From an optimization exercise on the open Yosys and OpenROAD flow, aimed at small area, a short achievable clock period and few clock cycles per item; shortcuts taken in it are not production practice. At most, simulation tests tie the RTL to the original design; equivalence was not proved. Some runs may be left out. An edit can pass the tests and still lose a function that they never use. No functional check of the RTL was part of runs 1 to 3, 7 and 12 to 14. The flow treats the clock pin as an ideal source, which a real chip does not have. No activity file was given, so power comes from the tool's default toggle rates.

==> design.v <==
module Convolution(clk, rst_n, in_valid, weight_valid,
  In_IFM_1, In_IFM_2, In_IFM_3, In_IFM_4, In_IFM_5, In_IFM_6, In_IFM_7, In_IFM_8, In_IFM_9,
  In_Weight_1, In_Weight_2, In_Weight_3, In_Weight_4, In_Weight_5, In_Weight_6, In_Weight_7, In_Weight_8, In_Weight_9,
  out_valid, Out_OFM);
input clk, rst_n, in_valid, weight_valid;
input [7:0] In_IFM_1;
input [7:0] In_IFM_2;
input [7:0] In_IFM_3;
input [7:0] In_IFM_4;
input [7:0] In_IFM_5;
input [7:0] In_IFM_6;
input [7:0] In_IFM_7;
input [7:0] In_IFM_8;
input [7:0] In_IFM_9;
input [7:0] In_Weight_1;
input [7:0] In_Weight_2;
input [7:0] In_Weight_3;
input [7:0] In_Weight_4;
input [7:0] In_Weight_5;
input [7:0] In_Weight_6;
input [7:0] In_Weight_7;
input [7:0] In_Weight_8;
input [7:0] In_Weight_9;
output out_valid;
output [20:0] Out_OFM;
reg [7:0] x1, w1;
reg [7:0] x2, w2;
reg [7:0] x3, w3;
reg [7:0] x4, w4;
reg [7:0] x5, w5;
reg [7:0] x6, w6;
reg [7:0] x7, w7;
reg [7:0] x8, w8;
reg [7:0] x9, w9;
wire [7:0] wn1;
wsel #(.N(8)) u_wsel1(.s(weight_valid), .a(In_Weight_1), .b(w1), .y(wn1));
wire [7:0] wn2;
wsel #(.N(8)) u_wsel2(.s(weight_valid), .a(In_Weight_2), .b(w2), .y(wn2));
wire [7:0] wn3;
wsel #(.N(8)) u_wsel3(.s(weight_valid), .a(In_Weight_3), .b(w3), .y(wn3));
wire [7:0] wn4;
wsel #(.N(8)) u_wsel4(.s(weight_valid), .a(In_Weight_4), .b(w4), .y(wn4));
wire [7:0] wn5;
wsel #(.N(8)) u_wsel5(.s(weight_valid), .a(In_Weight_5), .b(w5), .y(wn5));
wire [7:0] wn6;
wsel #(.N(8)) u_wsel6(.s(weight_valid), .a(In_Weight_6), .b(w6), .y(wn6));
wire [7:0] wn7;
wsel #(.N(8)) u_wsel7(.s(weight_valid), .a(In_Weight_7), .b(w7), .y(wn7));
wire [7:0] wn8;
wsel #(.N(8)) u_wsel8(.s(weight_valid), .a(In_Weight_8), .b(w8), .y(wn8));
wire [7:0] wn9;
wsel #(.N(8)) u_wsel9(.s(weight_valid), .a(In_Weight_9), .b(w9), .y(wn9));
always @(posedge clk) begin
  x1 <= In_IFM_1;
  x2 <= In_IFM_2;
  x3 <= In_IFM_3;
  x4 <= In_IFM_4;
  x5 <= In_IFM_5;
  x6 <= In_IFM_6;
  x7 <= In_IFM_7;
  x8 <= In_IFM_8;
  x9 <= In_IFM_9;
  w1 <= wn1;
  w2 <= wn2;
  w3 <= wn3;
  w4 <= wn4;
  w5 <= wn5;
  w6 <= wn6;
  w7 <= wn7;
  w8 <= wn8;
  w9 <= wn9;
end
reg [3:0] vld;
always @(posedge clk or negedge rst_n)
  if (!rst_n) vld <= 4'd0;
  else vld <= {vld[2:0], in_valid};
assign out_valid = vld[3];
reg k1_879;
reg k1_880;
reg k1_881;
reg k1_882;
reg k1_883;
reg k1_884;
reg k1_885;
reg k1_886;
reg k1_887;
reg k1_888;
reg k1_889;
reg k1_890;
reg k1_891;
reg k1_892;
reg k1_893;
reg k1_894;
reg k1_895;
reg k1_896;
reg k1_897;
reg k1_898;
reg k1_899;
reg k1_900;
reg k1_901;
reg k1_902;
reg k1_903;
reg k1_904;
reg k1_905;
reg k1_906;
reg k1_907;
reg k1_908;
reg k1_909;
reg k1_910;
reg k1_911;
reg k1_912;
reg k1_913;
reg k1_914;
reg k1_915;
reg k1_916;
reg k1_917;
reg k1_918;
reg k1_919;
reg k1_920;
reg k1_921;
reg k1_922;
reg k1_923;
reg k1_924;
reg k1_925;
reg k1_926;
reg k1_927;
reg k1_928;
reg k1_929;
reg k1_930;
reg k1_931;
reg k1_932;
reg k1_933;
reg k1_934;
reg k1_935;
reg k1_936;
reg k1_937;
reg k1_938;
reg k1_939;
reg k1_940;
reg k1_941;
reg k1_942;
reg k1_943;
reg k1_944;
reg k1_945;
reg k1_946;
reg k1_947;
reg k1_948;
reg k1_949;
reg k1_950;
reg k1_951;
reg k1_952;
reg k1_953;
reg k1_954;
reg k1_955;
reg k1_956;
reg k1_957;
reg k1_958;
reg k1_959;
reg k1_960;
reg k1_961;
reg k1_962;
reg k1_963;
reg k1_964;
reg k1_965;
reg k1_966;
reg k1_967;
reg k1_968;
reg k1_969;
reg k1_970;
reg k1_971;
reg k1_972;
reg k1_973;
reg k1_974;
reg k1_975;
reg k1_976;
reg k1_977;
reg k1_978;
reg k1_979;
reg k1_980;
reg k1_981;
reg k1_982;
reg k1_983;
reg k1_984;
reg k1_985;
reg k1_986;
reg k1_987;
reg k1_988;
reg k1_989;
reg k1_990;
reg k1_991;
reg k1_992;
reg k1_993;
reg k1_994;
reg k1_995;
reg k1_996;
reg k1_997;
reg k1_998;
reg k1_999;
reg k1_1000;
reg k1_1001;
reg k1_1002;
reg k1_1003;
reg k1_1004;
reg k1_1005;
reg k1_1006;
reg k1_1007;
reg k1_1008;
reg k1_1009;
reg k1_1010;
reg k1_1011;
reg k1_1012;
reg k1_1013;
reg k1_1014;
reg k1_1015;
reg k1_1016;
reg k2_1227;
reg k2_1228;
reg k2_1229;
reg k2_1230;
reg k2_1231;
reg k2_1232;
reg k2_1233;
reg k2_1234;
reg k2_1235;
reg k2_1236;
reg k2_1237;
reg k2_1238;
reg k2_1239;
reg k2_1240;
reg k2_1241;
reg k2_1242;
reg k2_1243;
reg k2_1244;
reg k2_1245;
reg k2_1246;
reg k2_1247;
reg k2_1248;
reg k2_1249;
reg k2_1250;
reg k2_1251;
reg k2_1252;
reg k2_1253;
reg k2_1254;
reg k2_1255;
reg k2_1256;
reg k2_1257;
reg k2_1258;
reg k2_1259;
reg k2_1260;
reg k2_1261;
reg k2_1262;
wire pp1_0_0 = ~(x1[0] & w1[0]);
wire pp1_0_1 = ~(x1[0] & w1[1]);
wire pp1_0_2 = ~(x1[0] & w1[2]);
wire pp1_0_3 = ~(x1[0] & w1[3]);
wire pp1_0_4 = ~(x1[0] & w1[4]);
wire pp1_0_5 = ~(x1[0] & w1[5]);
wire pp1_0_6 = ~(x1[0] & w1[6]);
wire pp1_0_7 = ~(x1[0] & w1[7]);
wire pp1_1_0 = ~(x1[1] & w1[0]);
wire pp1_1_1 = ~(x1[1] & w1[1]);
wire pp1_1_2 = ~(x1[1] & w1[2]);
wire pp1_1_3 = ~(x1[1] & w1[3]);
wire pp1_1_4 = ~(x1[1] & w1[4]);
wire pp1_1_5 = ~(x1[1] & w1[5]);
wire pp1_1_6 = ~(x1[1] & w1[6]);
wire pp1_1_7 = ~(x1[1] & w1[7]);
wire pp1_2_0 = ~(x1[2] & w1[0]);
wire pp1_2_1 = ~(x1[2] & w1[1]);
wire pp1_2_2 = ~(x1[2] & w1[2]);
wire pp1_2_3 = ~(x1[2] & w1[3]);
wire pp1_2_4 = ~(x1[2] & w1[4]);
wire pp1_2_5 = ~(x1[2] & w1[5]);
wire pp1_2_6 = ~(x1[2] & w1[6]);
wire pp1_2_7 = ~(x1[2] & w1[7]);
wire pp1_3_0 = ~(x1[3] & w1[0]);
wire pp1_3_1 = ~(x1[3] & w1[1]);
wire pp1_3_2 = ~(x1[3] & w1[2]);
wire pp1_3_3 = ~(x1[3] & w1[3]);
wire pp1_3_4 = ~(x1[3] & w1[4]);
wire pp1_3_5 = ~(x1[3] & w1[5]);
wire pp1_3_6 = ~(x1[3] & w1[6]);
wire pp1_3_7 = ~(x1[3] & w1[7]);
wire pp1_4_0 = ~(x1[4] & w1[0]);
wire pp1_4_1 = ~(x1[4] & w1[1]);
wire pp1_4_2 = ~(x1[4] & w1[2]);
wire pp1_4_3 = ~(x1[4] & w1[3]);
wire pp1_4_4 = ~(x1[4] & w1[4]);
wire pp1_4_5 = ~(x1[4] & w1[5]);
wire pp1_4_6 = ~(x1[4] & w1[6]);
wire pp1_4_7 = ~(x1[4] & w1[7]);
wire pp1_5_0 = ~(x1[5] & w1[0]);
wire pp1_5_1 = ~(x1[5] & w1[1]);
wire pp1_5_2 = ~(x1[5] & w1[2]);
wire pp1_5_3 = ~(x1[5] & w1[3]);
wire pp1_5_4 = ~(x1[5] & w1[4]);
wire pp1_5_5 = ~(x1[5] & w1[5]);
wire pp1_5_6 = ~(x1[5] & w1[6]);
wire pp1_5_7 = ~(x1[5] & w1[7]);
wire pp1_6_0 = ~(x1[6] & w1[0]);
wire pp1_6_1 = ~(x1[6] & w1[1]);
wire pp1_6_2 = ~(x1[6] & w1[2]);
wire pp1_6_3 = ~(x1[6] & w1[3]);
wire pp1_6_4 = ~(x1[6] & w1[4]);
wire pp1_6_5 = ~(x1[6] & w1[5]);
wire pp1_6_6 = ~(x1[6] & w1[6]);
wire pp1_6_7 = ~(x1[6] & w1[7]);
wire pp1_7_0 = ~(x1[7] & w1[0]);
wire pp1_7_1 = ~(x1[7] & w1[1]);
wire pp1_7_2 = ~(x1[7] & w1[2]);
wire pp1_7_3 = ~(x1[7] & w1[3]);
wire pp1_7_4 = ~(x1[7] & w1[4]);
wire pp1_7_5 = ~(x1[7] & w1[5]);
wire pp1_7_6 = ~(x1[7] & w1[6]);
wire pp1_7_7 = ~(x1[7] & w1[7]);
wire pp2_0_0 = ~(x2[0] & w2[0]);
wire pp2_0_1 = ~(x2[0] & w2[1]);
wire pp2_0_2 = ~(x2[0] & w2[2]);
wire pp2_0_3 = ~(x2[0] & w2[3]);
wire pp2_0_4 = ~(x2[0] & w2[4]);
wire pp2_0_5 = ~(x2[0] & w2[5]);
wire pp2_0_6 = ~(x2[0] & w2[6]);
wire pp2_0_7 = ~(x2[0] & w2[7]);
wire pp2_1_0 = ~(x2[1] & w2[0]);
wire pp2_1_1 = ~(x2[1] & w2[1]);
wire pp2_1_2 = ~(x2[1] & w2[2]);
wire pp2_1_3 = ~(x2[1] & w2[3]);
wire pp2_1_4 = ~(x2[1] & w2[4]);
wire pp2_1_5 = ~(x2[1] & w2[5]);
wire pp2_1_6 = ~(x2[1] & w2[6]);
wire pp2_1_7 = ~(x2[1] & w2[7]);
wire pp2_2_0 = ~(x2[2] & w2[0]);
wire pp2_2_1 = ~(x2[2] & w2[1]);
wire pp2_2_2 = ~(x2[2] & w2[2]);
wire pp2_2_3 = ~(x2[2] & w2[3]);
wire pp2_2_4 = ~(x2[2] & w2[4]);
wire pp2_2_5 = ~(x2[2] & w2[5]);
wire pp2_2_6 = ~(x2[2] & w2[6]);
wire pp2_2_7 = ~(x2[2] & w2[7]);
wire pp2_3_0 = ~(x2[3] & w2[0]);
wire pp2_3_1 = ~(x2[3] & w2[1]);
wire pp2_3_2 = ~(x2[3] & w2[2]);
wire pp2_3_3 = ~(x2[3] & w2[3]);
wire pp2_3_4 = ~(x2[3] & w2[4]);
wire pp2_3_5 = ~(x2[3] & w2[5]);
wire pp2_3_6 = ~(x2[3] & w2[6]);
wire pp2_3_7 = ~(x2[3] & w2[7]);
wire pp2_4_0 = ~(x2[4] & w2[0]);
wire pp2_4_1 = ~(x2[4] & w2[1]);
wire pp2_4_2 = ~(x2[4] & w2[2]);
wire pp2_4_3 = ~(x2[4] & w2[3]);
wire pp2_4_4 = ~(x2[4] & w2[4]);
wire pp2_4_5 = ~(x2[4] & w2[5]);
wire pp2_4_6 = ~(x2[4] & w2[6]);
wire pp2_4_7 = ~(x2[4] & w2[7]);
wire pp2_5_0 = ~(x2[5] & w2[0]);
wire pp2_5_1 = ~(x2[5] & w2[1]);
wire pp2_5_2 = ~(x2[5] & w2[2]);
wire pp2_5_3 = ~(x2[5] & w2[3]);
wire pp2_5_4 = ~(x2[5] & w2[4]);
wire pp2_5_5 = ~(x2[5] & w2[5]);
wire pp2_5_6 = ~(x2[5] & w2[6]);
wire pp2_5_7 = ~(x2[5] & w2[7]);
wire pp2_6_0 = ~(x2[6] & w2[0]);
wire pp2_6_1 = ~(x2[6] & w2[1]);
wire pp2_6_2 = ~(x2[6] & w2[2]);
wire pp2_6_3 = ~(x2[6] & w2[3]);
wire pp2_6_4 = ~(x2[6] & w2[4]);
wire pp2_6_5 = ~(x2[6] & w2[5]);
wire pp2_6_6 = ~(x2[6] & w2[6]);
wire pp2_6_7 = ~(x2[6] & w2[7]);
wire pp2_7_0 = ~(x2[7] & w2[0]);
wire pp2_7_1 = ~(x2[7] & w2[1]);
wire pp2_7_2 = ~(x2[7] & w2[2]);
wire pp2_7_3 = ~(x2[7] & w2[3]);
wire pp2_7_4 = ~(x2[7] & w2[4]);
wire pp2_7_5 = ~(x2[7] & w2[5]);
wire pp2_7_6 = ~(x2[7] & w2[6]);
wire pp2_7_7 = ~(x2[7] & w2[7]);
wire pp3_0_0 = ~(x3[0] & w3[0]);
wire pp3_0_1 = ~(x3[0] & w3[1]);
wire pp3_0_2 = ~(x3[0] & w3[2]);
wire pp3_0_3 = ~(x3[0] & w3[3]);
wire pp3_0_4 = ~(x3[0] & w3[4]);
wire pp3_0_5 = ~(x3[0] & w3[5]);
wire pp3_0_6 = ~(x3[0] & w3[6]);
wire pp3_0_7 = ~(x3[0] & w3[7]);
wire pp3_1_0 = ~(x3[1] & w3[0]);
wire pp3_1_1 = ~(x3[1] & w3[1]);
wire pp3_1_2 = ~(x3[1] & w3[2]);
wire pp3_1_3 = ~(x3[1] & w3[3]);
wire pp3_1_4 = ~(x3[1] & w3[4]);
wire pp3_1_5 = ~(x3[1] & w3[5]);
wire pp3_1_6 = ~(x3[1] & w3[6]);
wire pp3_1_7 = ~(x3[1] & w3[7]);
wire pp3_2_0 = ~(x3[2] & w3[0]);
wire pp3_2_1 = ~(x3[2] & w3[1]);
wire pp3_2_2 = ~(x3[2] & w3[2]);
wire pp3_2_3 = ~(x3[2] & w3[3]);
wire pp3_2_4 = ~(x3[2] & w3[4]);
wire pp3_2_5 = ~(x3[2] & w3[5]);
wire pp3_2_6 = ~(x3[2] & w3[6]);
wire pp3_2_7 = ~(x3[2] & w3[7]);
wire pp3_3_0 = ~(x3[3] & w3[0]);
wire pp3_3_1 = ~(x3[3] & w3[1]);
wire pp3_3_2 = ~(x3[3] & w3[2]);
wire pp3_3_3 = ~(x3[3] & w3[3]);
wire pp3_3_4 = ~(x3[3] & w3[4]);
wire pp3_3_5 = ~(x3[3] & w3[5]);
wire pp3_3_6 = ~(x3[3] & w3[6]);
wire pp3_3_7 = ~(x3[3] & w3[7]);
wire pp3_4_0 = ~(x3[4] & w3[0]);
wire pp3_4_1 = ~(x3[4] & w3[1]);
wire pp3_4_2 = ~(x3[4] & w3[2]);
wire pp3_4_3 = ~(x3[4] & w3[3]);
wire pp3_4_4 = ~(x3[4] & w3[4]);
wire pp3_4_5 = ~(x3[4] & w3[5]);
wire pp3_4_6 = ~(x3[4] & w3[6]);
wire pp3_4_7 = ~(x3[4] & w3[7]);
wire pp3_5_0 = ~(x3[5] & w3[0]);
wire pp3_5_1 = ~(x3[5] & w3[1]);
wire pp3_5_2 = ~(x3[5] & w3[2]);
wire pp3_5_3 = ~(x3[5] & w3[3]);
wire pp3_5_4 = ~(x3[5] & w3[4]);
wire pp3_5_5 = ~(x3[5] & w3[5]);
wire pp3_5_6 = ~(x3[5] & w3[6]);
wire pp3_5_7 = ~(x3[5] & w3[7]);
wire pp3_6_0 = ~(x3[6] & w3[0]);
wire pp3_6_1 = ~(x3[6] & w3[1]);
wire pp3_6_2 = ~(x3[6] & w3[2]);
wire pp3_6_3 = ~(x3[6] & w3[3]);
wire pp3_6_4 = ~(x3[6] & w3[4]);
wire pp3_6_5 = ~(x3[6] & w3[5]);
wire pp3_6_6 = ~(x3[6] & w3[6]);
wire pp3_6_7 = ~(x3[6] & w3[7]);
wire pp3_7_0 = ~(x3[7] & w3[0]);
wire pp3_7_1 = ~(x3[7] & w3[1]);
wire pp3_7_2 = ~(x3[7] & w3[2]);
wire pp3_7_3 = ~(x3[7] & w3[3]);
wire pp3_7_4 = ~(x3[7] & w3[4]);
wire pp3_7_5 = ~(x3[7] & w3[5]);
wire pp3_7_6 = ~(x3[7] & w3[6]);
wire pp3_7_7 = ~(x3[7] & w3[7]);
wire pp4_0_0 = ~(x4[0] & w4[0]);
wire pp4_0_1 = ~(x4[0] & w4[1]);
wire pp4_0_2 = ~(x4[0] & w4[2]);
wire pp4_0_3 = ~(x4[0] & w4[3]);
wire pp4_0_4 = ~(x4[0] & w4[4]);
wire pp4_0_5 = ~(x4[0] & w4[5]);
wire pp4_0_6 = ~(x4[0] & w4[6]);
wire pp4_0_7 = ~(x4[0] & w4[7]);
wire pp4_1_0 = ~(x4[1] & w4[0]);
wire pp4_1_1 = ~(x4[1] & w4[1]);
wire pp4_1_2 = ~(x4[1] & w4[2]);
wire pp4_1_3 = ~(x4[1] & w4[3]);
wire pp4_1_4 = ~(x4[1] & w4[4]);
wire pp4_1_5 = ~(x4[1] & w4[5]);
wire pp4_1_6 = ~(x4[1] & w4[6]);
wire pp4_1_7 = ~(x4[1] & w4[7]);
wire pp4_2_0 = ~(x4[2] & w4[0]);
wire pp4_2_1 = ~(x4[2] & w4[1]);
wire pp4_2_2 = ~(x4[2] & w4[2]);
wire pp4_2_3 = ~(x4[2] & w4[3]);
wire pp4_2_4 = ~(x4[2] & w4[4]);
wire pp4_2_5 = ~(x4[2] & w4[5]);
wire pp4_2_6 = ~(x4[2] & w4[6]);
wire pp4_2_7 = ~(x4[2] & w4[7]);
wire pp4_3_0 = ~(x4[3] & w4[0]);
wire pp4_3_1 = ~(x4[3] & w4[1]);
wire pp4_3_2 = ~(x4[3] & w4[2]);
wire pp4_3_3 = ~(x4[3] & w4[3]);
wire pp4_3_4 = ~(x4[3] & w4[4]);
wire pp4_3_5 = ~(x4[3] & w4[5]);
wire pp4_3_6 = ~(x4[3] & w4[6]);
wire pp4_3_7 = ~(x4[3] & w4[7]);
wire pp4_4_0 = ~(x4[4] & w4[0]);
wire pp4_4_1 = ~(x4[4] & w4[1]);
wire pp4_4_2 = ~(x4[4] & w4[2]);
wire pp4_4_3 = ~(x4[4] & w4[3]);
wire pp4_4_4 = ~(x4[4] & w4[4]);
wire pp4_4_5 = ~(x4[4] & w4[5]);
wire pp4_4_6 = ~(x4[4] & w4[6]);
wire pp4_4_7 = ~(x4[4] & w4[7]);
wire pp4_5_0 = ~(x4[5] & w4[0]);
wire pp4_5_1 = ~(x4[5] & w4[1]);
wire pp4_5_2 = ~(x4[5] & w4[2]);
wire pp4_5_3 = ~(x4[5] & w4[3]);
wire pp4_5_4 = ~(x4[5] & w4[4]);
wire pp4_5_5 = ~(x4[5] & w4[5]);
wire pp4_5_6 = ~(x4[5] & w4[6]);
wire pp4_5_7 = ~(x4[5] & w4[7]);
wire pp4_6_0 = ~(x4[6] & w4[0]);
wire pp4_6_1 = ~(x4[6] & w4[1]);
wire pp4_6_2 = ~(x4[6] & w4[2]);
wire pp4_6_3 = ~(x4[6] & w4[3]);
wire pp4_6_4 = ~(x4[6] & w4[4]);
wire pp4_6_5 = ~(x4[6] & w4[5]);
wire pp4_6_6 = ~(x4[6] & w4[6]);
wire pp4_6_7 = ~(x4[6] & w4[7]);
wire pp4_7_0 = ~(x4[7] & w4[0]);
wire pp4_7_1 = ~(x4[7] & w4[1]);
wire pp4_7_2 = ~(x4[7] & w4[2]);
wire pp4_7_3 = ~(x4[7] & w4[3]);
wire pp4_7_4 = ~(x4[7] & w4[4]);
wire pp4_7_5 = ~(x4[7] & w4[5]);
wire pp4_7_6 = ~(x4[7] & w4[6]);
wire pp4_7_7 = ~(x4[7] & w4[7]);
wire pp5_0_0 = ~(x5[0] & w5[0]);
wire pp5_0_1 = ~(x5[0] & w5[1]);
wire pp5_0_2 = ~(x5[0] & w5[2]);
wire pp5_0_3 = ~(x5[0] & w5[3]);
wire pp5_0_4 = ~(x5[0] & w5[4]);
wire pp5_0_5 = ~(x5[0] & w5[5]);
wire pp5_0_6 = ~(x5[0] & w5[6]);
wire pp5_0_7 = ~(x5[0] & w5[7]);
wire pp5_1_0 = ~(x5[1] & w5[0]);
wire pp5_1_1 = ~(x5[1] & w5[1]);
wire pp5_1_2 = ~(x5[1] & w5[2]);
wire pp5_1_3 = ~(x5[1] & w5[3]);
wire pp5_1_4 = ~(x5[1] & w5[4]);
wire pp5_1_5 = ~(x5[1] & w5[5]);
wire pp5_1_6 = ~(x5[1] & w5[6]);
wire pp5_1_7 = ~(x5[1] & w5[7]);
wire pp5_2_0 = ~(x5[2] & w5[0]);
wire pp5_2_1 = ~(x5[2] & w5[1]);
wire pp5_2_2 = ~(x5[2] & w5[2]);
wire pp5_2_3 = ~(x5[2] & w5[3]);
wire pp5_2_4 = ~(x5[2] & w5[4]);
wire pp5_2_5 = ~(x5[2] & w5[5]);
wire pp5_2_6 = ~(x5[2] & w5[6]);
wire pp5_2_7 = ~(x5[2] & w5[7]);
wire pp5_3_0 = ~(x5[3] & w5[0]);
wire pp5_3_1 = ~(x5[3] & w5[1]);
wire pp5_3_2 = ~(x5[3] & w5[2]);
wire pp5_3_3 = ~(x5[3] & w5[3]);
wire pp5_3_4 = ~(x5[3] & w5[4]);
wire pp5_3_5 = ~(x5[3] & w5[5]);
wire pp5_3_6 = ~(x5[3] & w5[6]);
wire pp5_3_7 = ~(x5[3] & w5[7]);
wire pp5_4_0 = ~(x5[4] & w5[0]);
wire pp5_4_1 = ~(x5[4] & w5[1]);
wire pp5_4_2 = ~(x5[4] & w5[2]);
wire pp5_4_3 = ~(x5[4] & w5[3]);
wire pp5_4_4 = ~(x5[4] & w5[4]);
wire pp5_4_5 = ~(x5[4] & w5[5]);
wire pp5_4_6 = ~(x5[4] & w5[6]);
wire pp5_4_7 = ~(x5[4] & w5[7]);
wire pp5_5_0 = ~(x5[5] & w5[0]);
wire pp5_5_1 = ~(x5[5] & w5[1]);
wire pp5_5_2 = ~(x5[5] & w5[2]);
wire pp5_5_3 = ~(x5[5] & w5[3]);
wire pp5_5_4 = ~(x5[5] & w5[4]);
wire pp5_5_5 = ~(x5[5] & w5[5]);
wire pp5_5_6 = ~(x5[5] & w5[6]);
wire pp5_5_7 = ~(x5[5] & w5[7]);
wire pp5_6_0 = ~(x5[6] & w5[0]);
wire pp5_6_1 = ~(x5[6] & w5[1]);
wire pp5_6_2 = ~(x5[6] & w5[2]);
wire pp5_6_3 = ~(x5[6] & w5[3]);
wire pp5_6_4 = ~(x5[6] & w5[4]);
wire pp5_6_5 = ~(x5[6] & w5[5]);
wire pp5_6_6 = ~(x5[6] & w5[6]);
wire pp5_6_7 = ~(x5[6] & w5[7]);
wire pp5_7_0 = ~(x5[7] & w5[0]);
wire pp5_7_1 = ~(x5[7] & w5[1]);
wire pp5_7_2 = ~(x5[7] & w5[2]);
wire pp5_7_3 = ~(x5[7] & w5[3]);
wire pp5_7_4 = ~(x5[7] & w5[4]);
wire pp5_7_5 = ~(x5[7] & w5[5]);
wire pp5_7_6 = ~(x5[7] & w5[6]);
wire pp5_7_7 = ~(x5[7] & w5[7]);
wire pp6_0_0 = ~(x6[0] & w6[0]);
wire pp6_0_1 = ~(x6[0] & w6[1]);
wire pp6_0_2 = ~(x6[0] & w6[2]);
wire pp6_0_3 = ~(x6[0] & w6[3]);
wire pp6_0_4 = ~(x6[0] & w6[4]);
wire pp6_0_5 = ~(x6[0] & w6[5]);
wire pp6_0_6 = ~(x6[0] & w6[6]);
wire pp6_0_7 = ~(x6[0] & w6[7]);
wire pp6_1_0 = ~(x6[1] & w6[0]);
wire pp6_1_1 = ~(x6[1] & w6[1]);
wire pp6_1_2 = ~(x6[1] & w6[2]);
wire pp6_1_3 = ~(x6[1] & w6[3]);
wire pp6_1_4 = ~(x6[1] & w6[4]);
wire pp6_1_5 = ~(x6[1] & w6[5]);
wire pp6_1_6 = ~(x6[1] & w6[6]);
wire pp6_1_7 = ~(x6[1] & w6[7]);
wire pp6_2_0 = ~(x6[2] & w6[0]);
wire pp6_2_1 = ~(x6[2] & w6[1]);
wire pp6_2_2 = ~(x6[2] & w6[2]);
wire pp6_2_3 = ~(x6[2] & w6[3]);
wire pp6_2_4 = ~(x6[2] & w6[4]);
wire pp6_2_5 = ~(x6[2] & w6[5]);
wire pp6_2_6 = ~(x6[2] & w6[6]);
wire pp6_2_7 = ~(x6[2] & w6[7]);
wire pp6_3_0 = ~(x6[3] & w6[0]);
wire pp6_3_1 = ~(x6[3] & w6[1]);
wire pp6_3_2 = ~(x6[3] & w6[2]);
wire pp6_3_3 = ~(x6[3] & w6[3]);
wire pp6_3_4 = ~(x6[3] & w6[4]);
wire pp6_3_5 = ~(x6[3] & w6[5]);
wire pp6_3_6 = ~(x6[3] & w6[6]);
wire pp6_3_7 = ~(x6[3] & w6[7]);
wire pp6_4_0 = ~(x6[4] & w6[0]);
wire pp6_4_1 = ~(x6[4] & w6[1]);
wire pp6_4_2 = ~(x6[4] & w6[2]);
wire pp6_4_3 = ~(x6[4] & w6[3]);
wire pp6_4_4 = ~(x6[4] & w6[4]);
wire pp6_4_5 = ~(x6[4] & w6[5]);
wire pp6_4_6 = ~(x6[4] & w6[6]);
wire pp6_4_7 = ~(x6[4] & w6[7]);
wire pp6_5_0 = ~(x6[5] & w6[0]);
wire pp6_5_1 = ~(x6[5] & w6[1]);
wire pp6_5_2 = ~(x6[5] & w6[2]);
wire pp6_5_3 = ~(x6[5] & w6[3]);
wire pp6_5_4 = ~(x6[5] & w6[4]);
wire pp6_5_5 = ~(x6[5] & w6[5]);
wire pp6_5_6 = ~(x6[5] & w6[6]);
wire pp6_5_7 = ~(x6[5] & w6[7]);
wire pp6_6_0 = ~(x6[6] & w6[0]);
wire pp6_6_1 = ~(x6[6] & w6[1]);
wire pp6_6_2 = ~(x6[6] & w6[2]);
wire pp6_6_3 = ~(x6[6] & w6[3]);
wire pp6_6_4 = ~(x6[6] & w6[4]);
wire pp6_6_5 = ~(x6[6] & w6[5]);
wire pp6_6_6 = ~(x6[6] & w6[6]);
wire pp6_6_7 = ~(x6[6] & w6[7]);
wire pp6_7_0 = ~(x6[7] & w6[0]);
wire pp6_7_1 = ~(x6[7] & w6[1]);
wire pp6_7_2 = ~(x6[7] & w6[2]);
wire pp6_7_3 = ~(x6[7] & w6[3]);
wire pp6_7_4 = ~(x6[7] & w6[4]);
wire pp6_7_5 = ~(x6[7] & w6[5]);
wire pp6_7_6 = ~(x6[7] & w6[6]);
wire pp6_7_7 = ~(x6[7] & w6[7]);
wire pp7_0_0 = ~(x7[0] & w7[0]);
wire pp7_0_1 = ~(x7[0] & w7[1]);
wire pp7_0_2 = ~(x7[0] & w7[2]);
wire pp7_0_3 = ~(x7[0] & w7[3]);
wire pp7_0_4 = ~(x7[0] & w7[4]);
wire pp7_0_5 = ~(x7[0] & w7[5]);
wire pp7_0_6 = ~(x7[0] & w7[6]);
wire pp7_0_7 = ~(x7[0] & w7[7]);
wire pp7_1_0 = ~(x7[1] & w7[0]);
wire pp7_1_1 = ~(x7[1] & w7[1]);
wire pp7_1_2 = ~(x7[1] & w7[2]);
wire pp7_1_3 = ~(x7[1] & w7[3]);
wire pp7_1_4 = ~(x7[1] & w7[4]);
wire pp7_1_5 = ~(x7[1] & w7[5]);
wire pp7_1_6 = ~(x7[1] & w7[6]);
wire pp7_1_7 = ~(x7[1] & w7[7]);
wire pp7_2_0 = ~(x7[2] & w7[0]);
wire pp7_2_1 = ~(x7[2] & w7[1]);
wire pp7_2_2 = ~(x7[2] & w7[2]);
wire pp7_2_3 = ~(x7[2] & w7[3]);
wire pp7_2_4 = ~(x7[2] & w7[4]);
wire pp7_2_5 = ~(x7[2] & w7[5]);
wire pp7_2_6 = ~(x7[2] & w7[6]);
wire pp7_2_7 = ~(x7[2] & w7[7]);
wire pp7_3_0 = ~(x7[3] & w7[0]);
wire pp7_3_1 = ~(x7[3] & w7[1]);
wire pp7_3_2 = ~(x7[3] & w7[2]);
wire pp7_3_3 = ~(x7[3] & w7[3]);
wire pp7_3_4 = ~(x7[3] & w7[4]);
wire pp7_3_5 = ~(x7[3] & w7[5]);
wire pp7_3_6 = ~(x7[3] & w7[6]);
wire pp7_3_7 = ~(x7[3] & w7[7]);
wire pp7_4_0 = ~(x7[4] & w7[0]);
wire pp7_4_1 = ~(x7[4] & w7[1]);
wire pp7_4_2 = ~(x7[4] & w7[2]);
wire pp7_4_3 = ~(x7[4] & w7[3]);
wire pp7_4_4 = ~(x7[4] & w7[4]);
wire pp7_4_5 = ~(x7[4] & w7[5]);
wire pp7_4_6 = ~(x7[4] & w7[6]);
wire pp7_4_7 = ~(x7[4] & w7[7]);
wire pp7_5_0 = ~(x7[5] & w7[0]);
wire pp7_5_1 = ~(x7[5] & w7[1]);
wire pp7_5_2 = ~(x7[5] & w7[2]);
wire pp7_5_3 = ~(x7[5] & w7[3]);
wire pp7_5_4 = ~(x7[5] & w7[4]);
wire pp7_5_5 = ~(x7[5] & w7[5]);
wire pp7_5_6 = ~(x7[5] & w7[6]);
wire pp7_5_7 = ~(x7[5] & w7[7]);
wire pp7_6_0 = ~(x7[6] & w7[0]);
wire pp7_6_1 = ~(x7[6] & w7[1]);
wire pp7_6_2 = ~(x7[6] & w7[2]);
wire pp7_6_3 = ~(x7[6] & w7[3]);
wire pp7_6_4 = ~(x7[6] & w7[4]);
wire pp7_6_5 = ~(x7[6] & w7[5]);
wire pp7_6_6 = ~(x7[6] & w7[6]);
wire pp7_6_7 = ~(x7[6] & w7[7]);
wire pp7_7_0 = ~(x7[7] & w7[0]);
wire pp7_7_1 = ~(x7[7] & w7[1]);
wire pp7_7_2 = ~(x7[7] & w7[2]);
wire pp7_7_3 = ~(x7[7] & w7[3]);
wire pp7_7_4 = ~(x7[7] & w7[4]);
wire pp7_7_5 = ~(x7[7] & w7[5]);
wire pp7_7_6 = ~(x7[7] & w7[6]);
wire pp7_7_7 = ~(x7[7] & w7[7]);
wire pp8_0_0 = ~(x8[0] & w8[0]);
wire pp8_0_1 = ~(x8[0] & w8[1]);
wire pp8_0_2 = ~(x8[0] & w8[2]);
wire pp8_0_3 = ~(x8[0] & w8[3]);
wire pp8_0_4 = ~(x8[0] & w8[4]);
wire pp8_0_5 = ~(x8[0] & w8[5]);
wire pp8_0_6 = ~(x8[0] & w8[6]);
wire pp8_0_7 = ~(x8[0] & w8[7]);
wire pp8_1_0 = ~(x8[1] & w8[0]);
wire pp8_1_1 = ~(x8[1] & w8[1]);
wire pp8_1_2 = ~(x8[1] & w8[2]);
wire pp8_1_3 = ~(x8[1] & w8[3]);
wire pp8_1_4 = ~(x8[1] & w8[4]);
wire pp8_1_5 = ~(x8[1] & w8[5]);
wire pp8_1_6 = ~(x8[1] & w8[6]);
wire pp8_1_7 = ~(x8[1] & w8[7]);
wire pp8_2_0 = ~(x8[2] & w8[0]);
wire pp8_2_1 = ~(x8[2] & w8[1]);
wire pp8_2_2 = ~(x8[2] & w8[2]);
wire pp8_2_3 = ~(x8[2] & w8[3]);
wire pp8_2_4 = ~(x8[2] & w8[4]);
wire pp8_2_5 = ~(x8[2] & w8[5]);
wire pp8_2_6 = ~(x8[2] & w8[6]);
wire pp8_2_7 = ~(x8[2] & w8[7]);
wire pp8_3_0 = ~(x8[3] & w8[0]);
wire pp8_3_1 = ~(x8[3] & w8[1]);
wire pp8_3_2 = ~(x8[3] & w8[2]);
wire pp8_3_3 = ~(x8[3] & w8[3]);
wire pp8_3_4 = ~(x8[3] & w8[4]);
wire pp8_3_5 = ~(x8[3] & w8[5]);
wire pp8_3_6 = ~(x8[3] & w8[6]);
wire pp8_3_7 = ~(x8[3] & w8[7]);
wire pp8_4_0 = ~(x8[4] & w8[0]);
wire pp8_4_1 = ~(x8[4] & w8[1]);
wire pp8_4_2 = ~(x8[4] & w8[2]);
wire pp8_4_3 = ~(x8[4] & w8[3]);
wire pp8_4_4 = ~(x8[4] & w8[4]);
wire pp8_4_5 = ~(x8[4] & w8[5]);
wire pp8_4_6 = ~(x8[4] & w8[6]);
wire pp8_4_7 = ~(x8[4] & w8[7]);
wire pp8_5_0 = ~(x8[5] & w8[0]);
wire pp8_5_1 = ~(x8[5] & w8[1]);
wire pp8_5_2 = ~(x8[5] & w8[2]);
wire pp8_5_3 = ~(x8[5] & w8[3]);
wire pp8_5_4 = ~(x8[5] & w8[4]);
wire pp8_5_5 = ~(x8[5] & w8[5]);
wire pp8_5_6 = ~(x8[5] & w8[6]);
wire pp8_5_7 = ~(x8[5] & w8[7]);
wire pp8_6_0 = ~(x8[6] & w8[0]);
wire pp8_6_1 = ~(x8[6] & w8[1]);
wire pp8_6_2 = ~(x8[6] & w8[2]);
wire pp8_6_3 = ~(x8[6] & w8[3]);
wire pp8_6_4 = ~(x8[6] & w8[4]);
wire pp8_6_5 = ~(x8[6] & w8[5]);
wire pp8_6_6 = ~(x8[6] & w8[6]);
wire pp8_6_7 = ~(x8[6] & w8[7]);
wire pp8_7_0 = ~(x8[7] & w8[0]);
wire pp8_7_1 = ~(x8[7] & w8[1]);
wire pp8_7_2 = ~(x8[7] & w8[2]);
wire pp8_7_3 = ~(x8[7] & w8[3]);
wire pp8_7_4 = ~(x8[7] & w8[4]);
wire pp8_7_5 = ~(x8[7] & w8[5]);
wire pp8_7_6 = ~(x8[7] & w8[6]);
wire pp8_7_7 = ~(x8[7] & w8[7]);
wire pp9_0_0 = ~(x9[0] & w9[0]);
wire pp9_0_1 = ~(x9[0] & w9[1]);
wire pp9_0_2 = ~(x9[0] & w9[2]);
wire pp9_0_3 = ~(x9[0] & w9[3]);
wire pp9_0_4 = ~(x9[0] & w9[4]);
wire pp9_0_5 = ~(x9[0] & w9[5]);
wire pp9_0_6 = ~(x9[0] & w9[6]);
wire pp9_0_7 = ~(x9[0] & w9[7]);
wire pp9_1_0 = ~(x9[1] & w9[0]);
wire pp9_1_1 = ~(x9[1] & w9[1]);
wire pp9_1_2 = ~(x9[1] & w9[2]);
wire pp9_1_3 = ~(x9[1] & w9[3]);
wire pp9_1_4 = ~(x9[1] & w9[4]);
wire pp9_1_5 = ~(x9[1] & w9[5]);
wire pp9_1_6 = ~(x9[1] & w9[6]);
wire pp9_1_7 = ~(x9[1] & w9[7]);
wire pp9_2_0 = ~(x9[2] & w9[0]);
wire pp9_2_1 = ~(x9[2] & w9[1]);
wire pp9_2_2 = ~(x9[2] & w9[2]);
wire pp9_2_3 = ~(x9[2] & w9[3]);
wire pp9_2_4 = ~(x9[2] & w9[4]);
wire pp9_2_5 = ~(x9[2] & w9[5]);
wire pp9_2_6 = ~(x9[2] & w9[6]);
wire pp9_2_7 = ~(x9[2] & w9[7]);
wire pp9_3_0 = ~(x9[3] & w9[0]);
wire pp9_3_1 = ~(x9[3] & w9[1]);
wire pp9_3_2 = ~(x9[3] & w9[2]);
wire pp9_3_3 = ~(x9[3] & w9[3]);
wire pp9_3_4 = ~(x9[3] & w9[4]);
wire pp9_3_5 = ~(x9[3] & w9[5]);
wire pp9_3_6 = ~(x9[3] & w9[6]);
wire pp9_3_7 = ~(x9[3] & w9[7]);
wire pp9_4_0 = ~(x9[4] & w9[0]);
wire pp9_4_1 = ~(x9[4] & w9[1]);
wire pp9_4_2 = ~(x9[4] & w9[2]);
wire pp9_4_3 = ~(x9[4] & w9[3]);
wire pp9_4_4 = ~(x9[4] & w9[4]);
wire pp9_4_5 = ~(x9[4] & w9[5]);
wire pp9_4_6 = ~(x9[4] & w9[6]);
wire pp9_4_7 = ~(x9[4] & w9[7]);
wire pp9_5_0 = ~(x9[5] & w9[0]);
wire pp9_5_1 = ~(x9[5] & w9[1]);
wire pp9_5_2 = ~(x9[5] & w9[2]);
wire pp9_5_3 = ~(x9[5] & w9[3]);
wire pp9_5_4 = ~(x9[5] & w9[4]);
wire pp9_5_5 = ~(x9[5] & w9[5]);
wire pp9_5_6 = ~(x9[5] & w9[6]);
wire pp9_5_7 = ~(x9[5] & w9[7]);
wire pp9_6_0 = ~(x9[6] & w9[0]);
wire pp9_6_1 = ~(x9[6] & w9[1]);
wire pp9_6_2 = ~(x9[6] & w9[2]);
wire pp9_6_3 = ~(x9[6] & w9[3]);
wire pp9_6_4 = ~(x9[6] & w9[4]);
wire pp9_6_5 = ~(x9[6] & w9[5]);
wire pp9_6_6 = ~(x9[6] & w9[6]);
wire pp9_6_7 = ~(x9[6] & w9[7]);
wire pp9_7_0 = ~(x9[7] & w9[0]);
wire pp9_7_1 = ~(x9[7] & w9[1]);
wire pp9_7_2 = ~(x9[7] & w9[2]);
wire pp9_7_3 = ~(x9[7] & w9[3]);
wire pp9_7_4 = ~(x9[7] & w9[4]);
wire pp9_7_5 = ~(x9[7] & w9[5]);
wire pp9_7_6 = ~(x9[7] & w9[6]);
wire pp9_7_7 = ~(x9[7] & w9[7]);
wire s1, c2;
fa u_s1(.a(pp1_0_0), .b(pp2_0_0), .c(pp3_0_0), .s(s1), .co(c2));
wire s3, c4;
fa u_s3(.a(pp4_0_0), .b(pp5_0_0), .c(pp6_0_0), .s(s3), .co(c4));
wire s5, c6;
fa u_s5(.a(pp7_0_0), .b(pp8_0_0), .c(pp9_0_0), .s(s5), .co(c6));
wire s7, c8;
fa u_s7(.a(s1), .b(s3), .c(s5), .s(s7), .co(c8));
wire s9, c10;
fa u_s9(.a(pp1_0_1), .b(pp1_1_0), .c(pp2_0_1), .s(s9), .co(c10));
wire s11, c12;
fa u_s11(.a(pp2_1_0), .b(pp3_0_1), .c(pp3_1_0), .s(s11), .co(c12));
wire s13, c14;
fa u_s13(.a(pp4_0_1), .b(pp4_1_0), .c(pp5_0_1), .s(s13), .co(c14));
wire s15, c16;
fa u_s15(.a(pp5_1_0), .b(pp6_0_1), .c(pp6_1_0), .s(s15), .co(c16));
wire s17, c18;
fa u_s17(.a(pp7_0_1), .b(pp7_1_0), .c(pp8_0_1), .s(s17), .co(c18));
wire s19, c20;
fa u_s19(.a(pp8_1_0), .b(pp9_0_1), .c(pp9_1_0), .s(s19), .co(c20));
wire s21, c22;
fa u_s21(.a(c2), .b(c4), .c(c6), .s(s21), .co(c22));
wire s23, c24;
fa u_s23(.a(s11), .b(s13), .c(s15), .s(s23), .co(c24));
wire s25, c26;
fa u_s25(.a(s17), .b(s19), .c(s9), .s(s25), .co(c26));
wire s27, c28;
fa u_s27(.a(c8), .b(s21), .c(s23), .s(s27), .co(c28));
wire s29, c30;
fa u_s29(.a(pp1_0_2), .b(pp1_1_1), .c(pp1_2_0), .s(s29), .co(c30));
wire s31, c32;
fa u_s31(.a(pp2_0_2), .b(pp2_1_1), .c(pp2_2_0), .s(s31), .co(c32));
wire s33, c34;
fa u_s33(.a(pp3_0_2), .b(pp3_1_1), .c(pp3_2_0), .s(s33), .co(c34));
wire s35, c36;
fa u_s35(.a(pp4_0_2), .b(pp4_1_1), .c(pp4_2_0), .s(s35), .co(c36));
wire s37, c38;
fa u_s37(.a(pp5_0_2), .b(pp5_1_1), .c(pp5_2_0), .s(s37), .co(c38));
wire s39, c40;
fa u_s39(.a(pp6_0_2), .b(pp6_1_1), .c(pp6_2_0), .s(s39), .co(c40));
wire s41, c42;
fa u_s41(.a(pp7_0_2), .b(pp7_1_1), .c(pp7_2_0), .s(s41), .co(c42));
wire s43, c44;
fa u_s43(.a(pp8_0_2), .b(pp8_1_1), .c(pp8_2_0), .s(s43), .co(c44));
wire s45, c46;
fa u_s45(.a(pp9_0_2), .b(pp9_1_1), .c(pp9_2_0), .s(s45), .co(c46));
wire s47, c48;
fa u_s47(.a(c10), .b(c12), .c(c14), .s(s47), .co(c48));
wire s49, c50;
fa u_s49(.a(c16), .b(c18), .c(c20), .s(s49), .co(c50));
wire s51, c52;
fa u_s51(.a(s29), .b(s31), .c(s33), .s(s51), .co(c52));
wire s53, c54;
fa u_s53(.a(s35), .b(s37), .c(s39), .s(s53), .co(c54));
wire s55, c56;
fa u_s55(.a(s41), .b(s43), .c(s45), .s(s55), .co(c56));
wire s57, c58;
fa u_s57(.a(c22), .b(c24), .c(c26), .s(s57), .co(c58));
wire s59, c60;
fa u_s59(.a(s47), .b(s49), .c(s51), .s(s59), .co(c60));
wire s61, c62;
fa u_s61(.a(s53), .b(s55), .c(c28), .s(s61), .co(c62));
wire s63, c64;
fa u_s63(.a(pp1_0_3), .b(pp1_1_2), .c(pp1_2_1), .s(s63), .co(c64));
wire s65, c66;
fa u_s65(.a(pp1_3_0), .b(pp2_0_3), .c(pp2_1_2), .s(s65), .co(c66));
wire s67, c68;
fa u_s67(.a(pp2_2_1), .b(pp2_3_0), .c(pp3_0_3), .s(s67), .co(c68));
wire s69, c70;
fa u_s69(.a(pp3_1_2), .b(pp3_2_1), .c(pp3_3_0), .s(s69), .co(c70));
wire s71, c72;
fa u_s71(.a(pp4_0_3), .b(pp4_1_2), .c(pp4_2_1), .s(s71), .co(c72));
wire s73, c74;
fa u_s73(.a(pp4_3_0), .b(pp5_0_3), .c(pp5_1_2), .s(s73), .co(c74));
wire s75, c76;
fa u_s75(.a(pp5_2_1), .b(pp5_3_0), .c(pp6_0_3), .s(s75), .co(c76));
wire s77, c78;
fa u_s77(.a(pp6_1_2), .b(pp6_2_1), .c(pp6_3_0), .s(s77), .co(c78));
wire s79, c80;
fa u_s79(.a(pp7_0_3), .b(pp7_1_2), .c(pp7_2_1), .s(s79), .co(c80));
wire s81, c82;
fa u_s81(.a(pp7_3_0), .b(pp8_0_3), .c(pp8_1_2), .s(s81), .co(c82));
wire s83, c84;
fa u_s83(.a(pp8_2_1), .b(pp8_3_0), .c(pp9_0_3), .s(s83), .co(c84));
wire s85, c86;
fa u_s85(.a(pp9_1_2), .b(pp9_2_1), .c(pp9_3_0), .s(s85), .co(c86));
wire s87, c88;
fa u_s87(.a(c30), .b(c32), .c(c34), .s(s87), .co(c88));
wire s89, c90;
fa u_s89(.a(c36), .b(c38), .c(c40), .s(s89), .co(c90));
wire s91, c92;
fa u_s91(.a(c42), .b(c44), .c(c46), .s(s91), .co(c92));
wire s93, c94;
fa u_s93(.a(s63), .b(s65), .c(s67), .s(s93), .co(c94));
wire s95, c96;
fa u_s95(.a(s69), .b(s71), .c(s73), .s(s95), .co(c96));
wire s97, c98;
fa u_s97(.a(s75), .b(s77), .c(s79), .s(s97), .co(c98));
wire s99, c100;
fa u_s99(.a(s81), .b(s83), .c(s85), .s(s99), .co(c100));
wire s101, c102;
fa u_s101(.a(c48), .b(c50), .c(c52), .s(s101), .co(c102));
wire s103, c104;
fa u_s103(.a(c54), .b(c56), .c(s87), .s(s103), .co(c104));
wire s105, c106;
fa u_s105(.a(s89), .b(s91), .c(s93), .s(s105), .co(c106));
wire s107, c108;
fa u_s107(.a(s95), .b(s97), .c(s99), .s(s107), .co(c108));
wire s109, c110;
fa u_s109(.a(c58), .b(c60), .c(s101), .s(s109), .co(c110));
wire s111, c112;
fa u_s111(.a(pp1_0_4), .b(pp1_1_3), .c(pp1_2_2), .s(s111), .co(c112));
wire s113, c114;
fa u_s113(.a(pp1_3_1), .b(pp1_4_0), .c(pp2_0_4), .s(s113), .co(c114));
wire s115, c116;
fa u_s115(.a(pp2_1_3), .b(pp2_2_2), .c(pp2_3_1), .s(s115), .co(c116));
wire s117, c118;
fa u_s117(.a(pp2_4_0), .b(pp3_0_4), .c(pp3_1_3), .s(s117), .co(c118));
wire s119, c120;
fa u_s119(.a(pp3_2_2), .b(pp3_3_1), .c(pp3_4_0), .s(s119), .co(c120));
wire s121, c122;
fa u_s121(.a(pp4_0_4), .b(pp4_1_3), .c(pp4_2_2), .s(s121), .co(c122));
wire s123, c124;
fa u_s123(.a(pp4_3_1), .b(pp4_4_0), .c(pp5_0_4), .s(s123), .co(c124));
wire s125, c126;
fa u_s125(.a(pp5_1_3), .b(pp5_2_2), .c(pp5_3_1), .s(s125), .co(c126));
wire s127, c128;
fa u_s127(.a(pp5_4_0), .b(pp6_0_4), .c(pp6_1_3), .s(s127), .co(c128));
wire s129, c130;
fa u_s129(.a(pp6_2_2), .b(pp6_3_1), .c(pp6_4_0), .s(s129), .co(c130));
wire s131, c132;
fa u_s131(.a(pp7_0_4), .b(pp7_1_3), .c(pp7_2_2), .s(s131), .co(c132));
wire s133, c134;
fa u_s133(.a(pp7_3_1), .b(pp7_4_0), .c(pp8_0_4), .s(s133), .co(c134));
wire s135, c136;
fa u_s135(.a(pp8_1_3), .b(pp8_2_2), .c(pp8_3_1), .s(s135), .co(c136));
wire s137, c138;
fa u_s137(.a(pp8_4_0), .b(pp9_0_4), .c(pp9_1_3), .s(s137), .co(c138));
wire s139, c140;
fa u_s139(.a(pp9_2_2), .b(pp9_3_1), .c(pp9_4_0), .s(s139), .co(c140));
wire s141, c142;
fa u_s141(.a(c64), .b(c66), .c(c68), .s(s141), .co(c142));
wire s143, c144;
fa u_s143(.a(c70), .b(c72), .c(c74), .s(s143), .co(c144));
wire s145, c146;
fa u_s145(.a(c76), .b(c78), .c(c80), .s(s145), .co(c146));
wire s147, c148;
fa u_s147(.a(c82), .b(c84), .c(c86), .s(s147), .co(c148));
wire s149, c150;
fa u_s149(.a(s111), .b(s113), .c(s115), .s(s149), .co(c150));
wire s151, c152;
fa u_s151(.a(s117), .b(s119), .c(s121), .s(s151), .co(c152));
wire s153, c154;
fa u_s153(.a(s123), .b(s125), .c(s127), .s(s153), .co(c154));
wire s155, c156;
fa u_s155(.a(s129), .b(s131), .c(s133), .s(s155), .co(c156));
wire s157, c158;
fa u_s157(.a(s135), .b(s137), .c(s139), .s(s157), .co(c158));
wire s159, c160;
fa u_s159(.a(c88), .b(c90), .c(c92), .s(s159), .co(c160));
wire s161, c162;
fa u_s161(.a(c100), .b(c94), .c(c96), .s(s161), .co(c162));
wire s163, c164;
fa u_s163(.a(c98), .b(s141), .c(s143), .s(s163), .co(c164));
wire s165, c166;
fa u_s165(.a(s145), .b(s147), .c(s149), .s(s165), .co(c166));
wire s167, c168;
fa u_s167(.a(s151), .b(s153), .c(s155), .s(s167), .co(c168));
wire s169, c170;
fa u_s169(.a(s157), .b(c102), .c(c104), .s(s169), .co(c170));
wire s171, c172;
fa u_s171(.a(c106), .b(s159), .c(c108), .s(s171), .co(c172));
wire s173, c174;
fa u_s173(.a(pp1_0_5), .b(pp1_1_4), .c(pp1_2_3), .s(s173), .co(c174));
wire s175, c176;
fa u_s175(.a(pp1_3_2), .b(pp1_4_1), .c(pp1_5_0), .s(s175), .co(c176));
wire s177, c178;
fa u_s177(.a(pp2_0_5), .b(pp2_1_4), .c(pp2_2_3), .s(s177), .co(c178));
wire s179, c180;
fa u_s179(.a(pp2_3_2), .b(pp2_4_1), .c(pp2_5_0), .s(s179), .co(c180));
wire s181, c182;
fa u_s181(.a(pp3_0_5), .b(pp3_1_4), .c(pp3_2_3), .s(s181), .co(c182));
wire s183, c184;
fa u_s183(.a(pp3_3_2), .b(pp3_4_1), .c(pp3_5_0), .s(s183), .co(c184));
wire s185, c186;
fa u_s185(.a(pp4_0_5), .b(pp4_1_4), .c(pp4_2_3), .s(s185), .co(c186));
wire s187, c188;
fa u_s187(.a(pp4_3_2), .b(pp4_4_1), .c(pp4_5_0), .s(s187), .co(c188));
wire s189, c190;
fa u_s189(.a(pp5_0_5), .b(pp5_1_4), .c(pp5_2_3), .s(s189), .co(c190));
wire s191, c192;
fa u_s191(.a(pp5_3_2), .b(pp5_4_1), .c(pp5_5_0), .s(s191), .co(c192));
wire s193, c194;
fa u_s193(.a(pp6_0_5), .b(pp6_1_4), .c(pp6_2_3), .s(s193), .co(c194));
wire s195, c196;
fa u_s195(.a(pp6_3_2), .b(pp6_4_1), .c(pp6_5_0), .s(s195), .co(c196));
wire s197, c198;
fa u_s197(.a(pp7_0_5), .b(pp7_1_4), .c(pp7_2_3), .s(s197), .co(c198));
wire s199, c200;
fa u_s199(.a(pp7_3_2), .b(pp7_4_1), .c(pp7_5_0), .s(s199), .co(c200));
wire s201, c202;
fa u_s201(.a(pp8_0_5), .b(pp8_1_4), .c(pp8_2_3), .s(s201), .co(c202));
wire s203, c204;
fa u_s203(.a(pp8_3_2), .b(pp8_4_1), .c(pp8_5_0), .s(s203), .co(c204));
wire s205, c206;
fa u_s205(.a(pp9_0_5), .b(pp9_1_4), .c(pp9_2_3), .s(s205), .co(c206));
wire s207, c208;
fa u_s207(.a(pp9_3_2), .b(pp9_4_1), .c(pp9_5_0), .s(s207), .co(c208));
wire s209, c210;
fa u_s209(.a(c112), .b(c114), .c(c116), .s(s209), .co(c210));
wire s211, c212;
fa u_s211(.a(c118), .b(c120), .c(c122), .s(s211), .co(c212));
wire s213, c214;
fa u_s213(.a(c124), .b(c126), .c(c128), .s(s213), .co(c214));
wire s215, c216;
fa u_s215(.a(c130), .b(c132), .c(c134), .s(s215), .co(c216));
wire s217, c218;
fa u_s217(.a(c136), .b(c138), .c(c140), .s(s217), .co(c218));
wire s219, c220;
fa u_s219(.a(s173), .b(s175), .c(s177), .s(s219), .co(c220));
wire s221, c222;
fa u_s221(.a(s179), .b(s181), .c(s183), .s(s221), .co(c222));
wire s223, c224;
fa u_s223(.a(s185), .b(s187), .c(s189), .s(s223), .co(c224));
wire s225, c226;
fa u_s225(.a(s191), .b(s193), .c(s195), .s(s225), .co(c226));
wire s227, c228;
fa u_s227(.a(s197), .b(s199), .c(s201), .s(s227), .co(c228));
wire s229, c230;
fa u_s229(.a(s203), .b(s205), .c(s207), .s(s229), .co(c230));
wire s231, c232;
fa u_s231(.a(c142), .b(c144), .c(c146), .s(s231), .co(c232));
wire s233, c234;
fa u_s233(.a(c148), .b(c150), .c(c152), .s(s233), .co(c234));
wire s235, c236;
fa u_s235(.a(c154), .b(c156), .c(c158), .s(s235), .co(c236));
wire s237, c238;
fa u_s237(.a(s209), .b(s211), .c(s213), .s(s237), .co(c238));
wire s239, c240;
fa u_s239(.a(s215), .b(s217), .c(s219), .s(s239), .co(c240));
wire s241, c242;
fa u_s241(.a(s221), .b(s223), .c(s225), .s(s241), .co(c242));
wire s243, c244;
fa u_s243(.a(s227), .b(s229), .c(c160), .s(s243), .co(c244));
wire s245, c246;
fa u_s245(.a(c162), .b(c164), .c(c166), .s(s245), .co(c246));
wire s247, c248;
fa u_s247(.a(s231), .b(s233), .c(c168), .s(s247), .co(c248));
wire s249, c250;
fa u_s249(.a(pp1_0_6), .b(pp1_1_5), .c(pp1_2_4), .s(s249), .co(c250));
wire s251, c252;
fa u_s251(.a(pp1_3_3), .b(pp1_4_2), .c(pp1_5_1), .s(s251), .co(c252));
wire s253, c254;
fa u_s253(.a(pp1_6_0), .b(pp2_0_6), .c(pp2_1_5), .s(s253), .co(c254));
wire s255, c256;
fa u_s255(.a(pp2_2_4), .b(pp2_3_3), .c(pp2_4_2), .s(s255), .co(c256));
wire s257, c258;
fa u_s257(.a(pp2_5_1), .b(pp2_6_0), .c(pp3_0_6), .s(s257), .co(c258));
wire s259, c260;
fa u_s259(.a(pp3_1_5), .b(pp3_2_4), .c(pp3_3_3), .s(s259), .co(c260));
wire s261, c262;
fa u_s261(.a(pp3_4_2), .b(pp3_5_1), .c(pp3_6_0), .s(s261), .co(c262));
wire s263, c264;
fa u_s263(.a(pp4_0_6), .b(pp4_1_5), .c(pp4_2_4), .s(s263), .co(c264));
wire s265, c266;
fa u_s265(.a(pp4_3_3), .b(pp4_4_2), .c(pp4_5_1), .s(s265), .co(c266));
wire s267, c268;
fa u_s267(.a(pp4_6_0), .b(pp5_0_6), .c(pp5_1_5), .s(s267), .co(c268));
wire s269, c270;
fa u_s269(.a(pp5_2_4), .b(pp5_3_3), .c(pp5_4_2), .s(s269), .co(c270));
wire s271, c272;
fa u_s271(.a(pp5_5_1), .b(pp5_6_0), .c(pp6_0_6), .s(s271), .co(c272));
wire s273, c274;
fa u_s273(.a(pp6_1_5), .b(pp6_2_4), .c(pp6_3_3), .s(s273), .co(c274));
wire s275, c276;
fa u_s275(.a(pp6_4_2), .b(pp6_5_1), .c(pp6_6_0), .s(s275), .co(c276));
wire s277, c278;
fa u_s277(.a(pp7_0_6), .b(pp7_1_5), .c(pp7_2_4), .s(s277), .co(c278));
wire s279, c280;
fa u_s279(.a(pp7_3_3), .b(pp7_4_2), .c(pp7_5_1), .s(s279), .co(c280));
wire s281, c282;
fa u_s281(.a(pp7_6_0), .b(pp8_0_6), .c(pp8_1_5), .s(s281), .co(c282));
wire s283, c284;
fa u_s283(.a(pp8_2_4), .b(pp8_3_3), .c(pp8_4_2), .s(s283), .co(c284));
wire s285, c286;
fa u_s285(.a(pp8_5_1), .b(pp8_6_0), .c(pp9_0_6), .s(s285), .co(c286));
wire s287, c288;
fa u_s287(.a(pp9_1_5), .b(pp9_2_4), .c(pp9_3_3), .s(s287), .co(c288));
wire s289, c290;
fa u_s289(.a(pp9_4_2), .b(pp9_5_1), .c(pp9_6_0), .s(s289), .co(c290));
wire s291, c292;
fa u_s291(.a(c174), .b(c176), .c(c178), .s(s291), .co(c292));
wire s293, c294;
fa u_s293(.a(c180), .b(c182), .c(c184), .s(s293), .co(c294));
wire s295, c296;
fa u_s295(.a(c186), .b(c188), .c(c190), .s(s295), .co(c296));
wire s297, c298;
fa u_s297(.a(c192), .b(c194), .c(c196), .s(s297), .co(c298));
wire s299, c300;
fa u_s299(.a(c198), .b(c200), .c(c202), .s(s299), .co(c300));
wire s301, c302;
fa u_s301(.a(c204), .b(c206), .c(c208), .s(s301), .co(c302));
wire s303, c304;
fa u_s303(.a(s249), .b(s251), .c(s253), .s(s303), .co(c304));
wire s305, c306;
fa u_s305(.a(s255), .b(s257), .c(s259), .s(s305), .co(c306));
wire s307, c308;
fa u_s307(.a(s261), .b(s263), .c(s265), .s(s307), .co(c308));
wire s309, c310;
fa u_s309(.a(s267), .b(s269), .c(s271), .s(s309), .co(c310));
wire s311, c312;
fa u_s311(.a(s273), .b(s275), .c(s277), .s(s311), .co(c312));
wire s313, c314;
fa u_s313(.a(s279), .b(s281), .c(s283), .s(s313), .co(c314));
wire s315, c316;
fa u_s315(.a(s285), .b(s287), .c(s289), .s(s315), .co(c316));
wire s317, c318;
fa u_s317(.a(c210), .b(c212), .c(c214), .s(s317), .co(c318));
wire s319, c320;
fa u_s319(.a(c216), .b(c218), .c(c220), .s(s319), .co(c320));
wire s321, c322;
fa u_s321(.a(c222), .b(c224), .c(c226), .s(s321), .co(c322));
wire s323, c324;
fa u_s323(.a(c228), .b(c230), .c(s291), .s(s323), .co(c324));
wire s325, c326;
fa u_s325(.a(s293), .b(s295), .c(s297), .s(s325), .co(c326));
wire s327, c328;
fa u_s327(.a(s299), .b(s301), .c(s303), .s(s327), .co(c328));
wire s329, c330;
fa u_s329(.a(s305), .b(s307), .c(s309), .s(s329), .co(c330));
wire s331, c332;
fa u_s331(.a(s311), .b(s313), .c(s315), .s(s331), .co(c332));
wire s333, c334;
fa u_s333(.a(c232), .b(c234), .c(c236), .s(s333), .co(c334));
wire s335, c336;
fa u_s335(.a(c238), .b(c240), .c(s317), .s(s335), .co(c336));
wire s337, c338;
fa u_s337(.a(s319), .b(c242), .c(s321), .s(s337), .co(c338));
wire s339, c340;
fa u_s339(.a(pp1_0_7), .b(pp1_1_6), .c(pp1_2_5), .s(s339), .co(c340));
wire s341, c342;
fa u_s341(.a(pp1_3_4), .b(pp1_4_3), .c(pp1_5_2), .s(s341), .co(c342));
wire s343, c344;
fa u_s343(.a(pp1_6_1), .b(pp1_7_0), .c(pp2_0_7), .s(s343), .co(c344));
wire s345, c346;
fa u_s345(.a(pp2_1_6), .b(pp2_2_5), .c(pp2_3_4), .s(s345), .co(c346));
wire s347, c348;
fa u_s347(.a(pp2_4_3), .b(pp2_5_2), .c(pp2_6_1), .s(s347), .co(c348));
wire s349, c350;
fa u_s349(.a(pp2_7_0), .b(pp3_0_7), .c(pp3_1_6), .s(s349), .co(c350));
wire s351, c352;
fa u_s351(.a(pp3_2_5), .b(pp3_3_4), .c(pp3_4_3), .s(s351), .co(c352));
wire s353, c354;
fa u_s353(.a(pp3_5_2), .b(pp3_6_1), .c(pp3_7_0), .s(s353), .co(c354));
wire s355, c356;
fa u_s355(.a(pp4_0_7), .b(pp4_1_6), .c(pp4_2_5), .s(s355), .co(c356));
wire s357, c358;
fa u_s357(.a(pp4_3_4), .b(pp4_4_3), .c(pp4_5_2), .s(s357), .co(c358));
wire s359, c360;
fa u_s359(.a(pp4_6_1), .b(pp4_7_0), .c(pp5_0_7), .s(s359), .co(c360));
wire s361, c362;
fa u_s361(.a(pp5_1_6), .b(pp5_2_5), .c(pp5_3_4), .s(s361), .co(c362));
wire s363, c364;
fa u_s363(.a(pp5_4_3), .b(pp5_5_2), .c(pp5_6_1), .s(s363), .co(c364));
wire s365, c366;
fa u_s365(.a(pp5_7_0), .b(pp6_0_7), .c(pp6_1_6), .s(s365), .co(c366));
wire s367, c368;
fa u_s367(.a(pp6_2_5), .b(pp6_3_4), .c(pp6_4_3), .s(s367), .co(c368));
wire s369, c370;
fa u_s369(.a(pp6_5_2), .b(pp6_6_1), .c(pp6_7_0), .s(s369), .co(c370));
wire s371, c372;
fa u_s371(.a(pp7_0_7), .b(pp7_1_6), .c(pp7_2_5), .s(s371), .co(c372));
wire s373, c374;
fa u_s373(.a(pp7_3_4), .b(pp7_4_3), .c(pp7_5_2), .s(s373), .co(c374));
wire s375, c376;
fa u_s375(.a(pp7_6_1), .b(pp7_7_0), .c(pp8_0_7), .s(s375), .co(c376));
wire s377, c378;
fa u_s377(.a(pp8_1_6), .b(pp8_2_5), .c(pp8_3_4), .s(s377), .co(c378));
wire s379, c380;
fa u_s379(.a(pp8_4_3), .b(pp8_5_2), .c(pp8_6_1), .s(s379), .co(c380));
wire s381, c382;
fa u_s381(.a(pp8_7_0), .b(pp9_0_7), .c(pp9_1_6), .s(s381), .co(c382));
wire s383, c384;
fa u_s383(.a(pp9_2_5), .b(pp9_3_4), .c(pp9_4_3), .s(s383), .co(c384));
wire s385, c386;
fa u_s385(.a(pp9_5_2), .b(pp9_6_1), .c(pp9_7_0), .s(s385), .co(c386));
wire s387, c388;
fa u_s387(.a(c250), .b(c252), .c(c254), .s(s387), .co(c388));
wire s389, c390;
fa u_s389(.a(c256), .b(c258), .c(c260), .s(s389), .co(c390));
wire s391, c392;
fa u_s391(.a(c262), .b(c264), .c(c266), .s(s391), .co(c392));
wire s393, c394;
fa u_s393(.a(c268), .b(c270), .c(c272), .s(s393), .co(c394));
wire s395, c396;
fa u_s395(.a(c274), .b(c276), .c(c278), .s(s395), .co(c396));
wire s397, c398;
fa u_s397(.a(c280), .b(c282), .c(c284), .s(s397), .co(c398));
wire s399, c400;
fa u_s399(.a(c286), .b(c288), .c(c290), .s(s399), .co(c400));
wire s401, c402;
fa u_s401(.a(s339), .b(s341), .c(s343), .s(s401), .co(c402));
wire s403, c404;
fa u_s403(.a(s345), .b(s347), .c(s349), .s(s403), .co(c404));
wire s405, c406;
fa u_s405(.a(s351), .b(s353), .c(s355), .s(s405), .co(c406));
wire s407, c408;
fa u_s407(.a(s357), .b(s359), .c(s361), .s(s407), .co(c408));
wire s409, c410;
fa u_s409(.a(s363), .b(s365), .c(s367), .s(s409), .co(c410));
wire s411, c412;
fa u_s411(.a(s369), .b(s371), .c(s373), .s(s411), .co(c412));
wire s413, c414;
fa u_s413(.a(s375), .b(s377), .c(s379), .s(s413), .co(c414));
wire s415, c416;
fa u_s415(.a(s381), .b(s383), .c(s385), .s(s415), .co(c416));
wire s417, c418;
fa u_s417(.a(c292), .b(c294), .c(c296), .s(s417), .co(c418));
wire s419, c420;
fa u_s419(.a(c298), .b(c300), .c(c302), .s(s419), .co(c420));
wire s421, c422;
fa u_s421(.a(c304), .b(c306), .c(c308), .s(s421), .co(c422));
wire s423, c424;
fa u_s423(.a(c310), .b(c312), .c(c314), .s(s423), .co(c424));
wire s425, c426;
fa u_s425(.a(c316), .b(s387), .c(s389), .s(s425), .co(c426));
wire s427, c428;
fa u_s427(.a(s391), .b(s393), .c(s395), .s(s427), .co(c428));
wire s429, c430;
fa u_s429(.a(s397), .b(s399), .c(s401), .s(s429), .co(c430));
wire s431, c432;
fa u_s431(.a(s403), .b(s405), .c(s407), .s(s431), .co(c432));
wire s433, c434;
fa u_s433(.a(s409), .b(s411), .c(s413), .s(s433), .co(c434));
wire s435, c436;
fa u_s435(.a(s415), .b(c318), .c(c320), .s(s435), .co(c436));
wire s437, c438;
fa u_s437(.a(c322), .b(c324), .c(c326), .s(s437), .co(c438));
wire s439, c440;
fa u_s439(.a(c328), .b(s417), .c(s419), .s(s439), .co(c440));
wire s441, c442;
fa u_s441(.a(pp1_1_7), .b(pp1_2_6), .c(pp1_3_5), .s(s441), .co(c442));
wire s443, c444;
fa u_s443(.a(pp1_4_4), .b(pp1_5_3), .c(pp1_6_2), .s(s443), .co(c444));
wire s445, c446;
fa u_s445(.a(pp1_7_1), .b(pp2_1_7), .c(pp2_2_6), .s(s445), .co(c446));
wire s447, c448;
fa u_s447(.a(pp2_3_5), .b(pp2_4_4), .c(pp2_5_3), .s(s447), .co(c448));
wire s449, c450;
fa u_s449(.a(pp2_6_2), .b(pp2_7_1), .c(pp3_1_7), .s(s449), .co(c450));
wire s451, c452;
fa u_s451(.a(pp3_2_6), .b(pp3_3_5), .c(pp3_4_4), .s(s451), .co(c452));
wire s453, c454;
fa u_s453(.a(pp3_5_3), .b(pp3_6_2), .c(pp3_7_1), .s(s453), .co(c454));
wire s455, c456;
fa u_s455(.a(pp4_1_7), .b(pp4_2_6), .c(pp4_3_5), .s(s455), .co(c456));
wire s457, c458;
fa u_s457(.a(pp4_4_4), .b(pp4_5_3), .c(pp4_6_2), .s(s457), .co(c458));
wire s459, c460;
fa u_s459(.a(pp4_7_1), .b(pp5_1_7), .c(pp5_2_6), .s(s459), .co(c460));
wire s461, c462;
fa u_s461(.a(pp5_3_5), .b(pp5_4_4), .c(pp5_5_3), .s(s461), .co(c462));
wire s463, c464;
fa u_s463(.a(pp5_6_2), .b(pp5_7_1), .c(pp6_1_7), .s(s463), .co(c464));
wire s465, c466;
fa u_s465(.a(pp6_2_6), .b(pp6_3_5), .c(pp6_4_4), .s(s465), .co(c466));
wire s467, c468;
fa u_s467(.a(pp6_5_3), .b(pp6_6_2), .c(pp6_7_1), .s(s467), .co(c468));
wire s469, c470;
fa u_s469(.a(pp7_1_7), .b(pp7_2_6), .c(pp7_3_5), .s(s469), .co(c470));
wire s471, c472;
fa u_s471(.a(pp7_4_4), .b(pp7_5_3), .c(pp7_6_2), .s(s471), .co(c472));
wire s473, c474;
fa u_s473(.a(pp7_7_1), .b(pp8_1_7), .c(pp8_2_6), .s(s473), .co(c474));
wire s475, c476;
fa u_s475(.a(pp8_3_5), .b(pp8_4_4), .c(pp8_5_3), .s(s475), .co(c476));
wire s477, c478;
fa u_s477(.a(pp8_6_2), .b(pp8_7_1), .c(pp9_1_7), .s(s477), .co(c478));
wire s479, c480;
fa u_s479(.a(pp9_2_6), .b(pp9_3_5), .c(pp9_4_4), .s(s479), .co(c480));
wire s481, c482;
fa u_s481(.a(pp9_5_3), .b(pp9_6_2), .c(pp9_7_1), .s(s481), .co(c482));
wire s483, c484;
fa u_s483(.a(c340), .b(c342), .c(c344), .s(s483), .co(c484));
wire s485, c486;
fa u_s485(.a(c346), .b(c348), .c(c350), .s(s485), .co(c486));
wire s487, c488;
fa u_s487(.a(c352), .b(c354), .c(c356), .s(s487), .co(c488));
wire s489, c490;
fa u_s489(.a(c358), .b(c360), .c(c362), .s(s489), .co(c490));
wire s491, c492;
fa u_s491(.a(c364), .b(c366), .c(c368), .s(s491), .co(c492));
wire s493, c494;
fa u_s493(.a(c370), .b(c372), .c(c374), .s(s493), .co(c494));
wire s495, c496;
fa u_s495(.a(c376), .b(c378), .c(c380), .s(s495), .co(c496));
wire s497, c498;
fa u_s497(.a(c382), .b(c384), .c(c386), .s(s497), .co(c498));
wire s499, c500;
fa u_s499(.a(s441), .b(s443), .c(s445), .s(s499), .co(c500));
wire s501, c502;
fa u_s501(.a(s447), .b(s449), .c(s451), .s(s501), .co(c502));
wire s503, c504;
fa u_s503(.a(s453), .b(s455), .c(s457), .s(s503), .co(c504));
wire s505, c506;
fa u_s505(.a(s459), .b(s461), .c(s463), .s(s505), .co(c506));
wire s507, c508;
fa u_s507(.a(s465), .b(s467), .c(s469), .s(s507), .co(c508));
wire s509, c510;
fa u_s509(.a(s471), .b(s473), .c(s475), .s(s509), .co(c510));
wire s511, c512;
fa u_s511(.a(s477), .b(s479), .c(s481), .s(s511), .co(c512));
wire s513, c514;
fa u_s513(.a(c388), .b(c390), .c(c392), .s(s513), .co(c514));
wire s515, c516;
fa u_s515(.a(c394), .b(c396), .c(c398), .s(s515), .co(c516));
wire s517, c518;
fa u_s517(.a(c400), .b(c402), .c(c404), .s(s517), .co(c518));
wire s519, c520;
fa u_s519(.a(c406), .b(c408), .c(c410), .s(s519), .co(c520));
wire s521, c522;
fa u_s521(.a(c412), .b(c414), .c(c416), .s(s521), .co(c522));
wire s523, c524;
fa u_s523(.a(s483), .b(s485), .c(s487), .s(s523), .co(c524));
wire s525, c526;
fa u_s525(.a(s489), .b(s491), .c(s493), .s(s525), .co(c526));
wire s527, c528;
fa u_s527(.a(s495), .b(s497), .c(s499), .s(s527), .co(c528));
wire s529, c530;
fa u_s529(.a(s501), .b(s503), .c(s505), .s(s529), .co(c530));
wire s531, c532;
fa u_s531(.a(s507), .b(s509), .c(s511), .s(s531), .co(c532));
wire s533, c534;
fa u_s533(.a(c418), .b(c420), .c(c422), .s(s533), .co(c534));
wire s535, c536;
fa u_s535(.a(c424), .b(c426), .c(c428), .s(s535), .co(c536));
wire s537, c538;
fa u_s537(.a(c430), .b(s513), .c(s515), .s(s537), .co(c538));
wire s539, c540;
fa u_s539(.a(s517), .b(c432), .c(c434), .s(s539), .co(c540));
wire s541, c542;
fa u_s541(.a(pp1_2_7), .b(pp1_3_6), .c(pp1_4_5), .s(s541), .co(c542));
wire s543, c544;
fa u_s543(.a(pp1_5_4), .b(pp1_6_3), .c(pp1_7_2), .s(s543), .co(c544));
wire s545, c546;
fa u_s545(.a(pp2_2_7), .b(pp2_3_6), .c(pp2_4_5), .s(s545), .co(c546));
wire s547, c548;
fa u_s547(.a(pp2_5_4), .b(pp2_6_3), .c(pp2_7_2), .s(s547), .co(c548));
wire s549, c550;
fa u_s549(.a(pp3_2_7), .b(pp3_3_6), .c(pp3_4_5), .s(s549), .co(c550));
wire s551, c552;
fa u_s551(.a(pp3_5_4), .b(pp3_6_3), .c(pp3_7_2), .s(s551), .co(c552));
wire s553, c554;
fa u_s553(.a(pp4_2_7), .b(pp4_3_6), .c(pp4_4_5), .s(s553), .co(c554));
wire s555, c556;
fa u_s555(.a(pp4_5_4), .b(pp4_6_3), .c(pp4_7_2), .s(s555), .co(c556));
wire s557, c558;
fa u_s557(.a(pp5_2_7), .b(pp5_3_6), .c(pp5_4_5), .s(s557), .co(c558));
wire s559, c560;
fa u_s559(.a(pp5_5_4), .b(pp5_6_3), .c(pp5_7_2), .s(s559), .co(c560));
wire s561, c562;
fa u_s561(.a(pp6_2_7), .b(pp6_3_6), .c(pp6_4_5), .s(s561), .co(c562));
wire s563, c564;
fa u_s563(.a(pp6_5_4), .b(pp6_6_3), .c(pp6_7_2), .s(s563), .co(c564));
wire s565, c566;
fa u_s565(.a(pp7_2_7), .b(pp7_3_6), .c(pp7_4_5), .s(s565), .co(c566));
wire s567, c568;
fa u_s567(.a(pp7_5_4), .b(pp7_6_3), .c(pp7_7_2), .s(s567), .co(c568));
wire s569, c570;
fa u_s569(.a(pp8_2_7), .b(pp8_3_6), .c(pp8_4_5), .s(s569), .co(c570));
wire s571, c572;
fa u_s571(.a(pp8_5_4), .b(pp8_6_3), .c(pp8_7_2), .s(s571), .co(c572));
wire s573, c574;
fa u_s573(.a(pp9_2_7), .b(pp9_3_6), .c(pp9_4_5), .s(s573), .co(c574));
wire s575, c576;
fa u_s575(.a(pp9_5_4), .b(pp9_6_3), .c(pp9_7_2), .s(s575), .co(c576));
wire s577, c578;
fa u_s577(.a(c442), .b(c444), .c(c446), .s(s577), .co(c578));
wire s579, c580;
fa u_s579(.a(c448), .b(c450), .c(c452), .s(s579), .co(c580));
wire s581, c582;
fa u_s581(.a(c454), .b(c456), .c(c458), .s(s581), .co(c582));
wire s583, c584;
fa u_s583(.a(c460), .b(c462), .c(c464), .s(s583), .co(c584));
wire s585, c586;
fa u_s585(.a(c466), .b(c468), .c(c470), .s(s585), .co(c586));
wire s587, c588;
fa u_s587(.a(c472), .b(c474), .c(c476), .s(s587), .co(c588));
wire s589, c590;
fa u_s589(.a(c478), .b(c480), .c(c482), .s(s589), .co(c590));
wire s591, c592;
fa u_s591(.a(s541), .b(s543), .c(s545), .s(s591), .co(c592));
wire s593, c594;
fa u_s593(.a(s547), .b(s549), .c(s551), .s(s593), .co(c594));
wire s595, c596;
fa u_s595(.a(s553), .b(s555), .c(s557), .s(s595), .co(c596));
wire s597, c598;
fa u_s597(.a(s559), .b(s561), .c(s563), .s(s597), .co(c598));
wire s599, c600;
fa u_s599(.a(s565), .b(s567), .c(s569), .s(s599), .co(c600));
wire s601, c602;
fa u_s601(.a(s571), .b(s573), .c(s575), .s(s601), .co(c602));
wire s603, c604;
fa u_s603(.a(c484), .b(c486), .c(c488), .s(s603), .co(c604));
wire s605, c606;
fa u_s605(.a(c490), .b(c492), .c(c494), .s(s605), .co(c606));
wire s607, c608;
fa u_s607(.a(c496), .b(c498), .c(c500), .s(s607), .co(c608));
wire s609, c610;
fa u_s609(.a(c502), .b(c504), .c(c506), .s(s609), .co(c610));
wire s611, c612;
fa u_s611(.a(c508), .b(c510), .c(c512), .s(s611), .co(c612));
wire s613, c614;
fa u_s613(.a(s577), .b(s579), .c(s581), .s(s613), .co(c614));
wire s615, c616;
fa u_s615(.a(s583), .b(s585), .c(s587), .s(s615), .co(c616));
wire s617, c618;
fa u_s617(.a(s589), .b(s591), .c(s593), .s(s617), .co(c618));
wire s619, c620;
fa u_s619(.a(s595), .b(s597), .c(s599), .s(s619), .co(c620));
wire s621, c622;
fa u_s621(.a(s601), .b(c514), .c(c516), .s(s621), .co(c622));
wire s623, c624;
fa u_s623(.a(c518), .b(c520), .c(c522), .s(s623), .co(c624));
wire s625, c626;
fa u_s625(.a(c524), .b(c526), .c(c528), .s(s625), .co(c626));
wire s627, c628;
fa u_s627(.a(s603), .b(s605), .c(s607), .s(s627), .co(c628));
wire s629, c630;
fa u_s629(.a(pp1_3_7), .b(pp1_4_6), .c(pp1_5_5), .s(s629), .co(c630));
wire s631, c632;
fa u_s631(.a(pp1_6_4), .b(pp1_7_3), .c(pp2_3_7), .s(s631), .co(c632));
wire s633, c634;
fa u_s633(.a(pp2_4_6), .b(pp2_5_5), .c(pp2_6_4), .s(s633), .co(c634));
wire s635, c636;
fa u_s635(.a(pp2_7_3), .b(pp3_3_7), .c(pp3_4_6), .s(s635), .co(c636));
wire s637, c638;
fa u_s637(.a(pp3_5_5), .b(pp3_6_4), .c(pp3_7_3), .s(s637), .co(c638));
wire s639, c640;
fa u_s639(.a(pp4_3_7), .b(pp4_4_6), .c(pp4_5_5), .s(s639), .co(c640));
wire s641, c642;
fa u_s641(.a(pp4_6_4), .b(pp4_7_3), .c(pp5_3_7), .s(s641), .co(c642));
wire s643, c644;
fa u_s643(.a(pp5_4_6), .b(pp5_5_5), .c(pp5_6_4), .s(s643), .co(c644));
wire s645, c646;
fa u_s645(.a(pp5_7_3), .b(pp6_3_7), .c(pp6_4_6), .s(s645), .co(c646));
wire s647, c648;
fa u_s647(.a(pp6_5_5), .b(pp6_6_4), .c(pp6_7_3), .s(s647), .co(c648));
wire s649, c650;
fa u_s649(.a(pp7_3_7), .b(pp7_4_6), .c(pp7_5_5), .s(s649), .co(c650));
wire s651, c652;
fa u_s651(.a(pp7_6_4), .b(pp7_7_3), .c(pp8_3_7), .s(s651), .co(c652));
wire s653, c654;
fa u_s653(.a(pp8_4_6), .b(pp8_5_5), .c(pp8_6_4), .s(s653), .co(c654));
wire s655, c656;
fa u_s655(.a(pp8_7_3), .b(pp9_3_7), .c(pp9_4_6), .s(s655), .co(c656));
wire s657, c658;
fa u_s657(.a(pp9_5_5), .b(pp9_6_4), .c(pp9_7_3), .s(s657), .co(c658));
wire s659, c660;
fa u_s659(.a(c542), .b(c544), .c(c546), .s(s659), .co(c660));
wire s661, c662;
fa u_s661(.a(c548), .b(c550), .c(c552), .s(s661), .co(c662));
wire s663, c664;
fa u_s663(.a(c554), .b(c556), .c(c558), .s(s663), .co(c664));
wire s665, c666;
fa u_s665(.a(c560), .b(c562), .c(c564), .s(s665), .co(c666));
wire s667, c668;
fa u_s667(.a(c566), .b(c568), .c(c570), .s(s667), .co(c668));
wire s669, c670;
fa u_s669(.a(c572), .b(c574), .c(c576), .s(s669), .co(c670));
wire s671, c672;
fa u_s671(.a(s629), .b(s631), .c(s633), .s(s671), .co(c672));
wire s673, c674;
fa u_s673(.a(s635), .b(s637), .c(s639), .s(s673), .co(c674));
wire s675, c676;
fa u_s675(.a(s641), .b(s643), .c(s645), .s(s675), .co(c676));
wire s677, c678;
fa u_s677(.a(s647), .b(s649), .c(s651), .s(s677), .co(c678));
wire s679, c680;
fa u_s679(.a(s653), .b(s655), .c(s657), .s(s679), .co(c680));
wire s681, c682;
fa u_s681(.a(c578), .b(c580), .c(c582), .s(s681), .co(c682));
wire s683, c684;
fa u_s683(.a(c584), .b(c586), .c(c588), .s(s683), .co(c684));
wire s685, c686;
fa u_s685(.a(c590), .b(c592), .c(c594), .s(s685), .co(c686));
wire s687, c688;
fa u_s687(.a(c596), .b(c598), .c(c600), .s(s687), .co(c688));
wire s689, c690;
fa u_s689(.a(c602), .b(s659), .c(s661), .s(s689), .co(c690));
wire s691, c692;
fa u_s691(.a(s663), .b(s665), .c(s667), .s(s691), .co(c692));
wire s693, c694;
fa u_s693(.a(s669), .b(s671), .c(s673), .s(s693), .co(c694));
wire s695, c696;
fa u_s695(.a(s675), .b(s677), .c(s679), .s(s695), .co(c696));
wire s697, c698;
fa u_s697(.a(c604), .b(c606), .c(c608), .s(s697), .co(c698));
wire s699, c700;
fa u_s699(.a(c610), .b(c612), .c(c614), .s(s699), .co(c700));
wire s701, c702;
fa u_s701(.a(c616), .b(s681), .c(s683), .s(s701), .co(c702));
wire s703, c704;
fa u_s703(.a(c618), .b(s685), .c(c620), .s(s703), .co(c704));
wire s705, c706;
fa u_s705(.a(pp1_4_7), .b(pp1_5_6), .c(pp1_6_5), .s(s705), .co(c706));
wire s707, c708;
fa u_s707(.a(pp1_7_4), .b(pp2_4_7), .c(pp2_5_6), .s(s707), .co(c708));
wire s709, c710;
fa u_s709(.a(pp2_6_5), .b(pp2_7_4), .c(pp3_4_7), .s(s709), .co(c710));
wire s711, c712;
fa u_s711(.a(pp3_5_6), .b(pp3_6_5), .c(pp3_7_4), .s(s711), .co(c712));
wire s713, c714;
fa u_s713(.a(pp4_4_7), .b(pp4_5_6), .c(pp4_6_5), .s(s713), .co(c714));
wire s715, c716;
fa u_s715(.a(pp4_7_4), .b(pp5_4_7), .c(pp5_5_6), .s(s715), .co(c716));
wire s717, c718;
fa u_s717(.a(pp5_6_5), .b(pp5_7_4), .c(pp6_4_7), .s(s717), .co(c718));
wire s719, c720;
fa u_s719(.a(pp6_5_6), .b(pp6_6_5), .c(pp6_7_4), .s(s719), .co(c720));
wire s721, c722;
fa u_s721(.a(pp7_4_7), .b(pp7_5_6), .c(pp7_6_5), .s(s721), .co(c722));
wire s723, c724;
fa u_s723(.a(pp7_7_4), .b(pp8_4_7), .c(pp8_5_6), .s(s723), .co(c724));
wire s725, c726;
fa u_s725(.a(pp8_6_5), .b(pp8_7_4), .c(pp9_4_7), .s(s725), .co(c726));
wire s727, c728;
fa u_s727(.a(pp9_5_6), .b(pp9_6_5), .c(pp9_7_4), .s(s727), .co(c728));
wire s729, c730;
fa u_s729(.a(c630), .b(c632), .c(c634), .s(s729), .co(c730));
wire s731, c732;
fa u_s731(.a(c636), .b(c638), .c(c640), .s(s731), .co(c732));
wire s733, c734;
fa u_s733(.a(c642), .b(c644), .c(c646), .s(s733), .co(c734));
wire s735, c736;
fa u_s735(.a(c648), .b(c650), .c(c652), .s(s735), .co(c736));
wire s737, c738;
fa u_s737(.a(c654), .b(c656), .c(c658), .s(s737), .co(c738));
wire s739, c740;
fa u_s739(.a(s705), .b(s707), .c(s709), .s(s739), .co(c740));
wire s741, c742;
fa u_s741(.a(s711), .b(s713), .c(s715), .s(s741), .co(c742));
wire s743, c744;
fa u_s743(.a(s717), .b(s719), .c(s721), .s(s743), .co(c744));
wire s745, c746;
fa u_s745(.a(s723), .b(s725), .c(s727), .s(s745), .co(c746));
wire s747, c748;
fa u_s747(.a(c660), .b(c662), .c(c664), .s(s747), .co(c748));
wire s749, c750;
fa u_s749(.a(c666), .b(c668), .c(c670), .s(s749), .co(c750));
wire s751, c752;
fa u_s751(.a(c672), .b(c674), .c(c676), .s(s751), .co(c752));
wire s753, c754;
fa u_s753(.a(c678), .b(c680), .c(s729), .s(s753), .co(c754));
wire s755, c756;
fa u_s755(.a(s731), .b(s733), .c(s735), .s(s755), .co(c756));
wire s757, c758;
fa u_s757(.a(s737), .b(s739), .c(s741), .s(s757), .co(c758));
wire s759, c760;
fa u_s759(.a(s743), .b(s745), .c(c682), .s(s759), .co(c760));
wire s761, c762;
fa u_s761(.a(c684), .b(c686), .c(c688), .s(s761), .co(c762));
wire s763, c764;
fa u_s763(.a(c690), .b(c692), .c(s747), .s(s763), .co(c764));
wire s765, c766;
fa u_s765(.a(s749), .b(c694), .c(c696), .s(s765), .co(c766));
wire s767, c768;
fa u_s767(.a(pp1_5_7), .b(pp1_6_6), .c(pp1_7_5), .s(s767), .co(c768));
wire s769, c770;
fa u_s769(.a(pp2_5_7), .b(pp2_6_6), .c(pp2_7_5), .s(s769), .co(c770));
wire s771, c772;
fa u_s771(.a(pp3_5_7), .b(pp3_6_6), .c(pp3_7_5), .s(s771), .co(c772));
wire s773, c774;
fa u_s773(.a(pp4_5_7), .b(pp4_6_6), .c(pp4_7_5), .s(s773), .co(c774));
wire s775, c776;
fa u_s775(.a(pp5_5_7), .b(pp5_6_6), .c(pp5_7_5), .s(s775), .co(c776));
wire s777, c778;
fa u_s777(.a(pp6_5_7), .b(pp6_6_6), .c(pp6_7_5), .s(s777), .co(c778));
wire s779, c780;
fa u_s779(.a(pp7_5_7), .b(pp7_6_6), .c(pp7_7_5), .s(s779), .co(c780));
wire s781, c782;
fa u_s781(.a(pp8_5_7), .b(pp8_6_6), .c(pp8_7_5), .s(s781), .co(c782));
wire s783, c784;
fa u_s783(.a(pp9_5_7), .b(pp9_6_6), .c(pp9_7_5), .s(s783), .co(c784));
wire s785, c786;
fa u_s785(.a(c706), .b(c708), .c(c710), .s(s785), .co(c786));
wire s787, c788;
fa u_s787(.a(c712), .b(c714), .c(c716), .s(s787), .co(c788));
wire s789, c790;
fa u_s789(.a(c718), .b(c720), .c(c722), .s(s789), .co(c790));
wire s791, c792;
fa u_s791(.a(c724), .b(c726), .c(c728), .s(s791), .co(c792));
wire s793, c794;
fa u_s793(.a(s767), .b(s769), .c(s771), .s(s793), .co(c794));
wire s795, c796;
fa u_s795(.a(s773), .b(s775), .c(s777), .s(s795), .co(c796));
wire s797, c798;
fa u_s797(.a(s779), .b(s781), .c(s783), .s(s797), .co(c798));
wire s799, c800;
fa u_s799(.a(c730), .b(c732), .c(c734), .s(s799), .co(c800));
wire s801, c802;
fa u_s801(.a(c736), .b(c738), .c(c740), .s(s801), .co(c802));
wire s803, c804;
fa u_s803(.a(c742), .b(c744), .c(c746), .s(s803), .co(c804));
wire s805, c806;
fa u_s805(.a(s785), .b(s787), .c(s789), .s(s805), .co(c806));
wire s807, c808;
fa u_s807(.a(s791), .b(s793), .c(s795), .s(s807), .co(c808));
wire s809, c810;
fa u_s809(.a(s797), .b(c748), .c(c750), .s(s809), .co(c810));
wire s811, c812;
fa u_s811(.a(c752), .b(c754), .c(c756), .s(s811), .co(c812));
wire s813, c814;
fa u_s813(.a(s799), .b(s801), .c(c758), .s(s813), .co(c814));
wire s815, c816;
fa u_s815(.a(pp1_6_7), .b(pp1_7_6), .c(pp2_6_7), .s(s815), .co(c816));
wire s817, c818;
fa u_s817(.a(pp2_7_6), .b(pp3_6_7), .c(pp3_7_6), .s(s817), .co(c818));
wire s819, c820;
fa u_s819(.a(pp4_6_7), .b(pp4_7_6), .c(pp5_6_7), .s(s819), .co(c820));
wire s821, c822;
fa u_s821(.a(pp5_7_6), .b(pp6_6_7), .c(pp6_7_6), .s(s821), .co(c822));
wire s823, c824;
fa u_s823(.a(pp7_6_7), .b(pp7_7_6), .c(pp8_6_7), .s(s823), .co(c824));
wire s825, c826;
fa u_s825(.a(pp8_7_6), .b(pp9_6_7), .c(pp9_7_6), .s(s825), .co(c826));
wire s827, c828;
fa u_s827(.a(c768), .b(c770), .c(c772), .s(s827), .co(c828));
wire s829, c830;
fa u_s829(.a(c774), .b(c776), .c(c778), .s(s829), .co(c830));
wire s831, c832;
fa u_s831(.a(c780), .b(c782), .c(c784), .s(s831), .co(c832));
wire s833, c834;
fa u_s833(.a(s815), .b(s817), .c(s819), .s(s833), .co(c834));
wire s835, c836;
fa u_s835(.a(s821), .b(s823), .c(s825), .s(s835), .co(c836));
wire s837, c838;
fa u_s837(.a(c786), .b(c788), .c(c790), .s(s837), .co(c838));
wire s839, c840;
fa u_s839(.a(c792), .b(c794), .c(c796), .s(s839), .co(c840));
wire s841, c842;
fa u_s841(.a(c798), .b(s827), .c(s829), .s(s841), .co(c842));
wire s843, c844;
fa u_s843(.a(s831), .b(s833), .c(s835), .s(s843), .co(c844));
wire s845, c846;
fa u_s845(.a(c800), .b(c802), .c(c804), .s(s845), .co(c846));
wire s847, c848;
fa u_s847(.a(c806), .b(s837), .c(c808), .s(s847), .co(c848));
wire s849, c850;
fa u_s849(.a(s839), .b(s841), .c(s843), .s(s849), .co(c850));
wire s851, c852;
fa u_s851(.a(pp1_7_7), .b(pp2_7_7), .c(pp3_7_7), .s(s851), .co(c852));
wire s853, c854;
fa u_s853(.a(pp4_7_7), .b(pp5_7_7), .c(pp6_7_7), .s(s853), .co(c854));
wire s855, c856;
fa u_s855(.a(pp7_7_7), .b(pp8_7_7), .c(pp9_7_7), .s(s855), .co(c856));
wire s857, c858;
fa u_s857(.a(c816), .b(c818), .c(c820), .s(s857), .co(c858));
wire s859, c860;
fa u_s859(.a(c822), .b(c824), .c(c826), .s(s859), .co(c860));
wire s861, c862;
fa u_s861(.a(s851), .b(s853), .c(s855), .s(s861), .co(c862));
wire s863, c864;
fa u_s863(.a(c828), .b(c830), .c(c832), .s(s863), .co(c864));
wire s865, c866;
fa u_s865(.a(c834), .b(c836), .c(s857), .s(s865), .co(c866));
wire s867, c868;
fa u_s867(.a(s859), .b(s861), .c(c838), .s(s867), .co(c868));
wire s869, c870;
fa u_s869(.a(c840), .b(c842), .c(s863), .s(s869), .co(c870));
wire s871, c872;
fa u_s871(.a(c852), .b(c854), .c(c856), .s(s871), .co(c872));
wire s873, c874;
fa u_s873(.a(c858), .b(c860), .c(c862), .s(s873), .co(c874));
wire s875, c876;
fa u_s875(.a(s871), .b(c864), .c(c866), .s(s875), .co(c876));
wire s877, c878;
fa u_s877(.a(1'b1), .b(s25), .c(s27), .s(s877), .co(c878));
wire s1017, c1018;
fa u_s1017(.a(k1_881), .b(k1_882), .c(k1_883), .s(s1017), .co(c1018));
wire s1019, c1020;
fa u_s1019(.a(k1_884), .b(k1_885), .c(k1_886), .s(s1019), .co(c1020));
wire s1021, c1022;
fa u_s1021(.a(k1_887), .b(k1_888), .c(c1018), .s(s1021), .co(c1022));
wire s1023, c1024;
fa u_s1023(.a(k1_889), .b(k1_890), .c(k1_891), .s(s1023), .co(c1024));
wire s1025, c1026;
fa u_s1025(.a(k1_892), .b(k1_893), .c(k1_894), .s(s1025), .co(c1026));
wire s1027, c1028;
fa u_s1027(.a(k1_895), .b(c1020), .c(s1023), .s(s1027), .co(c1028));
wire s1029, c1030;
fa u_s1029(.a(s1025), .b(c1022), .c(s1027), .s(s1029), .co(c1030));
wire s1031, c1032;
fa u_s1031(.a(k1_896), .b(k1_897), .c(k1_898), .s(s1031), .co(c1032));
wire s1033, c1034;
fa u_s1033(.a(k1_899), .b(k1_900), .c(k1_901), .s(s1033), .co(c1034));
wire s1035, c1036;
fa u_s1035(.a(k1_902), .b(k1_903), .c(k1_904), .s(s1035), .co(c1036));
wire s1037, c1038;
fa u_s1037(.a(c1024), .b(c1026), .c(s1031), .s(s1037), .co(c1038));
wire s1039, c1040;
fa u_s1039(.a(s1033), .b(s1035), .c(c1028), .s(s1039), .co(c1040));
wire s1041, c1042;
fa u_s1041(.a(s1037), .b(s1039), .c(c1030), .s(s1041), .co(c1042));
wire s1043, c1044;
fa u_s1043(.a(k1_905), .b(k1_906), .c(k1_907), .s(s1043), .co(c1044));
wire s1045, c1046;
fa u_s1045(.a(k1_908), .b(k1_909), .c(k1_910), .s(s1045), .co(c1046));
wire s1047, c1048;
fa u_s1047(.a(k1_911), .b(k1_912), .c(k1_913), .s(s1047), .co(c1048));
wire s1049, c1050;
fa u_s1049(.a(k1_914), .b(k1_915), .c(c1032), .s(s1049), .co(c1050));
wire s1051, c1052;
fa u_s1051(.a(c1034), .b(c1036), .c(s1043), .s(s1051), .co(c1052));
wire s1053, c1054;
fa u_s1053(.a(s1045), .b(s1047), .c(s1049), .s(s1053), .co(c1054));
wire s1055, c1056;
fa u_s1055(.a(c1038), .b(s1051), .c(c1040), .s(s1055), .co(c1056));
wire s1057, c1058;
fa u_s1057(.a(s1053), .b(s1055), .c(c1042), .s(s1057), .co(c1058));
wire s1059, c1060;
fa u_s1059(.a(k1_916), .b(k1_917), .c(k1_918), .s(s1059), .co(c1060));
wire s1061, c1062;
fa u_s1061(.a(k1_919), .b(k1_920), .c(k1_921), .s(s1061), .co(c1062));
wire s1063, c1064;
fa u_s1063(.a(k1_922), .b(k1_923), .c(k1_924), .s(s1063), .co(c1064));
wire s1065, c1066;
fa u_s1065(.a(k1_925), .b(k1_926), .c(k1_927), .s(s1065), .co(c1066));
wire s1067, c1068;
fa u_s1067(.a(k1_928), .b(k1_929), .c(k1_930), .s(s1067), .co(c1068));
wire s1069, c1070;
fa u_s1069(.a(c1044), .b(c1046), .c(c1048), .s(s1069), .co(c1070));
wire s1071, c1072;
fa u_s1071(.a(s1059), .b(s1061), .c(s1063), .s(s1071), .co(c1072));
wire s1073, c1074;
fa u_s1073(.a(s1065), .b(s1067), .c(c1050), .s(s1073), .co(c1074));
wire s1075, c1076;
fa u_s1075(.a(c1052), .b(s1069), .c(s1071), .s(s1075), .co(c1076));
wire s1077, c1078;
fa u_s1077(.a(c1054), .b(s1073), .c(s1075), .s(s1077), .co(c1078));
wire s1079, c1080;
fa u_s1079(.a(k1_931), .b(k1_932), .c(k1_933), .s(s1079), .co(c1080));
wire s1081, c1082;
fa u_s1081(.a(k1_934), .b(k1_935), .c(k1_936), .s(s1081), .co(c1082));
wire s1083, c1084;
fa u_s1083(.a(k1_937), .b(k1_938), .c(k1_939), .s(s1083), .co(c1084));
wire s1085, c1086;
fa u_s1085(.a(k1_940), .b(k1_941), .c(k1_942), .s(s1085), .co(c1086));
wire s1087, c1088;
fa u_s1087(.a(k1_943), .b(k1_944), .c(c1060), .s(s1087), .co(c1088));
wire s1089, c1090;
fa u_s1089(.a(c1062), .b(c1064), .c(c1066), .s(s1089), .co(c1090));
wire s1091, c1092;
fa u_s1091(.a(c1068), .b(s1079), .c(s1081), .s(s1091), .co(c1092));
wire s1093, c1094;
fa u_s1093(.a(s1083), .b(s1085), .c(s1087), .s(s1093), .co(c1094));
wire s1095, c1096;
fa u_s1095(.a(c1070), .b(c1072), .c(s1089), .s(s1095), .co(c1096));
wire s1097, c1098;
fa u_s1097(.a(s1091), .b(c1074), .c(s1093), .s(s1097), .co(c1098));
wire s1099, c1100;
fa u_s1099(.a(c1076), .b(s1095), .c(s1097), .s(s1099), .co(c1100));
wire s1101, c1102;
fa u_s1101(.a(k1_945), .b(k1_946), .c(k1_947), .s(s1101), .co(c1102));
wire s1103, c1104;
fa u_s1103(.a(k1_948), .b(k1_949), .c(k1_950), .s(s1103), .co(c1104));
wire s1105, c1106;
fa u_s1105(.a(k1_951), .b(k1_952), .c(k1_953), .s(s1105), .co(c1106));
wire s1107, c1108;
fa u_s1107(.a(k1_954), .b(k1_955), .c(k1_956), .s(s1107), .co(c1108));
wire s1109, c1110;
fa u_s1109(.a(k1_957), .b(k1_958), .c(k1_959), .s(s1109), .co(c1110));
wire s1111, c1112;
fa u_s1111(.a(k1_960), .b(c1080), .c(c1082), .s(s1111), .co(c1112));
wire s1113, c1114;
fa u_s1113(.a(c1084), .b(c1086), .c(s1101), .s(s1113), .co(c1114));
wire s1115, c1116;
fa u_s1115(.a(s1103), .b(s1105), .c(s1107), .s(s1115), .co(c1116));
wire s1117, c1118;
fa u_s1117(.a(s1109), .b(c1088), .c(c1090), .s(s1117), .co(c1118));
wire s1119, c1120;
fa u_s1119(.a(c1092), .b(s1111), .c(s1113), .s(s1119), .co(c1120));
wire s1121, c1122;
fa u_s1121(.a(s1115), .b(c1094), .c(s1117), .s(s1121), .co(c1122));
wire s1123, c1124;
fa u_s1123(.a(c1096), .b(s1119), .c(c1098), .s(s1123), .co(c1124));
wire s1125, c1126;
fa u_s1125(.a(k1_961), .b(k1_962), .c(k1_963), .s(s1125), .co(c1126));
wire s1127, c1128;
fa u_s1127(.a(k1_964), .b(k1_965), .c(k1_966), .s(s1127), .co(c1128));
wire s1129, c1130;
fa u_s1129(.a(k1_967), .b(k1_968), .c(k1_969), .s(s1129), .co(c1130));
wire s1131, c1132;
fa u_s1131(.a(k1_970), .b(k1_971), .c(k1_972), .s(s1131), .co(c1132));
wire s1133, c1134;
fa u_s1133(.a(k1_973), .b(c1102), .c(c1104), .s(s1133), .co(c1134));
wire s1135, c1136;
fa u_s1135(.a(c1106), .b(c1108), .c(c1110), .s(s1135), .co(c1136));
wire s1137, c1138;
fa u_s1137(.a(s1125), .b(s1127), .c(s1129), .s(s1137), .co(c1138));
wire s1139, c1140;
fa u_s1139(.a(s1131), .b(c1112), .c(c1114), .s(s1139), .co(c1140));
wire s1141, c1142;
fa u_s1141(.a(s1133), .b(c1116), .c(s1135), .s(s1141), .co(c1142));
wire s1143, c1144;
fa u_s1143(.a(s1137), .b(c1118), .c(s1139), .s(s1143), .co(c1144));
wire s1145, c1146;
fa u_s1145(.a(c1120), .b(s1141), .c(c1122), .s(s1145), .co(c1146));
wire s1147, c1148;
fa u_s1147(.a(k1_974), .b(k1_975), .c(k1_976), .s(s1147), .co(c1148));
wire s1149, c1150;
fa u_s1149(.a(k1_977), .b(k1_978), .c(k1_979), .s(s1149), .co(c1150));
wire s1151, c1152;
fa u_s1151(.a(k1_980), .b(k1_981), .c(k1_982), .s(s1151), .co(c1152));
wire s1153, c1154;
fa u_s1153(.a(k1_983), .b(k1_984), .c(k1_985), .s(s1153), .co(c1154));
wire s1155, c1156;
fa u_s1155(.a(c1126), .b(c1128), .c(c1130), .s(s1155), .co(c1156));
wire s1157, c1158;
fa u_s1157(.a(c1132), .b(s1147), .c(s1149), .s(s1157), .co(c1158));
wire s1159, c1160;
fa u_s1159(.a(s1151), .b(s1153), .c(c1134), .s(s1159), .co(c1160));
wire s1161, c1162;
fa u_s1161(.a(c1136), .b(c1138), .c(s1155), .s(s1161), .co(c1162));
wire s1163, c1164;
fa u_s1163(.a(s1157), .b(c1140), .c(s1159), .s(s1163), .co(c1164));
wire s1165, c1166;
fa u_s1165(.a(c1142), .b(s1161), .c(c1144), .s(s1165), .co(c1166));
wire s1167, c1168;
fa u_s1167(.a(k1_986), .b(k1_987), .c(k1_988), .s(s1167), .co(c1168));
wire s1169, c1170;
fa u_s1169(.a(k1_989), .b(k1_990), .c(k1_991), .s(s1169), .co(c1170));
wire s1171, c1172;
fa u_s1171(.a(k1_992), .b(k1_993), .c(k1_994), .s(s1171), .co(c1172));
wire s1173, c1174;
fa u_s1173(.a(k1_995), .b(c1148), .c(c1150), .s(s1173), .co(c1174));
wire s1175, c1176;
fa u_s1175(.a(c1152), .b(c1154), .c(s1167), .s(s1175), .co(c1176));
wire s1177, c1178;
fa u_s1177(.a(s1169), .b(s1171), .c(c1156), .s(s1177), .co(c1178));
wire s1179, c1180;
fa u_s1179(.a(c1158), .b(s1173), .c(s1175), .s(s1179), .co(c1180));
wire s1181, c1182;
fa u_s1181(.a(c1160), .b(s1177), .c(c1162), .s(s1181), .co(c1182));
wire s1183, c1184;
fa u_s1183(.a(s1179), .b(c1164), .c(s1181), .s(s1183), .co(c1184));
wire s1185, c1186;
fa u_s1185(.a(k1_1000), .b(k1_1001), .c(k1_996), .s(s1185), .co(c1186));
wire s1187, c1188;
fa u_s1187(.a(k1_997), .b(k1_998), .c(k1_999), .s(s1187), .co(c1188));
wire s1189, c1190;
fa u_s1189(.a(c1168), .b(c1170), .c(c1172), .s(s1189), .co(c1190));
wire s1191, c1192;
fa u_s1191(.a(s1185), .b(s1187), .c(c1174), .s(s1191), .co(c1192));
wire s1193, c1194;
fa u_s1193(.a(c1176), .b(s1189), .c(c1178), .s(s1193), .co(c1194));
wire s1195, c1196;
fa u_s1195(.a(s1191), .b(c1180), .c(s1193), .s(s1195), .co(c1196));
wire s1197, c1198;
fa u_s1197(.a(k1_1002), .b(k1_1003), .c(k1_1004), .s(s1197), .co(c1198));
wire s1199, c1200;
fa u_s1199(.a(k1_1005), .b(k1_1006), .c(k1_1007), .s(s1199), .co(c1200));
wire s1201, c1202;
fa u_s1201(.a(k1_1008), .b(c1186), .c(c1188), .s(s1201), .co(c1202));
wire s1203, c1204;
fa u_s1203(.a(s1197), .b(s1199), .c(c1190), .s(s1203), .co(c1204));
wire s1205, c1206;
fa u_s1205(.a(s1201), .b(c1192), .c(s1203), .s(s1205), .co(c1206));
wire s1207, c1208;
fa u_s1207(.a(k1_1009), .b(k1_1010), .c(k1_1011), .s(s1207), .co(c1208));
wire s1209, c1210;
fa u_s1209(.a(k1_1012), .b(c1198), .c(c1200), .s(s1209), .co(c1210));
wire s1211, c1212;
fa u_s1211(.a(s1207), .b(c1202), .c(s1209), .s(s1211), .co(c1212));
wire s1213, c1214;
fa u_s1213(.a(c1204), .b(s1211), .c(c1206), .s(s1213), .co(c1214));
wire s1215, c1216;
fa u_s1215(.a(k1_1013), .b(k1_1014), .c(k1_1015), .s(s1215), .co(c1216));
wire s1217, c1218;
fa u_s1217(.a(c1208), .b(s1215), .c(c1210), .s(s1217), .co(c1218));
wire s1219, c1220;
fa u_s1219(.a(1'b1), .b(k1_1016), .c(s1017), .s(s1219), .co(c1220));
wire s1221, c1222;
fa u_s1221(.a(s1019), .b(s1021), .c(c1220), .s(s1221), .co(c1222));
wire s1223, c1224;
fa u_s1223(.a(1'b1), .b(c1222), .c(s1029), .s(s1223), .co(c1224));
wire s1225, c1226;
fa u_s1225(.a(1'b1), .b(c1224), .c(s1041), .s(s1225), .co(c1226));
wire s1263, c1264;
fa u_s1263(.a(1'b1), .b(k2_1233), .c(k2_1262), .s(s1263), .co(c1264));
wire s1265, c1266;
fa u_s1265(.a(k2_1234), .b(k2_1235), .c(k2_1236), .s(s1265), .co(c1266));
wire s1267, c1268;
fa u_s1267(.a(1'b1), .b(k2_1237), .c(k2_1238), .s(s1267), .co(c1268));
wire s1269, c1270;
fa u_s1269(.a(k2_1239), .b(k2_1240), .c(k2_1241), .s(s1269), .co(c1270));
wire s1271, c1272;
fa u_s1271(.a(k2_1242), .b(k2_1243), .c(k2_1244), .s(s1271), .co(c1272));
wire s1273, c1274;
fa u_s1273(.a(k2_1245), .b(k2_1246), .c(k2_1247), .s(s1273), .co(c1274));
wire s1275, c1276;
fa u_s1275(.a(1'b1), .b(k2_1248), .c(k2_1249), .s(s1275), .co(c1276));
wire s1277, c1278;
fa u_s1277(.a(k2_1250), .b(k2_1251), .c(k2_1252), .s(s1277), .co(c1278));
wire s1279, c1280;
fa u_s1279(.a(k2_1253), .b(k2_1254), .c(k2_1255), .s(s1279), .co(c1280));
wire s1281, c1282;
fa u_s1281(.a(1'b1), .b(k2_1257), .c(k2_1258), .s(s1281), .co(c1282));
wire s1283, c1284;
fa u_s1283(.a(1'b1), .b(k2_1260), .c(k2_1261), .s(s1283), .co(c1284));
always @(posedge clk) begin
  k1_879 <= s7;
  k1_880 <= s877;
  k1_881 <= s57;
  k1_882 <= s59;
  k1_883 <= s61;
  k1_884 <= s103;
  k1_885 <= s105;
  k1_886 <= s107;
  k1_887 <= c62;
  k1_888 <= s109;
  k1_889 <= s161;
  k1_890 <= s163;
  k1_891 <= s165;
  k1_892 <= s167;
  k1_893 <= c110;
  k1_894 <= s169;
  k1_895 <= s171;
  k1_896 <= s235;
  k1_897 <= s237;
  k1_898 <= s239;
  k1_899 <= s241;
  k1_900 <= s243;
  k1_901 <= c170;
  k1_902 <= c172;
  k1_903 <= s245;
  k1_904 <= s247;
  k1_905 <= s323;
  k1_906 <= s325;
  k1_907 <= s327;
  k1_908 <= s329;
  k1_909 <= s331;
  k1_910 <= c244;
  k1_911 <= c246;
  k1_912 <= c248;
  k1_913 <= s333;
  k1_914 <= s335;
  k1_915 <= s337;
  k1_916 <= c330;
  k1_917 <= c332;
  k1_918 <= s421;
  k1_919 <= s423;
  k1_920 <= s425;
  k1_921 <= s427;
  k1_922 <= s429;
  k1_923 <= s431;
  k1_924 <= s433;
  k1_925 <= c334;
  k1_926 <= s435;
  k1_927 <= c336;
  k1_928 <= c338;
  k1_929 <= s437;
  k1_930 <= s439;
  k1_931 <= s519;
  k1_932 <= s521;
  k1_933 <= s523;
  k1_934 <= s525;
  k1_935 <= s527;
  k1_936 <= s529;
  k1_937 <= s531;
  k1_938 <= c436;
  k1_939 <= c438;
  k1_940 <= c440;
  k1_941 <= s533;
  k1_942 <= s535;
  k1_943 <= s537;
  k1_944 <= s539;
  k1_945 <= c530;
  k1_946 <= c532;
  k1_947 <= s609;
  k1_948 <= s611;
  k1_949 <= s613;
  k1_950 <= s615;
  k1_951 <= s617;
  k1_952 <= s619;
  k1_953 <= c534;
  k1_954 <= s621;
  k1_955 <= c536;
  k1_956 <= c538;
  k1_957 <= c540;
  k1_958 <= s623;
  k1_959 <= s625;
  k1_960 <= s627;
  k1_961 <= s687;
  k1_962 <= s689;
  k1_963 <= s691;
  k1_964 <= s693;
  k1_965 <= s695;
  k1_966 <= c622;
  k1_967 <= c624;
  k1_968 <= c626;
  k1_969 <= c628;
  k1_970 <= s697;
  k1_971 <= s699;
  k1_972 <= s701;
  k1_973 <= s703;
  k1_974 <= s751;
  k1_975 <= s753;
  k1_976 <= s755;
  k1_977 <= s757;
  k1_978 <= s759;
  k1_979 <= c698;
  k1_980 <= c700;
  k1_981 <= c702;
  k1_982 <= s761;
  k1_983 <= c704;
  k1_984 <= s763;
  k1_985 <= s765;
  k1_986 <= s803;
  k1_987 <= s805;
  k1_988 <= s807;
  k1_989 <= c760;
  k1_990 <= c762;
  k1_991 <= s809;
  k1_992 <= c764;
  k1_993 <= c766;
  k1_994 <= s811;
  k1_995 <= s813;
  k1_996 <= c810;
  k1_997 <= c812;
  k1_998 <= c814;
  k1_999 <= s845;
  k1_1000 <= s847;
  k1_1001 <= s849;
  k1_1002 <= c844;
  k1_1003 <= s865;
  k1_1004 <= s867;
  k1_1005 <= c846;
  k1_1006 <= c848;
  k1_1007 <= c850;
  k1_1008 <= s869;
  k1_1009 <= s873;
  k1_1010 <= c868;
  k1_1011 <= c870;
  k1_1012 <= s875;
  k1_1013 <= c872;
  k1_1014 <= c874;
  k1_1015 <= c876;
  k1_1016 <= c878;
  k2_1227 <= k1_879;
  k2_1228 <= k1_880;
  k2_1229 <= s1219;
  k2_1230 <= s1221;
  k2_1231 <= s1223;
  k2_1232 <= s1225;
  k2_1233 <= s1057;
  k2_1234 <= c1056;
  k2_1235 <= s1077;
  k2_1236 <= c1058;
  k2_1237 <= c1078;
  k2_1238 <= s1099;
  k2_1239 <= s1121;
  k2_1240 <= s1123;
  k2_1241 <= c1100;
  k2_1242 <= s1143;
  k2_1243 <= c1124;
  k2_1244 <= s1145;
  k2_1245 <= s1163;
  k2_1246 <= c1146;
  k2_1247 <= s1165;
  k2_1248 <= c1166;
  k2_1249 <= s1183;
  k2_1250 <= c1182;
  k2_1251 <= s1195;
  k2_1252 <= c1184;
  k2_1253 <= c1194;
  k2_1254 <= s1205;
  k2_1255 <= c1196;
  k2_1256 <= s1213;
  k2_1257 <= s1217;
  k2_1258 <= c1212;
  k2_1259 <= c1214;
  k2_1260 <= c1216;
  k2_1261 <= c1218;
  k2_1262 <= c1226;
end
wire [12:0] fa_a = {1'b1,c1284,s1283,k2_1259,k2_1256,s1279,s1277,s1275,s1273,s1271,s1269,s1267,c1264};
wire [12:0] fa_b = {1'b1,1'b1,c1282,s1281,c1280,c1278,c1276,c1274,c1272,c1270,c1268,c1266,s1265};
wire [12:0] hi;
cpa #(.N(13)) u_cpa(.a(fa_a), .b(fa_b), .s(hi));
reg [19:0] ofm;
always @(posedge clk) ofm <= {hi, ~{s1263,k2_1232,k2_1231,k2_1230,k2_1229,k2_1228,k2_1227}};
assign Out_OFM = {1'd0, ofm};
endmodule
module fa(a, b, c, s, co);
input a, b, c;
output s, co;
assign s = a ^ b ^ c;
assign co = (a & b) | (a & c) | (b & c);
endmodule
module wsel(s, a, b, y);
parameter N = 8;
input s;
input [N-1:0] a, b;
output [N-1:0] y;
assign y = s ? a : b;
endmodule
module cpa(a, b, s);
parameter N = 16;
input [N-1:0] a, b;
output [N-1:0] s;
localparam LV = $clog2(N);
wire [(LV+1)*N-1:0] g, p;
assign g[N-1:0] = ~a & ~b;
assign p[N-1:0] = a ^ b;
genvar l, i;
generate
  for (l = 0; l < LV; l = l + 1) begin : lvl
    for (i = 0; i < N; i = i + 1) begin : bt
      if (i >= (1 << l)) begin : op
        assign g[(l+1)*N+i] = g[l*N+i] | (p[l*N+i] & g[l*N+i-(1<<l)]);
        assign p[(l+1)*N+i] = p[l*N+i] & p[l*N+i-(1<<l)];
      end else begin : pass
        assign g[(l+1)*N+i] = g[l*N+i];
        assign p[(l+1)*N+i] = p[l*N+i];
      end
    end
  end
endgenerate
assign s = p[N-1:0] ^ {g[LV*N+N-2:LV*N], 1'b0};
endmodule
==> flow/run.sh <==
#!/bin/bash
# Own flow: the standard ORFS flow (standard synthesis, same steps and scripts), with
#  - port buffers of a plain small buffer cell (every input and output port still gets one),
#  - a tighter setup-slack target for the resizer's timing repair (flow/margin.txt),
#  - optionally (flow/post_cts.tcl) a step after clock-tree synthesis that sizes down cells
#    that are faster than needed, keeping the same setup-slack target.
# Each tool's full output goes to flow_orfs.log in this folder; ORFS's per-step logs stay
# under orfs/logs/.
set -euo pipefail
MARGIN=$(cat flow/margin.txt 2>/dev/null || echo 5.0)
export BUFFER_PORTS_ARGS="-buffer_cell sky130_fd_sc_hd__buf_1"
if [[ -f flow/post_cts.tcl ]]; then
  export POST_CTS_TCL=$PWD/flow/post_cts.tcl
fi
export OWN_MARGIN=$MARGIN
bash standard.sh SETUP_SLACK_MARGIN=$MARGIN finish > flow_orfs.log 2>&1
==> flow/margin.txt <==
5.2
==> flow/post_cts.tcl <==
# After clock-tree synthesis and its timing repair: size down cells on paths with more
# setup slack than the target, then legalise the placement again.
estimate_parasitics -placement
repair_timing -recover_power 100 -setup_margin $::env(OWN_MARGIN) -verbose
detailed_placement
check_placement -verbose
==> standard.sh <==
#!/bin/bash
# synth_recipe.tcl (not shown) runs the flow's synth.tcl, then flattens the netlist and writes it again
# the make line also repeats each setting of config.mk as NAME=value (left out here)
make -C /OpenROAD-flow-scripts/flow DESIGN_CONFIG=/design/flow/config.mk WORK_HOME=/design/flow/orfs CLKGATE_MAP_FILE= SYNTH_SCRIPT=/design/flow/synth_recipe.tcl "${@:-finish}"
==> config.mk <==
export PLATFORM = sky130hd
export DESIGN_NAME = Convolution
export DESIGN_NICKNAME = Convolution
export VERILOG_FILES = /design/flow/design.v
export SDC_FILE = /design/flow/constraint.sdc
export NUM_CORES = 8
export LEC_CHECK = 0
export ABC_CLOCK_PERIOD_IN_PS = 2000
export CAP_MARGIN = 20
export CORE_MARGIN = 2
export CORE_UTILIZATION = 60
export PLACE_DENSITY = 0.7
export SLEW_MARGIN = 20
export SYNTH_HIERARCHICAL = 1
==> constraint.sdc <==
create_clock -name core_clock -period 8.0 [get_ports {clk}]
set_input_delay 1.6000 -clock core_clock [delete_from_list [all_inputs] [get_ports {clk}]]
set_output_delay 1.6000 -clock core_clock [all_outputs]
set_load 0.01 [all_outputs]
==> run_1/congestion_map.png <==
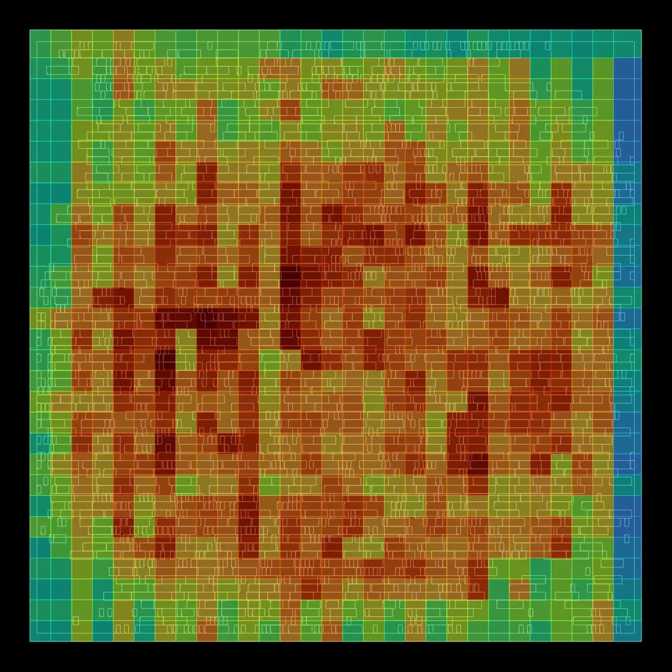
Overall Global Routing Usage: 31.6%
Top Usage Layer GRT: met2
met1 usage: 42.5%
met3 usage: 5.76%

==> run_1/top_view.png <==
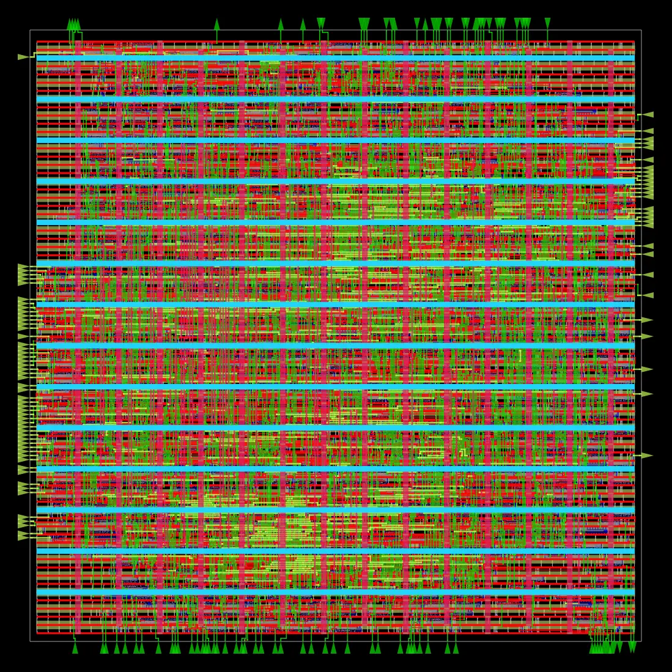
Util after Layout: 63.1%
Routed WL: 59.8 mm
fin cells: 2408
Die H: 202 µm

==> impl_metrics.tcl, run 1 <==
set metrics [dict create \
    multi_input_area_share_pct 60.2 \
    hp-start "k1_880$_DFF_P_" \
    rr_worst_depth 5 \
    core_um2 38700 \
    fmax_mhz 356 \
    status "finished clean" \
    die_w_um 202 \
    drv_cap 0 \
    grt_max_degree 45 \
    areaGrowthSynthToFinish_pct 3.51 \
    setup.worst_path.class "reg2reg" \
    place_congestion 0.952 \
    fin_crit_ns 2.81 \
    seq-power_w 0.00291 \
    dominant_cells "multi-input combinational cells" \
    clock-sinks 342 \
    rr_startpoint "k1_916$_DFF_P_" \
    max_stage_delay_ns 0.51 \
    nNetsFinal 2581 \
    rr_endpoint "k2_1238$_DFF_P_" \
    detail_route.iter0.violations 1140 \
    power_frac_comb_pct 57.5 \
    crit_top_cell "fa_1" \
    comb.multi_input.count 1281 \
    p_clk_share_pct 15.6 \
    p_int_w 0.00627 \
    p_switching_w 0.00455 \
    inverters_excl_clock 33 \
    tns_ns 0 \
    final_hold_viol_count 0 \
    antenna_found_initial 0 \
    die-area_um2 41000 \
    seq_cells 342 \
    drtPass1Iterations 7 \
    critPathLaunchType "flip-flop" \
    critPathMaxFanout 1 \
    maxSlewHeadroom_pct 48.9 \
    power_leakage_nw 8.71 \
    ios 170 \
    grt_use_met2_pct 48.9 \
    crit_arrival_ns 3.23 \
    place_area_um2 23200 \
    fillers 3104 \
    layout-drive-gt1-share_pct 13.2 \
    gr-total-overflow 0 \
    finalCritPeriodShare_pct 35.1 \
]
==> run_1/m1.png <==
Bar = 50 µm. Supply wires on this layer in grey.
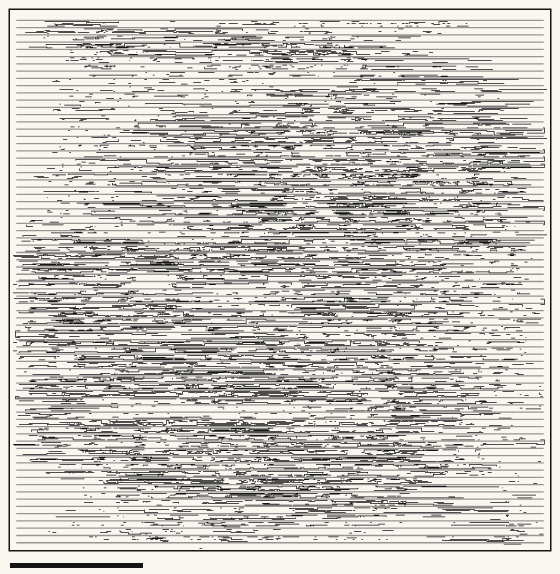
nets with wire on the layer: 2197
longest straight run: 55.7 µm
main direction: horizontal
share of all routed wire: 38%
wire length on this layer: 22.5 mm
via count: 13500

run 1: worst max-delay path, delay by kind of cell (launching register included):
kind                     cells  cell delay, ns
adder cells (fa/ha/maj)      5            2.32
flip-flops                   1            0.34
run 1: cell families after synthesis:
| kind of cell | count (synthesis) | synth area share [%] |
|---|---|---|
| simple gates | 589 | 9.51 |
| fa+ha+maj | 568 | 47.8 |
| flops | 342 | 29.1 |
| buf+inv | 187 | 7.85 |
| mux | 72 | 4.58 |
| compound gates | 27 | 0.763 |
| xor+xnor | 12 | 0.445 |
| other cells | 2 | 0.0318 |
run 1: modules after synthesis, one instance, submodules excluded, a selection:
module,copies in the design,area (µm²),flip-flops and latches
fa,555,20.0,0
Convolution,1,10700,342
run 1: how the worst max path moves through the flow:
stage / start / endpoint / slack, ns / cells past startpoint
floorplan: k1_961$_DFF_P_ / k2_1249$_DFF_P_ / 5.32 / 5
global placement: weight_valid / w8[0]$_DFF_P_ / 4.64 / 3
finish: k1_916$_DFF_P_ / k2_1238$_DFF_P_ / 5.19 / 5
detailed placement: weight_valid / w7[1]$_DFF_P_ / 4.60 / 3
global route: k2_1234$_DFF_P_ / ofm[17]$_DFF_P_ / 5.13 / 9
run 1: cell usage after synthesis, drive strengths merged:
library cell | number | area, µm²
xnor2 | 10 | 87.6
conb | 2 | 7.51
mux2 | 72 | 1080
o211ai | 1 | 7.51
o21bai | 2 | 15.0
nor2 | 3 | 11.3
a31o | 2 | 17.5
nor4 | 4 | 25.0
fa | 556 | 11100
a211oi | 4 | 35.0
o21ai | 6 | 30.0
xor2 | 2 | 17.5
a21oi | 9 | 52.6
nor3 | 1 | 5.00
ha | 12 | 150
buf | 154 | 1730
nand3b | 1 | 7.51
inv | 33 | 124
dfxtp | 338 | 6770
nand2 | 578 | 2190
dfrtp | 4 | 100
nand3 | 2 | 10.0
a21o | 3 | 22.5
run 1: layer usage:
metal  share of wire [%]  routed length [µm]
met1                  38               22500
met2                  47               27900
met3                 9.3                5540
met4                 6.5                3860
met5                   0                   0
run 1: metrics by stage:
step / hold slack, ns / total power, W
2_1_floorplan: 0.310 / 0.00697
3_3_place_gp: 0.314 / 0.00901
3_5_place_dp: 0.313 / 0.00923
5_1_grt: 0.331 / 0.0119
6_report: 0.326 / 0.0108
==> inputs of run 2 (changes only) <==
--- a/config.mk
+++ b/config.mk
@@ -11,2 +11,4 @@
 export CORE_UTILIZATION = 60
+export CTS_CLUSTER_DIAMETER = 100
+export CTS_CLUSTER_SIZE = 30
 export PLACE_DENSITY = 0.7
==> run_2/top_view.png <==
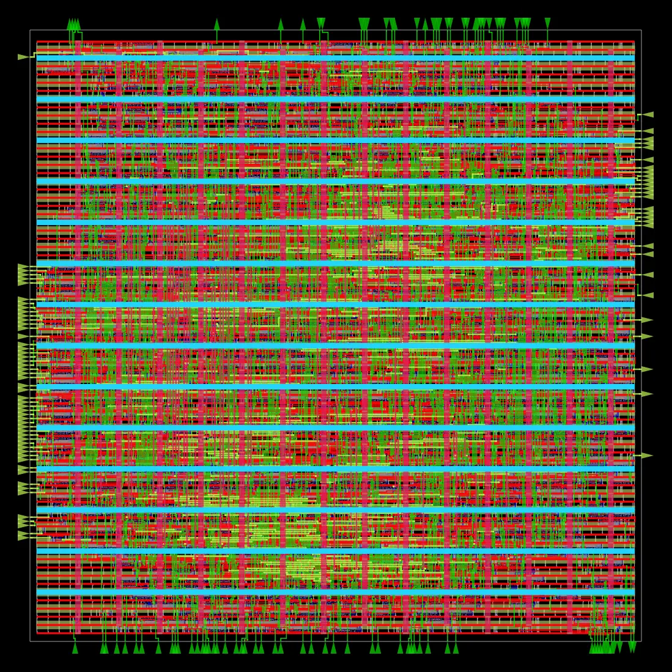
fin cells: 2365
Rows: 72

==> run_2/m1.png <==
Bar = 50 µm. Supply wires on this layer in grey.
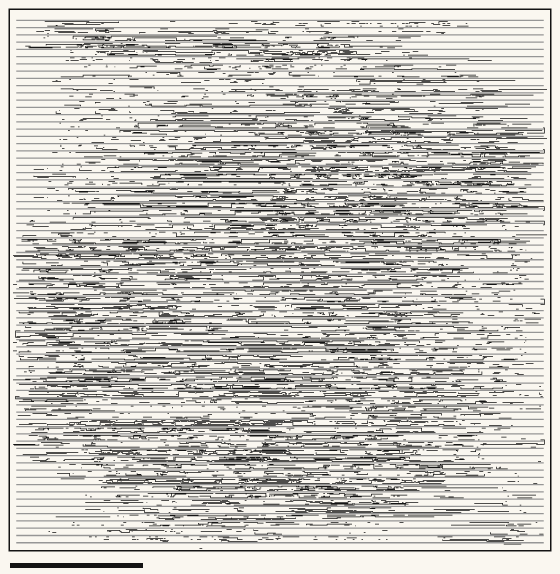
share of all routed wire: 38%
longest straight run: 54.3 µm
main direction: horizontal
nets with wire on the layer: 2175

==> run_2/gates.png <==
Bar = 50 µm.
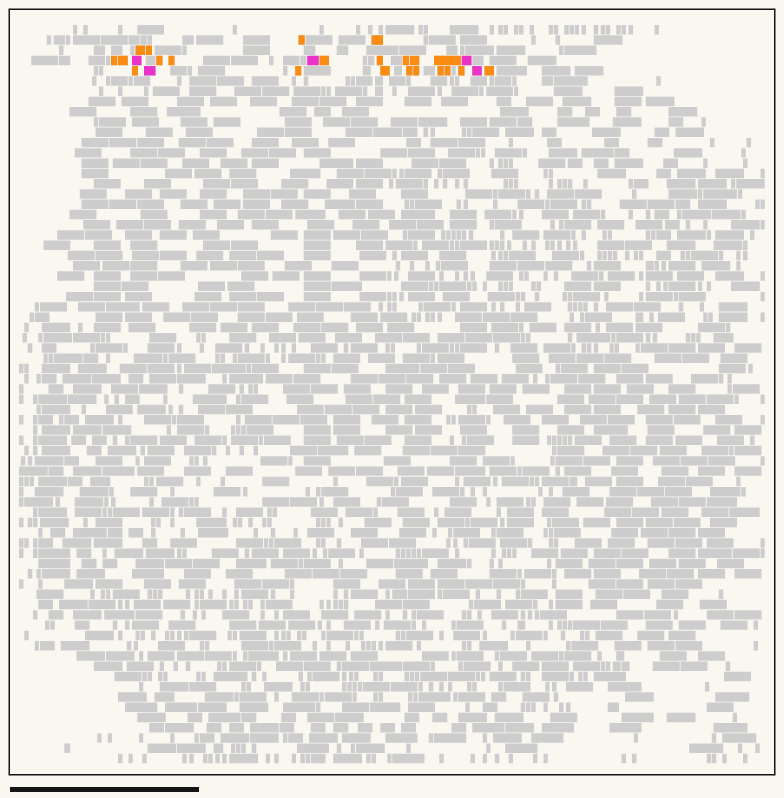
| family | colour | cells |
|---|---|---|
| non-inverting ao/oa cells | magenta | 5 |
| aoi and oai cells | orange | 22 |

==> impl_metrics.tcl, run 2 <==
set metrics [dict create \
    status "finished clean" \
    die-area_um2 41000 \
    synth_fa_ha_area_share_pct 47.8 \
    synth_enable_flop_cells 0 \
    synthFlopType "dfxtp_1" \
    nNetsFinal 2559 \
    clock-sinks 342 \
    place_congestion 0.952 \
    synth_xor_area_share_pct 0.445 \
    yosysTopAreaCellShare_pct 47.1 \
    vias 13300 \
    synth_compound_area_share_pct 0.763 \
    critPathLaunchType "flip-flop" \
    p_int_w 0.00572 \
    critPathMaxFanout 1 \
    hp-start "k1_880$_DFF_P_" \
    rr_startpoint "k1_916$_DFF_P_" \
    synth.area.top_cells "fa_1 47%, dfxtp_1 29%, nand2_1 9.1%, buf_6 7.3%, mux2_4 4.6%" \
    power_frac_comb_pct 61.6 \
    final_hold_viol_count 0 \
    drv_cap 0 \
    setup.worst_path.class "reg2reg" \
    synth_simple_gate_area_share_pct 9.51 \
    drtPass1Iterations 7 \
    maxSlewHeadroom_pct 47.7 \
    ios 170 \
    cp_num_buf_inv 0 \
    wl_mm 58.7 \
    synth_top_family_by_area "adder cells" \
    crit_top_cell "fa_1" \
    dieHeight_um 202 \
    grt_max_degree 45 \
    p_clk_share_pct 9.7 \
    areaGrowthSynthToFinish_pct 0.466 \
    die_w_um 202 \
    synthMuxAreaShare_pct 4.58 \
    rr_endpoint "k2_1238$_DFF_P_" \
    track_usage_pct 30.9 \
    crit_arrival_ns 3.22 \
    fin_crit_ns 2.83 \
    pre_cts_slack_ns 4.60 \
    fillers 3159 \
    rr_worst_depth 5 \
    detail_route.iter0.violations 1213 \
    finalCritPeriodShare_pct 35.4 \
    async_flop_share_pct 1.17 \
]
run 2: per-layer routing:
layer	vias up	global-route usage, %	part of all wire, %
li1	5433	-	-
met3	125	4.76	8.7
met5	-	0	0
met1	7029	42.8	38
met4	0	13.9	5.7
met2	746	48.9	47
run 2: power by group through the flow:
stage               registers, W  logic [W]  clock network, W
floorplan                0.00274    0.00423                 0
global placement         0.00291    0.00609                 0
detailed placement       0.00293    0.00630                 0
global route             0.00297    0.00716           0.00106
finish                   0.00291    0.00623          0.000980
run 2: worst max-delay path by stage:
stage                           end      startpoint  cells after the start
floorplan           k2_1249$_DFF_P_  k1_961$_DFF_P_                      5
global placement      w8[0]$_DFF_P_    weight_valid                      3
detailed placement    w7[1]$_DFF_P_    weight_valid                      3
global route         k1_895$_DFF_P_   w7[2]$_DFF_P_                      5
finish              k2_1238$_DFF_P_  k1_916$_DFF_P_                      5
run 2: per-module statistics from Yosys (local to each module, per instance), a selection:
module	times used	flip-flops and latches	cell area (µm²)
Convolution	1	342	10700
fa	555	0	20.0
run 2: metrics by stage:
stage	instances	hold slack [ns]	instance area, µm²	power [W]
after global routing	2365	0.347	23700	0.0112
after floorplan	1810	0.310	23700	0.00697
after detailed placement	2343	0.313	23200	0.00923
after global placement	2343	0.314	23200	0.00901
final	2365	0.342	23700	0.0101
run 2: cells by family after synthesis:
group,after synthesis
adder cells (fa/ha/maj),568
flip-flops,342
multiplexers,72
other,2
AND/OR/NAND/NOR,589
buffers and inverters,187
AO/OA/AOI/OAI,27
XOR/XNOR,12
run 2: worst reg2reg max path: stages (launching register included):
cell and delay, ns:
dfxtp_2 0.36, fa_2 0.39, fa_1 0.50, fa_1 0.44
fa_1 0.51, fa_1 0.48
run 2: final cells by class:
| cell class | instances | area share [%] |
|---|---|---|
| clock inverters | 5 | 0.237 |
| inverters | 33 | 0.522 |
| repair buffers | 169 | 2.71 |
| well taps | 518 | 2.73 |
| multi-input cells | 1281 | 62.1 |
| clock buffers | 17 | 1.79 |
| flip-flops and latches | 342 | 29.9 |
==> inputs of run 3 (changes only) <==
--- a/config.mk
+++ b/config.mk
@@ -11,3 +11,3 @@
 export CORE_UTILIZATION = 60
-export CTS_CLUSTER_DIAMETER = 100
+export CTS_CLUSTER_DIAMETER = 50
 export CTS_CLUSTER_SIZE = 30
==> run_3/congestion_map.png <==
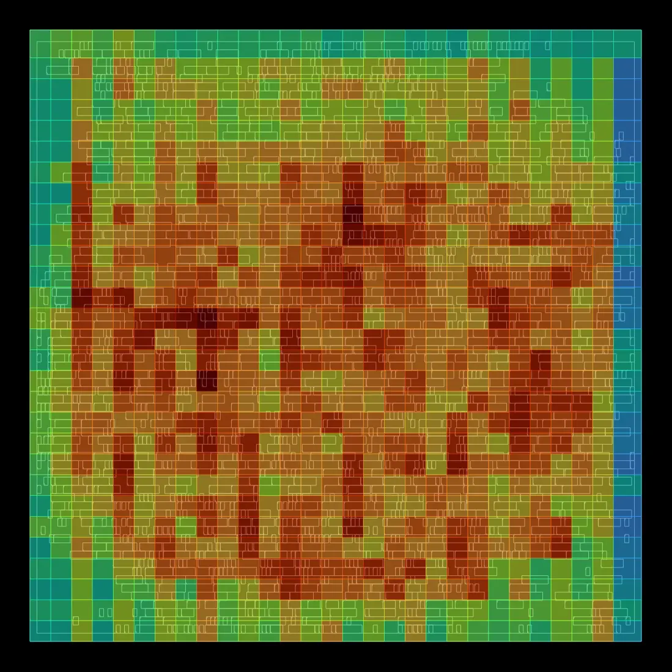
Overall Global Routing Usage: 31.7%
M2 GR Usage: 48.5%

==> run_3/top_view.png <==
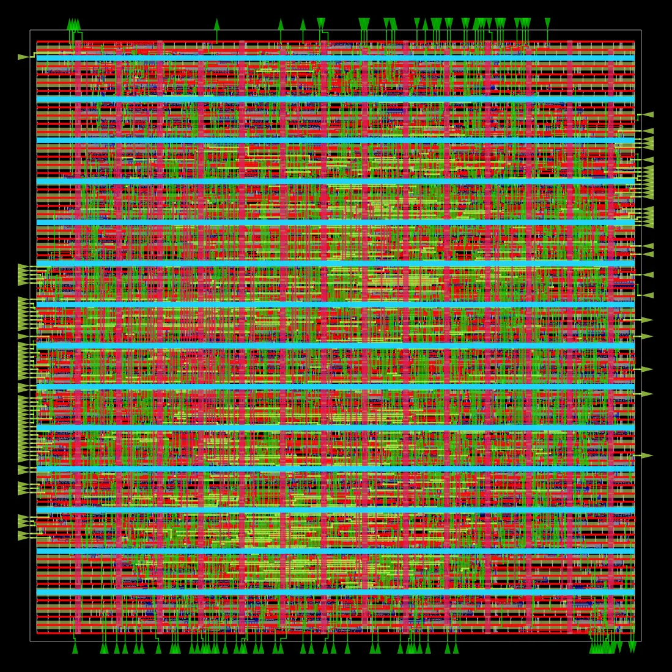
die area: 41000 µm²
Routed WL: 59.9 mm
fin area: 24600 µm²

==> run_3/gates.png <==
Bar = 50 µm.
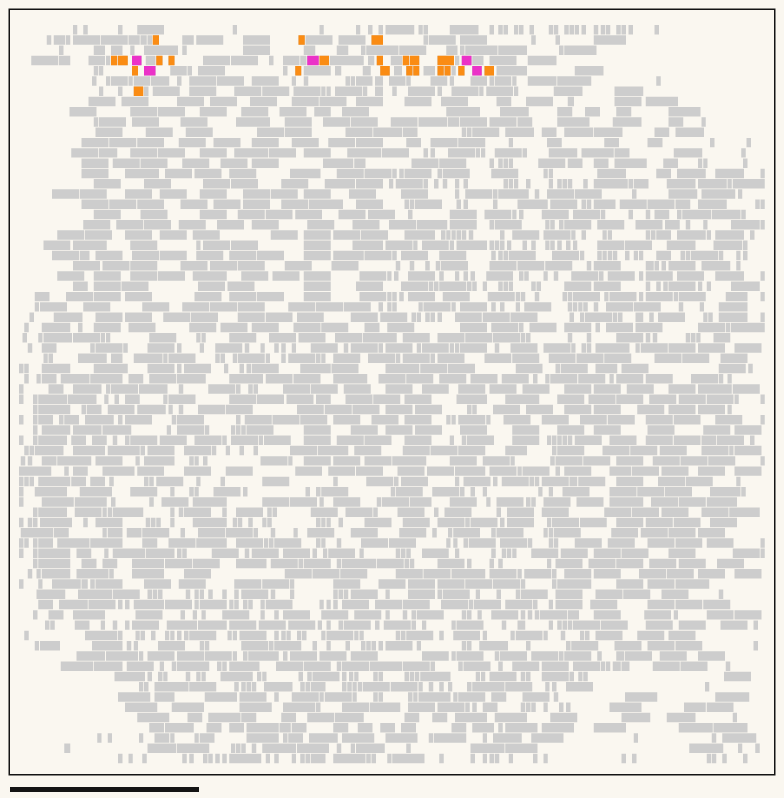
| family | colour | cells |
|---|---|---|
| aoi and oai cells | orange | 22 |
| non-inverting ao/oa cells | magenta | 5 |

==> impl_metrics.tcl, run 3 <==
set metrics [dict create \
    hold_ws_ns 0.333 \
    areaGrowthSynthToFinish_pct 4.19 \
    drv_cap 0 \
    synth_simple_gate_area_share_pct 9.51 \
    place_congestion 0.952 \
    critPathLaunchType "flip-flop" \
    finalCritPeriodShare_pct 35.3 \
    drtPass1Iterations 6 \
    dieHeight_um 202 \
    async_flop_share_pct 1.17 \
    die_w_um 202 \
    fin_cells 2406 \
    synth.area.top_cells "fa_1 47%, dfxtp_1 29%, nand2_1 9.1%, buf_6 7.3%, mux2_4 4.6%" \
    detail_route.iter0.violations 1146 \
    power_frac_comb_pct 57.3 \
    layout-drive-gt1-share_pct 13.7 \
    nNetsFinal 2578 \
    core_um2 38700 \
    synth_top_family_by_area "adder cells" \
    ys_ff_latch 342 \
    synthMuxAreaShare_pct 4.58 \
    yosysTopAreaCellShare_pct 47.1 \
    row_count 72 \
    largest_register "ofm" \
    p_int_w 0.00622 \
    synth_compound_area_share_pct 0.763 \
    setup_viol 0 \
    fin_crit_ns 2.83 \
    clock-sinks 342 \
    maxSlewHeadroom_pct 48.8 \
    critPathMaxFanout 1 \
    ys_types 28 \
    p_total_w 0.0109 \
    synth_fa_ha_area_share_pct 47.8 \
    vias 13500 \
    place_area_um2 23200 \
    synth_xor_area_share_pct 0.445 \
    synthFlopType "dfxtp_1" \
    antennaDiodeCount 0 \
    final_hold_viol_count 0 \
    synth_enable_flop_cells 0 \
    setup.worst_path.class "reg2reg" \
    p_clk_share_pct 16.0 \
    mostFrequentLayoutCell "nand2_1" \
    status "finished clean" \
    synth_cells 1799 \
    pwr_density_cell_nw_per_um2 443 \
    fillers 3059 \
    grt_max_degree 45 \
    cts_tree "done" \
    crit_arrival_ns 3.25 \
    ios 170 \
    place_inst 2343 \
]
[run 3: cell counts after synthesis]
No cell type changed its count.
[run 3: routing by layer]
layer | track usage [%] | routed length, µm | vias up
met5 | 0 | 0 | -
met4 | 18.2 | 4200 | 0
met3 | 6.72 | 5780 | 170
met2 | 48.5 | 27700 | 773
met1 | 42.6 | 22200 | 7072
li1 | - | - | 5524
[run 3: modules after synthesis, one instance, submodules excluded, a selection]
module	area (µm²)	flip-flops and latches	times used	cells inside
Convolution	10700	342	1	1072
fa	20.0	0	555	1
[run 3: path summary, 6_finish.rpt]
kind	from	to	slack [ns]	depth (start not counted)
min in group asynchronous	rst_n	vld[3]$_DFF_PN0_	0.85	1
min reg2reg	k1_880$_DFF_P_	k2_1228$_DFF_P_	0.33	0
max reg2reg	k1_916$_DFF_P_	k2_1238$_DFF_P_	5.17	5
max	k1_916$_DFF_P_	k2_1238$_DFF_P_	5.17	5
max in group asynchronous	rst_n	vld[1]$_DFF_PN0_	6.97	1
min	k1_880$_DFF_P_	k2_1228$_DFF_P_	0.33	0
[run 3: worst max-delay path, cell delays in order (launching register included)]
cell and delay [ns]:
dfxtp_1 0.34, fa_2 0.40, fa_1 0.51, fa_1 0.44, fa_1 0.51, fa_1 0.48
[run 3: power by group through the flow]
stage	clock, W	combinational (W)	sequential [W]
6_report	0.00174	0.00625	0.00291
3_3_place_gp	0	0.00609	0.00291
2_1_floorplan	0	0.00423	0.00274
3_5_place_dp	0	0.00630	0.00293
5_1_grt	0.00184	0.00716	0.00297
[run 3: final cells by class]
class	instances	area, µm²	share of cell area (%)
Timing Repair Buffer	169	643	2.61
Tap cell	518	648	2.63
Clock inverter	24	302	1.23
Sequential cell	342	7210	29.3
Multi-Input combinational cell	1281	14800	59.9
Clock buffer	39	932	3.79
Inverter	33	124	0.503
[run 3: through the flow]
| stage | util, % | setup slack [ns] |
|---|---|---|
| 2_1_floorplan | - | 5.32 |
| 3_3_place_gp | 59.9 | 4.64 |
| 3_5_place_dp | 59.9 | 4.60 |
| 5_1_grt | 63.5 | 5.12 |
| 6_report | 63.5 | 5.17 |
[run 3: cells by family after synthesis]
logic type,after synthesis
AO/OA/AOI/OAI,27
adder cells (fa/ha/maj),568
other,2
AND/OR/NAND/NOR,589
XOR/XNOR,12
multiplexers,72
flip-flops,342
buffers and inverters,187
==> inputs of run 4 (changes only) <==
--- a/design.v
+++ b/design.v
@@ -2116,3 +2116,3 @@
 wire [12:0] hi;
-cpa #(.N(13)) u_cpa(.a(fa_a), .b(fa_b), .s(hi));
+cpa #(.N(13), .LV(4)) u_cpa(.a(fa_a), .b(fa_b), .s(hi));
 reg [19:0] ofm;
@@ -2138,3 +2138,3 @@
 output [N-1:0] s;
-localparam LV = $clog2(N);
+parameter LV = 4;   
 wire [(LV+1)*N-1:0] g, p;
--- a/config.mk
+++ b/config.mk
@@ -11,3 +11,3 @@
 export CORE_UTILIZATION = 60
-export CTS_CLUSTER_DIAMETER = 50
+export CTS_CLUSTER_DIAMETER = 75
 export CTS_CLUSTER_SIZE = 30
==> run_4/congestion_map.png <==
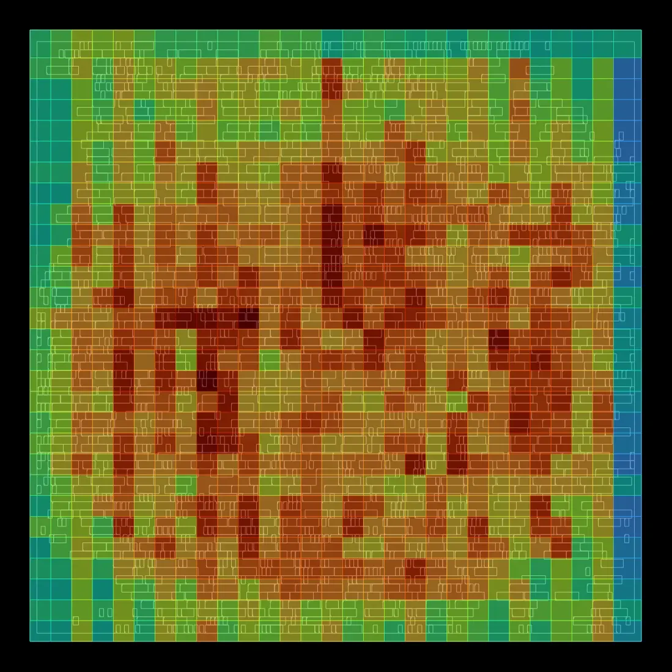
M2 GR Usage: 48.8%
met1 usage: 42.3%
met3 usage: 5.40%
WL per Instance: 24.7 µm
Overall Global Routing Usage: 31.0%

==> run_4/pinout.png <==
Pins as bars across the die edge, other pins in grey.
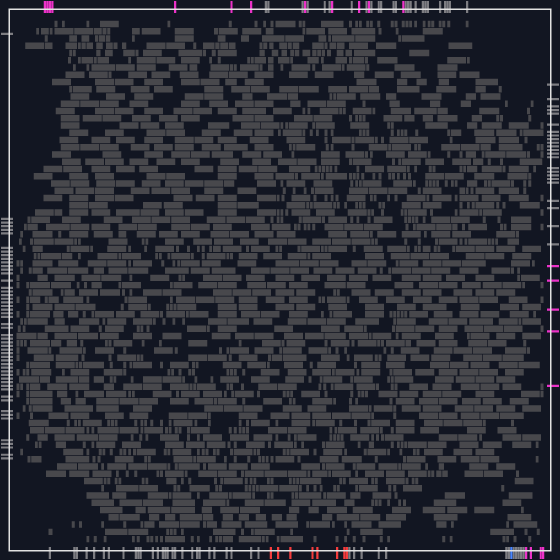
| port | colour | pins | direction | edge |
|---|---|---|---|---|
| in_valid | blue | 1 | input | bottom |
| In_Weight_1 | red | 8 | input | bottom |
| Out_OFM | magenta | 21 | output | 12 top, 5 right, 4 bottom |
all pins by edge: 53 bottom, 52 left, 37 top, 28 right

==> run_4/top_view.png <==
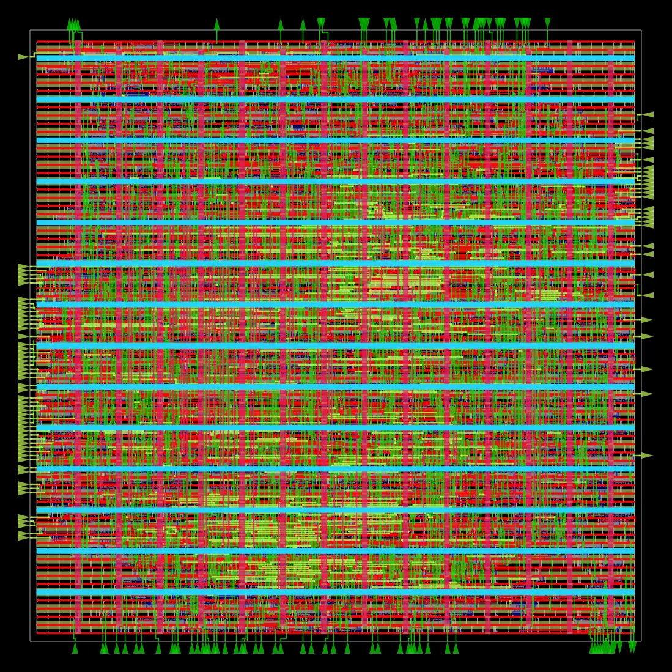
Util after Layout: 62.1%
Die Wd: 202 µm
# IOs: 170
Routed WL: 58.9 mm

==> impl_metrics.tcl, run 4 <==
set metrics [dict create \
    worst_slew_pin_slew_ns 0.777 \
    crit_arrival_ns 3.22 \
    place_congestion 0.952 \
    mostFrequentLayoutCell "nand2_1" \
    synthFlopType "dfxtp_1" \
    synthMuxAreaShare_pct 4.58 \
    setup_viol 0 \
    pwr-share-seq_pct 28.0 \
    grt_max_degree 45 \
    reg2reg_setup_slack_ns 5.21 \
    power_frac_comb_pct 59.6 \
    yosysTopAreaCellShare_pct 47.1 \
    synth_fa_ha_area_share_pct 47.8 \
    p_total_w 0.0104 \
    cts_tree "done" \
    drtPass1Iterations 5 \
    row_count 72 \
    pwr_density_cell_nw_per_um2 432 \
    core_um2 38700 \
    synth_simple_gate_area_share_pct 9.51 \
    areaGrowthSynthToFinish_pct 1.82 \
    synth.area.top_cells "fa_1 47%, dfxtp_1 29%, nand2_1 9.1%, buf_6 7.3%, mux2_4 4.6%" \
    final_hold_viol_count 0 \
    synth_top_family_by_area "adder cells" \
    rr_worst_depth 5 \
    fillers 3140 \
    die-area_um2 41000 \
    antennaDiodeCount 0 \
    ys_ff_latch 342 \
    layout-drive-gt1-share_pct 12.0 \
    status "finished clean" \
    min_path_cells 0 \
    nNetsFinal 2566 \
    critPathMaxFanout 1 \
    p_clk_share_pct 12.4 \
    async_flop_share_pct 1.17 \
    rr_startpoint "k1_916$_DFF_P_" \
    fin_crit_ns 2.79 \
    maxSlewHeadroom_pct 48.2 \
    synth_enable_flop_cells 0 \
    p_int_w 0.00589 \
    gr-total-overflow 0 \
    drv_cap 0 \
    hp-start "k1_879$_DFF_P_" \
    hold_ws_ns 0.336 \
    synth_cells 1799 \
    holdPathEnd "k2_1227$_DFF_P_" \
    critPathLaunchType "flip-flop" \
    largest_register "ofm" \
    ys_types 28 \
    detail_route.iter0.violations 1158 \
    rr_endpoint "k2_1238$_DFF_P_" \
    clock-sinks 342 \
    setup.worst_path.class "reg2reg" \
    synth_compound_area_share_pct 0.763 \
    finalCritPeriodShare_pct 34.9 \
    tns_ns 0 \
    clk_latency_ns 0.58 \
    synth_xor_area_share_pct 0.445 \
]
Testbench counts for the RTL of run 4, summed over its fixed seeds: cycles 824, items 800.
-- run 4: cell families after synthesis --
logic type,after synthesis
AO/OA/AOI/OAI,27
XOR/XNOR,12
adder cells (fa/ha/maj),568
buffers and inverters,187
flip-flops,342
multiplexers,72
other,2
AND/OR/NAND/NOR,589
-- run 4: power by group through the flow --
stage | Combinational, W | Clock, W | Sequential, W
floorplan | 0.00423 | 0 | 0.00274
global placement | 0.00609 | 0 | 0.00291
detailed placement | 0.00630 | 0 | 0.00293
global route | 0.00711 | 0.00137 | 0.00297
finish | 0.00619 | 0.00129 | 0.00291
-- run 4: per-layer routing --
| layer | global-route usage (%) | wire, µm | up-vias | part of all wire, % |
|---|---|---|---|---|
| met5 | 0 | 0 | - | 0 |
| met3 | 5.40 | 5450 | 148 | 9.2 |
| met2 | 48.8 | 27600 | 761 | 47 |
| li1 | - | - | 5462 | - |
| met4 | 15.0 | 3650 | 0 | 6.2 |
| met1 | 42.3 | 22300 | 6983 | 38 |
-- run 4: worst max path at each step --
stage                               start         endpoint  slack, ns  cells past startpoint
after global routing      k2_1234$_DFF_P_  ofm[17]$_DFF_P_       5.14                      9
after floorplan            k1_961$_DFF_P_  k2_1249$_DFF_P_       5.32                      5
final                      k1_916$_DFF_P_  k2_1238$_DFF_P_       5.21                      5
after global placement       weight_valid    w8[0]$_DFF_P_       4.64                      3
after detailed placement     weight_valid    w7[1]$_DFF_P_       4.60                      3
-- run 4: area by class of cell --
cell class,instances,area [µm²],share of cell area (%)
Multi-Input combinational cell,1281,14700,61.2
Sequential cell,342,7140,29.7
Tap cell,518,648,2.69
Timing Repair Buffer,169,643,2.67
Clock buffer,25,583,2.42
Clock inverter,14,188,0.780
Inverter,33,124,0.515
-- run 4: through the flow --
step | instances | cell area (µm²) | utilization (%) | worst slack (ns)
2_1_floorplan | 1810 | 23700 | - | 5.32
3_3_place_gp | 2343 | 23200 | 59.9 | 4.64
3_5_place_dp | 2343 | 23200 | 59.9 | 4.60
5_1_grt | 2382 | 24100 | 62.1 | 5.14
6_report | 2382 | 24100 | 62.1 | 5.21
-- run 4: per-module statistics from Yosys (local to each module, per instance), excerpt --
module / cells / cell area (µm²) / copies in the design
Convolution: 1072 / 10700 / 1
fa: 1 / 20.0 / 555
-- run 4: critical path, stage by stage, from the launching register on --
cell	delay [ns]
dfxtp_2	0.35
fa_2	0.39
fa_1	0.50
fa_1	0.44
fa_1	0.51
fa_1	0.48
==> inputs of run 5 (changes only) <==
--- a/config.mk
+++ b/config.mk
@@ -11,4 +11,4 @@
 export CORE_UTILIZATION = 60
-export CTS_CLUSTER_DIAMETER = 75
-export CTS_CLUSTER_SIZE = 30
+export CTS_CLUSTER_DIAMETER = 100
+export CTS_CLUSTER_SIZE = 20
 export PLACE_DENSITY = 0.7
==> run_5/top_view.png <==
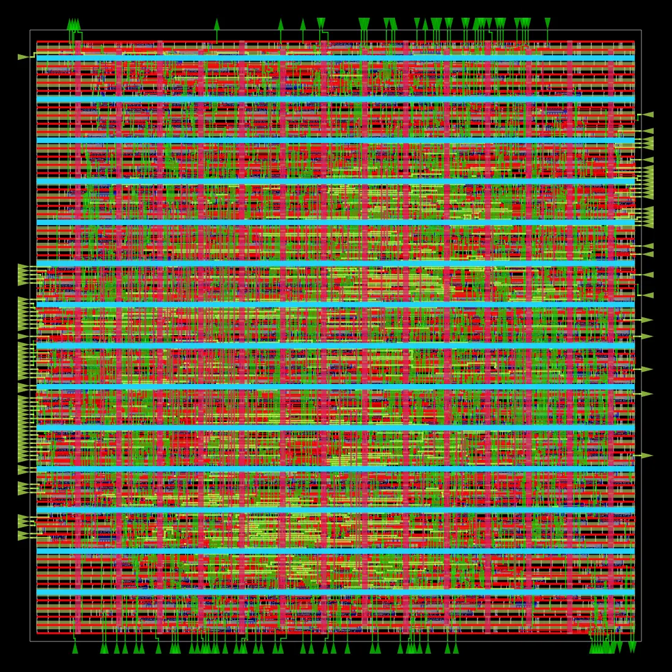
Util after Layout: 61.5%
fin cells: 2367
fin area: 23800 µm²

==> run_5/congestion_map.png <==
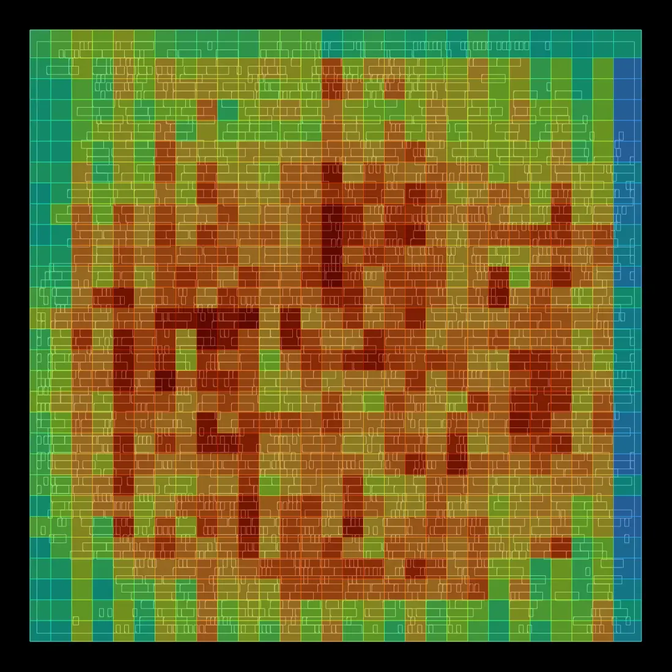
M2 GR Usage: 48.6%
WL per Instance: 24.9 µm
met1 usage: 42.2%
Overall Global Routing Usage: 31.1%
met3 usage: 5.90%

==> run_5/m1.png <==
Bar = 50 µm. Supply wires on this layer in grey.
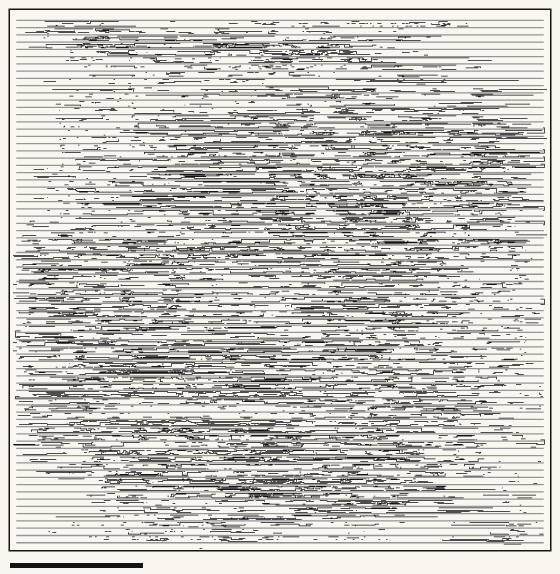
wire length on this layer: 22.4 mm
main direction: horizontal

==> impl_metrics.tcl, run 5 <==
set metrics [dict create \
    status "finished clean" \
    setup_ws_ns 5.18 \
    largest_register "ofm" \
    p_clk_share_pct 10.5 \
    drtPass1Iterations 5 \
    synth_cells 1799 \
    gr-total-overflow 0 \
    power_frac_comb_pct 60.9 \
    die_w_um 202 \
    clock-sinks 342 \
    power.group.top "combinational cells" \
    critPathMaxFanout 1 \
    seq-power_w 0.00291 \
    cp-startpoint "k1_916$_DFF_P_" \
    layout-drive-gt1-share_pct 11.3 \
    maxSlewHeadroom_pct 48.6 \
    crit_arrival_ns 3.23 \
    crit_slowest_cell "fa_1" \
    row_count 72 \
    cp-endpoint "k2_1238$_DFF_P_" \
    worst_slew_pin_slew_ns 0.772 \
    die-area_um2 41000 \
    clkSlewWorstSetupHoldPaths_ns 0.09 \
    nNetsFinal 2564 \
    synthFlopType "dfxtp_1" \
    reg2reg_setup_slack_ns 5.18 \
    grt_max_degree 45 \
    worstPathCellList "fa_2 -> fa_1 -> fa_1 -> fa_1 -> fa_1" \
    cts_tree "done" \
    pwr-share-seq_pct 28.6 \
    power_leakage_nw 8.40 \
    rr_startpoint "k1_916$_DFF_P_" \
    fillers 3156 \
    p_int_w 0.00578 \
    synth_enable_flop_cells 0 \
    fin_crit_ns 2.82 \
    rr_worst_depth 5 \
    core_um2 38700 \
    clk_latency_ns 0.57 \
    mostFrequentLayoutCells "571 x nand2_1, 537 x fa_1, 195 x dfxtp_1, 167 x buf_1, 111 x dfxtp_2" \
    antennaDiodeCount 0 \
    pre_cts_slack_ns 4.60 \
    pwr_density_cell_nw_per_um2 427 \
    setup.worst_path.class "reg2reg" \
    drv_cap 0 \
    ios 170 \
    finalCritPeriodShare_pct 35.3 \
    max_stage_delay_ns 0.51 \
    critPathLaunchType "flip-flop" \
    clk-power_w 0.00107 \
    setup_viol 0 \
    ys_types 28 \
    yosysTopAreaCellShare_pct 47.1 \
    areaGrowthSynthToFinish_pct 0.879 \
    crit_top_cell "fa_1" \
    synth.area.top_cells "fa_1 47%, dfxtp_1 29%, nand2_1 9.1%, buf_6 7.3%, mux2_4 4.6%" \
    place_congestion 0.952 \
    rr_endpoint "k2_1238$_DFF_P_" \
]
[run 5: how the worst min path moves through the flow]
stage | startpoint | end | slack, ns | cells past startpoint
6_report | k1_879$_DFF_P_ | k2_1227$_DFF_P_ | 0.33 | 0
5_1_grt | k1_879$_DFF_P_ | k2_1227$_DFF_P_ | 0.34 | 0
3_5_place_dp | k1_879$_DFF_P_ | k2_1227$_DFF_P_ | 0.31 | 0
3_3_place_gp | k1_880$_DFF_P_ | k2_1228$_DFF_P_ | 0.31 | 0
2_1_floorplan | k1_879$_DFF_P_ | k2_1227$_DFF_P_ | 0.31 | 0
[run 5: per-layer routing]
metal,track usage [%],wire length (µm)
met1,42.2,22400
met2,48.6,27100
met3,5.90,5560
met4,15.4,3900
met5,0,0
[run 5: area by class of cell]
class | instances | area, µm² | area share [%]
Clock buffer | 22 | 529 | 2.22
Clock inverter | 2 | 28.8 | 0.121
Inverter | 33 | 124 | 0.520
Multi-Input combinational cell | 1281 | 14700 | 61.8
Sequential cell | 342 | 7130 | 29.9
Tap cell | 518 | 648 | 2.72
Timing Repair Buffer | 169 | 643 | 2.70
[run 5: logic make-up (layout without fill, tap and decap cells)]
| group | after synthesis | in the layout | share of synthesized area, % |
|---|---|---|---|
| buffers and inverters | 187 | 226 | 7.85 |
| AO/OA/AOI/OAI | 27 | 27 | 0.763 |
| adder cells (fa/ha/maj) | 568 | 568 | 47.8 |
| other | 2 | 13 | 0.0318 |
| XOR/XNOR | 12 | 12 | 0.445 |
| flip-flops | 342 | 342 | 29.1 |
| multiplexers | 72 | 72 | 4.58 |
| AND/OR/NAND/NOR | 589 | 589 | 9.51 |
[run 5: metrics by stage]
| step | total power [W] | hold WS, ns | area (µm²) | instances |
|---|---|---|---|---|
| after detailed placement | 0.00923 | 0.313 | 23200 | 2343 |
| final | 0.0102 | 0.330 | 23800 | 2367 |
| after global placement | 0.00901 | 0.314 | 23200 | 2343 |
| after floorplan | 0.00697 | 0.310 | 23700 | 1810 |
| after global routing | 0.0113 | 0.336 | 23800 | 2367 |
[run 5: Yosys stat by module, one instance, submodules excluded, excerpt]
module / cells inside / area (µm²) / flops+latches
Convolution: 1072 / 10700 / 342
fa: 1 / 20.0 / 0
[run 5: critical path, delay by kind of cell, from the launching register on]
family	cells	cell delay [ns]
DFF	1	0.35
adders and majority gates	5	2.32
==> inputs of run 6 (changes only) <==
--- a/config.mk
+++ b/config.mk
@@ -10,6 +10,6 @@
 export CORE_MARGIN = 2
-export CORE_UTILIZATION = 60
+export CORE_UTILIZATION = 70
 export CTS_CLUSTER_DIAMETER = 100
 export CTS_CLUSTER_SIZE = 20
-export PLACE_DENSITY = 0.7
+export PLACE_DENSITY = 0.8
 export SLEW_MARGIN = 20
==> run_6/closeup.png <==
Bar = 10 µm. Window x 34 to 59, y 128 to 153 µm. Cells in grey, sequential cells in the stronger grey; small squares are vias.
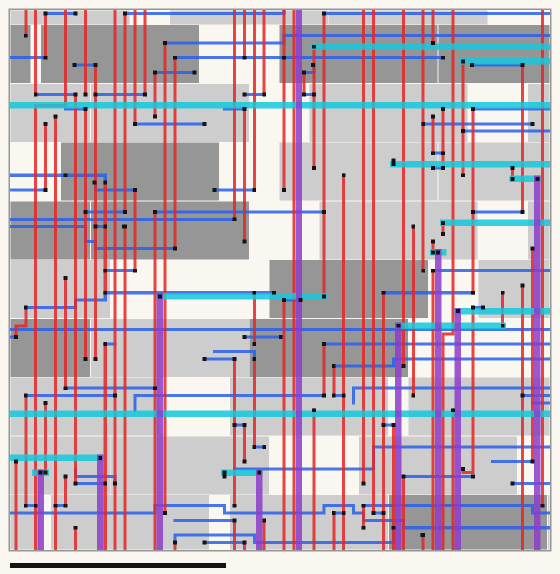
| layer | colour |
|---|---|
| M3 | cyan |
| M1 | blue |
| M2 | red |
| M4 | purple |
cells with their middle in the window: 26
sequential cells in the window: 10
most frequent: fa_1 (16), dfxtp_1 (10)

==> run_6/m1.png <==
Bar = 50 µm. Supply wires on this layer in grey.
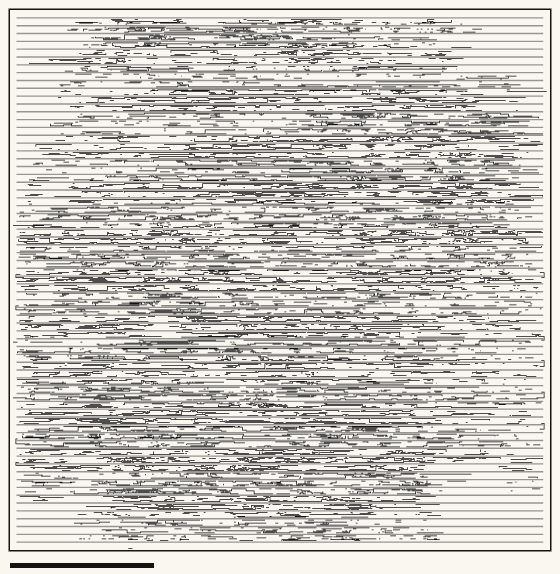
main direction: horizontal
nets with wire on the layer: 2127
wire length on this layer: 20.6 mm

==> run_6/top_view.png <==
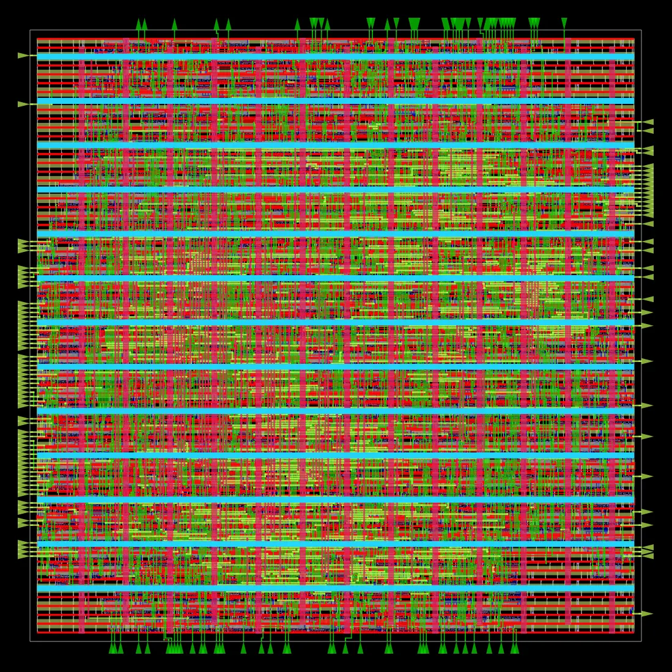
fin cells: 2298
Routed WL: 58.6 mm
Rows: 67
Die Wd: 188 µm
die area: 35200 µm²

==> impl_metrics.tcl, run 6 <==
set metrics [dict create \
    status "finished clean" \
    drv_cap 0 \
    crit_top_cell "fa_1" \
    setup_viol 0 \
    ys_types 28 \
    routedWlPerCell_um 25.5 \
    clkSlewWorstSetupHoldPaths_ns 0.09 \
    ios 170 \
    worstPathCellList "fa_2 -> fa_1 -> fa_1 -> fa_1 -> fa_1" \
    grt_max_degree 51 \
    yosysTopAreaCellShare_pct 47.1 \
    largest_register "ofm" \
    setup.worst_path.class "reg2reg" \
    synth_cells 1799 \
    power_leakage_nw 8.41 \
    cts_tree "done" \
    synthFlopType "dfxtp_1" \
    crit_family "adder cells" \
    critPathLaunchType "flip-flop" \
    gr-total-overflow 0 \
    clock-sinks 342 \
    synth.area.top_cells "fa_1 47%, dfxtp_1 29%, nand2_1 9.1%, buf_6 7.3%, mux2_4 4.6%" \
    worst_slew_pin_slew_ns 0.616 \
    mostFrequentLayoutCells "571 x nand2_1, 534 x fa_1, 196 x dfxtp_1, 167 x buf_1, 109 x dfxtp_2" \
    core_um2 33400 \
    fin_crit_ns 2.80 \
    cp_num_buf_inv 0 \
    antennaDiodeCount 0 \
    place_congestion 1.03 \
    pwr_density_cell_nw_per_um2 429 \
    final_hold_viol_count 0 \
    crit_slowest_cell "fa_1" \
    nNetsFinal 2564 \
    clk_latency_ns 0.55 \
    synth_enable_flop_cells 0 \
    max_stage_delay_ns 0.51 \
    critPathMaxFanout 1 \
    mostFrequentLayoutCell "nand2_1" \
    routed_via_density 5.93 \
    maxSlewHeadroom_pct 58.9 \
    fmax_mhz 357 \
    finalCritPeriodShare_pct 35.0 \
    place_area_um2 23100 \
    drtPass1Iterations 6 \
]
run 6: power by group:
| part | internal, W | switching, W | leakage, nW |
|---|---|---|---|
| Clock | 0.000508 | 0.000571 | 0.282 |
| Combinational | 0.00285 | 0.00336 | 5.23 |
| Sequential | 0.00246 | 0.000441 | 2.90 |
run 6: area by class of cell:
class,count,area (µm²)
multi-input cells,1281,14700
fillers,2320,9600
flip-flops and latches,342,7130
repair buffers,169,643
well taps,448,561
clock buffers,23,533
inverters,33,124
clock inverters,2,46.3
run 6: through the flow:
| stage | setup WS, ns | hold slack [ns] | utilization (%) | total power [W] | cells |
|---|---|---|---|---|---|
| finish | 5.20 | 0.330 | 71.2 | 0.0102 | 2298 |
| global route | 5.15 | 0.340 | 71.2 | 0.0112 | 2298 |
| detailed placement | 4.60 | 0.314 | 69.3 | 0.00915 | 2273 |
| global placement | 4.69 | 0.311 | 69.3 | 0.00880 | 2273 |
| floorplan | 5.32 | 0.310 | - | 0.00697 | 1810 |
run 6: cells by family (layout without fill, tap and decap cells):
logic type                 after synthesis  after routing  share of synthesized area [%]
and+or+nand+nor                        589            589                           9.51
adders and majority gates              568            568                           47.8
DFF                                    342            342                           29.1
buffers and inverters                  187            227                           7.85
muxes                                   72             72                           4.58
AOI/OAI and AO/OA                       27             27                          0.763
xor gates and xnor gates                12             12                          0.445
other                                    2             13                         0.0318
run 6: worst reg2reg max path: cells and delay by family (launching register included):
| family | cells | cell delay, ns |
|---|---|---|
| fa+ha+maj | 5 | 2.30 |
| flops | 1 | 0.35 |
run 6: layer usage:
layer,vias up,global-route usage (%),part of all wire [%]
li1,5453,-,-
met1,6969,48.9,35
met2,1017,55.1,45
met3,196,7.73,12
met4,0,20.7,7.7
met5,-,0,0
run 6: final timing paths:
check	from	to	slack (ns)	cells past startpoint
setup / recovery	k1_916$_DFF_P_	k2_1238$_DFF_P_	5.20	5
hold / removal	k1_880$_DFF_P_	k2_1228$_DFF_P_	0.33	0
setup reg to reg	k1_916$_DFF_P_	k2_1238$_DFF_P_	5.20	5
hold reg to reg	k1_880$_DFF_P_	k2_1228$_DFF_P_	0.33	0
max in group asynchronous	rst_n	vld[0]$_DFF_PN0_	6.96	1
min in group asynchronous	rst_n	vld[1]$_DFF_PN0_	0.87	1
run 6: modules after synthesis (local to each module, per instance), a selection:
module / times used / cells inside / area (µm²)
fa: 555 / 1 / 20.0
Convolution: 1 / 1072 / 10700
==> inputs of run 7 (changes only) <==
--- a/design.v
+++ b/design.v
@@ -2136,5 +2136,5 @@
 parameter N = 16;
+parameter LV = 4;   
 input [N-1:0] a, b;
 output [N-1:0] s;
-parameter LV = 4;   
 wire [(LV+1)*N-1:0] g, p;
@@ -2146,5 +2146,5 @@
     for (i = 0; i < N; i = i + 1) begin : bt
-      if (i >= (1 << l)) begin : op
-        assign g[(l+1)*N+i] = g[l*N+i] | (p[l*N+i] & g[l*N+i-(1<<l)]);
-        assign p[(l+1)*N+i] = p[l*N+i] & p[l*N+i-(1<<l)];
+      if ((i >> l) % 2 == 1) begin : op
+        assign g[(l+1)*N+i] = g[l*N+i] | (p[l*N+i] & g[l*N+((i>>l)<<l)-1]);
+        assign p[(l+1)*N+i] = p[l*N+i] & p[l*N+((i>>l)<<l)-1];
       end else begin : pass
--- a/config.mk
+++ b/config.mk
@@ -10,6 +10,6 @@
 export CORE_MARGIN = 2
-export CORE_UTILIZATION = 70
+export CORE_UTILIZATION = 60
 export CTS_CLUSTER_DIAMETER = 100
 export CTS_CLUSTER_SIZE = 20
-export PLACE_DENSITY = 0.8
+export PLACE_DENSITY = 0.7
 export SLEW_MARGIN = 20
==> run_7/closeup.png <==
Bar = 10 µm. Window x 38 to 63, y 139 to 164 µm. Cells in grey, sequential cells in the stronger grey; small squares are vias.
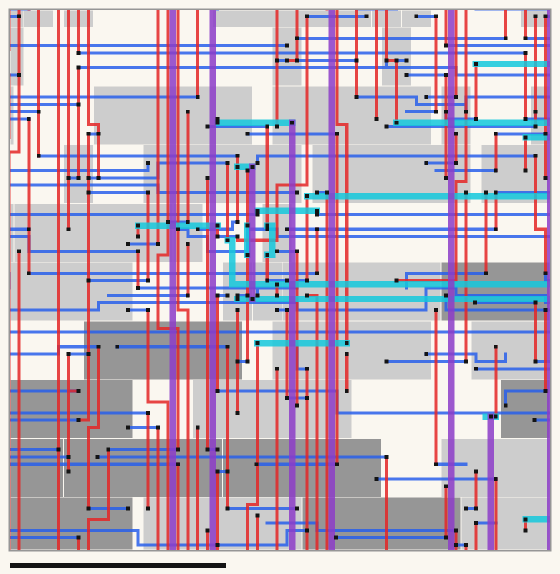
| layer | colour |
|---|---|
| M4 | purple |
| M3 | cyan |
| M2 | red |
| M1 | blue |
cells with their middle in the window: 28
most frequent: fa_1 (12), nand2_1 (9), dfxtp_1 (7)
sequential cells in the window: 7

==> run_7/pinout.png <==
Pins as bars across the die edge, other pins in grey.
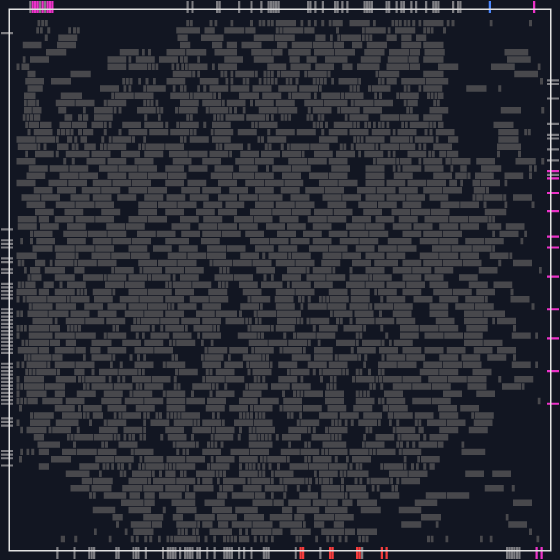
| port | colour | pins | direction | edge |
|---|---|---|---|---|
| Out_OFM | magenta | 21 | output | 11 right, 8 top, 2 bottom |
| in_valid | blue | 1 | input | top |
| In_Weight_1 | red | 8 | input | bottom |
all pins by edge: 54 bottom, 50 top, 46 left, 20 right

==> run_7/top_view.png <==
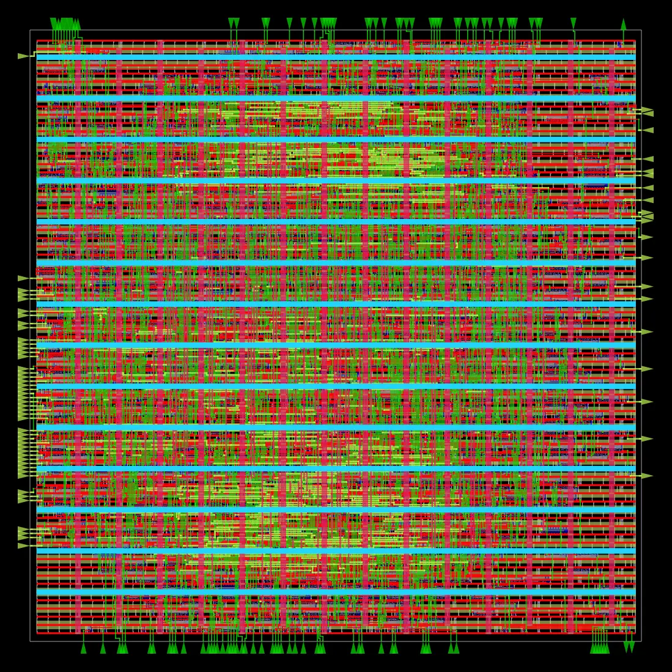
fin area: 23800 µm²
die area: 40800 µm²
Rows: 72
Die H: 202 µm

==> impl_metrics.tcl, run 7 <==
set metrics [dict create \
    cts_tree "done" \
    pwr_density_cell_nw_per_um2 415 \
    power.group.top "combinational cells" \
    maxSlewHeadroom_pct 53.5 \
    yosysTopAreaCellShare_pct 47.5 \
    p_total_w 0.00986 \
    crit_top_cell "fa_1" \
    fmax_mhz 355 \
    setup.worst_path.class "reg2reg" \
    grt_use_met2_pct 48.7 \
    pwr-share-seq_pct 29.6 \
    synth_enable_flop_cells 0 \
    antennaDiodeCount 0 \
    drtPass1Iterations 7 \
    cp-startpoint "k1_916$_DFF_P_" \
    worst_slew_pin_slew_ns 0.698 \
    final_hold_viol_count 0 \
    routed_via_density 5.56 \
    top_usage_layer "met2" \
    p_clk_share_pct 10.8 \
    ios 170 \
    die_w_um 202 \
    largest_register "ofm" \
    mostFrequentLayoutCell "nand2_1" \
    clk-power_w 0.00106 \
    wl_mm 56.8 \
    swShare_pct 42.4 \
    drv_cap 0 \
    place_congestion 0.911 \
    met1_usage_pct 38.6 \
    critPathMaxFanout 1 \
    grt_max_degree 48 \
    gr-total-overflow 0 \
    clk_latency_ns 0.55 \
    clock-sinks 342 \
    comb_cell_power_w 0.00587 \
    synthFlopType "dfxtp_1" \
    core_um2 38700 \
    status "finished clean" \
    max_stage_delay_ns 0.53 \
    rr_startpoint "k1_916$_DFF_P_" \
    critPathLaunchType "flip-flop" \
    crit_slowest_cell "fa_1" \
    p_switching_w 0.00418 \
    mostFrequentLayoutCells "571 x nand2_1, 547 x fa_1, 193 x dfxtp_1, 167 x buf_1, 115 x dfxtp_2" \
    use_met3_pct 4.47 \
    p_int_w 0.00568 \
    nNetsFinal 2552 \
    worstPathCellList "fa_1 -> fa_1 -> fa_1 -> fa_1 -> fa_1" \
]
[run 7: changes by cell type in the layout (fill, tap and decap cells not counted), moves of 3 or more]
cell | previous run | this run
fa_2 | 22 | 12
xnor2_1 | 10 | 4
dfxtp_4 | 33 | 30
a211oi_1 | 3 | 0
fa_1 | 534 | 547
a21oi_1 | 9 | 2
dfxtp_2 | 109 | 115
nor4_1 | 4 | 0
dfxtp_1 | 196 | 193
[run 7: per-module statistics from Yosys, one instance, submodules excluded, excerpt]
module | times used | cell area, µm² | cells | flops+latches
Convolution | 1 | 10700 | 1072 | 342
fa | 555 | 20.0 | 1 | 0
[run 7: layout make-up]
cell class                      count  area, µm²
Timing Repair Buffer              171        666
Clock inverter                      3       21.3
Sequential cell                   342       7120
Inverter                           35        131
Fill cell                        3060      15000
Multi-Input combinational cell   1263      14700
Clock buffer                       25        541
Tap cell                          518        648
[run 7: through the flow]
| step | hold slack [ns] | cell area, µm² | utilization, % | cells | setup WS, ns |
|---|---|---|---|---|---|
| after floorplan | 0.310 | 23600 | - | 1794 | 5.29 |
| after global placement | 0.316 | 23100 | 59.8 | 2327 | 4.65 |
| after detailed placement | 0.320 | 23100 | 59.8 | 2327 | 4.61 |
| after global routing | 0.351 | 23800 | 61.4 | 2357 | 5.07 |
| final | 0.333 | 23800 | 61.4 | 2357 | 5.18 |
[run 7: routing by layer]
metal | wire length (µm) | part of all wire (%)
met4 | 4380 | 7.7
met1 | 19800 | 35
met3 | 5300 | 9.3
met5 | 0 | 0
met2 | 27300 | 48
[run 7: cells by family after synthesis]
logic type | after synthesis | synth area share [%]
other cells | 2 | 0.0319
buf+inv | 189 | 7.91
xor+xnor | 7 | 0.260
simple gates | 587 | 9.48
flops | 342 | 29.2
fa+ha+maj | 570 | 48.1
compound gates | 13 | 0.425
mux | 73 | 4.63
[run 7: final timing paths]
kind | end | slack, ns | cells past startpoint
setup / recovery | k2_1238$_DFF_P_ | 5.18 | 5
hold / removal | k2_1227$_DFF_P_ | 0.33 | 0
setup reg to reg | k2_1238$_DFF_P_ | 5.18 | 5
hold reg to reg | k2_1227$_DFF_P_ | 0.33 | 0
max in group asynchronous | vld[1]$_DFF_PN0_ | 6.95 | 1
min in group asynchronous | vld[2]$_DFF_PN0_ | 0.87 | 1
[run 7: critical path: cells and delay by family, from the launching register on]
family	cells	cell delay (ns)
DFF	1	0.35
adders and majority gates	5	2.34
==> inputs of run 8 (changes only) <==
--- a/design.v
+++ b/design.v
@@ -2140,3 +2140,3 @@
 wire [(LV+1)*N-1:0] g, p;
-assign g[N-1:0] = ~a & ~b;
+assign g[N-1:0] = {a[N-1:1] & b[N-1:1], a[0] | b[0]};   
 assign p[N-1:0] = a ^ b;
@@ -2156,3 +2156,3 @@
 endgenerate
-assign s = p[N-1:0] ^ {g[LV*N+N-2:LV*N], 1'b0};
+assign s = ~(p[N-1:0] ^ {g[LV*N+N-2:LV*N], 1'b1});
 endmodule
==> flow/margin.txt (replaced) <==
5.3
==> run_8/m1.png <==
Bar = 50 µm. Supply wires on this layer in grey.
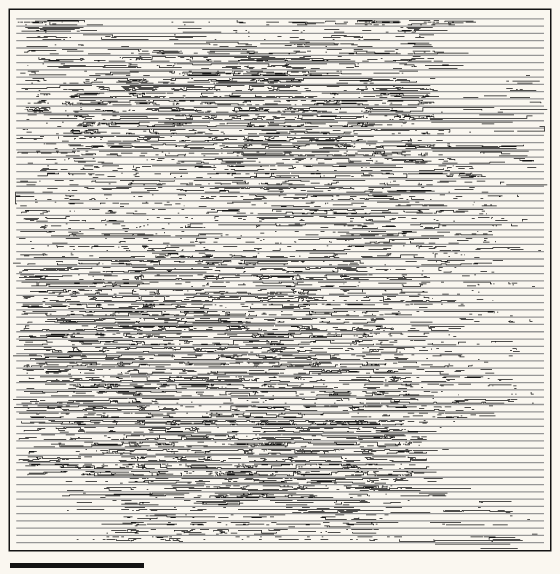
longest straight run: 89.7 µm
nets with wire on the layer: 2114

==> run_8/top_view.png <==
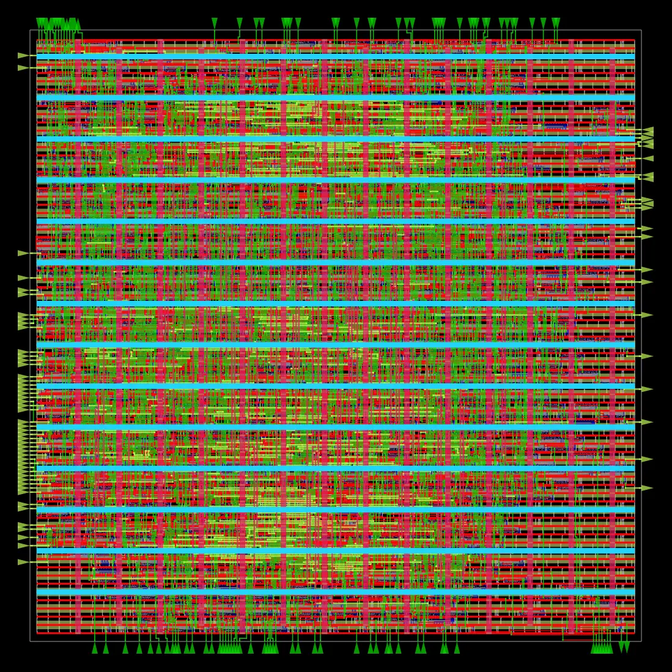
Die H: 202 µm
Routed WL: 58.0 mm

==> run_8/closeup.png <==
Bar = 10 µm. Window x 38 to 63, y 139 to 164 µm. Cells in grey, sequential cells in the stronger grey; small squares are vias.
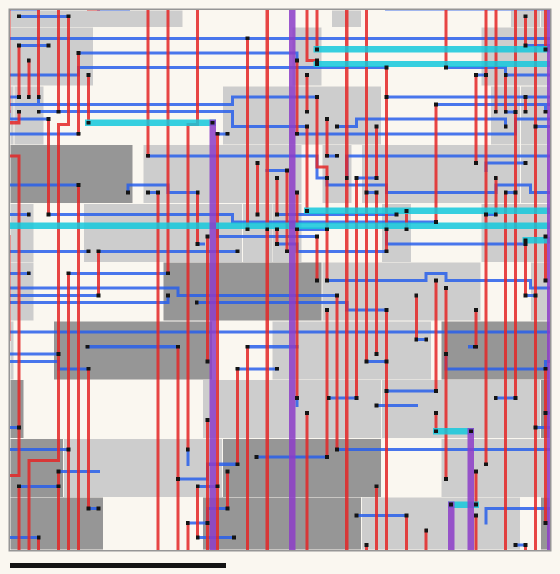
| layer | colour |
|---|---|
| M1 | blue |
| M2 | red |
| M3 | cyan |
| M4 | purple |
cells with their middle in the window: 28
most frequent: fa_1 (11), nand2_1 (9), dfxtp_1 (7)
sequential cells in the window: 7

==> impl_metrics.tcl, run 8 <==
set metrics [dict create \
    synth_simple_gate_area_share_pct 9.53 \
    status "finished clean" \
    synthMuxAreaShare_pct 4.65 \
    pwr_density_cell_nw_per_um2 418 \
    pwr-share-seq_pct 28.9 \
    synth_top_family_by_area "adder cells" \
    largest_register "ofm" \
    mostFrequentLayoutCells "572 x nand2_1, 498 x fa_1, 190 x dfxtp_1, 165 x buf_1, 123 x dfxtp_4" \
    die-area_um2 40800 \
    drv_cap 0 \
    crit_top_cell "fa_2" \
    max_stage_delay_ns 0.55 \
    core_um2 38600 \
    die_w_um 202 \
    rr_startpoint "k1_916$_DFF_P_" \
    critPathMaxFanout 1 \
    row_count 72 \
    nNetsFinal 2541 \
    drtPass1Iterations 6 \
    p_clk_share_pct 10.7 \
    setup.worst_path.class "reg2reg" \
    hold_ws_ns 0.339 \
    yosysTopAreaCellShare_pct 47.6 \
    setup_ws_ns 5.23 \
    clock-sinks 342 \
    place_congestion 0.912 \
    antennaDiodeCount 0 \
    synth_xor_area_share_pct 0.261 \
    ios 170 \
    worstPathCellList "fa_2 -> fa_1 -> fa_1 -> fa_2 -> fa_2" \
    cp-startpoint "k1_916$_DFF_P_" \
    grt_max_degree 49 \
    synthFlopType "dfxtp_1" \
    fin_cells 2345 \
    synth_enable_flop_cells 0 \
    p_switching_w 0.00426 \
    mostFrequentLayoutCell "nand2_1" \
    routed_via_density 5.63 \
]
Testbench counts for the RTL of run 8, summed over its fixed seeds: cycles 824, items 800.
run 8: final timing paths:
check                                         to  cells past startpoint
worst max-delay path             k2_1238$_DFF_P_                      5
worst min-delay path             k2_1228$_DFF_P_                      0
worst max register to register   k2_1238$_DFF_P_                      5
worst min register to register   k2_1228$_DFF_P_                      0
max in group asynchronous       vld[2]$_DFF_PN0_                      1
min in group asynchronous       vld[0]$_DFF_PN0_                      1
run 8: modules after synthesis (local to each module, per instance), a selection:
module | flip-flops and latches | cell area, µm² | cells inside | times used
fa | 0 | 20.0 | 1 | 555
Convolution | 342 | 10700 | 1072 | 1
run 8: layout make-up:
type,instances,area [µm²],area share (%)
Timing Repair Buffer,178,733,3.03
Clock buffer,24,547,2.26
Clock inverter,3,26.3,0.109
Sequential cell,342,7360,30.4
Multi-Input combinational cell,1263,14800,61.2
Inverter,17,63.8,0.264
Tap cell,518,648,2.68
run 8: through the flow:
stage	cell area (µm²)	total power (W)	util, %
after floorplan	23500	0.00677	-
after global placement	23100	0.00855	59.8
after detailed placement	23100	0.00877	59.8
final	24200	0.0101	62.6
after global routing	24200	0.0111	62.6
run 8: power groups by stage:
stage,registers [W],logic (W),clock network (W)
floorplan,0.00274,0.00403,0
global placement,0.00293,0.00563,0
detailed placement,0.00295,0.00582,0
global route,0.00298,0.00694,0.00117
finish,0.00292,0.00610,0.00108
run 8: worst max-delay path: cells and delay by family (launching register included):
kind / cells / cell delay [ns]
flip-flops: 1 / 0.35
adder cells (fa/ha/maj): 5 / 2.31
run 8: kinds of logic after synthesis:
family	count (synthesis)
AND/OR/NAND/NOR	587
adder cells (fa/ha/maj)	570
flip-flops	342
buffers and inverters	171
multiplexers	73
AO/OA/AOI/OAI	13
XOR/XNOR	7
other	2
run 8: routing by layer:
metal	wire length (µm)	GRT usage, %	vias up
met5	0	0	-
met2	28900	51.2	774
met3	5050	4.31	159
met1	20400	38.7	6908
li1	-	-	5357
met4	3650	14.9	0
==> inputs of run 9 (changes only) <==
==> flow/margin.txt (replaced) <==
5.1
==> run_9/gates.png <==
Bar = 50 µm.
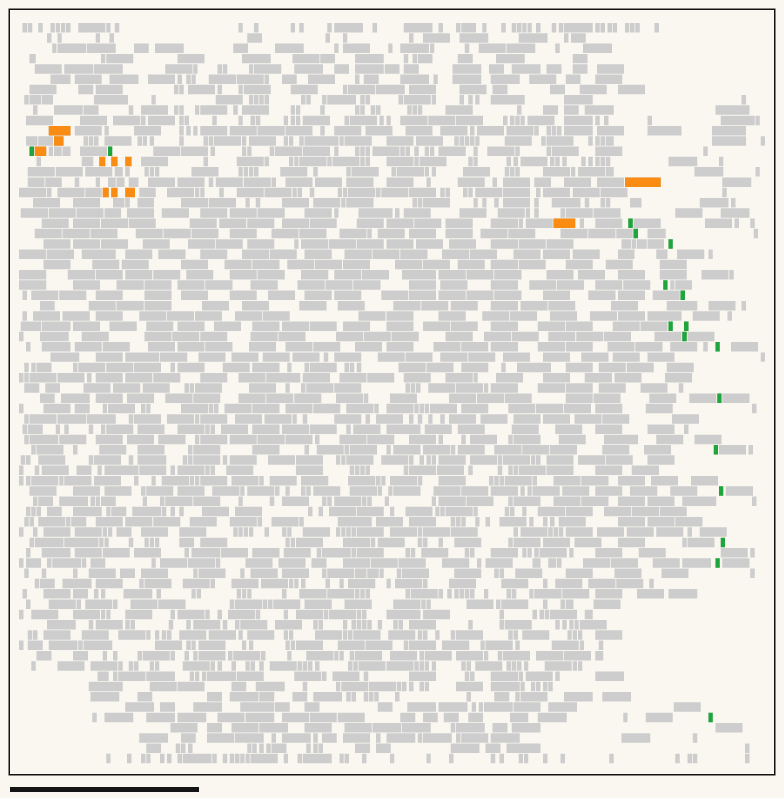
| family | colour | cells |
|---|---|---|
| inv cells | green | 17 |
| aoi and oai cells | orange | 11 |
fin cells: 2337
most common cell after layout, fill and taps aside: nand2_1
multi-input combinational area share: 62.1%

==> run_9/top_view.png <==
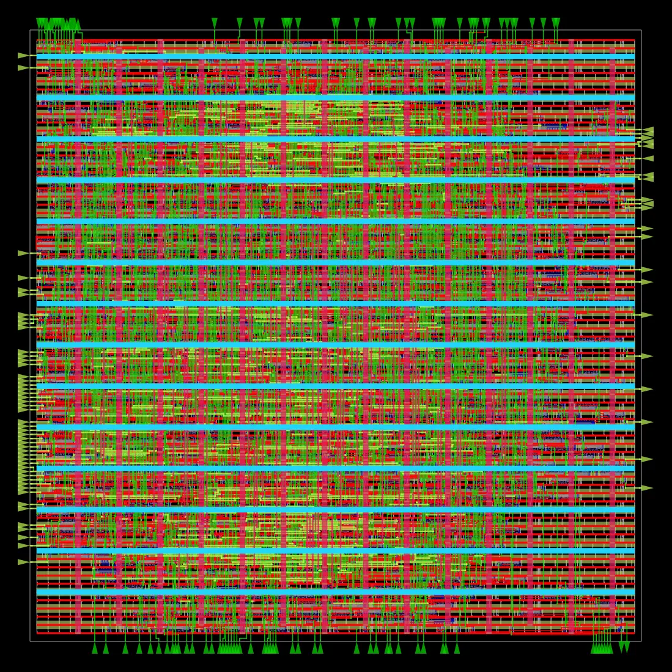
Util after Layout: 61.0%
Routed WL: 57.5 mm

==> run_9/congestion_map.png <==
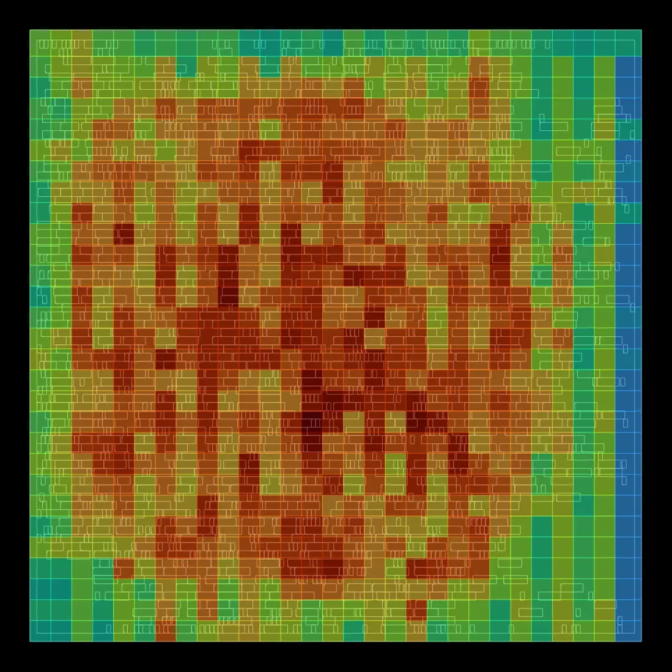
met3 usage: 4.26%
WL per Instance: 24.6 µm

==> impl_metrics.tcl, run 9 <==
set metrics [dict create \
    synth.area.top_cells "fa_1 48%, dfxtp_1 29%, nand2_1 9.1%, buf_6 7.3%, mux2_4 4.6%" \
    async_flop_share_pct 1.17 \
    p_total_w 0.00983 \
    drc 0 \
    setup_viol 0 \
    power_leakage_nw 8.30 \
    multi_input_area_um2 14600 \
    drv_slew 0 \
    pwr-share-seq_pct 29.8 \
    hold_ws_ns 0.339 \
    routed_via_density 5.64 \
    p_switching_w 0.00418 \
    row_count 72 \
    largest_reg_flops 20 \
    largest_register "ofm" \
    skew_ns 0.0350 \
    final-seq-area_um2 6990 \
    dieHeight_um 202 \
    synthFlopType "dfxtp_1" \
    rr_endpoint "k1_944$_DFF_P_" \
    antennaDiodeCount 0 \
    grt_pass1_vias 14800 \
    rr_worst_depth 5 \
    rr_startpoint "w4[4]$_DFF_P_" \
    drv_cap 0 \
    clock-sinks 342 \
    nNetsFinal 2533 \
    cp-endpoint "k1_944$_DFF_P_" \
    worst_slew_pin_slew_ns 0.689 \
    status "finished clean" \
    grt_max_degree 49 \
    p_clk_share_pct 11.0 \
    core_um2 38600 \
    crit_arrival_ns 3.34 \
    min_path_cells 0 \
    synth_enable_flop_cells 0 \
    hp-start "k1_880$_DFF_P_" \
    ys_ff_latch 342 \
    setup.worst_path.class "reg2reg" \
    ys_seq_area_share_pct 29.2 \
    finalCritPeriodShare_pct 36.1 \
    critPathMaxFanout 9 \
    layout-drive-gt1-share_pct 8.14 \
    ios 170 \
    pwr_density_cell_nw_per_um2 417 \
    yosysTopAreaCellShare_pct 47.6 \
    mostFrequentLayoutCells "572 x nand2_1, 558 x fa_1, 240 x dfxtp_1, 167 x buf_1, 98 x dfxtp_2" \
    cp-startpoint "w4[4]$_DFF_P_" \
    clkSlewWorstSetupHoldPaths_ns 0.08 \
    final_hold_viol_count 0 \
    tns_ns 0 \
    place_congestion 0.912 \
    drtPass1Iterations 8 \
    die-area_um2 40800 \
    die_w_um 202 \
]
[run 9: cell families after synthesis]
| family | synth area share, % |
|---|---|
| buffers and inverters | 7.64 |
| and+or+nand+nor | 9.53 |
| other | 0.0320 |
| AOI/OAI and AO/OA | 0.458 |
| DFF | 29.2 |
| muxes | 4.65 |
| xor gates and xnor gates | 0.261 |
| adders and majority gates | 48.2 |
[run 9: area by class of cell]
cell class | instances | area share (%)
clock buffers | 24 | 2.32
inverters | 17 | 0.271
multi-input cells | 1263 | 62.1
repair buffers | 170 | 2.76
well taps | 518 | 2.75
clock inverters | 3 | 0.112
flip-flops and latches | 342 | 29.7
[run 9: how the worst min path moves through the flow]
stage	endpoint
detailed placement	k2_1227$_DFF_P_
finish	k2_1228$_DFF_P_
global route	k2_1227$_DFF_P_
floorplan	k2_1227$_DFF_P_
global placement	k2_1228$_DFF_P_
[run 9: power groups by stage]
stage | combinational [W] | clock, W | sequential [W]
floorplan | 0.00403 | 0 | 0.00274
global placement | 0.00563 | 0 | 0.00293
detailed placement | 0.00582 | 0 | 0.00295
global route | 0.00664 | 0.00117 | 0.00298
finish | 0.00582 | 0.00109 | 0.00293
[run 9: worst max-delay path: stages (launching register included)]
cell and delay, ns:
dfxtp_1 0.62, nand2_1 0.16, fa_1 0.54, fa_1 0.51
fa_1 0.49, fa_1 0.47
[run 9: metal layers]
metal / wire length [µm] / GRT usage [%] / vias up
li1: - / - / 5346
met3: 5210 / 4.26 / 158
met4: 3590 / 15.0 / 0
met2: 28600 / 50.9 / 808
met5: 0 / 0 / -
met1: 20100 / 38.5 / 6871
[run 9: per-module statistics from Yosys (local to each module, per instance), excerpt]
module       area, µm²  times used
Convolution      10700           1
fa                20.0         555
[run 9: stage by stage]
step / area [µm²] / std cells / worst slack (ns)
floorplan: 23500 / 1776 / 5.32
global placement: 23100 / 2309 / 4.65
detailed placement: 23100 / 2309 / 4.62
global route: 23600 / 2337 / 5.09
finish: 23600 / 2337 / 5.11
==> inputs of run 10 (changes only) <==
==> flow/margin.txt (replaced) <==
5.2
==> run_10/m1.png <==
Bar = 50 µm. Supply wires on this layer in grey.
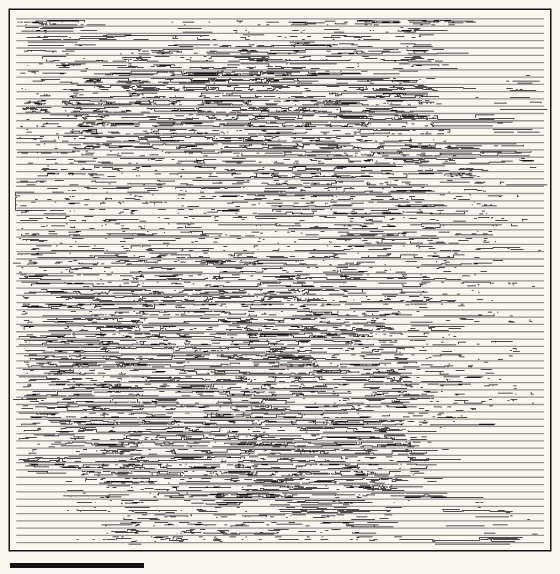
nets with wire on the layer: 2116
main direction: horizontal
longest straight run: 113 µm
wire length on this layer: 20.3 mm

==> run_10/top_view.png <==
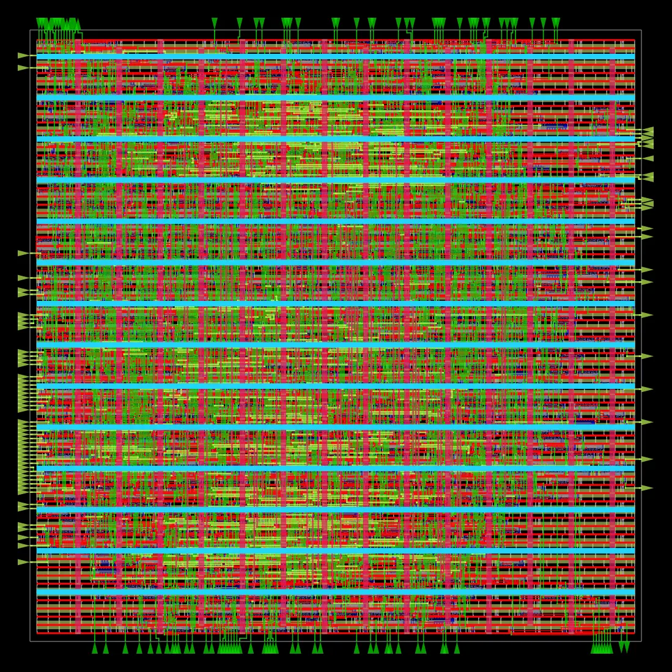
Util after Layout: 61.5%
die area: 40800 µm²
fin cells: 2339
fin area: 23800 µm²
Die Wd: 202 µm

==> run_10/pinout.png <==
Pins as bars across the die edge, other pins in grey.
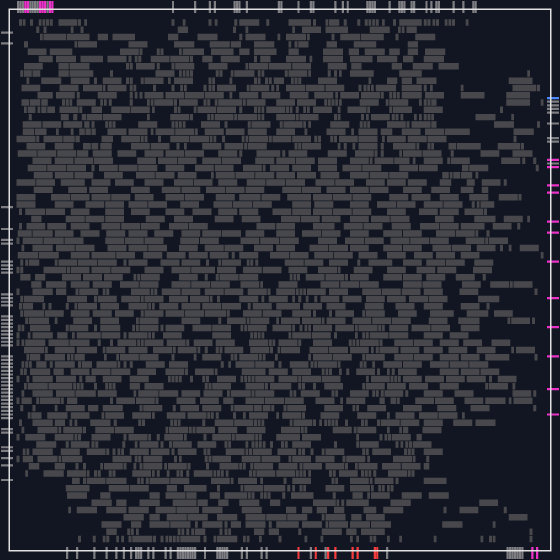
| port | colour | pins | direction | edge |
|---|---|---|---|---|
| In_Weight_1 | red | 8 | input | bottom |
| Out_OFM | magenta | 21 | output | 12 right, 7 top, 2 bottom |
| in_valid | blue | 1 | input | right |

==> impl_metrics.tcl, run 10 <==
set metrics [dict create \
    status "finished clean" \
    pwr_density_cell_nw_per_um2 418 \
    rr_worst_depth 5 \
    row_count 72 \
    worst_slew_pin_slew_ns 0.695 \
    synth_simple_gate_area_share_pct 9.53 \
    final_hold_viol_count 0 \
    drv_slew 0 \
    drtPass1Iterations 6 \
    synth_fa_ha_area_share_pct 48.2 \
    synth_xor_area_share_pct 0.261 \
    pwr-share-seq_pct 29.5 \
    rr_endpoint "k2_1238$_DFF_P_" \
    ys_seq_area_share_pct 29.2 \
    ys_ff_latch 342 \
    layout-drive-gt1-share_pct 11.5 \
    skew_ns 0.0344 \
    clock-sinks 342 \
    critPathMaxFanout 1 \
    clkSlewWorstSetupHoldPaths_ns 0.09 \
    mostFrequentLayoutCell "nand2_1" \
    pre_cts_slack_ns 4.62 \
    cp-startpoint "k1_916$_DFF_P_" \
    cp-endpoint "k2_1238$_DFF_P_" \
    wl_mm 57.7 \
    routedWlPerCell_um 24.7 \
    finalCritPeriodShare_pct 34.7 \
    nNetsFinal 2535 \
]
-- run 10: cell counts after synthesis --
Identical to the previous run, type by type.
-- run 10: power groups by stage --
stage               logic [W]  clock network (W)  registers [W]
floorplan             0.00403                  0        0.00274
global placement      0.00563                  0        0.00293
detailed placement    0.00582                  0        0.00295
global route          0.00676            0.00117        0.00298
finish                0.00591            0.00108        0.00293
-- run 10: critical path, cell delays in order (launching register included) --
cell and delay [ns]:
dfxtp_1 0.35, fa_1 0.43, fa_1 0.52, fa_1 0.45
fa_1 0.52, fa_1 0.40
-- run 10: worst min path at each step --
| stage | startpoint | endpoint | slack (ns) | cells past startpoint |
|---|---|---|---|---|
| after global routing | k1_879$_DFF_P_ | k2_1227$_DFF_P_ | 0.33 | 0 |
| final | k1_879$_DFF_P_ | k2_1227$_DFF_P_ | 0.34 | 0 |
| after detailed placement | k1_879$_DFF_P_ | k2_1227$_DFF_P_ | 0.32 | 0 |
| after global placement | k1_880$_DFF_P_ | k2_1228$_DFF_P_ | 0.31 | 0 |
| after floorplan | k1_879$_DFF_P_ | k2_1227$_DFF_P_ | 0.31 | 0 |
-- run 10: cells by family after synthesis --
group / after synthesis
simple gates: 587
other cells: 2
buf+inv: 171
compound gates: 13
xor+xnor: 7
flops: 342
fa+ha+maj: 570
mux: 73
-- run 10: layout make-up --
class	instances	area, µm²	share of cell area, %
inverter	17	63.8	0.269
clock buffer	24	547	2.30
sequential	342	7110	29.9
tap	518	648	2.73
multi-input combinational	1263	14700	61.8
timing repair buffer	172	666	2.80
clock inverter	3	26.3	0.111
-- run 10: per-module statistics from Yosys, one instance, submodules excluded, excerpt --
module,cell area (µm²),flip-flops and latches,cells
fa,20.0,0,1
Convolution,10700,342,1072
-- run 10: metal layers --
metal / track usage (%) / wire length, µm
met5: 0 / 0
met4: 15.4 / 3510
met3: 4.32 / 5110
met2: 50.9 / 28800
met1: 38.7 / 20300
-- run 10: per-stage QoR --
stage,cell area [µm²],hold slack (ns),std cells,util (%),power (W)
after floorplan,23500,0.310,1776,-,0.00677
after global placement,23100,0.311,2309,59.8,0.00855
after detailed placement,23100,0.317,2309,59.8,0.00877
after global routing,23800,0.331,2339,61.5,0.0109
final,23800,0.339,2339,61.5,0.00993
==> inputs of run 11 (changes only) <==
--- a/design.v
+++ b/design.v
@@ -2116,3 +2116,98 @@
 wire [12:0] hi;
-cpa #(.N(13), .LV(4)) u_cpa(.a(fa_a), .b(fa_b), .s(hi));
+wire cg0, cp0;
+skm_g u_cg0(.a(fa_a[0]), .b(fa_b[0]), .y(cg0));
+skm_x u_cp0(.a(fa_a[0]), .b(fa_b[0]), .y(cp0));
+wire cg1, cp1;
+skm_g u_cg1(.a(fa_a[1]), .b(fa_b[1]), .y(cg1));
+skm_x u_cp1(.a(fa_a[1]), .b(fa_b[1]), .y(cp1));
+wire cg2, cp2;
+skm_g u_cg2(.a(fa_a[2]), .b(fa_b[2]), .y(cg2));
+skm_x u_cp2(.a(fa_a[2]), .b(fa_b[2]), .y(cp2));
+wire cg3, cp3;
+skm_g u_cg3(.a(fa_a[3]), .b(fa_b[3]), .y(cg3));
+skm_x u_cp3(.a(fa_a[3]), .b(fa_b[3]), .y(cp3));
+wire cg4, cp4;
+skm_g u_cg4(.a(fa_a[4]), .b(fa_b[4]), .y(cg4));
+skm_x u_cp4(.a(fa_a[4]), .b(fa_b[4]), .y(cp4));
+wire cg5, cp5;
+skm_g u_cg5(.a(fa_a[5]), .b(fa_b[5]), .y(cg5));
+skm_x u_cp5(.a(fa_a[5]), .b(fa_b[5]), .y(cp5));
+wire cg6, cp6;
+skm_g u_cg6(.a(fa_a[6]), .b(fa_b[6]), .y(cg6));
+skm_x u_cp6(.a(fa_a[6]), .b(fa_b[6]), .y(cp6));
+wire cg7, cp7;
+skm_g u_cg7(.a(fa_a[7]), .b(fa_b[7]), .y(cg7));
+skm_x u_cp7(.a(fa_a[7]), .b(fa_b[7]), .y(cp7));
+wire cg8, cp8;
+skm_g u_cg8(.a(fa_a[8]), .b(fa_b[8]), .y(cg8));
+skm_x u_cp8(.a(fa_a[8]), .b(fa_b[8]), .y(cp8));
+wire cg9, cp9;
+skm_g u_cg9(.a(fa_a[9]), .b(fa_b[9]), .y(cg9));
+skm_x u_cp9(.a(fa_a[9]), .b(fa_b[9]), .y(cp9));
+wire cg10, cp10;
+skm_g u_cg10(.a(fa_a[10]), .b(fa_b[10]), .y(cg10));
+skm_x u_cp10(.a(fa_a[10]), .b(fa_b[10]), .y(cp10));
+wire cg11, cp11;
+skm_g u_cg11(.a(fa_a[11]), .b(fa_b[11]), .y(cg11));
+skm_x u_cp11(.a(fa_a[11]), .b(fa_b[11]), .y(cp11));
+wire cg12, cp12;
+skm_g u_cg12(.a(fa_a[12]), .b(fa_b[12]), .y(cg12));
+skm_x u_cp12(.a(fa_a[12]), .b(fa_b[12]), .y(cp12));
+wire pg0_1, pp0_1;
+skm_o11110 u_pg0_1(.gi(cg1), .pi(cp1), .gj(cg0), .pj(cp0), .go(pg0_1), .po(pp0_1));
+wire pg0_3, pp0_3;
+skm_o11110 u_pg0_3(.gi(cg3), .pi(cp3), .gj(cg2), .pj(cp2), .go(pg0_3), .po(pp0_3));
+wire pg0_5, pp0_5;
+skm_o11110 u_pg0_5(.gi(cg5), .pi(cp5), .gj(cg4), .pj(cp4), .go(pg0_5), .po(pp0_5));
+wire pg0_7, pp0_7;
+skm_o11110 u_pg0_7(.gi(cg7), .pi(cp7), .gj(cg6), .pj(cp6), .go(pg0_7), .po(pp0_7));
+wire pg0_9, pp0_9;
+skm_o11110 u_pg0_9(.gi(cg9), .pi(cp9), .gj(cg8), .pj(cp8), .go(pg0_9), .po(pp0_9));
+wire pg0_11, pp0_11;
+skm_o11110 u_pg0_11(.gi(cg11), .pi(cp11), .gj(cg10), .pj(cp10), .go(pg0_11), .po(pp0_11));
+wire pg1_2, pp1_2;
+skm_o11090 u_pg1_2(.gi(cg2), .pi(cp2), .gj(pg0_1), .pj(pg0_1), .go(pg1_2), .po(pp1_2));
+wire pg1_3, pp1_3;
+skm_o00001 u_pg1_3(.gi(pg0_3), .pi(pp0_3), .gj(pg0_1), .pj(pp0_1), .go(pg1_3), .po(pp1_3));
+wire pg1_6, pp1_6;
+skm_o11000 u_pg1_6(.gi(cg6), .pi(cp6), .gj(pg0_5), .pj(pp0_5), .go(pg1_6), .po(pp1_6));
+wire pg1_7, pp1_7;
+skm_o00001 u_pg1_7(.gi(pg0_7), .pi(pp0_7), .gj(pg0_5), .pj(pp0_5), .go(pg1_7), .po(pp1_7));
+wire pg1_10, pp1_10;
+skm_o11000 u_pg1_10(.gi(cg10), .pi(cp10), .gj(pg0_9), .pj(pp0_9), .go(pg1_10), .po(pp1_10));
+wire pg1_11, pp1_11;
+skm_o00001 u_pg1_11(.gi(pg0_11), .pi(pp0_11), .gj(pg0_9), .pj(pp0_9), .go(pg1_11), .po(pp1_11));
+wire pg2_4, pp2_4;
+skm_o11190 u_pg2_4(.gi(cg4), .pi(cp4), .gj(pg1_3), .pj(pg1_3), .go(pg2_4), .po(pp2_4));
+wire pg2_5, pp2_5;
+skm_o00191 u_pg2_5(.gi(pg0_5), .pi(pp0_5), .gj(pg1_3), .pj(pg1_3), .go(pg2_5), .po(pp2_5));
+wire pg2_6, pp2_6;
+skm_o00191 u_pg2_6(.gi(pg1_6), .pi(pp1_6), .gj(pg1_3), .pj(pg1_3), .go(pg2_6), .po(pp2_6));
+wire pg2_7, pp2_7;
+skm_o11110 u_pg2_7(.gi(pg1_7), .pi(pp1_7), .gj(pg1_3), .pj(pp1_3), .go(pg2_7), .po(pp2_7));
+wire pg2_12, pp2_12;
+skm_o11110 u_pg2_12(.gi(cg12), .pi(cp12), .gj(pg1_11), .pj(pp1_11), .go(pg2_12), .po(pp2_12));
+wire pg3_8, pp3_8;
+skm_o11090 u_pg3_8(.gi(cg8), .pi(cp8), .gj(pg2_7), .pj(pg2_7), .go(pg3_8), .po(pp3_8));
+wire pg3_9, pp3_9;
+skm_o00091 u_pg3_9(.gi(pg0_9), .pi(pp0_9), .gj(pg2_7), .pj(pg2_7), .go(pg3_9), .po(pp3_9));
+wire pg3_10, pp3_10;
+skm_o00091 u_pg3_10(.gi(pg1_10), .pi(pp1_10), .gj(pg2_7), .pj(pg2_7), .go(pg3_10), .po(pp3_10));
+wire pg3_11, pp3_11;
+skm_o11090 u_pg3_11(.gi(pg1_11), .pi(pp1_11), .gj(pg2_7), .pj(pg2_7), .go(pg3_11), .po(pp3_11));
+wire pg3_12, pp3_12;
+skm_o00091 u_pg3_12(.gi(pg2_12), .pi(pp2_12), .gj(pg2_7), .pj(pg2_7), .go(pg3_12), .po(pp3_12));
+assign hi[0] = cp0;
+skm_s1 u_sum1(.p(cp1), .c(cg0), .s(hi[1]));
+skm_s0 u_sum2(.p(cp2), .c(pg0_1), .s(hi[2]));
+skm_s0 u_sum3(.p(cp3), .c(pg1_2), .s(hi[3]));
+skm_s1 u_sum4(.p(cp4), .c(pg1_3), .s(hi[4]));
+skm_s0 u_sum5(.p(cp5), .c(pg2_4), .s(hi[5]));
+skm_s1 u_sum6(.p(cp6), .c(pg2_5), .s(hi[6]));
+skm_s1 u_sum7(.p(cp7), .c(pg2_6), .s(hi[7]));
+skm_s0 u_sum8(.p(cp8), .c(pg2_7), .s(hi[8]));
+skm_s0 u_sum9(.p(cp9), .c(pg3_8), .s(hi[9]));
+skm_s1 u_sum10(.p(cp10), .c(pg3_9), .s(hi[10]));
+skm_s1 u_sum11(.p(cp11), .c(pg3_10), .s(hi[11]));
+skm_s0 u_sum12(.p(cp12), .c(pg3_11), .s(hi[12]));
 reg [19:0] ofm;
@@ -2127,2 +2222,64 @@
 endmodule
+module skm_g(a, b, y);
+input a, b;
+output y;
+assign y = ~(a | b);
+endmodule
+module skm_x(a, b, y);
+input a, b;
+output y;
+assign y = a ^ b;
+endmodule
+module skm_o00001(gi, pi, gj, pj, go, po);
+input gi, pi, gj, pj;
+output go, po;
+assign go = (~gi | (~pi & ~gj));
+assign po = (~pi & ~pj);
+endmodule
+module skm_o00091(gi, pi, gj, pj, go, po);
+input gi, pi, gj, pj;
+output go, po;
+assign go = (~gi | (~pi & ~gj));
+assign po = 1'b0;
+endmodule
+module skm_o00191(gi, pi, gj, pj, go, po);
+input gi, pi, gj, pj;
+output go, po;
+assign go = (~gi | (~pi & gj));
+assign po = 1'b0;
+endmodule
+module skm_o11000(gi, pi, gj, pj, go, po);
+input gi, pi, gj, pj;
+output go, po;
+assign go = ~(gi | (pi & ~gj));
+assign po = ~(pi & ~pj);
+endmodule
+module skm_o11090(gi, pi, gj, pj, go, po);
+input gi, pi, gj, pj;
+output go, po;
+assign go = ~(gi | (pi & ~gj));
+assign po = 1'b0;
+endmodule
+module skm_o11110(gi, pi, gj, pj, go, po);
+input gi, pi, gj, pj;
+output go, po;
+assign go = ~(gi | (pi & gj));
+assign po = ~(pi & pj);
+endmodule
+module skm_o11190(gi, pi, gj, pj, go, po);
+input gi, pi, gj, pj;
+output go, po;
+assign go = ~(gi | (pi & gj));
+assign po = 1'b0;
+endmodule
+module skm_s0(p, c, s);
+input p, c;
+output s;
+assign s = ~(p ^ c);
+endmodule
+module skm_s1(p, c, s);
+input p, c;
+output s;
+assign s = p ^ c;
+endmodule
 module wsel(s, a, b, y);
@@ -2134,25 +2291 @@
 endmodule
-module cpa(a, b, s);
-parameter N = 16;
-parameter LV = 4;   
-input [N-1:0] a, b;
-output [N-1:0] s;
-wire [(LV+1)*N-1:0] g, p;
-assign g[N-1:0] = {a[N-1:1] & b[N-1:1], a[0] | b[0]};   
-assign p[N-1:0] = a ^ b;
-genvar l, i;
-generate
-  for (l = 0; l < LV; l = l + 1) begin : lvl
-    for (i = 0; i < N; i = i + 1) begin : bt
-      if ((i >> l) % 2 == 1) begin : op
-        assign g[(l+1)*N+i] = g[l*N+i] | (p[l*N+i] & g[l*N+((i>>l)<<l)-1]);
-        assign p[(l+1)*N+i] = p[l*N+i] & p[l*N+((i>>l)<<l)-1];
-      end else begin : pass
-        assign g[(l+1)*N+i] = g[l*N+i];
-        assign p[(l+1)*N+i] = p[l*N+i];
-      end
-    end
-  end
-endgenerate
-assign s = ~(p[N-1:0] ^ {g[LV*N+N-2:LV*N], 1'b1});
-endmodule
==> run_11/m1.png <==
Bar = 50 µm. Supply wires on this layer in grey.
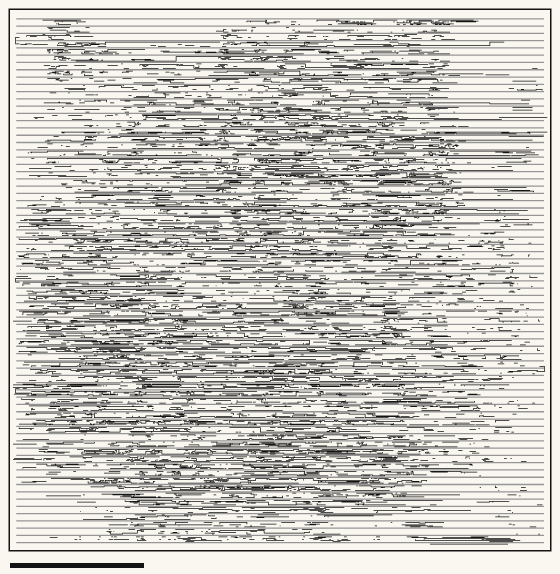
nets with wire on the layer: 2144
share of all routed wire: 38%
main direction: horizontal
via count: 13200
Routed WL: 58.4 mm

==> run_11/closeup.png <==
Bar = 10 µm. Window x 38 to 63, y 139 to 164 µm. Cells in grey, sequential cells in the stronger grey; small squares are vias.
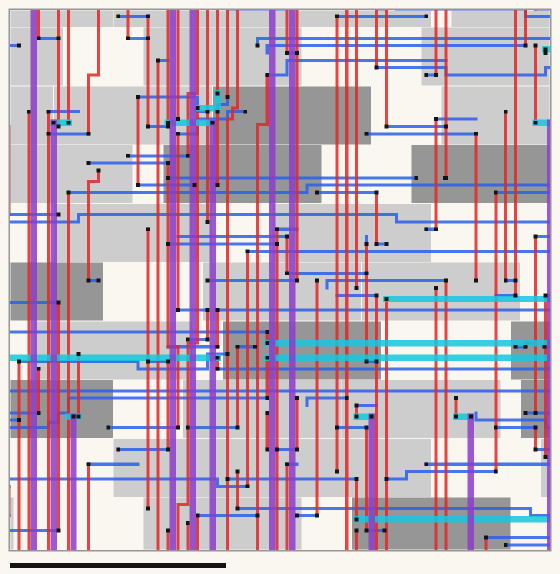
| layer | colour |
|---|---|
| M2 | red |
| M4 | purple |
| M1 | blue |
| M3 | cyan |
sequential cells in the window: 7
cells with their middle in the window: 22
most frequent: fa_1 (15), dfxtp_1 (7)

==> run_11/top_view.png <==
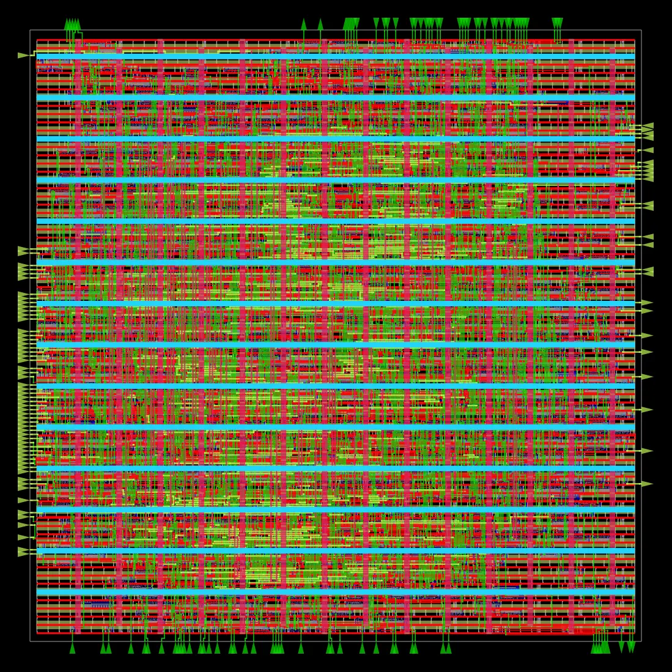
Die H: 202 µm
fin area: 23700 µm²
die area: 40700 µm²
Util after Layout: 61.3%

==> impl_metrics.tcl, run 11 <==
set metrics [dict create \
    layout-drive-gt1-share_pct 11.4 \
    hp-start "k1_879$_DFF_P_" \
    worstPathCellList "fa_2 -> fa_1 -> fa_1 -> fa_1 -> fa_1" \
    finalCritPeriodShare_pct 34.6 \
    skew_ns 0.0214 \
    rr_worst_depth 5 \
    fillers 3043 \
    crit_arrival_ns 3.20 \
    critPathMaxFanout 1 \
    maxSlewHeadroom_pct 63.6 \
    final_hold_viol_count 0 \
    crit_top_cell "fa_1" \
    row_count 72 \
    detail_route.iter0.violations 1100 \
    pre_cts_slack_ns 4.59 \
    min_path_cells 0 \
    fin_crit_ns 2.77 \
    drv_cap 0 \
    mostFrequentLayoutCell "nand2_1" \
    p_total_w 0.00984 \
    clkSlewWorstSetupHoldPaths_ns 0.09 \
    clock-sinks 342 \
    worst_slew_pin_slew_ns 0.545 \
    holdPathEnd "k2_1227$_DFF_P_" \
    pwr_density_cell_nw_per_um2 415 \
    die_w_um 202 \
    drtPass1Iterations 5 \
    routedWlPerCell_um 24.8 \
    antenna_left 0 \
    rr_endpoint "k2_1238$_DFF_P_" \
    tns_ns 0 \
    drv_slew 0 \
    status "finished clean" \
    max_stage_delay_ns 0.53 \
    crit_slowest_cell "fa_1" \
    nNetsFinal 2535 \
]
Testbench counts for the RTL of run 11, summed over its fixed seeds: cycles 824, items 800.
[run 11: cell types whose count changed in the layout (fill, tap and decap cells not counted), moves of 3 or more]
cell | before | now
fa_2 | 10 | 15
fa_1 | 549 | 540
xor2_1 | 2 | 19
a21oi_2 | 0 | 8
inv_1 | 17 | 14
a21oi_1 | 2 | 5
o21ai_0 | 1 | 4
nor2_1 | 2 | 14
ha_1 | 9 | 0
[run 11: final cells by class]
| cell class | instances | area (µm²) | area share, % |
|---|---|---|---|
| inverters | 14 | 52.6 | 0.222 |
| well taps | 518 | 648 | 2.74 |
| repair buffers | 170 | 671 | 2.83 |
| clock inverters | 3 | 32.5 | 0.137 |
| clock buffers | 23 | 533 | 2.25 |
| multi-input cells | 1283 | 14600 | 61.8 |
| flip-flops and latches | 342 | 7100 | 30.0 |
[run 11: routing by layer]
metal | global-route usage [%] | vias up | wire [µm]
li1 | - | 5380 | -
met1 | 42.1 | 6846 | 22000
met2 | 48.7 | 802 | 27500
met3 | 3.93 | 140 | 5120
met4 | 16.8 | 0 | 3750
met5 | 0 | - | 0
[run 11: stage by stage]
step / cell area [µm²] / hold WS (ns) / std cells
after floorplan: 23500 / 0.310 / 1793
after global placement: 23100 / 0.319 / 2326
after detailed placement: 23100 / 0.318 / 2326
after global routing: 23700 / 0.348 / 2353
final: 23700 / 0.334 / 2353
[run 11: worst max-delay path, delay by kind of cell (launching register included)]
family,cells,cell delay [ns]
adders and majority gates,5,2.28
DFF,1,0.35
[run 11: worst max-delay path by stage]
stage	from	end	depth (start not counted)
final	k1_916$_DFF_P_	k2_1238$_DFF_P_	5
after global routing	k1_916$_DFF_P_	k2_1238$_DFF_P_	5
after global placement	weight_valid	w9[2]$_DFF_P_	3
after detailed placement	weight_valid	w9[3]$_DFF_P_	3
after floorplan	k1_961$_DFF_P_	k2_1249$_DFF_P_	5
[run 11: power by group]
part | internal, W | leakage (nW) | total (W) | switching (W)
registers | 0.00246 | 2.90 | 0.00291 | 0.000451
logic | 0.00270 | 5.08 | 0.00585 | 0.00315
clock network | 0.000480 | 0.273 | 0.00107 | 0.000593
total | 0.00564 | 8.26 | 0.00984 | 0.00419
--- run 12: outline of the changes from run 11 ---
design.v: 2291 -> 2310 lines; modules unchanged: 2
  Convolution: edited, 2216 -> 2273 lines
  cpa: new, 24 lines
  removed: skm_g, skm_x, skm_o00001, skm_o00091, skm_o00191, skm_o11000, skm_o11090, skm_o11110, skm_o11190, skm_s0, skm_s1
==> module cpa as of run 12 <==
module cpa(a, b, s);
parameter N = 16;
parameter LV = 4;   
input [N-1:0] a, b;
output [N-1:0] s;
wire [(LV+1)*N-1:0] g, p;
assign g[N-1:0] = {a[N-1:1] & b[N-1:1], a[0] | b[0]};   
assign p[N-1:0] = a ^ b;
genvar l, i;
generate
  for (l = 0; l < LV; l = l + 1) begin : lvl
    for (i = 0; i < N; i = i + 1) begin : bt
      if ((i >> l) % 2 == 1) begin : op
        assign g[(l+1)*N+i] = g[l*N+i] | (p[l*N+i] & g[l*N+((i>>l)<<l)-1]);
        assign p[(l+1)*N+i] = p[l*N+i] & p[l*N+((i>>l)<<l)-1];
      end else begin : pass
        assign g[(l+1)*N+i] = g[l*N+i];
        assign p[(l+1)*N+i] = p[l*N+i];
      end
    end
  end
endgenerate
assign s = ~(p[N-1:0] ^ {g[LV*N+N-2:LV*N], 1'b1});
endmodule
==> flow/margin.txt (replaced) <==
5.4
==> run_12/gates.png <==
Bar = 50 µm.
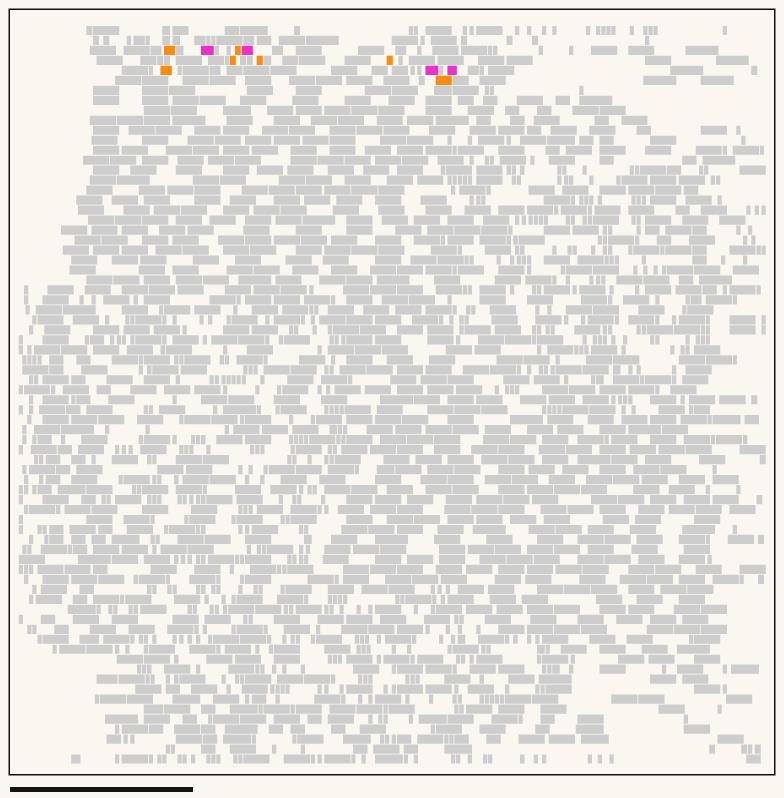
| family | colour | cells |
|---|---|---|
| aoi and oai cells | orange | 7 |
| non-inverting ao/oa cells | magenta | 4 |

==> run_12/top_view.png <==
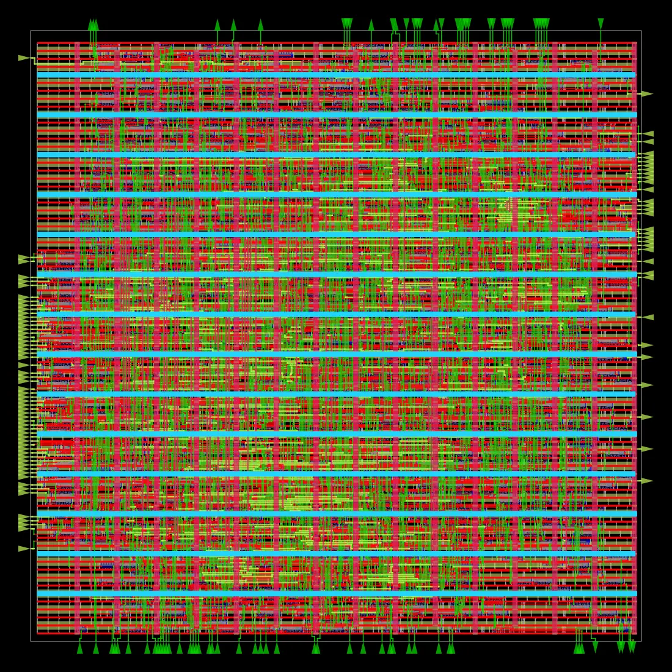
die area: 43400 µm²
Die Wd: 208 µm

==> run_12/m1.png <==
Bar = 50 µm. Supply wires on this layer in grey.
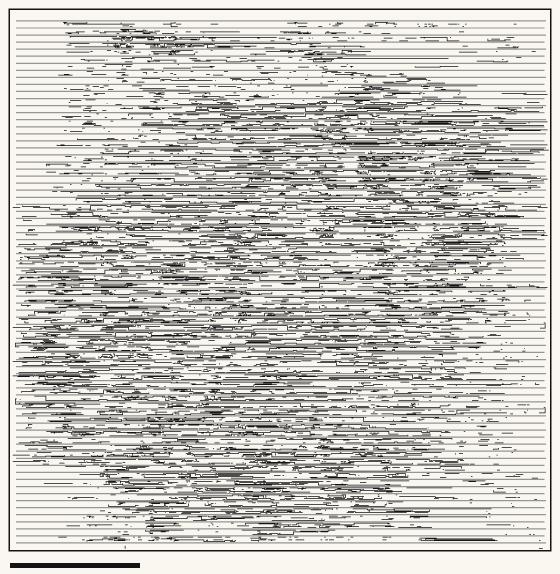
wire length on this layer: 23.7 mm
longest straight run: 78.2 µm
met1 usage: 42.1%
via count: 13600
Routed WL: 60.7 mm

==> impl_metrics.tcl, run 12 <==
set metrics [dict create \
    crit_family "flip-flops" \
    crit_arrival_ns 1.04 \
    synth_top_area_cell "fa_1" \
    final_hold_viol_count 0 \
    numPortBuffers 168 \
    nNetsFinal 2614 \
    fin_crit_ns 2.64 \
    pwr_density_cell_nw_per_um2 391 \
    drv_cap 0 \
    layout-drive-gt1-share_pct 4.79 \
    max_stage_delay_ns 0.36 \
    status "finished clean" \
    skew_ns 0.0215 \
    cp_num_buf_inv 1 \
    clock-sinks 418 \
    mostFrequentLayoutCell "nand2_1" \
    critPathMaxFanout 1 \
    finalCritPeriodShare_pct 33.0 \
    synth.area.top_cells "fa_1 45%, dfxtp_1 33%, nand2_1 8.6%, buf_6 6.9%, mux2_4 4.3%" \
    yosysMostFrequentCell "nand2_1" \
    synthFlopType "dfxtp_1" \
    row_count 74 \
    clkSlewWorstSetupHoldPaths_ns 0.08 \
    crit_slowest_cell "dfrtp_1" \
    drtPass1Iterations 6 \
    detail_route.iter0.violations 1232 \
    drv_slew 0 \
    ios 170 \
    worstPathCellList "clkbuf_2" \
    antenna_left 0 \
    routedWlPerCell_um 25.0 \
]
run 12: through the flow:
stage | utilization (%) | setup WS (ns) | hold slack, ns | std cells | cell area [µm²]
5_1_grt | 61.3 | 5.31 | 0.338 | 2432 | 25100
3_3_place_gp | 60.1 | 4.64 | 0.315 | 2401 | 24600
6_report | 61.3 | 5.36 | 0.332 | 2432 | 25100
2_1_floorplan | - | 5.68 | 0.310 | 1854 | 25100
3_5_place_dp | 60.1 | 4.61 | 0.312 | 2401 | 24600
run 12: cells by family after synthesis:
group                    count (synthesis)  synth area share, %
flip-flops                             418                 33.5
AND/OR/NAND/NOR                        589                 9.03
adder cells (fa/ha/maj)                570                 45.3
buffers and inverters                  172                 7.18
multiplexers                            72                 4.32
other                                    2               0.0300
XOR/XNOR                                 7                0.245
AO/OA/AOI/OAI                           11                0.345
run 12: worst reg2reg max path: cells and delay by family, from the launching register on:
kind / cells / cell delay (ns)
fa+ha+maj: 3 / 1.72
flops: 1 / 0.60
simple gates: 1 / 0.15
run 12: worst paths after layout:
check | from | to | cells past startpoint | slack [ns]
max | vld[4]$_DFF_PN0_ | out_valid | 1 | 5.36
min reg2reg | k2_1240$_DFF_P_ | k3_1337$_DFF_P_ | 0 | 0.33
max in group asynchronous | rst_n | vld[3]$_DFF_PN0_ | 1 | 6.91
min in group asynchronous | rst_n | vld[1]$_DFF_PN0_ | 1 | 0.88
max reg2reg | w2[2]$_DFF_P_ | k1_837$_DFF_P_ | 4 | 5.46
min | k2_1240$_DFF_P_ | k3_1337$_DFF_P_ | 0 | 0.33
run 12: modules after synthesis (local to each module, per instance), a selection:
module       times used  cells  flip-flops and latches
Convolution           1   1149                     418
fa                  556      1                       0
run 12: layer usage:
metal | global-route usage, % | routed length, µm
met5 | 0 | 0
met1 | 42.1 | 23700
met4 | 11.9 | 3120
met2 | 46.9 | 28400
met3 | 4.59 | 5450
run 12: power by group:
part / switching [W] / leakage (nW) / internal (W)
clock: 0.000687 / 0.330 / 0.000577
sequential: 0.000516 / 3.53 / 0.00294
combinational: 0.00273 / 5.21 / 0.00238
total: 0.00393 / 9.07 / 0.00590
run 12: final cells by class:
class,instances,area (µm²)
Inverter,18,67.6
Clock inverter,2,25.0
Timing Repair Buffer,169,697
Sequential cell,418,8410
Clock buffer,29,651
Multi-Input combinational cell,1264,14600
Tap cell,532,666
Fill cell,3256,15900
--- run 13: outline of the changes from run 12 ---
design.v: 2310 -> 2468 lines; modules unchanged: 2
  Convolution: edited, 2273 -> 2388 lines
  skm_g: new, 5 lines
  skm_t: new, 5 lines
  skm_x: new, 5 lines
  skm_o00001: new, 6 lines
  skm_o00091: new, 6 lines
  skm_o00111: new, 6 lines
  skm_o00191: new, 6 lines
  skm_o11000: new, 6 lines
  skm_o11110: new, 6 lines
  skm_o11190: new, 6 lines
  skm_s0: new, 5 lines
  skm_s1: new, 5 lines
  removed: cpa
==> module skm_o11000 as of run 13 <==
module skm_o11000(gi, pi, gj, pj, go, po);
input gi, pi, gj, pj;
output go, po;
assign go = ~(gi | (pi & ~gj));
assign po = ~(pi & ~pj);
endmodule
==> module skm_o00001 as of run 13 <==
module skm_o00001(gi, pi, gj, pj, go, po);
input gi, pi, gj, pj;
output go, po;
assign go = (~gi | (~pi & ~gj));
assign po = (~pi & ~pj);
endmodule
==> module skm_t as of run 13 <==
module skm_t(a, b, y);
input a, b;
output y;
assign y = ~(a & b);
endmodule
==> module skm_o11110 as of run 13 <==
module skm_o11110(gi, pi, gj, pj, go, po);
input gi, pi, gj, pj;
output go, po;
assign go = ~(gi | (pi & gj));
assign po = ~(pi & pj);
endmodule
==> module skm_g as of run 13 <==
module skm_g(a, b, y);
input a, b;
output y;
assign y = ~(a | b);
endmodule
==> module skm_o00191 as of run 13 <==
module skm_o00191(gi, pi, gj, pj, go, po);
input gi, pi, gj, pj;
output go, po;
assign go = (~gi | (~pi & gj));
assign po = 1'b0;
endmodule
==> module skm_o00111 as of run 13 <==
module skm_o00111(gi, pi, gj, pj, go, po);
input gi, pi, gj, pj;
output go, po;
assign go = (~gi | (~pi & gj));
assign po = (~pi & pj);
endmodule
==> module skm_x as of run 13 <==
module skm_x(a, b, y);
input a, b;
output y;
assign y = a ^ b;
endmodule
==> module skm_s0 as of run 13 <==
module skm_s0(p, c, s);
input p, c;
output s;
assign s = ~(p ^ c);
endmodule
==> module skm_s1 as of run 13 <==
module skm_s1(p, c, s);
input p, c;
output s;
assign s = p ^ c;
endmodule
==> module skm_o00091 as of run 13 <==
module skm_o00091(gi, pi, gj, pj, go, po);
input gi, pi, gj, pj;
output go, po;
assign go = (~gi | (~pi & ~gj));
assign po = 1'b0;
endmodule
==> module skm_o11190 as of run 13 <==
module skm_o11190(gi, pi, gj, pj, go, po);
input gi, pi, gj, pj;
output go, po;
assign go = ~(gi | (pi & gj));
assign po = 1'b0;
endmodule
==> flow/margin.txt (replaced) <==
5.35
==> run_13/congestion_map.png <==
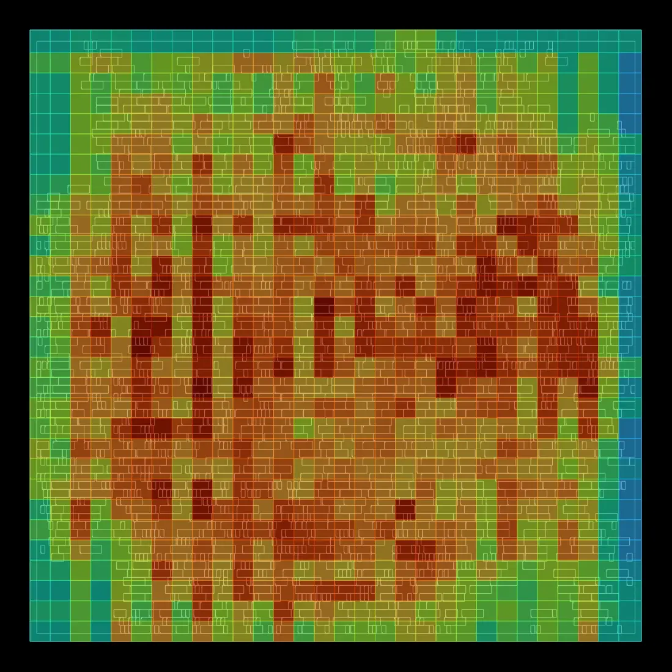
met3 usage: 6.10%
M2 GR Usage: 47.0%
Util after Layout: 61.6%

==> run_13/top_view.png <==
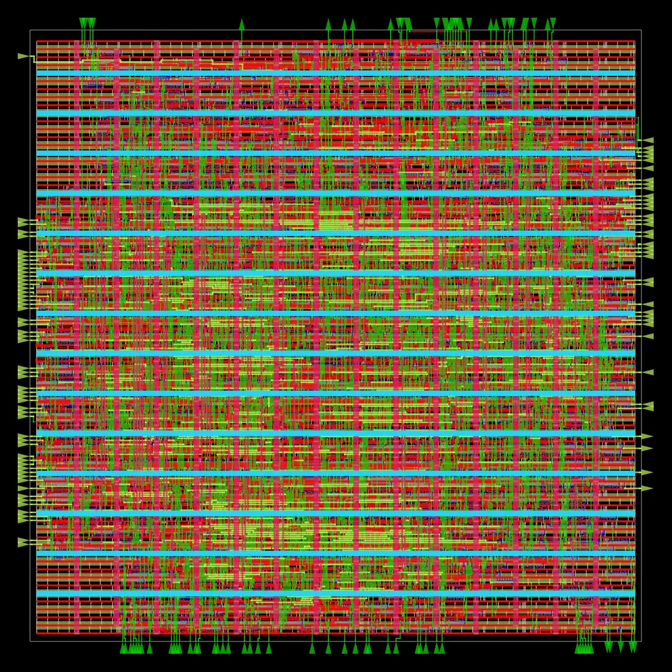
Rows: 74
fin area: 25200 µm²
fin cells: 2514

==> run_13/m1.png <==
Bar = 50 µm. Supply wires on this layer in grey.
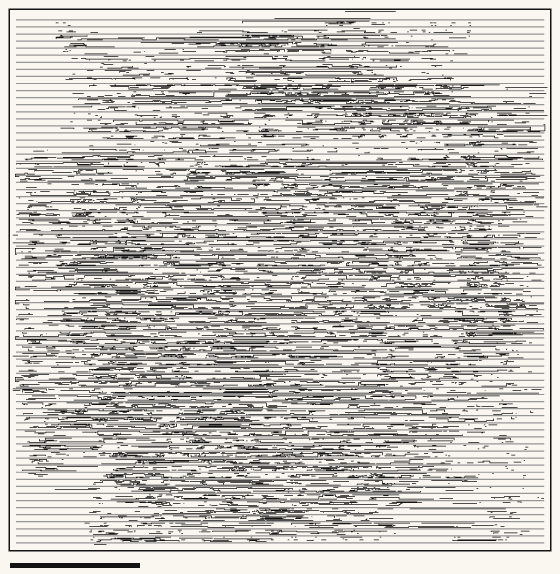
main direction: horizontal
share of all routed wire: 40%
nets with wire on the layer: 2265

==> impl_metrics.tcl, run 13 <==
set metrics [dict create \
    vias 14100 \
    fmax_mhz 228 \
    avgSynthCellArea_um2 13.1 \
    pre_cts_slack_ns 3.48 \
    final_hold_viol_count 0 \
    setup_ws_ns 3.62 \
    mostFrequentLayoutCell "nand2_1" \
    largest_register "ofm" \
    synth_cells 1908 \
    detail_route.iter0.violations 1323 \
    clkSlewWorstSetupHoldPaths_ns 0.09 \
    die-area_um2 43200 \
    drtPass1Iterations 6 \
    nNetsFinal 2687 \
    clock-sinks 391 \
    worst_slew_pin_slew_ns 0.577 \
    cp-startpoint "k2_1243$_DFF_P_" \
    ios 170 \
    antenna_found_initial 1 \
    synth_area_um2 24900 \
    die_w_um 208 \
    cp.required_ns 8.49 \
    drv_slew 0 \
    fin_crit_ns 4.38 \
    wl_mm 63.9 \
    place_congestion 0.979 \
    critPathMaxFanout 3 \
    numPortBuffers 168 \
    setup_viol 0 \
    pwr_density_cell_nw_per_um2 500 \
    status "finished clean" \
    critPathLaunchType "flip-flop" \
    drv_cap 0 \
    dp_hpwl_mm 53.1 \
    rr_startpoint "k2_1243$_DFF_P_" \
    skew_ns 0.0209 \
    layout-drive-gt1-share_pct 7.11 \
    crit_arrival_ns 4.88 \
    finalCritPeriodShare_pct 54.8 \
    antenna_left 0 \
    hp-start "k1_801$_DFF_P_" \
    routedWlPerCell_um 25.4 \
    areaGrowthSynthToFinish_pct 1.12 \
    hp-class "reg2reg" \
]
==> run 13: power by group <==
group	internal (W)	switching [W]	leakage, nW
Sequential	0.00276	0.000510	3.30
Combinational	0.00371	0.00445	5.50
Clock	0.000517	0.000647	0.291
==> run 13: area by class of cell <==
type / count / area, µm²
Fill cell: 3338 / 15700
Multi-Input combinational cell: 1343 / 15100
Sequential cell: 391 / 7860
Timing Repair Buffer: 187 / 838
Tap cell: 532 / 666
Clock buffer: 24 / 579
Inverter: 36 / 135
Clock inverter: 1 / 11.3
==> run 13: routing by layer <==
metal	global-route usage, %	share of wire (%)	wire length [µm]
met1	45.2	40	25600
met4	13.9	5.6	3580
met3	6.10	10	6480
met5	0	0	0
met2	47.0	44	28200
==> run 13: final timing paths <==
kind / depth (start not counted) / slack (ns) / endpoint
max reg2reg: 19 / 3.62 / ofm[19]$_DFF_P_
max: 19 / 3.62 / ofm[19]$_DFF_P_
min in group asynchronous: 1 / 0.85 / vld[0]$_DFF_PN0_
min reg2reg: 0 / 0.33 / k2_1239$_DFF_P_
min: 0 / 0.33 / k2_1239$_DFF_P_
max in group asynchronous: 1 / 6.99 / vld[3]$_DFF_PN0_
==> run 13: through the flow <==
step	power, W	cells	cell area (µm²)	util, %	hold slack (ns)
2_1_floorplan	0.00812	1924	25000	-	0.310
3_3_place_gp	0.0106	2471	24600	60.0	0.315
3_5_place_dp	0.0108	2471	24600	60.0	0.313
5_1_grt	0.0136	2514	25200	61.6	0.346
6_report	0.0126	2514	25200	61.6	0.331
==> run 13: critical path: stages, from the launching register on <==
cell and delay [ns]:
dfxtp_1 0.32, fa_1 0.40, fa_1 0.53, nand2_1 0.23
nand2_2 0.11, nand2b_4 0.15, nand2b_4 0.15, nand2b_4 0.16
nand2b_1 0.18, nand2b_1 0.19, nand2b_1 0.19, nand2b_1 0.23
nand2b_1 0.25, nand2b_1 0.25, nand2b_1 0.20, nand2b_1 0.19
nor2b_1 0.21, nand2b_1 0.10, o21ai_2 0.13, xor2_1 0.13
==> inputs of run 14 (changes only) <==
--- a/design.v
+++ b/design.v
@@ -2288,84 +2288,84 @@
 skm_t u_ct13(.a(fa_a[13]), .b(fa_b[13]), .y(ct13));
+wire pg0_13, pp0_13;
+skm_o11110 u_pg0_13(.gi(cg13), .pi(ct13), .gj(cg12), .pj(ct12), .go(pg0_13), .po(pp0_13));
+wire pg0_12, pp0_12;
+skm_o11110 u_pg0_12(.gi(cg12), .pi(ct12), .gj(cg11), .pj(ct11), .go(pg0_12), .po(pp0_12));
+wire pg0_11, pp0_11;
+skm_o11110 u_pg0_11(.gi(cg11), .pi(ct11), .gj(cg10), .pj(ct10), .go(pg0_11), .po(pp0_11));
+wire pg0_10, pp0_10;
+skm_o11110 u_pg0_10(.gi(cg10), .pi(ct10), .gj(cg9), .pj(ct9), .go(pg0_10), .po(pp0_10));
+wire pg0_9, pp0_9;
+skm_o11110 u_pg0_9(.gi(cg9), .pi(ct9), .gj(cg8), .pj(ct8), .go(pg0_9), .po(pp0_9));
+wire pg0_8, pp0_8;
+skm_o11110 u_pg0_8(.gi(cg8), .pi(ct8), .gj(cg7), .pj(ct7), .go(pg0_8), .po(pp0_8));
+wire pg0_7, pp0_7;
+skm_o11110 u_pg0_7(.gi(cg7), .pi(ct7), .gj(cg6), .pj(ct6), .go(pg0_7), .po(pp0_7));
+wire pg0_6, pp0_6;
+skm_o11110 u_pg0_6(.gi(cg6), .pi(ct6), .gj(cg5), .pj(ct5), .go(pg0_6), .po(pp0_6));
+wire pg0_5, pp0_5;
+skm_o11110 u_pg0_5(.gi(cg5), .pi(ct5), .gj(cg4), .pj(ct4), .go(pg0_5), .po(pp0_5));
+wire pg0_4, pp0_4;
+skm_o11110 u_pg0_4(.gi(cg4), .pi(ct4), .gj(cg3), .pj(ct3), .go(pg0_4), .po(pp0_4));
+wire pg0_3, pp0_3;
+skm_o11110 u_pg0_3(.gi(cg3), .pi(ct3), .gj(cg2), .pj(ct2), .go(pg0_3), .po(pp0_3));
+wire pg0_2, pp0_2;
+skm_o11110 u_pg0_2(.gi(cg2), .pi(ct2), .gj(cg1), .pj(ct1), .go(pg0_2), .po(pp0_2));
 wire pg0_1, pp0_1;
 skm_o11110 u_pg0_1(.gi(cg1), .pi(ct1), .gj(cg0), .pj(ct0), .go(pg0_1), .po(pp0_1));
-wire pg0_2, pp0_2;
-skm_o11000 u_pg0_2(.gi(cg2), .pi(ct2), .gj(pg0_1), .pj(pp0_1), .go(pg0_2), .po(pp0_2));
-wire pg0_3, pp0_3;
-skm_o11000 u_pg0_3(.gi(cg3), .pi(ct3), .gj(pg0_2), .pj(pp0_2), .go(pg0_3), .po(pp0_3));
-wire pg0_4, pp0_4;
-skm_o11000 u_pg0_4(.gi(cg4), .pi(ct4), .gj(pg0_3), .pj(pp0_3), .go(pg0_4), .po(pp0_4));
-wire pg0_5, pp0_5;
-skm_o11000 u_pg0_5(.gi(cg5), .pi(ct5), .gj(pg0_4), .pj(pp0_4), .go(pg0_5), .po(pp0_5));
-wire pg0_6, pp0_6;
-skm_o11000 u_pg0_6(.gi(cg6), .pi(ct6), .gj(pg0_5), .pj(pp0_5), .go(pg0_6), .po(pp0_6));
-wire pg0_7, pp0_7;
-skm_o11000 u_pg0_7(.gi(cg7), .pi(ct7), .gj(pg0_6), .pj(pp0_6), .go(pg0_7), .po(pp0_7));
-wire pg0_8, pp0_8;
-skm_o11000 u_pg0_8(.gi(cg8), .pi(ct8), .gj(pg0_7), .pj(pp0_7), .go(pg0_8), .po(pp0_8));
-wire pg0_9, pp0_9;
-skm_o11000 u_pg0_9(.gi(cg9), .pi(ct9), .gj(pg0_8), .pj(pp0_8), .go(pg0_9), .po(pp0_9));
-wire pg0_10, pp0_10;
-skm_o11000 u_pg0_10(.gi(cg10), .pi(ct10), .gj(pg0_9), .pj(pp0_9), .go(pg0_10), .po(pp0_10));
-wire pg0_11, pp0_11;
-skm_o11000 u_pg0_11(.gi(cg11), .pi(ct11), .gj(pg0_10), .pj(pp0_10), .go(pg0_11), .po(pp0_11));
-wire pg0_12, pp0_12;
-skm_o11000 u_pg0_12(.gi(cg12), .pi(ct12), .gj(pg0_11), .pj(pp0_11), .go(pg0_12), .po(pp0_12));
-wire pg0_13, pp0_13;
-skm_o11000 u_pg0_13(.gi(cg13), .pi(ct13), .gj(pg0_12), .pj(pp0_12), .go(pg0_13), .po(pp0_13));
-wire pg1_2, pp1_2;
-skm_o00111 u_pg1_2(.gi(pg0_2), .pi(pp0_2), .gj(cg0), .pj(ct0), .go(pg1_2), .po(pp1_2));
+wire pg1_13, pp1_13;
+skm_o00001 u_pg1_13(.gi(pg0_13), .pi(pp0_13), .gj(pg0_11), .pj(pp0_11), .go(pg1_13), .po(pp1_13));
+wire pg1_12, pp1_12;
+skm_o00001 u_pg1_12(.gi(pg0_12), .pi(pp0_12), .gj(pg0_10), .pj(pp0_10), .go(pg1_12), .po(pp1_12));
+wire pg1_11, pp1_11;
+skm_o00001 u_pg1_11(.gi(pg0_11), .pi(pp0_11), .gj(pg0_9), .pj(pp0_9), .go(pg1_11), .po(pp1_11));
+wire pg1_10, pp1_10;
+skm_o00001 u_pg1_10(.gi(pg0_10), .pi(pp0_10), .gj(pg0_8), .pj(pp0_8), .go(pg1_10), .po(pp1_10));
+wire pg1_9, pp1_9;
+skm_o00001 u_pg1_9(.gi(pg0_9), .pi(pp0_9), .gj(pg0_7), .pj(pp0_7), .go(pg1_9), .po(pp1_9));
+wire pg1_8, pp1_8;
+skm_o00001 u_pg1_8(.gi(pg0_8), .pi(pp0_8), .gj(pg0_6), .pj(pp0_6), .go(pg1_8), .po(pp1_8));
+wire pg1_7, pp1_7;
+skm_o00001 u_pg1_7(.gi(pg0_7), .pi(pp0_7), .gj(pg0_5), .pj(pp0_5), .go(pg1_7), .po(pp1_7));
+wire pg1_6, pp1_6;
+skm_o00001 u_pg1_6(.gi(pg0_6), .pi(pp0_6), .gj(pg0_4), .pj(pp0_4), .go(pg1_6), .po(pp1_6));
+wire pg1_5, pp1_5;
+skm_o00001 u_pg1_5(.gi(pg0_5), .pi(pp0_5), .gj(pg0_3), .pj(pp0_3), .go(pg1_5), .po(pp1_5));
+wire pg1_4, pp1_4;
+skm_o00001 u_pg1_4(.gi(pg0_4), .pi(pp0_4), .gj(pg0_2), .pj(pp0_2), .go(pg1_4), .po(pp1_4));
 wire pg1_3, pp1_3;
 skm_o00001 u_pg1_3(.gi(pg0_3), .pi(pp0_3), .gj(pg0_1), .pj(pp0_1), .go(pg1_3), .po(pp1_3));
-wire pg1_4, pp1_4;
-skm_o00111 u_pg1_4(.gi(pg0_4), .pi(pp0_4), .gj(pg1_2), .pj(pp1_2), .go(pg1_4), .po(pp1_4));
-wire pg1_5, pp1_5;
-skm_o00111 u_pg1_5(.gi(pg0_5), .pi(pp0_5), .gj(pg1_3), .pj(pp1_3), .go(pg1_5), .po(pp1_5));
-wire pg1_6, pp1_6;
-skm_o00111 u_pg1_6(.gi(pg0_6), .pi(pp0_6), .gj(pg1_4), .pj(pp1_4), .go(pg1_6), .po(pp1_6));
-wire pg1_7, pp1_7;
-skm_o00111 u_pg1_7(.gi(pg0_7), .pi(pp0_7), .gj(pg1_5), .pj(pp1_5), .go(pg1_7), .po(pp1_7));
-wire pg1_8, pp1_8;
-skm_o00111 u_pg1_8(.gi(pg0_8), .pi(pp0_8), .gj(pg1_6), .pj(pp1_6), .go(pg1_8), .po(pp1_8));
-wire pg1_9, pp1_9;
-skm_o00111 u_pg1_9(.gi(pg0_9), .pi(pp0_9), .gj(pg1_7), .pj(pp1_7), .go(pg1_9), .po(pp1_9));
-wire pg1_10, pp1_10;
-skm_o00111 u_pg1_10(.gi(pg0_10), .pi(pp0_10), .gj(pg1_8), .pj(pp1_8), .go(pg1_10), .po(pp1_10));
-wire pg1_11, pp1_11;
-skm_o00111 u_pg1_11(.gi(pg0_11), .pi(pp0_11), .gj(pg1_9), .pj(pp1_9), .go(pg1_11), .po(pp1_11));
-wire pg1_12, pp1_12;
-skm_o00111 u_pg1_12(.gi(pg0_12), .pi(pp0_12), .gj(pg1_10), .pj(pp1_10), .go(pg1_12), .po(pp1_12));
-wire pg1_13, pp1_13;
-skm_o00111 u_pg1_13(.gi(pg0_13), .pi(pp0_13), .gj(pg1_11), .pj(pp1_11), .go(pg1_13), .po(pp1_13));
-wire pg2_4, pp2_4;
-skm_o11110 u_pg2_4(.gi(pg1_4), .pi(pp1_4), .gj(cg0), .pj(ct0), .go(pg2_4), .po(pp2_4));
-wire pg2_5, pp2_5;
-skm_o11000 u_pg2_5(.gi(pg1_5), .pi(pp1_5), .gj(pg0_1), .pj(pp0_1), .go(pg2_5), .po(pp2_5));
-wire pg2_6, pp2_6;
-skm_o11190 u_pg2_6(.gi(pg1_6), .pi(pp1_6), .gj(pg1_2), .pj(pg1_2), .go(pg2_6), .po(pp2_6));
+wire pg1_2, pp1_2;
+skm_o00111 u_pg1_2(.gi(pg0_2), .pi(pp0_2), .gj(cg0), .pj(ct0), .go(pg1_2), .po(pp1_2));
+wire pg2_13, pp2_13;
+skm_o11110 u_pg2_13(.gi(pg1_13), .pi(pp1_13), .gj(pg1_9), .pj(pp1_9), .go(pg2_13), .po(pp2_13));
+wire pg2_12, pp2_12;
+skm_o11110 u_pg2_12(.gi(pg1_12), .pi(pp1_12), .gj(pg1_8), .pj(pp1_8), .go(pg2_12), .po(pp2_12));
+wire pg2_11, pp2_11;
+skm_o11110 u_pg2_11(.gi(pg1_11), .pi(pp1_11), .gj(pg1_7), .pj(pp1_7), .go(pg2_11), .po(pp2_11));
+wire pg2_10, pp2_10;
+skm_o11110 u_pg2_10(.gi(pg1_10), .pi(pp1_10), .gj(pg1_6), .pj(pp1_6), .go(pg2_10), .po(pp2_10));
+wire pg2_9, pp2_9;
+skm_o11110 u_pg2_9(.gi(pg1_9), .pi(pp1_9), .gj(pg1_5), .pj(pp1_5), .go(pg2_9), .po(pp2_9));
+wire pg2_8, pp2_8;
+skm_o11110 u_pg2_8(.gi(pg1_8), .pi(pp1_8), .gj(pg1_4), .pj(pp1_4), .go(pg2_8), .po(pp2_8));
 wire pg2_7, pp2_7;
 skm_o11190 u_pg2_7(.gi(pg1_7), .pi(pp1_7), .gj(pg1_3), .pj(pg1_3), .go(pg2_7), .po(pp2_7));
-wire pg2_8, pp2_8;
-skm_o11000 u_pg2_8(.gi(pg1_8), .pi(pp1_8), .gj(pg2_4), .pj(pp2_4), .go(pg2_8), .po(pp2_8));
-wire pg2_9, pp2_9;
-skm_o11000 u_pg2_9(.gi(pg1_9), .pi(pp1_9), .gj(pg2_5), .pj(pp2_5), .go(pg2_9), .po(pp2_9));
-wire pg2_10, pp2_10;
-skm_o11000 u_pg2_10(.gi(pg1_10), .pi(pp1_10), .gj(pg2_6), .pj(None), .go(pg2_10), .po(pp2_10));
-wire pg2_11, pp2_11;
-skm_o11000 u_pg2_11(.gi(pg1_11), .pi(pp1_11), .gj(pg2_7), .pj(None), .go(pg2_11), .po(pp2_11));
-wire pg2_12, pp2_12;
-skm_o11000 u_pg2_12(.gi(pg1_12), .pi(pp1_12), .gj(pg2_8), .pj(pp2_8), .go(pg2_12), .po(pp2_12));
-wire pg2_13, pp2_13;
-skm_o11000 u_pg2_13(.gi(pg1_13), .pi(pp1_13), .gj(pg2_9), .pj(pp2_9), .go(pg2_13), .po(pp2_13));
-wire pg3_8, pp3_8;
-skm_o00191 u_pg3_8(.gi(pg2_8), .pi(pp2_8), .gj(cg0), .pj(cg0), .go(pg3_8), .po(pp3_8));
-wire pg3_9, pp3_9;
-skm_o00091 u_pg3_9(.gi(pg2_9), .pi(pp2_9), .gj(pg0_1), .pj(pg0_1), .go(pg3_9), .po(pp3_9));
-wire pg3_10, pp3_10;
-skm_o00191 u_pg3_10(.gi(pg2_10), .pi(pp2_10), .gj(pg1_2), .pj(pg1_2), .go(pg3_10), .po(pp3_10));
-wire pg3_11, pp3_11;
-skm_o00191 u_pg3_11(.gi(pg2_11), .pi(pp2_11), .gj(pg1_3), .pj(pg1_3), .go(pg3_11), .po(pp3_11));
-wire pg3_12, pp3_12;
-skm_o00091 u_pg3_12(.gi(pg2_12), .pi(pp2_12), .gj(pg2_4), .pj(pg2_4), .go(pg3_12), .po(pp3_12));
+wire pg2_6, pp2_6;
+skm_o11190 u_pg2_6(.gi(pg1_6), .pi(pp1_6), .gj(pg1_2), .pj(pg1_2), .go(pg2_6), .po(pp2_6));
+wire pg2_5, pp2_5;
+skm_o11000 u_pg2_5(.gi(pg1_5), .pi(pp1_5), .gj(pg0_1), .pj(pp0_1), .go(pg2_5), .po(pp2_5));
+wire pg2_4, pp2_4;
+skm_o11110 u_pg2_4(.gi(pg1_4), .pi(pp1_4), .gj(cg0), .pj(ct0), .go(pg2_4), .po(pp2_4));
 wire pg3_13, pp3_13;
 skm_o00091 u_pg3_13(.gi(pg2_13), .pi(pp2_13), .gj(pg2_5), .pj(pg2_5), .go(pg3_13), .po(pp3_13));
+wire pg3_12, pp3_12;
+skm_o00091 u_pg3_12(.gi(pg2_12), .pi(pp2_12), .gj(pg2_4), .pj(pg2_4), .go(pg3_12), .po(pp3_12));
+wire pg3_11, pp3_11;
+skm_o00191 u_pg3_11(.gi(pg2_11), .pi(pp2_11), .gj(pg1_3), .pj(pg1_3), .go(pg3_11), .po(pp3_11));
+wire pg3_10, pp3_10;
+skm_o00191 u_pg3_10(.gi(pg2_10), .pi(pp2_10), .gj(pg1_2), .pj(pg1_2), .go(pg3_10), .po(pp3_10));
+wire pg3_9, pp3_9;
+skm_o00091 u_pg3_9(.gi(pg2_9), .pi(pp2_9), .gj(pg0_1), .pj(pg0_1), .go(pg3_9), .po(pp3_9));
+wire pg3_8, pp3_8;
+skm_o00191 u_pg3_8(.gi(pg2_8), .pi(pp2_8), .gj(cg0), .pj(cg0), .go(pg3_8), .po(pp3_8));
 assign hi[0] = cp0;
==> run_14/gates.png <==
Bar = 50 µm.
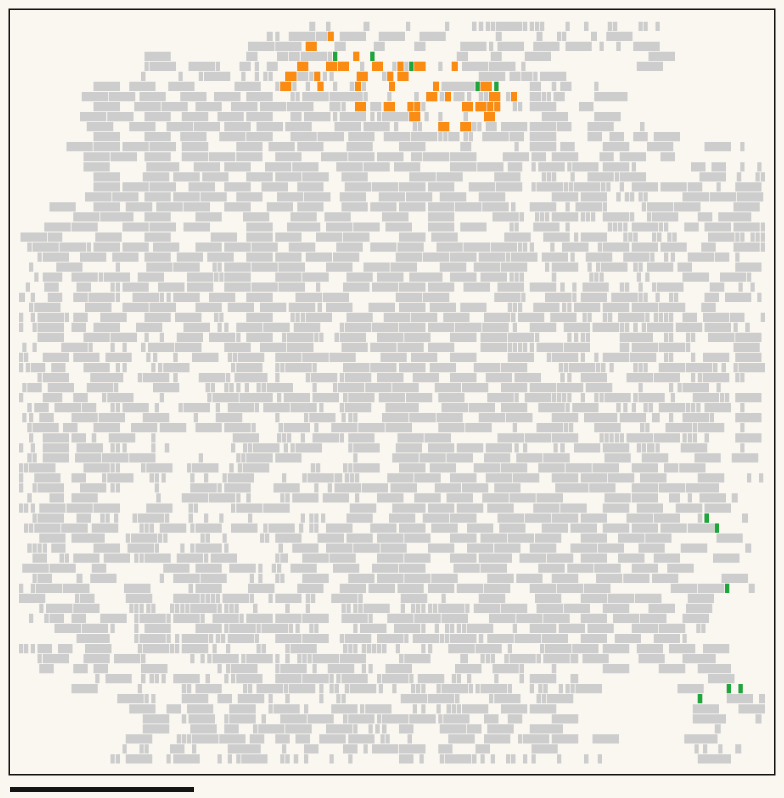
| family | colour | cells |
|---|---|---|
| inv cells | green | 11 |
| aoi and oai cells | orange | 37 |
multi-input combinational area share: 60.3%
fin cells: 2466

==> run_14/m1.png <==
Bar = 50 µm. Supply wires on this layer in grey.
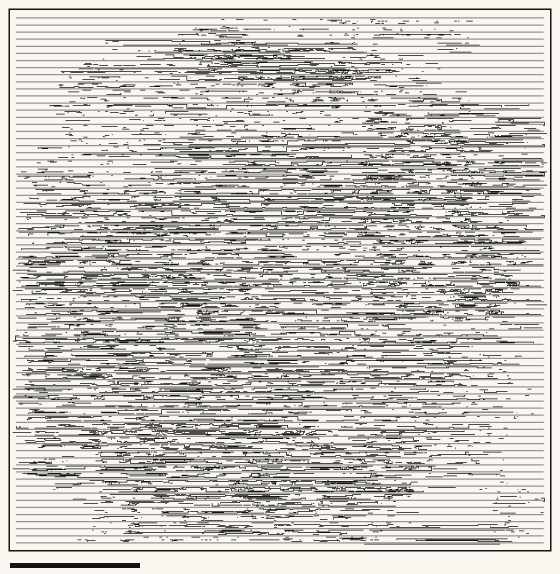
main direction: horizontal
longest straight run: 68.3 µm
wire length on this layer: 23.2 mm
via count: 13700
met1 usage: 41.2%

==> run_14/pinout.png <==
Pins as bars across the die edge, other pins in grey.
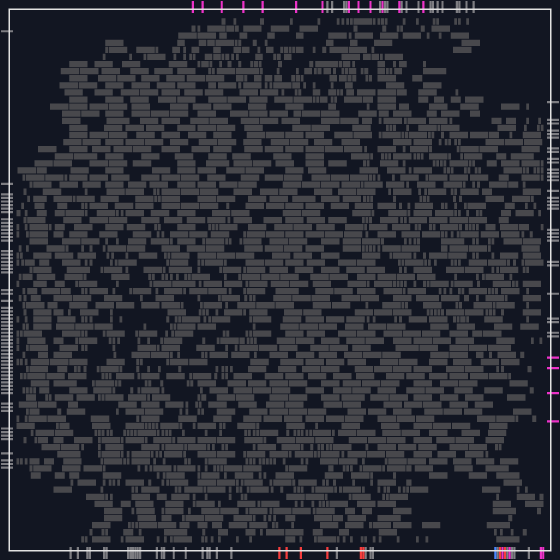
| port | colour | pins | direction | edge |
|---|---|---|---|---|
| In_Weight_1 | red | 8 | input | bottom |
| in_valid | blue | 1 | input | bottom |
| Out_OFM | magenta | 21 | output | 13 top, 4 bottom, 4 right |
all pins by edge: 61 left, 44 bottom, 34 right, 31 top

==> impl_metrics.tcl, run 14 <==
set metrics [dict create \
    p_total_w 0.0111 \
    mostFrequentLayoutCell "nand2_1" \
    cp.required_ns 6.40 \
    ios 170 \
    drtPass1Iterations 6 \
    setup_ws_ns 5.36 \
    clock-sinks 391 \
    drv_cap 0 \
    fillers 3245 \
    antenna_found_initial 0 \
    reg2reg_setup_slack_ns 5.37 \
    rr_worst_depth 4 \
    wl_mm 61.5 \
    rr_startpoint "x5[2]$_DFF_P_" \
    status "finished clean" \
    fin_crit_ns 2.64 \
    skew_ns 0.0292 \
    place_area_um2 24400 \
    cp_num_buf_inv 1 \
    pwr_density_cell_nw_per_um2 449 \
    cp-endpoint "out_valid" \
    fmax_mhz 378 \
    rr_endpoint "k1_814$_DFF_P_" \
    crit_family "flip-flops" \
    crit_arrival_ns 1.04 \
    nNetsFinal 2637 \
    avgSynthCellArea_um2 13.2 \
    synth_area_um2 24700 \
    cp-startpoint "vld[3]$_DFF_PN0_" \
    largest_register "ofm" \
    synth_cells 1877 \
    routedWlPerCell_um 25.0 \
    final_util_pct 60.7 \
    hp-start "k1_801$_DFF_P_" \
    numPortBuffers 168 \
    worstPathCellList "clkbuf_2" \
    crit_slowest_cell "dfrtp_1" \
    layout-drive-gt1-share_pct 4.14 \
    hp-class "reg2reg" \
    setup_viol 0 \
    final_hold_viol_count 0 \
    row_count 74 \
    antenna_left 0 \
    critPathMaxFanout 1 \
    worst_slew_pin_slew_ns 0.517 \
]
[run 14: changes by cell type in the layout (fill, tap and decap cells not counted), moves of 7 or more]
cell      delta
nor2b_1      -7
buf_4       -13
mux2_1      +13
nand2_1     +15
nor2_1       +8
inv_1       -24
mux2_2      -13
nand2b_1    -14
[run 14: area by class of cell]
type	count	area [µm²]	area share, %
Tap cell	532	666	2.69
Multi-Input combinational cell	1335	14900	60.3
Sequential cell	391	7850	31.7
Clock buffer	25	583	2.36
Timing Repair Buffer	170	681	2.75
Clock inverter	2	12.5	0.0506
Inverter	11	41.3	0.167
[run 14: per-layer routing]
metal	share of wire (%)	vias to the layer above	GRT usage, %	wire, µm
met2	44	831	45.4	27400
met3	12	128	8.96	7310
met4	5.9	0	13.9	3640
met1	38	7055	41.2	23200
met5	0	-	0	0
li1	-	5694	-	-
[run 14: through the flow]
stage          std cells  hold WS (ns)
5_1_grt             2466         0.347
6_report            2466         0.333
2_1_floorplan       1891         0.310
3_3_place_gp        2438         0.317
3_5_place_dp        2438         0.319
[run 14: where the power goes]
group | internal [W] | total, W | switching, W
Clock | 0.000518 | 0.00116 | 0.000641
Combinational | 0.00293 | 0.00670 | 0.00377
Sequential | 0.00276 | 0.00325 | 0.000494
Total | 0.00621 | 0.0111 | 0.00491
[run 14: how the worst min path moves through the flow]
stage / to / slack [ns] / depth (start not counted)
floorplan: k2_1239$_DFF_P_ / 0.31 / 0
global placement: k2_1239$_DFF_P_ / 0.32 / 0
detailed placement: k2_1239$_DFF_P_ / 0.32 / 0
global route: k2_1239$_DFF_P_ / 0.35 / 0
finish: k2_1239$_DFF_P_ / 0.33 / 0
==> run 15: too many edits to list; what changed since run 14 <==
design.v: 2468 -> 2464 lines; modules unchanged: 14
  Convolution: edited, 2388 -> 2384 lines
==> flow/margin.txt (replaced) <==
5.4
==> run_15/top_view.png <==
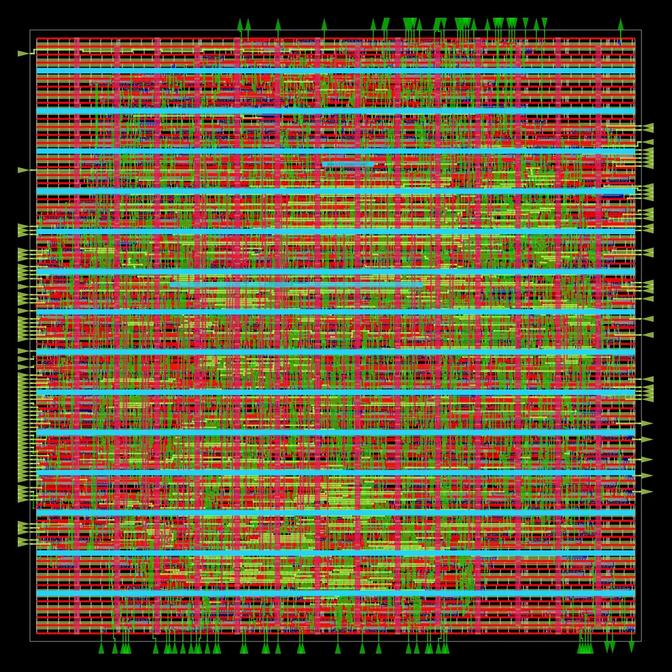
Util after Layout: 60.9%
Die Wd: 207 µm
fin cells: 2465
fin area: 24800 µm²
Routed WL: 61.4 mm

==> run_15/pinout.png <==
Pins as bars across the die edge, other pins in grey.
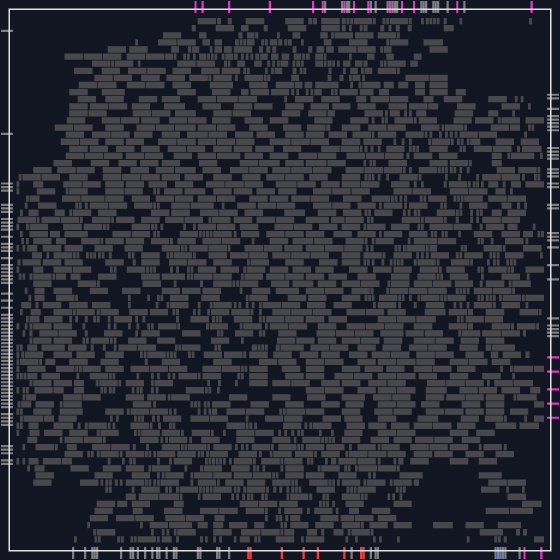
| port | colour | pins | direction | edge |
|---|---|---|---|---|
| in_valid | blue | 1 | input | bottom |
| In_Weight_1 | red | 8 | input | bottom |
| Out_OFM | magenta | 21 | output | 14 top, 5 right, 2 bottom |
all pins by edge: 62 left, 41 bottom, 35 right, 32 top

==> run_15/congestion_map.png <==
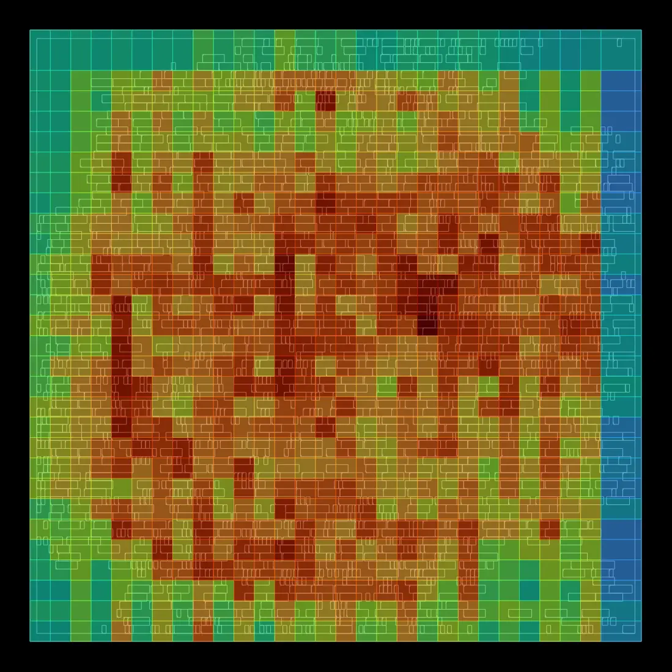
met1 usage: 41.8%
met3 usage: 9.34%
M2 GR Usage: 46.8%
WL per Instance: 24.9 µm
Overall Global Routing Usage: 31.2%

==> impl_metrics.tcl, run 15 <==
set metrics [dict create \
    avgSynthCellArea_um2 13.2 \
    numPortBuffers 168 \
    mostFrequentLayoutCells "597 x nand2_1, 537 x fa_1, 369 x dfxtp_1, 146 x buf_1, 66 x mux2_1" \
    worst_setup_path_end_kind "output pin" \
    drv_slew 0 \
    critPathLaunchType "flip-flop" \
    status "finished clean" \
    drv_cap 0 \
    clkSlewWorstSetupHoldPaths_ns 0.09 \
    largest_reg_flops 20 \
    mostFrequentLayoutCell "nand2_1" \
    cp.required_ns 6.40 \
    worst_slew_pin_slew_ns 0.626 \
    worstPathCellList "clkbuf_2" \
    antenna_left 0 \
    start_util_pct 60.6 \
    final_hold_viol_count 0 \
    hold_ws_ns 0.346 \
    setup_viol 0 \
    p_total_w 0.0112 \
    pwr_density_cell_nw_per_um2 453 \
    ios 170 \
    fin_crit_ns 2.63 \
    grt_pass1_wl_mm 94.7 \
    grt_max_degree 49 \
    areaGrowthSynthToFinish_pct 0.385 \
    nNetsFinal 2636 \
    largest_register "ofm" \
    gr-total-overflow 0 \
    synth_cells 1875 \
    setup.worst_path.class "reg2out" \
    finalCritPeriodShare_pct 32.9 \
    cp_num_buf_inv 1 \
    hp-class "reg2reg" \
    row_count 74 \
    vdd_drop_max_uv 297 \
    core_um2 40700 \
    dp_hpwl_mm 51.7 \
    layout-drive-gt1-share_pct 6.05 \
    setup_ws_ns 5.37 \
    synth_area_um2 24700 \
    fmax_mhz 380 \
    skew_ns 0.0176 \
    crit_family "flip-flops" \
    drtPass1Iterations 6 \
    maxSlewHeadroom_pct 58.3 \
    crit_slowest_cell "dfrtp_1" \
    cts_tree "done" \
    top_usage_layer "met2" \
    crit_arrival_ns 1.03 \
    antenna_found_initial 2 \
    critPathMaxFanout 1 \
    vias 13800 \
    clock-sinks 388 \
]
Testbench counts for the RTL of run 15, summed over its fixed seeds: cycles 824, items 800.
-- run 15: cell type report --
class / count / area, µm²
Timing Repair Buffer: 169 / 711
Inverter: 11 / 41.3
Clock buffer: 26 / 587
Fill cell: 3250 / 15900
Multi-Input combinational cell: 1337 / 15000
Tap cell: 532 / 666
Clock inverter: 2 / 13.8
Sequential cell: 388 / 7810
-- run 15: power breakdown --
group / internal (W) / total (W) / switching, W
clock network: 0.000521 / 0.00116 / 0.000637
logic: 0.00307 / 0.00684 / 0.00377
registers: 0.00275 / 0.00324 / 0.000489
-- run 15: final timing paths --
kind	slack [ns]	start	to	cells past startpoint
max in group asynchronous	6.97	rst_n	vld[1]$_DFF_PN0_	1
min	0.35	k1_801$_DFF_P_	k2_1247$_DFF_P_	0
max reg2reg	5.37	k1_825$_DFF_P_	k2_1257$_DFF_P_	5
min reg2reg	0.35	k1_801$_DFF_P_	k2_1247$_DFF_P_	0
max	5.37	vld[3]$_DFF_PN0_	out_valid	1
min in group asynchronous	0.85	rst_n	vld[2]$_DFF_PN0_	1
-- run 15: metal layers --
metal  vias to the layer above  part of all wire (%)  wire length, µm
met1                      7163                    38            23200
li1                       5688                     -                -
met2                       835                    44            27100
met5                         -                  0.16               99
met4                         4                   6.5             3980
met3                       144                    11             6990
-- run 15: metrics by stage --
stage / std cells / instance area (µm²)
2_1_floorplan: 1890 / 24800
3_3_place_gp: 2437 / 24300
3_5_place_dp: 2437 / 24300
5_1_grt: 2465 / 24800
6_report: 2465 / 24800

==> screenshots <==
Close-up of the layout.
panel A
Bar = 10 µm. Window x 39 to 64, y 143 to 168 µm. Cells in grey, sequential cells in the stronger grey; small squares are vias.
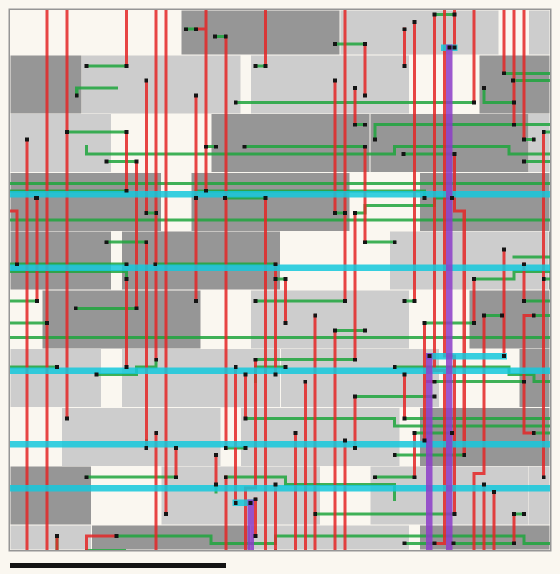
panel B
Bar = 10 µm. Window x 38 to 63, y 139 to 164 µm. Cells in grey, sequential cells in the stronger grey; small squares are vias.
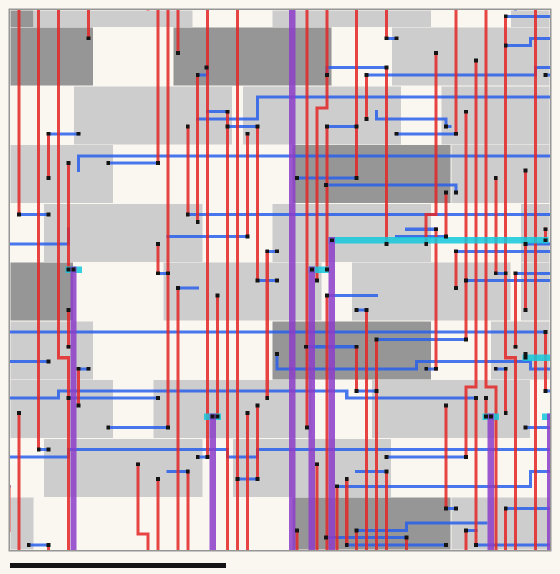
panel C
Bar = 10 µm. Window x 39 to 64, y 143 to 168 µm. Cells in grey, sequential cells in the stronger grey; small squares are vias.
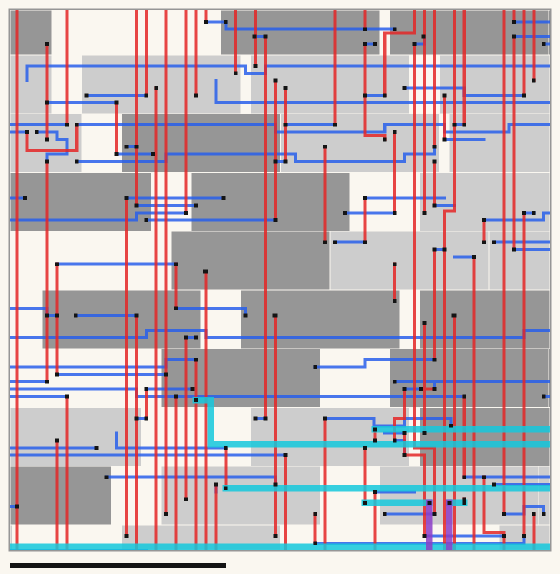
panel D
Bar = 10 µm. Window x 38 to 63, y 139 to 164 µm. Cells in grey, sequential cells in the stronger grey; small squares are vias.
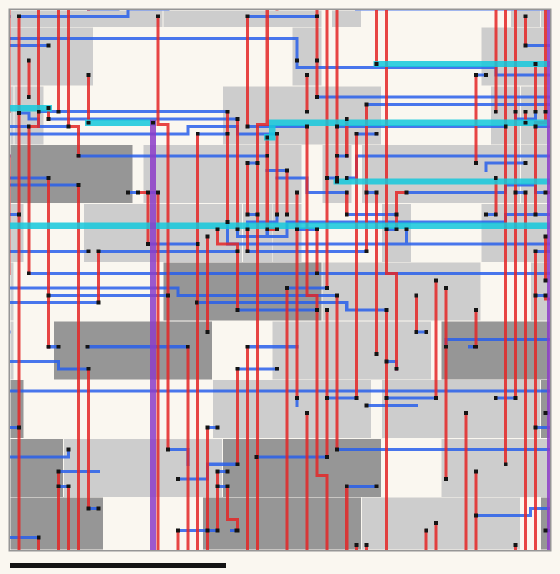
panel E
Bar = 10 µm. Window x 40 to 65, y 144 to 169 µm. Cells in grey, sequential cells in the stronger grey; small squares are vias.
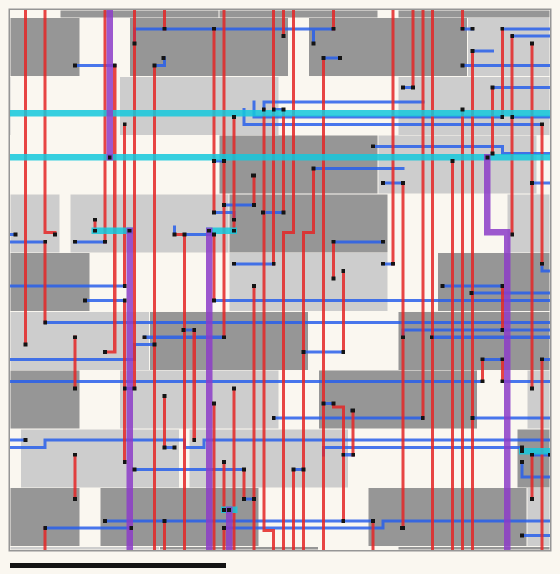
panel F
Bar = 10 µm. Window x 39 to 64, y 143 to 168 µm. Cells in grey, sequential cells in the stronger grey; small squares are vias.
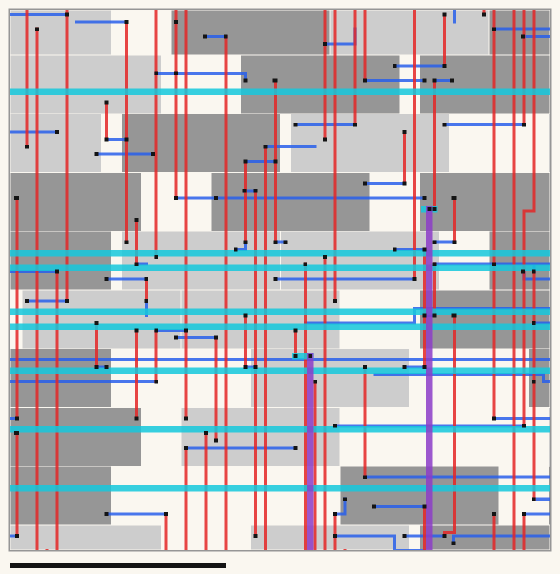
panel F -> run 14
panel C -> run 13
panel A -> run 15
panel B -> run 4
panel D -> run 9
panel E -> run 12

Key to panel C:
| layer | colour |
|---|---|
| M3 | cyan |
| M1 | blue |
| M4 | purple |
| M2 | red |
sequential cells in the window: 13
cells with their middle in the window: 24
most frequent: dfxtp_1 (13), fa_1 (11)


==> layout pictures side by side <==
Track usage over the die.
(a)
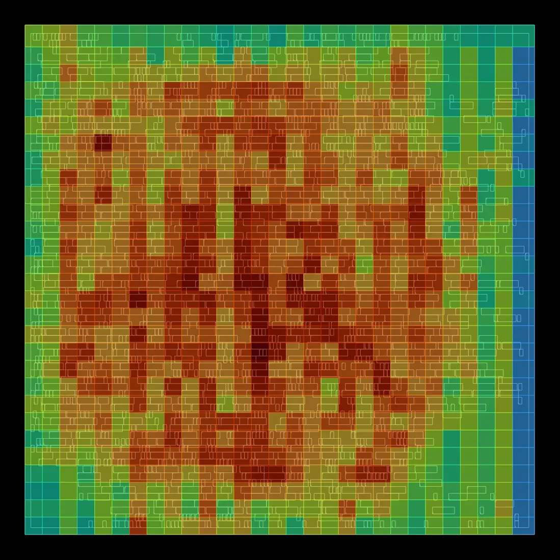
(b)
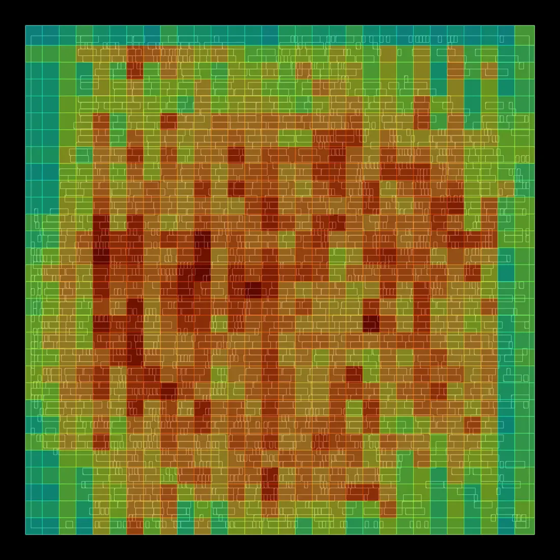
(c)
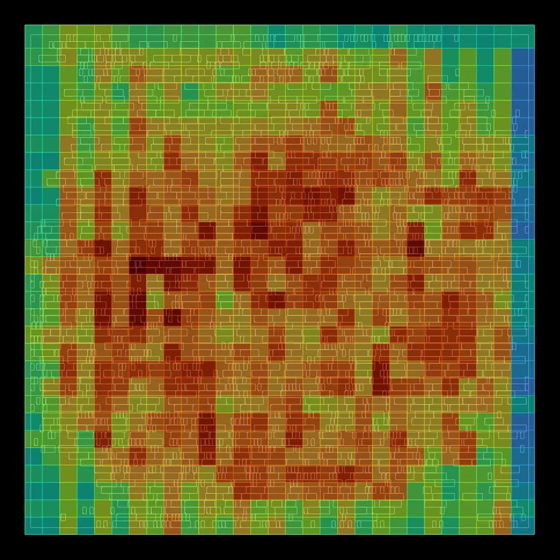
(d)
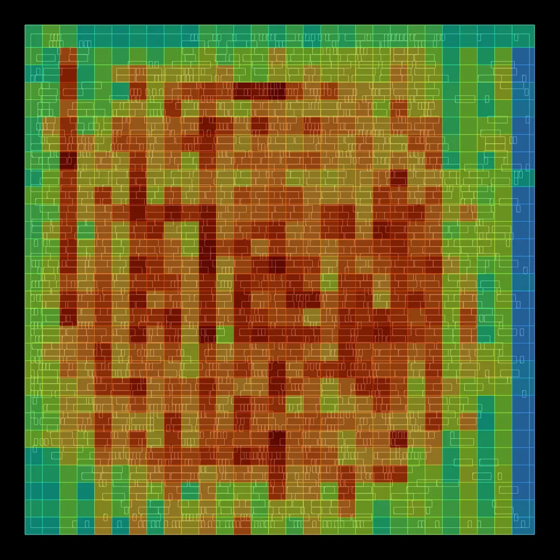
- (a) = run 8
- (b) = run 12
- (d) = run 7
- (c) = run 2

Re-timed with assumed drivers on the ports (clkbuf_16 on the clock, buf_2 on other inputs), run 15 has 5.314 ns of setup slack against 5.367 ns with ideal ports, and 4.829 ns once port delays also move by the mid clock arrival of 0.611 ns.
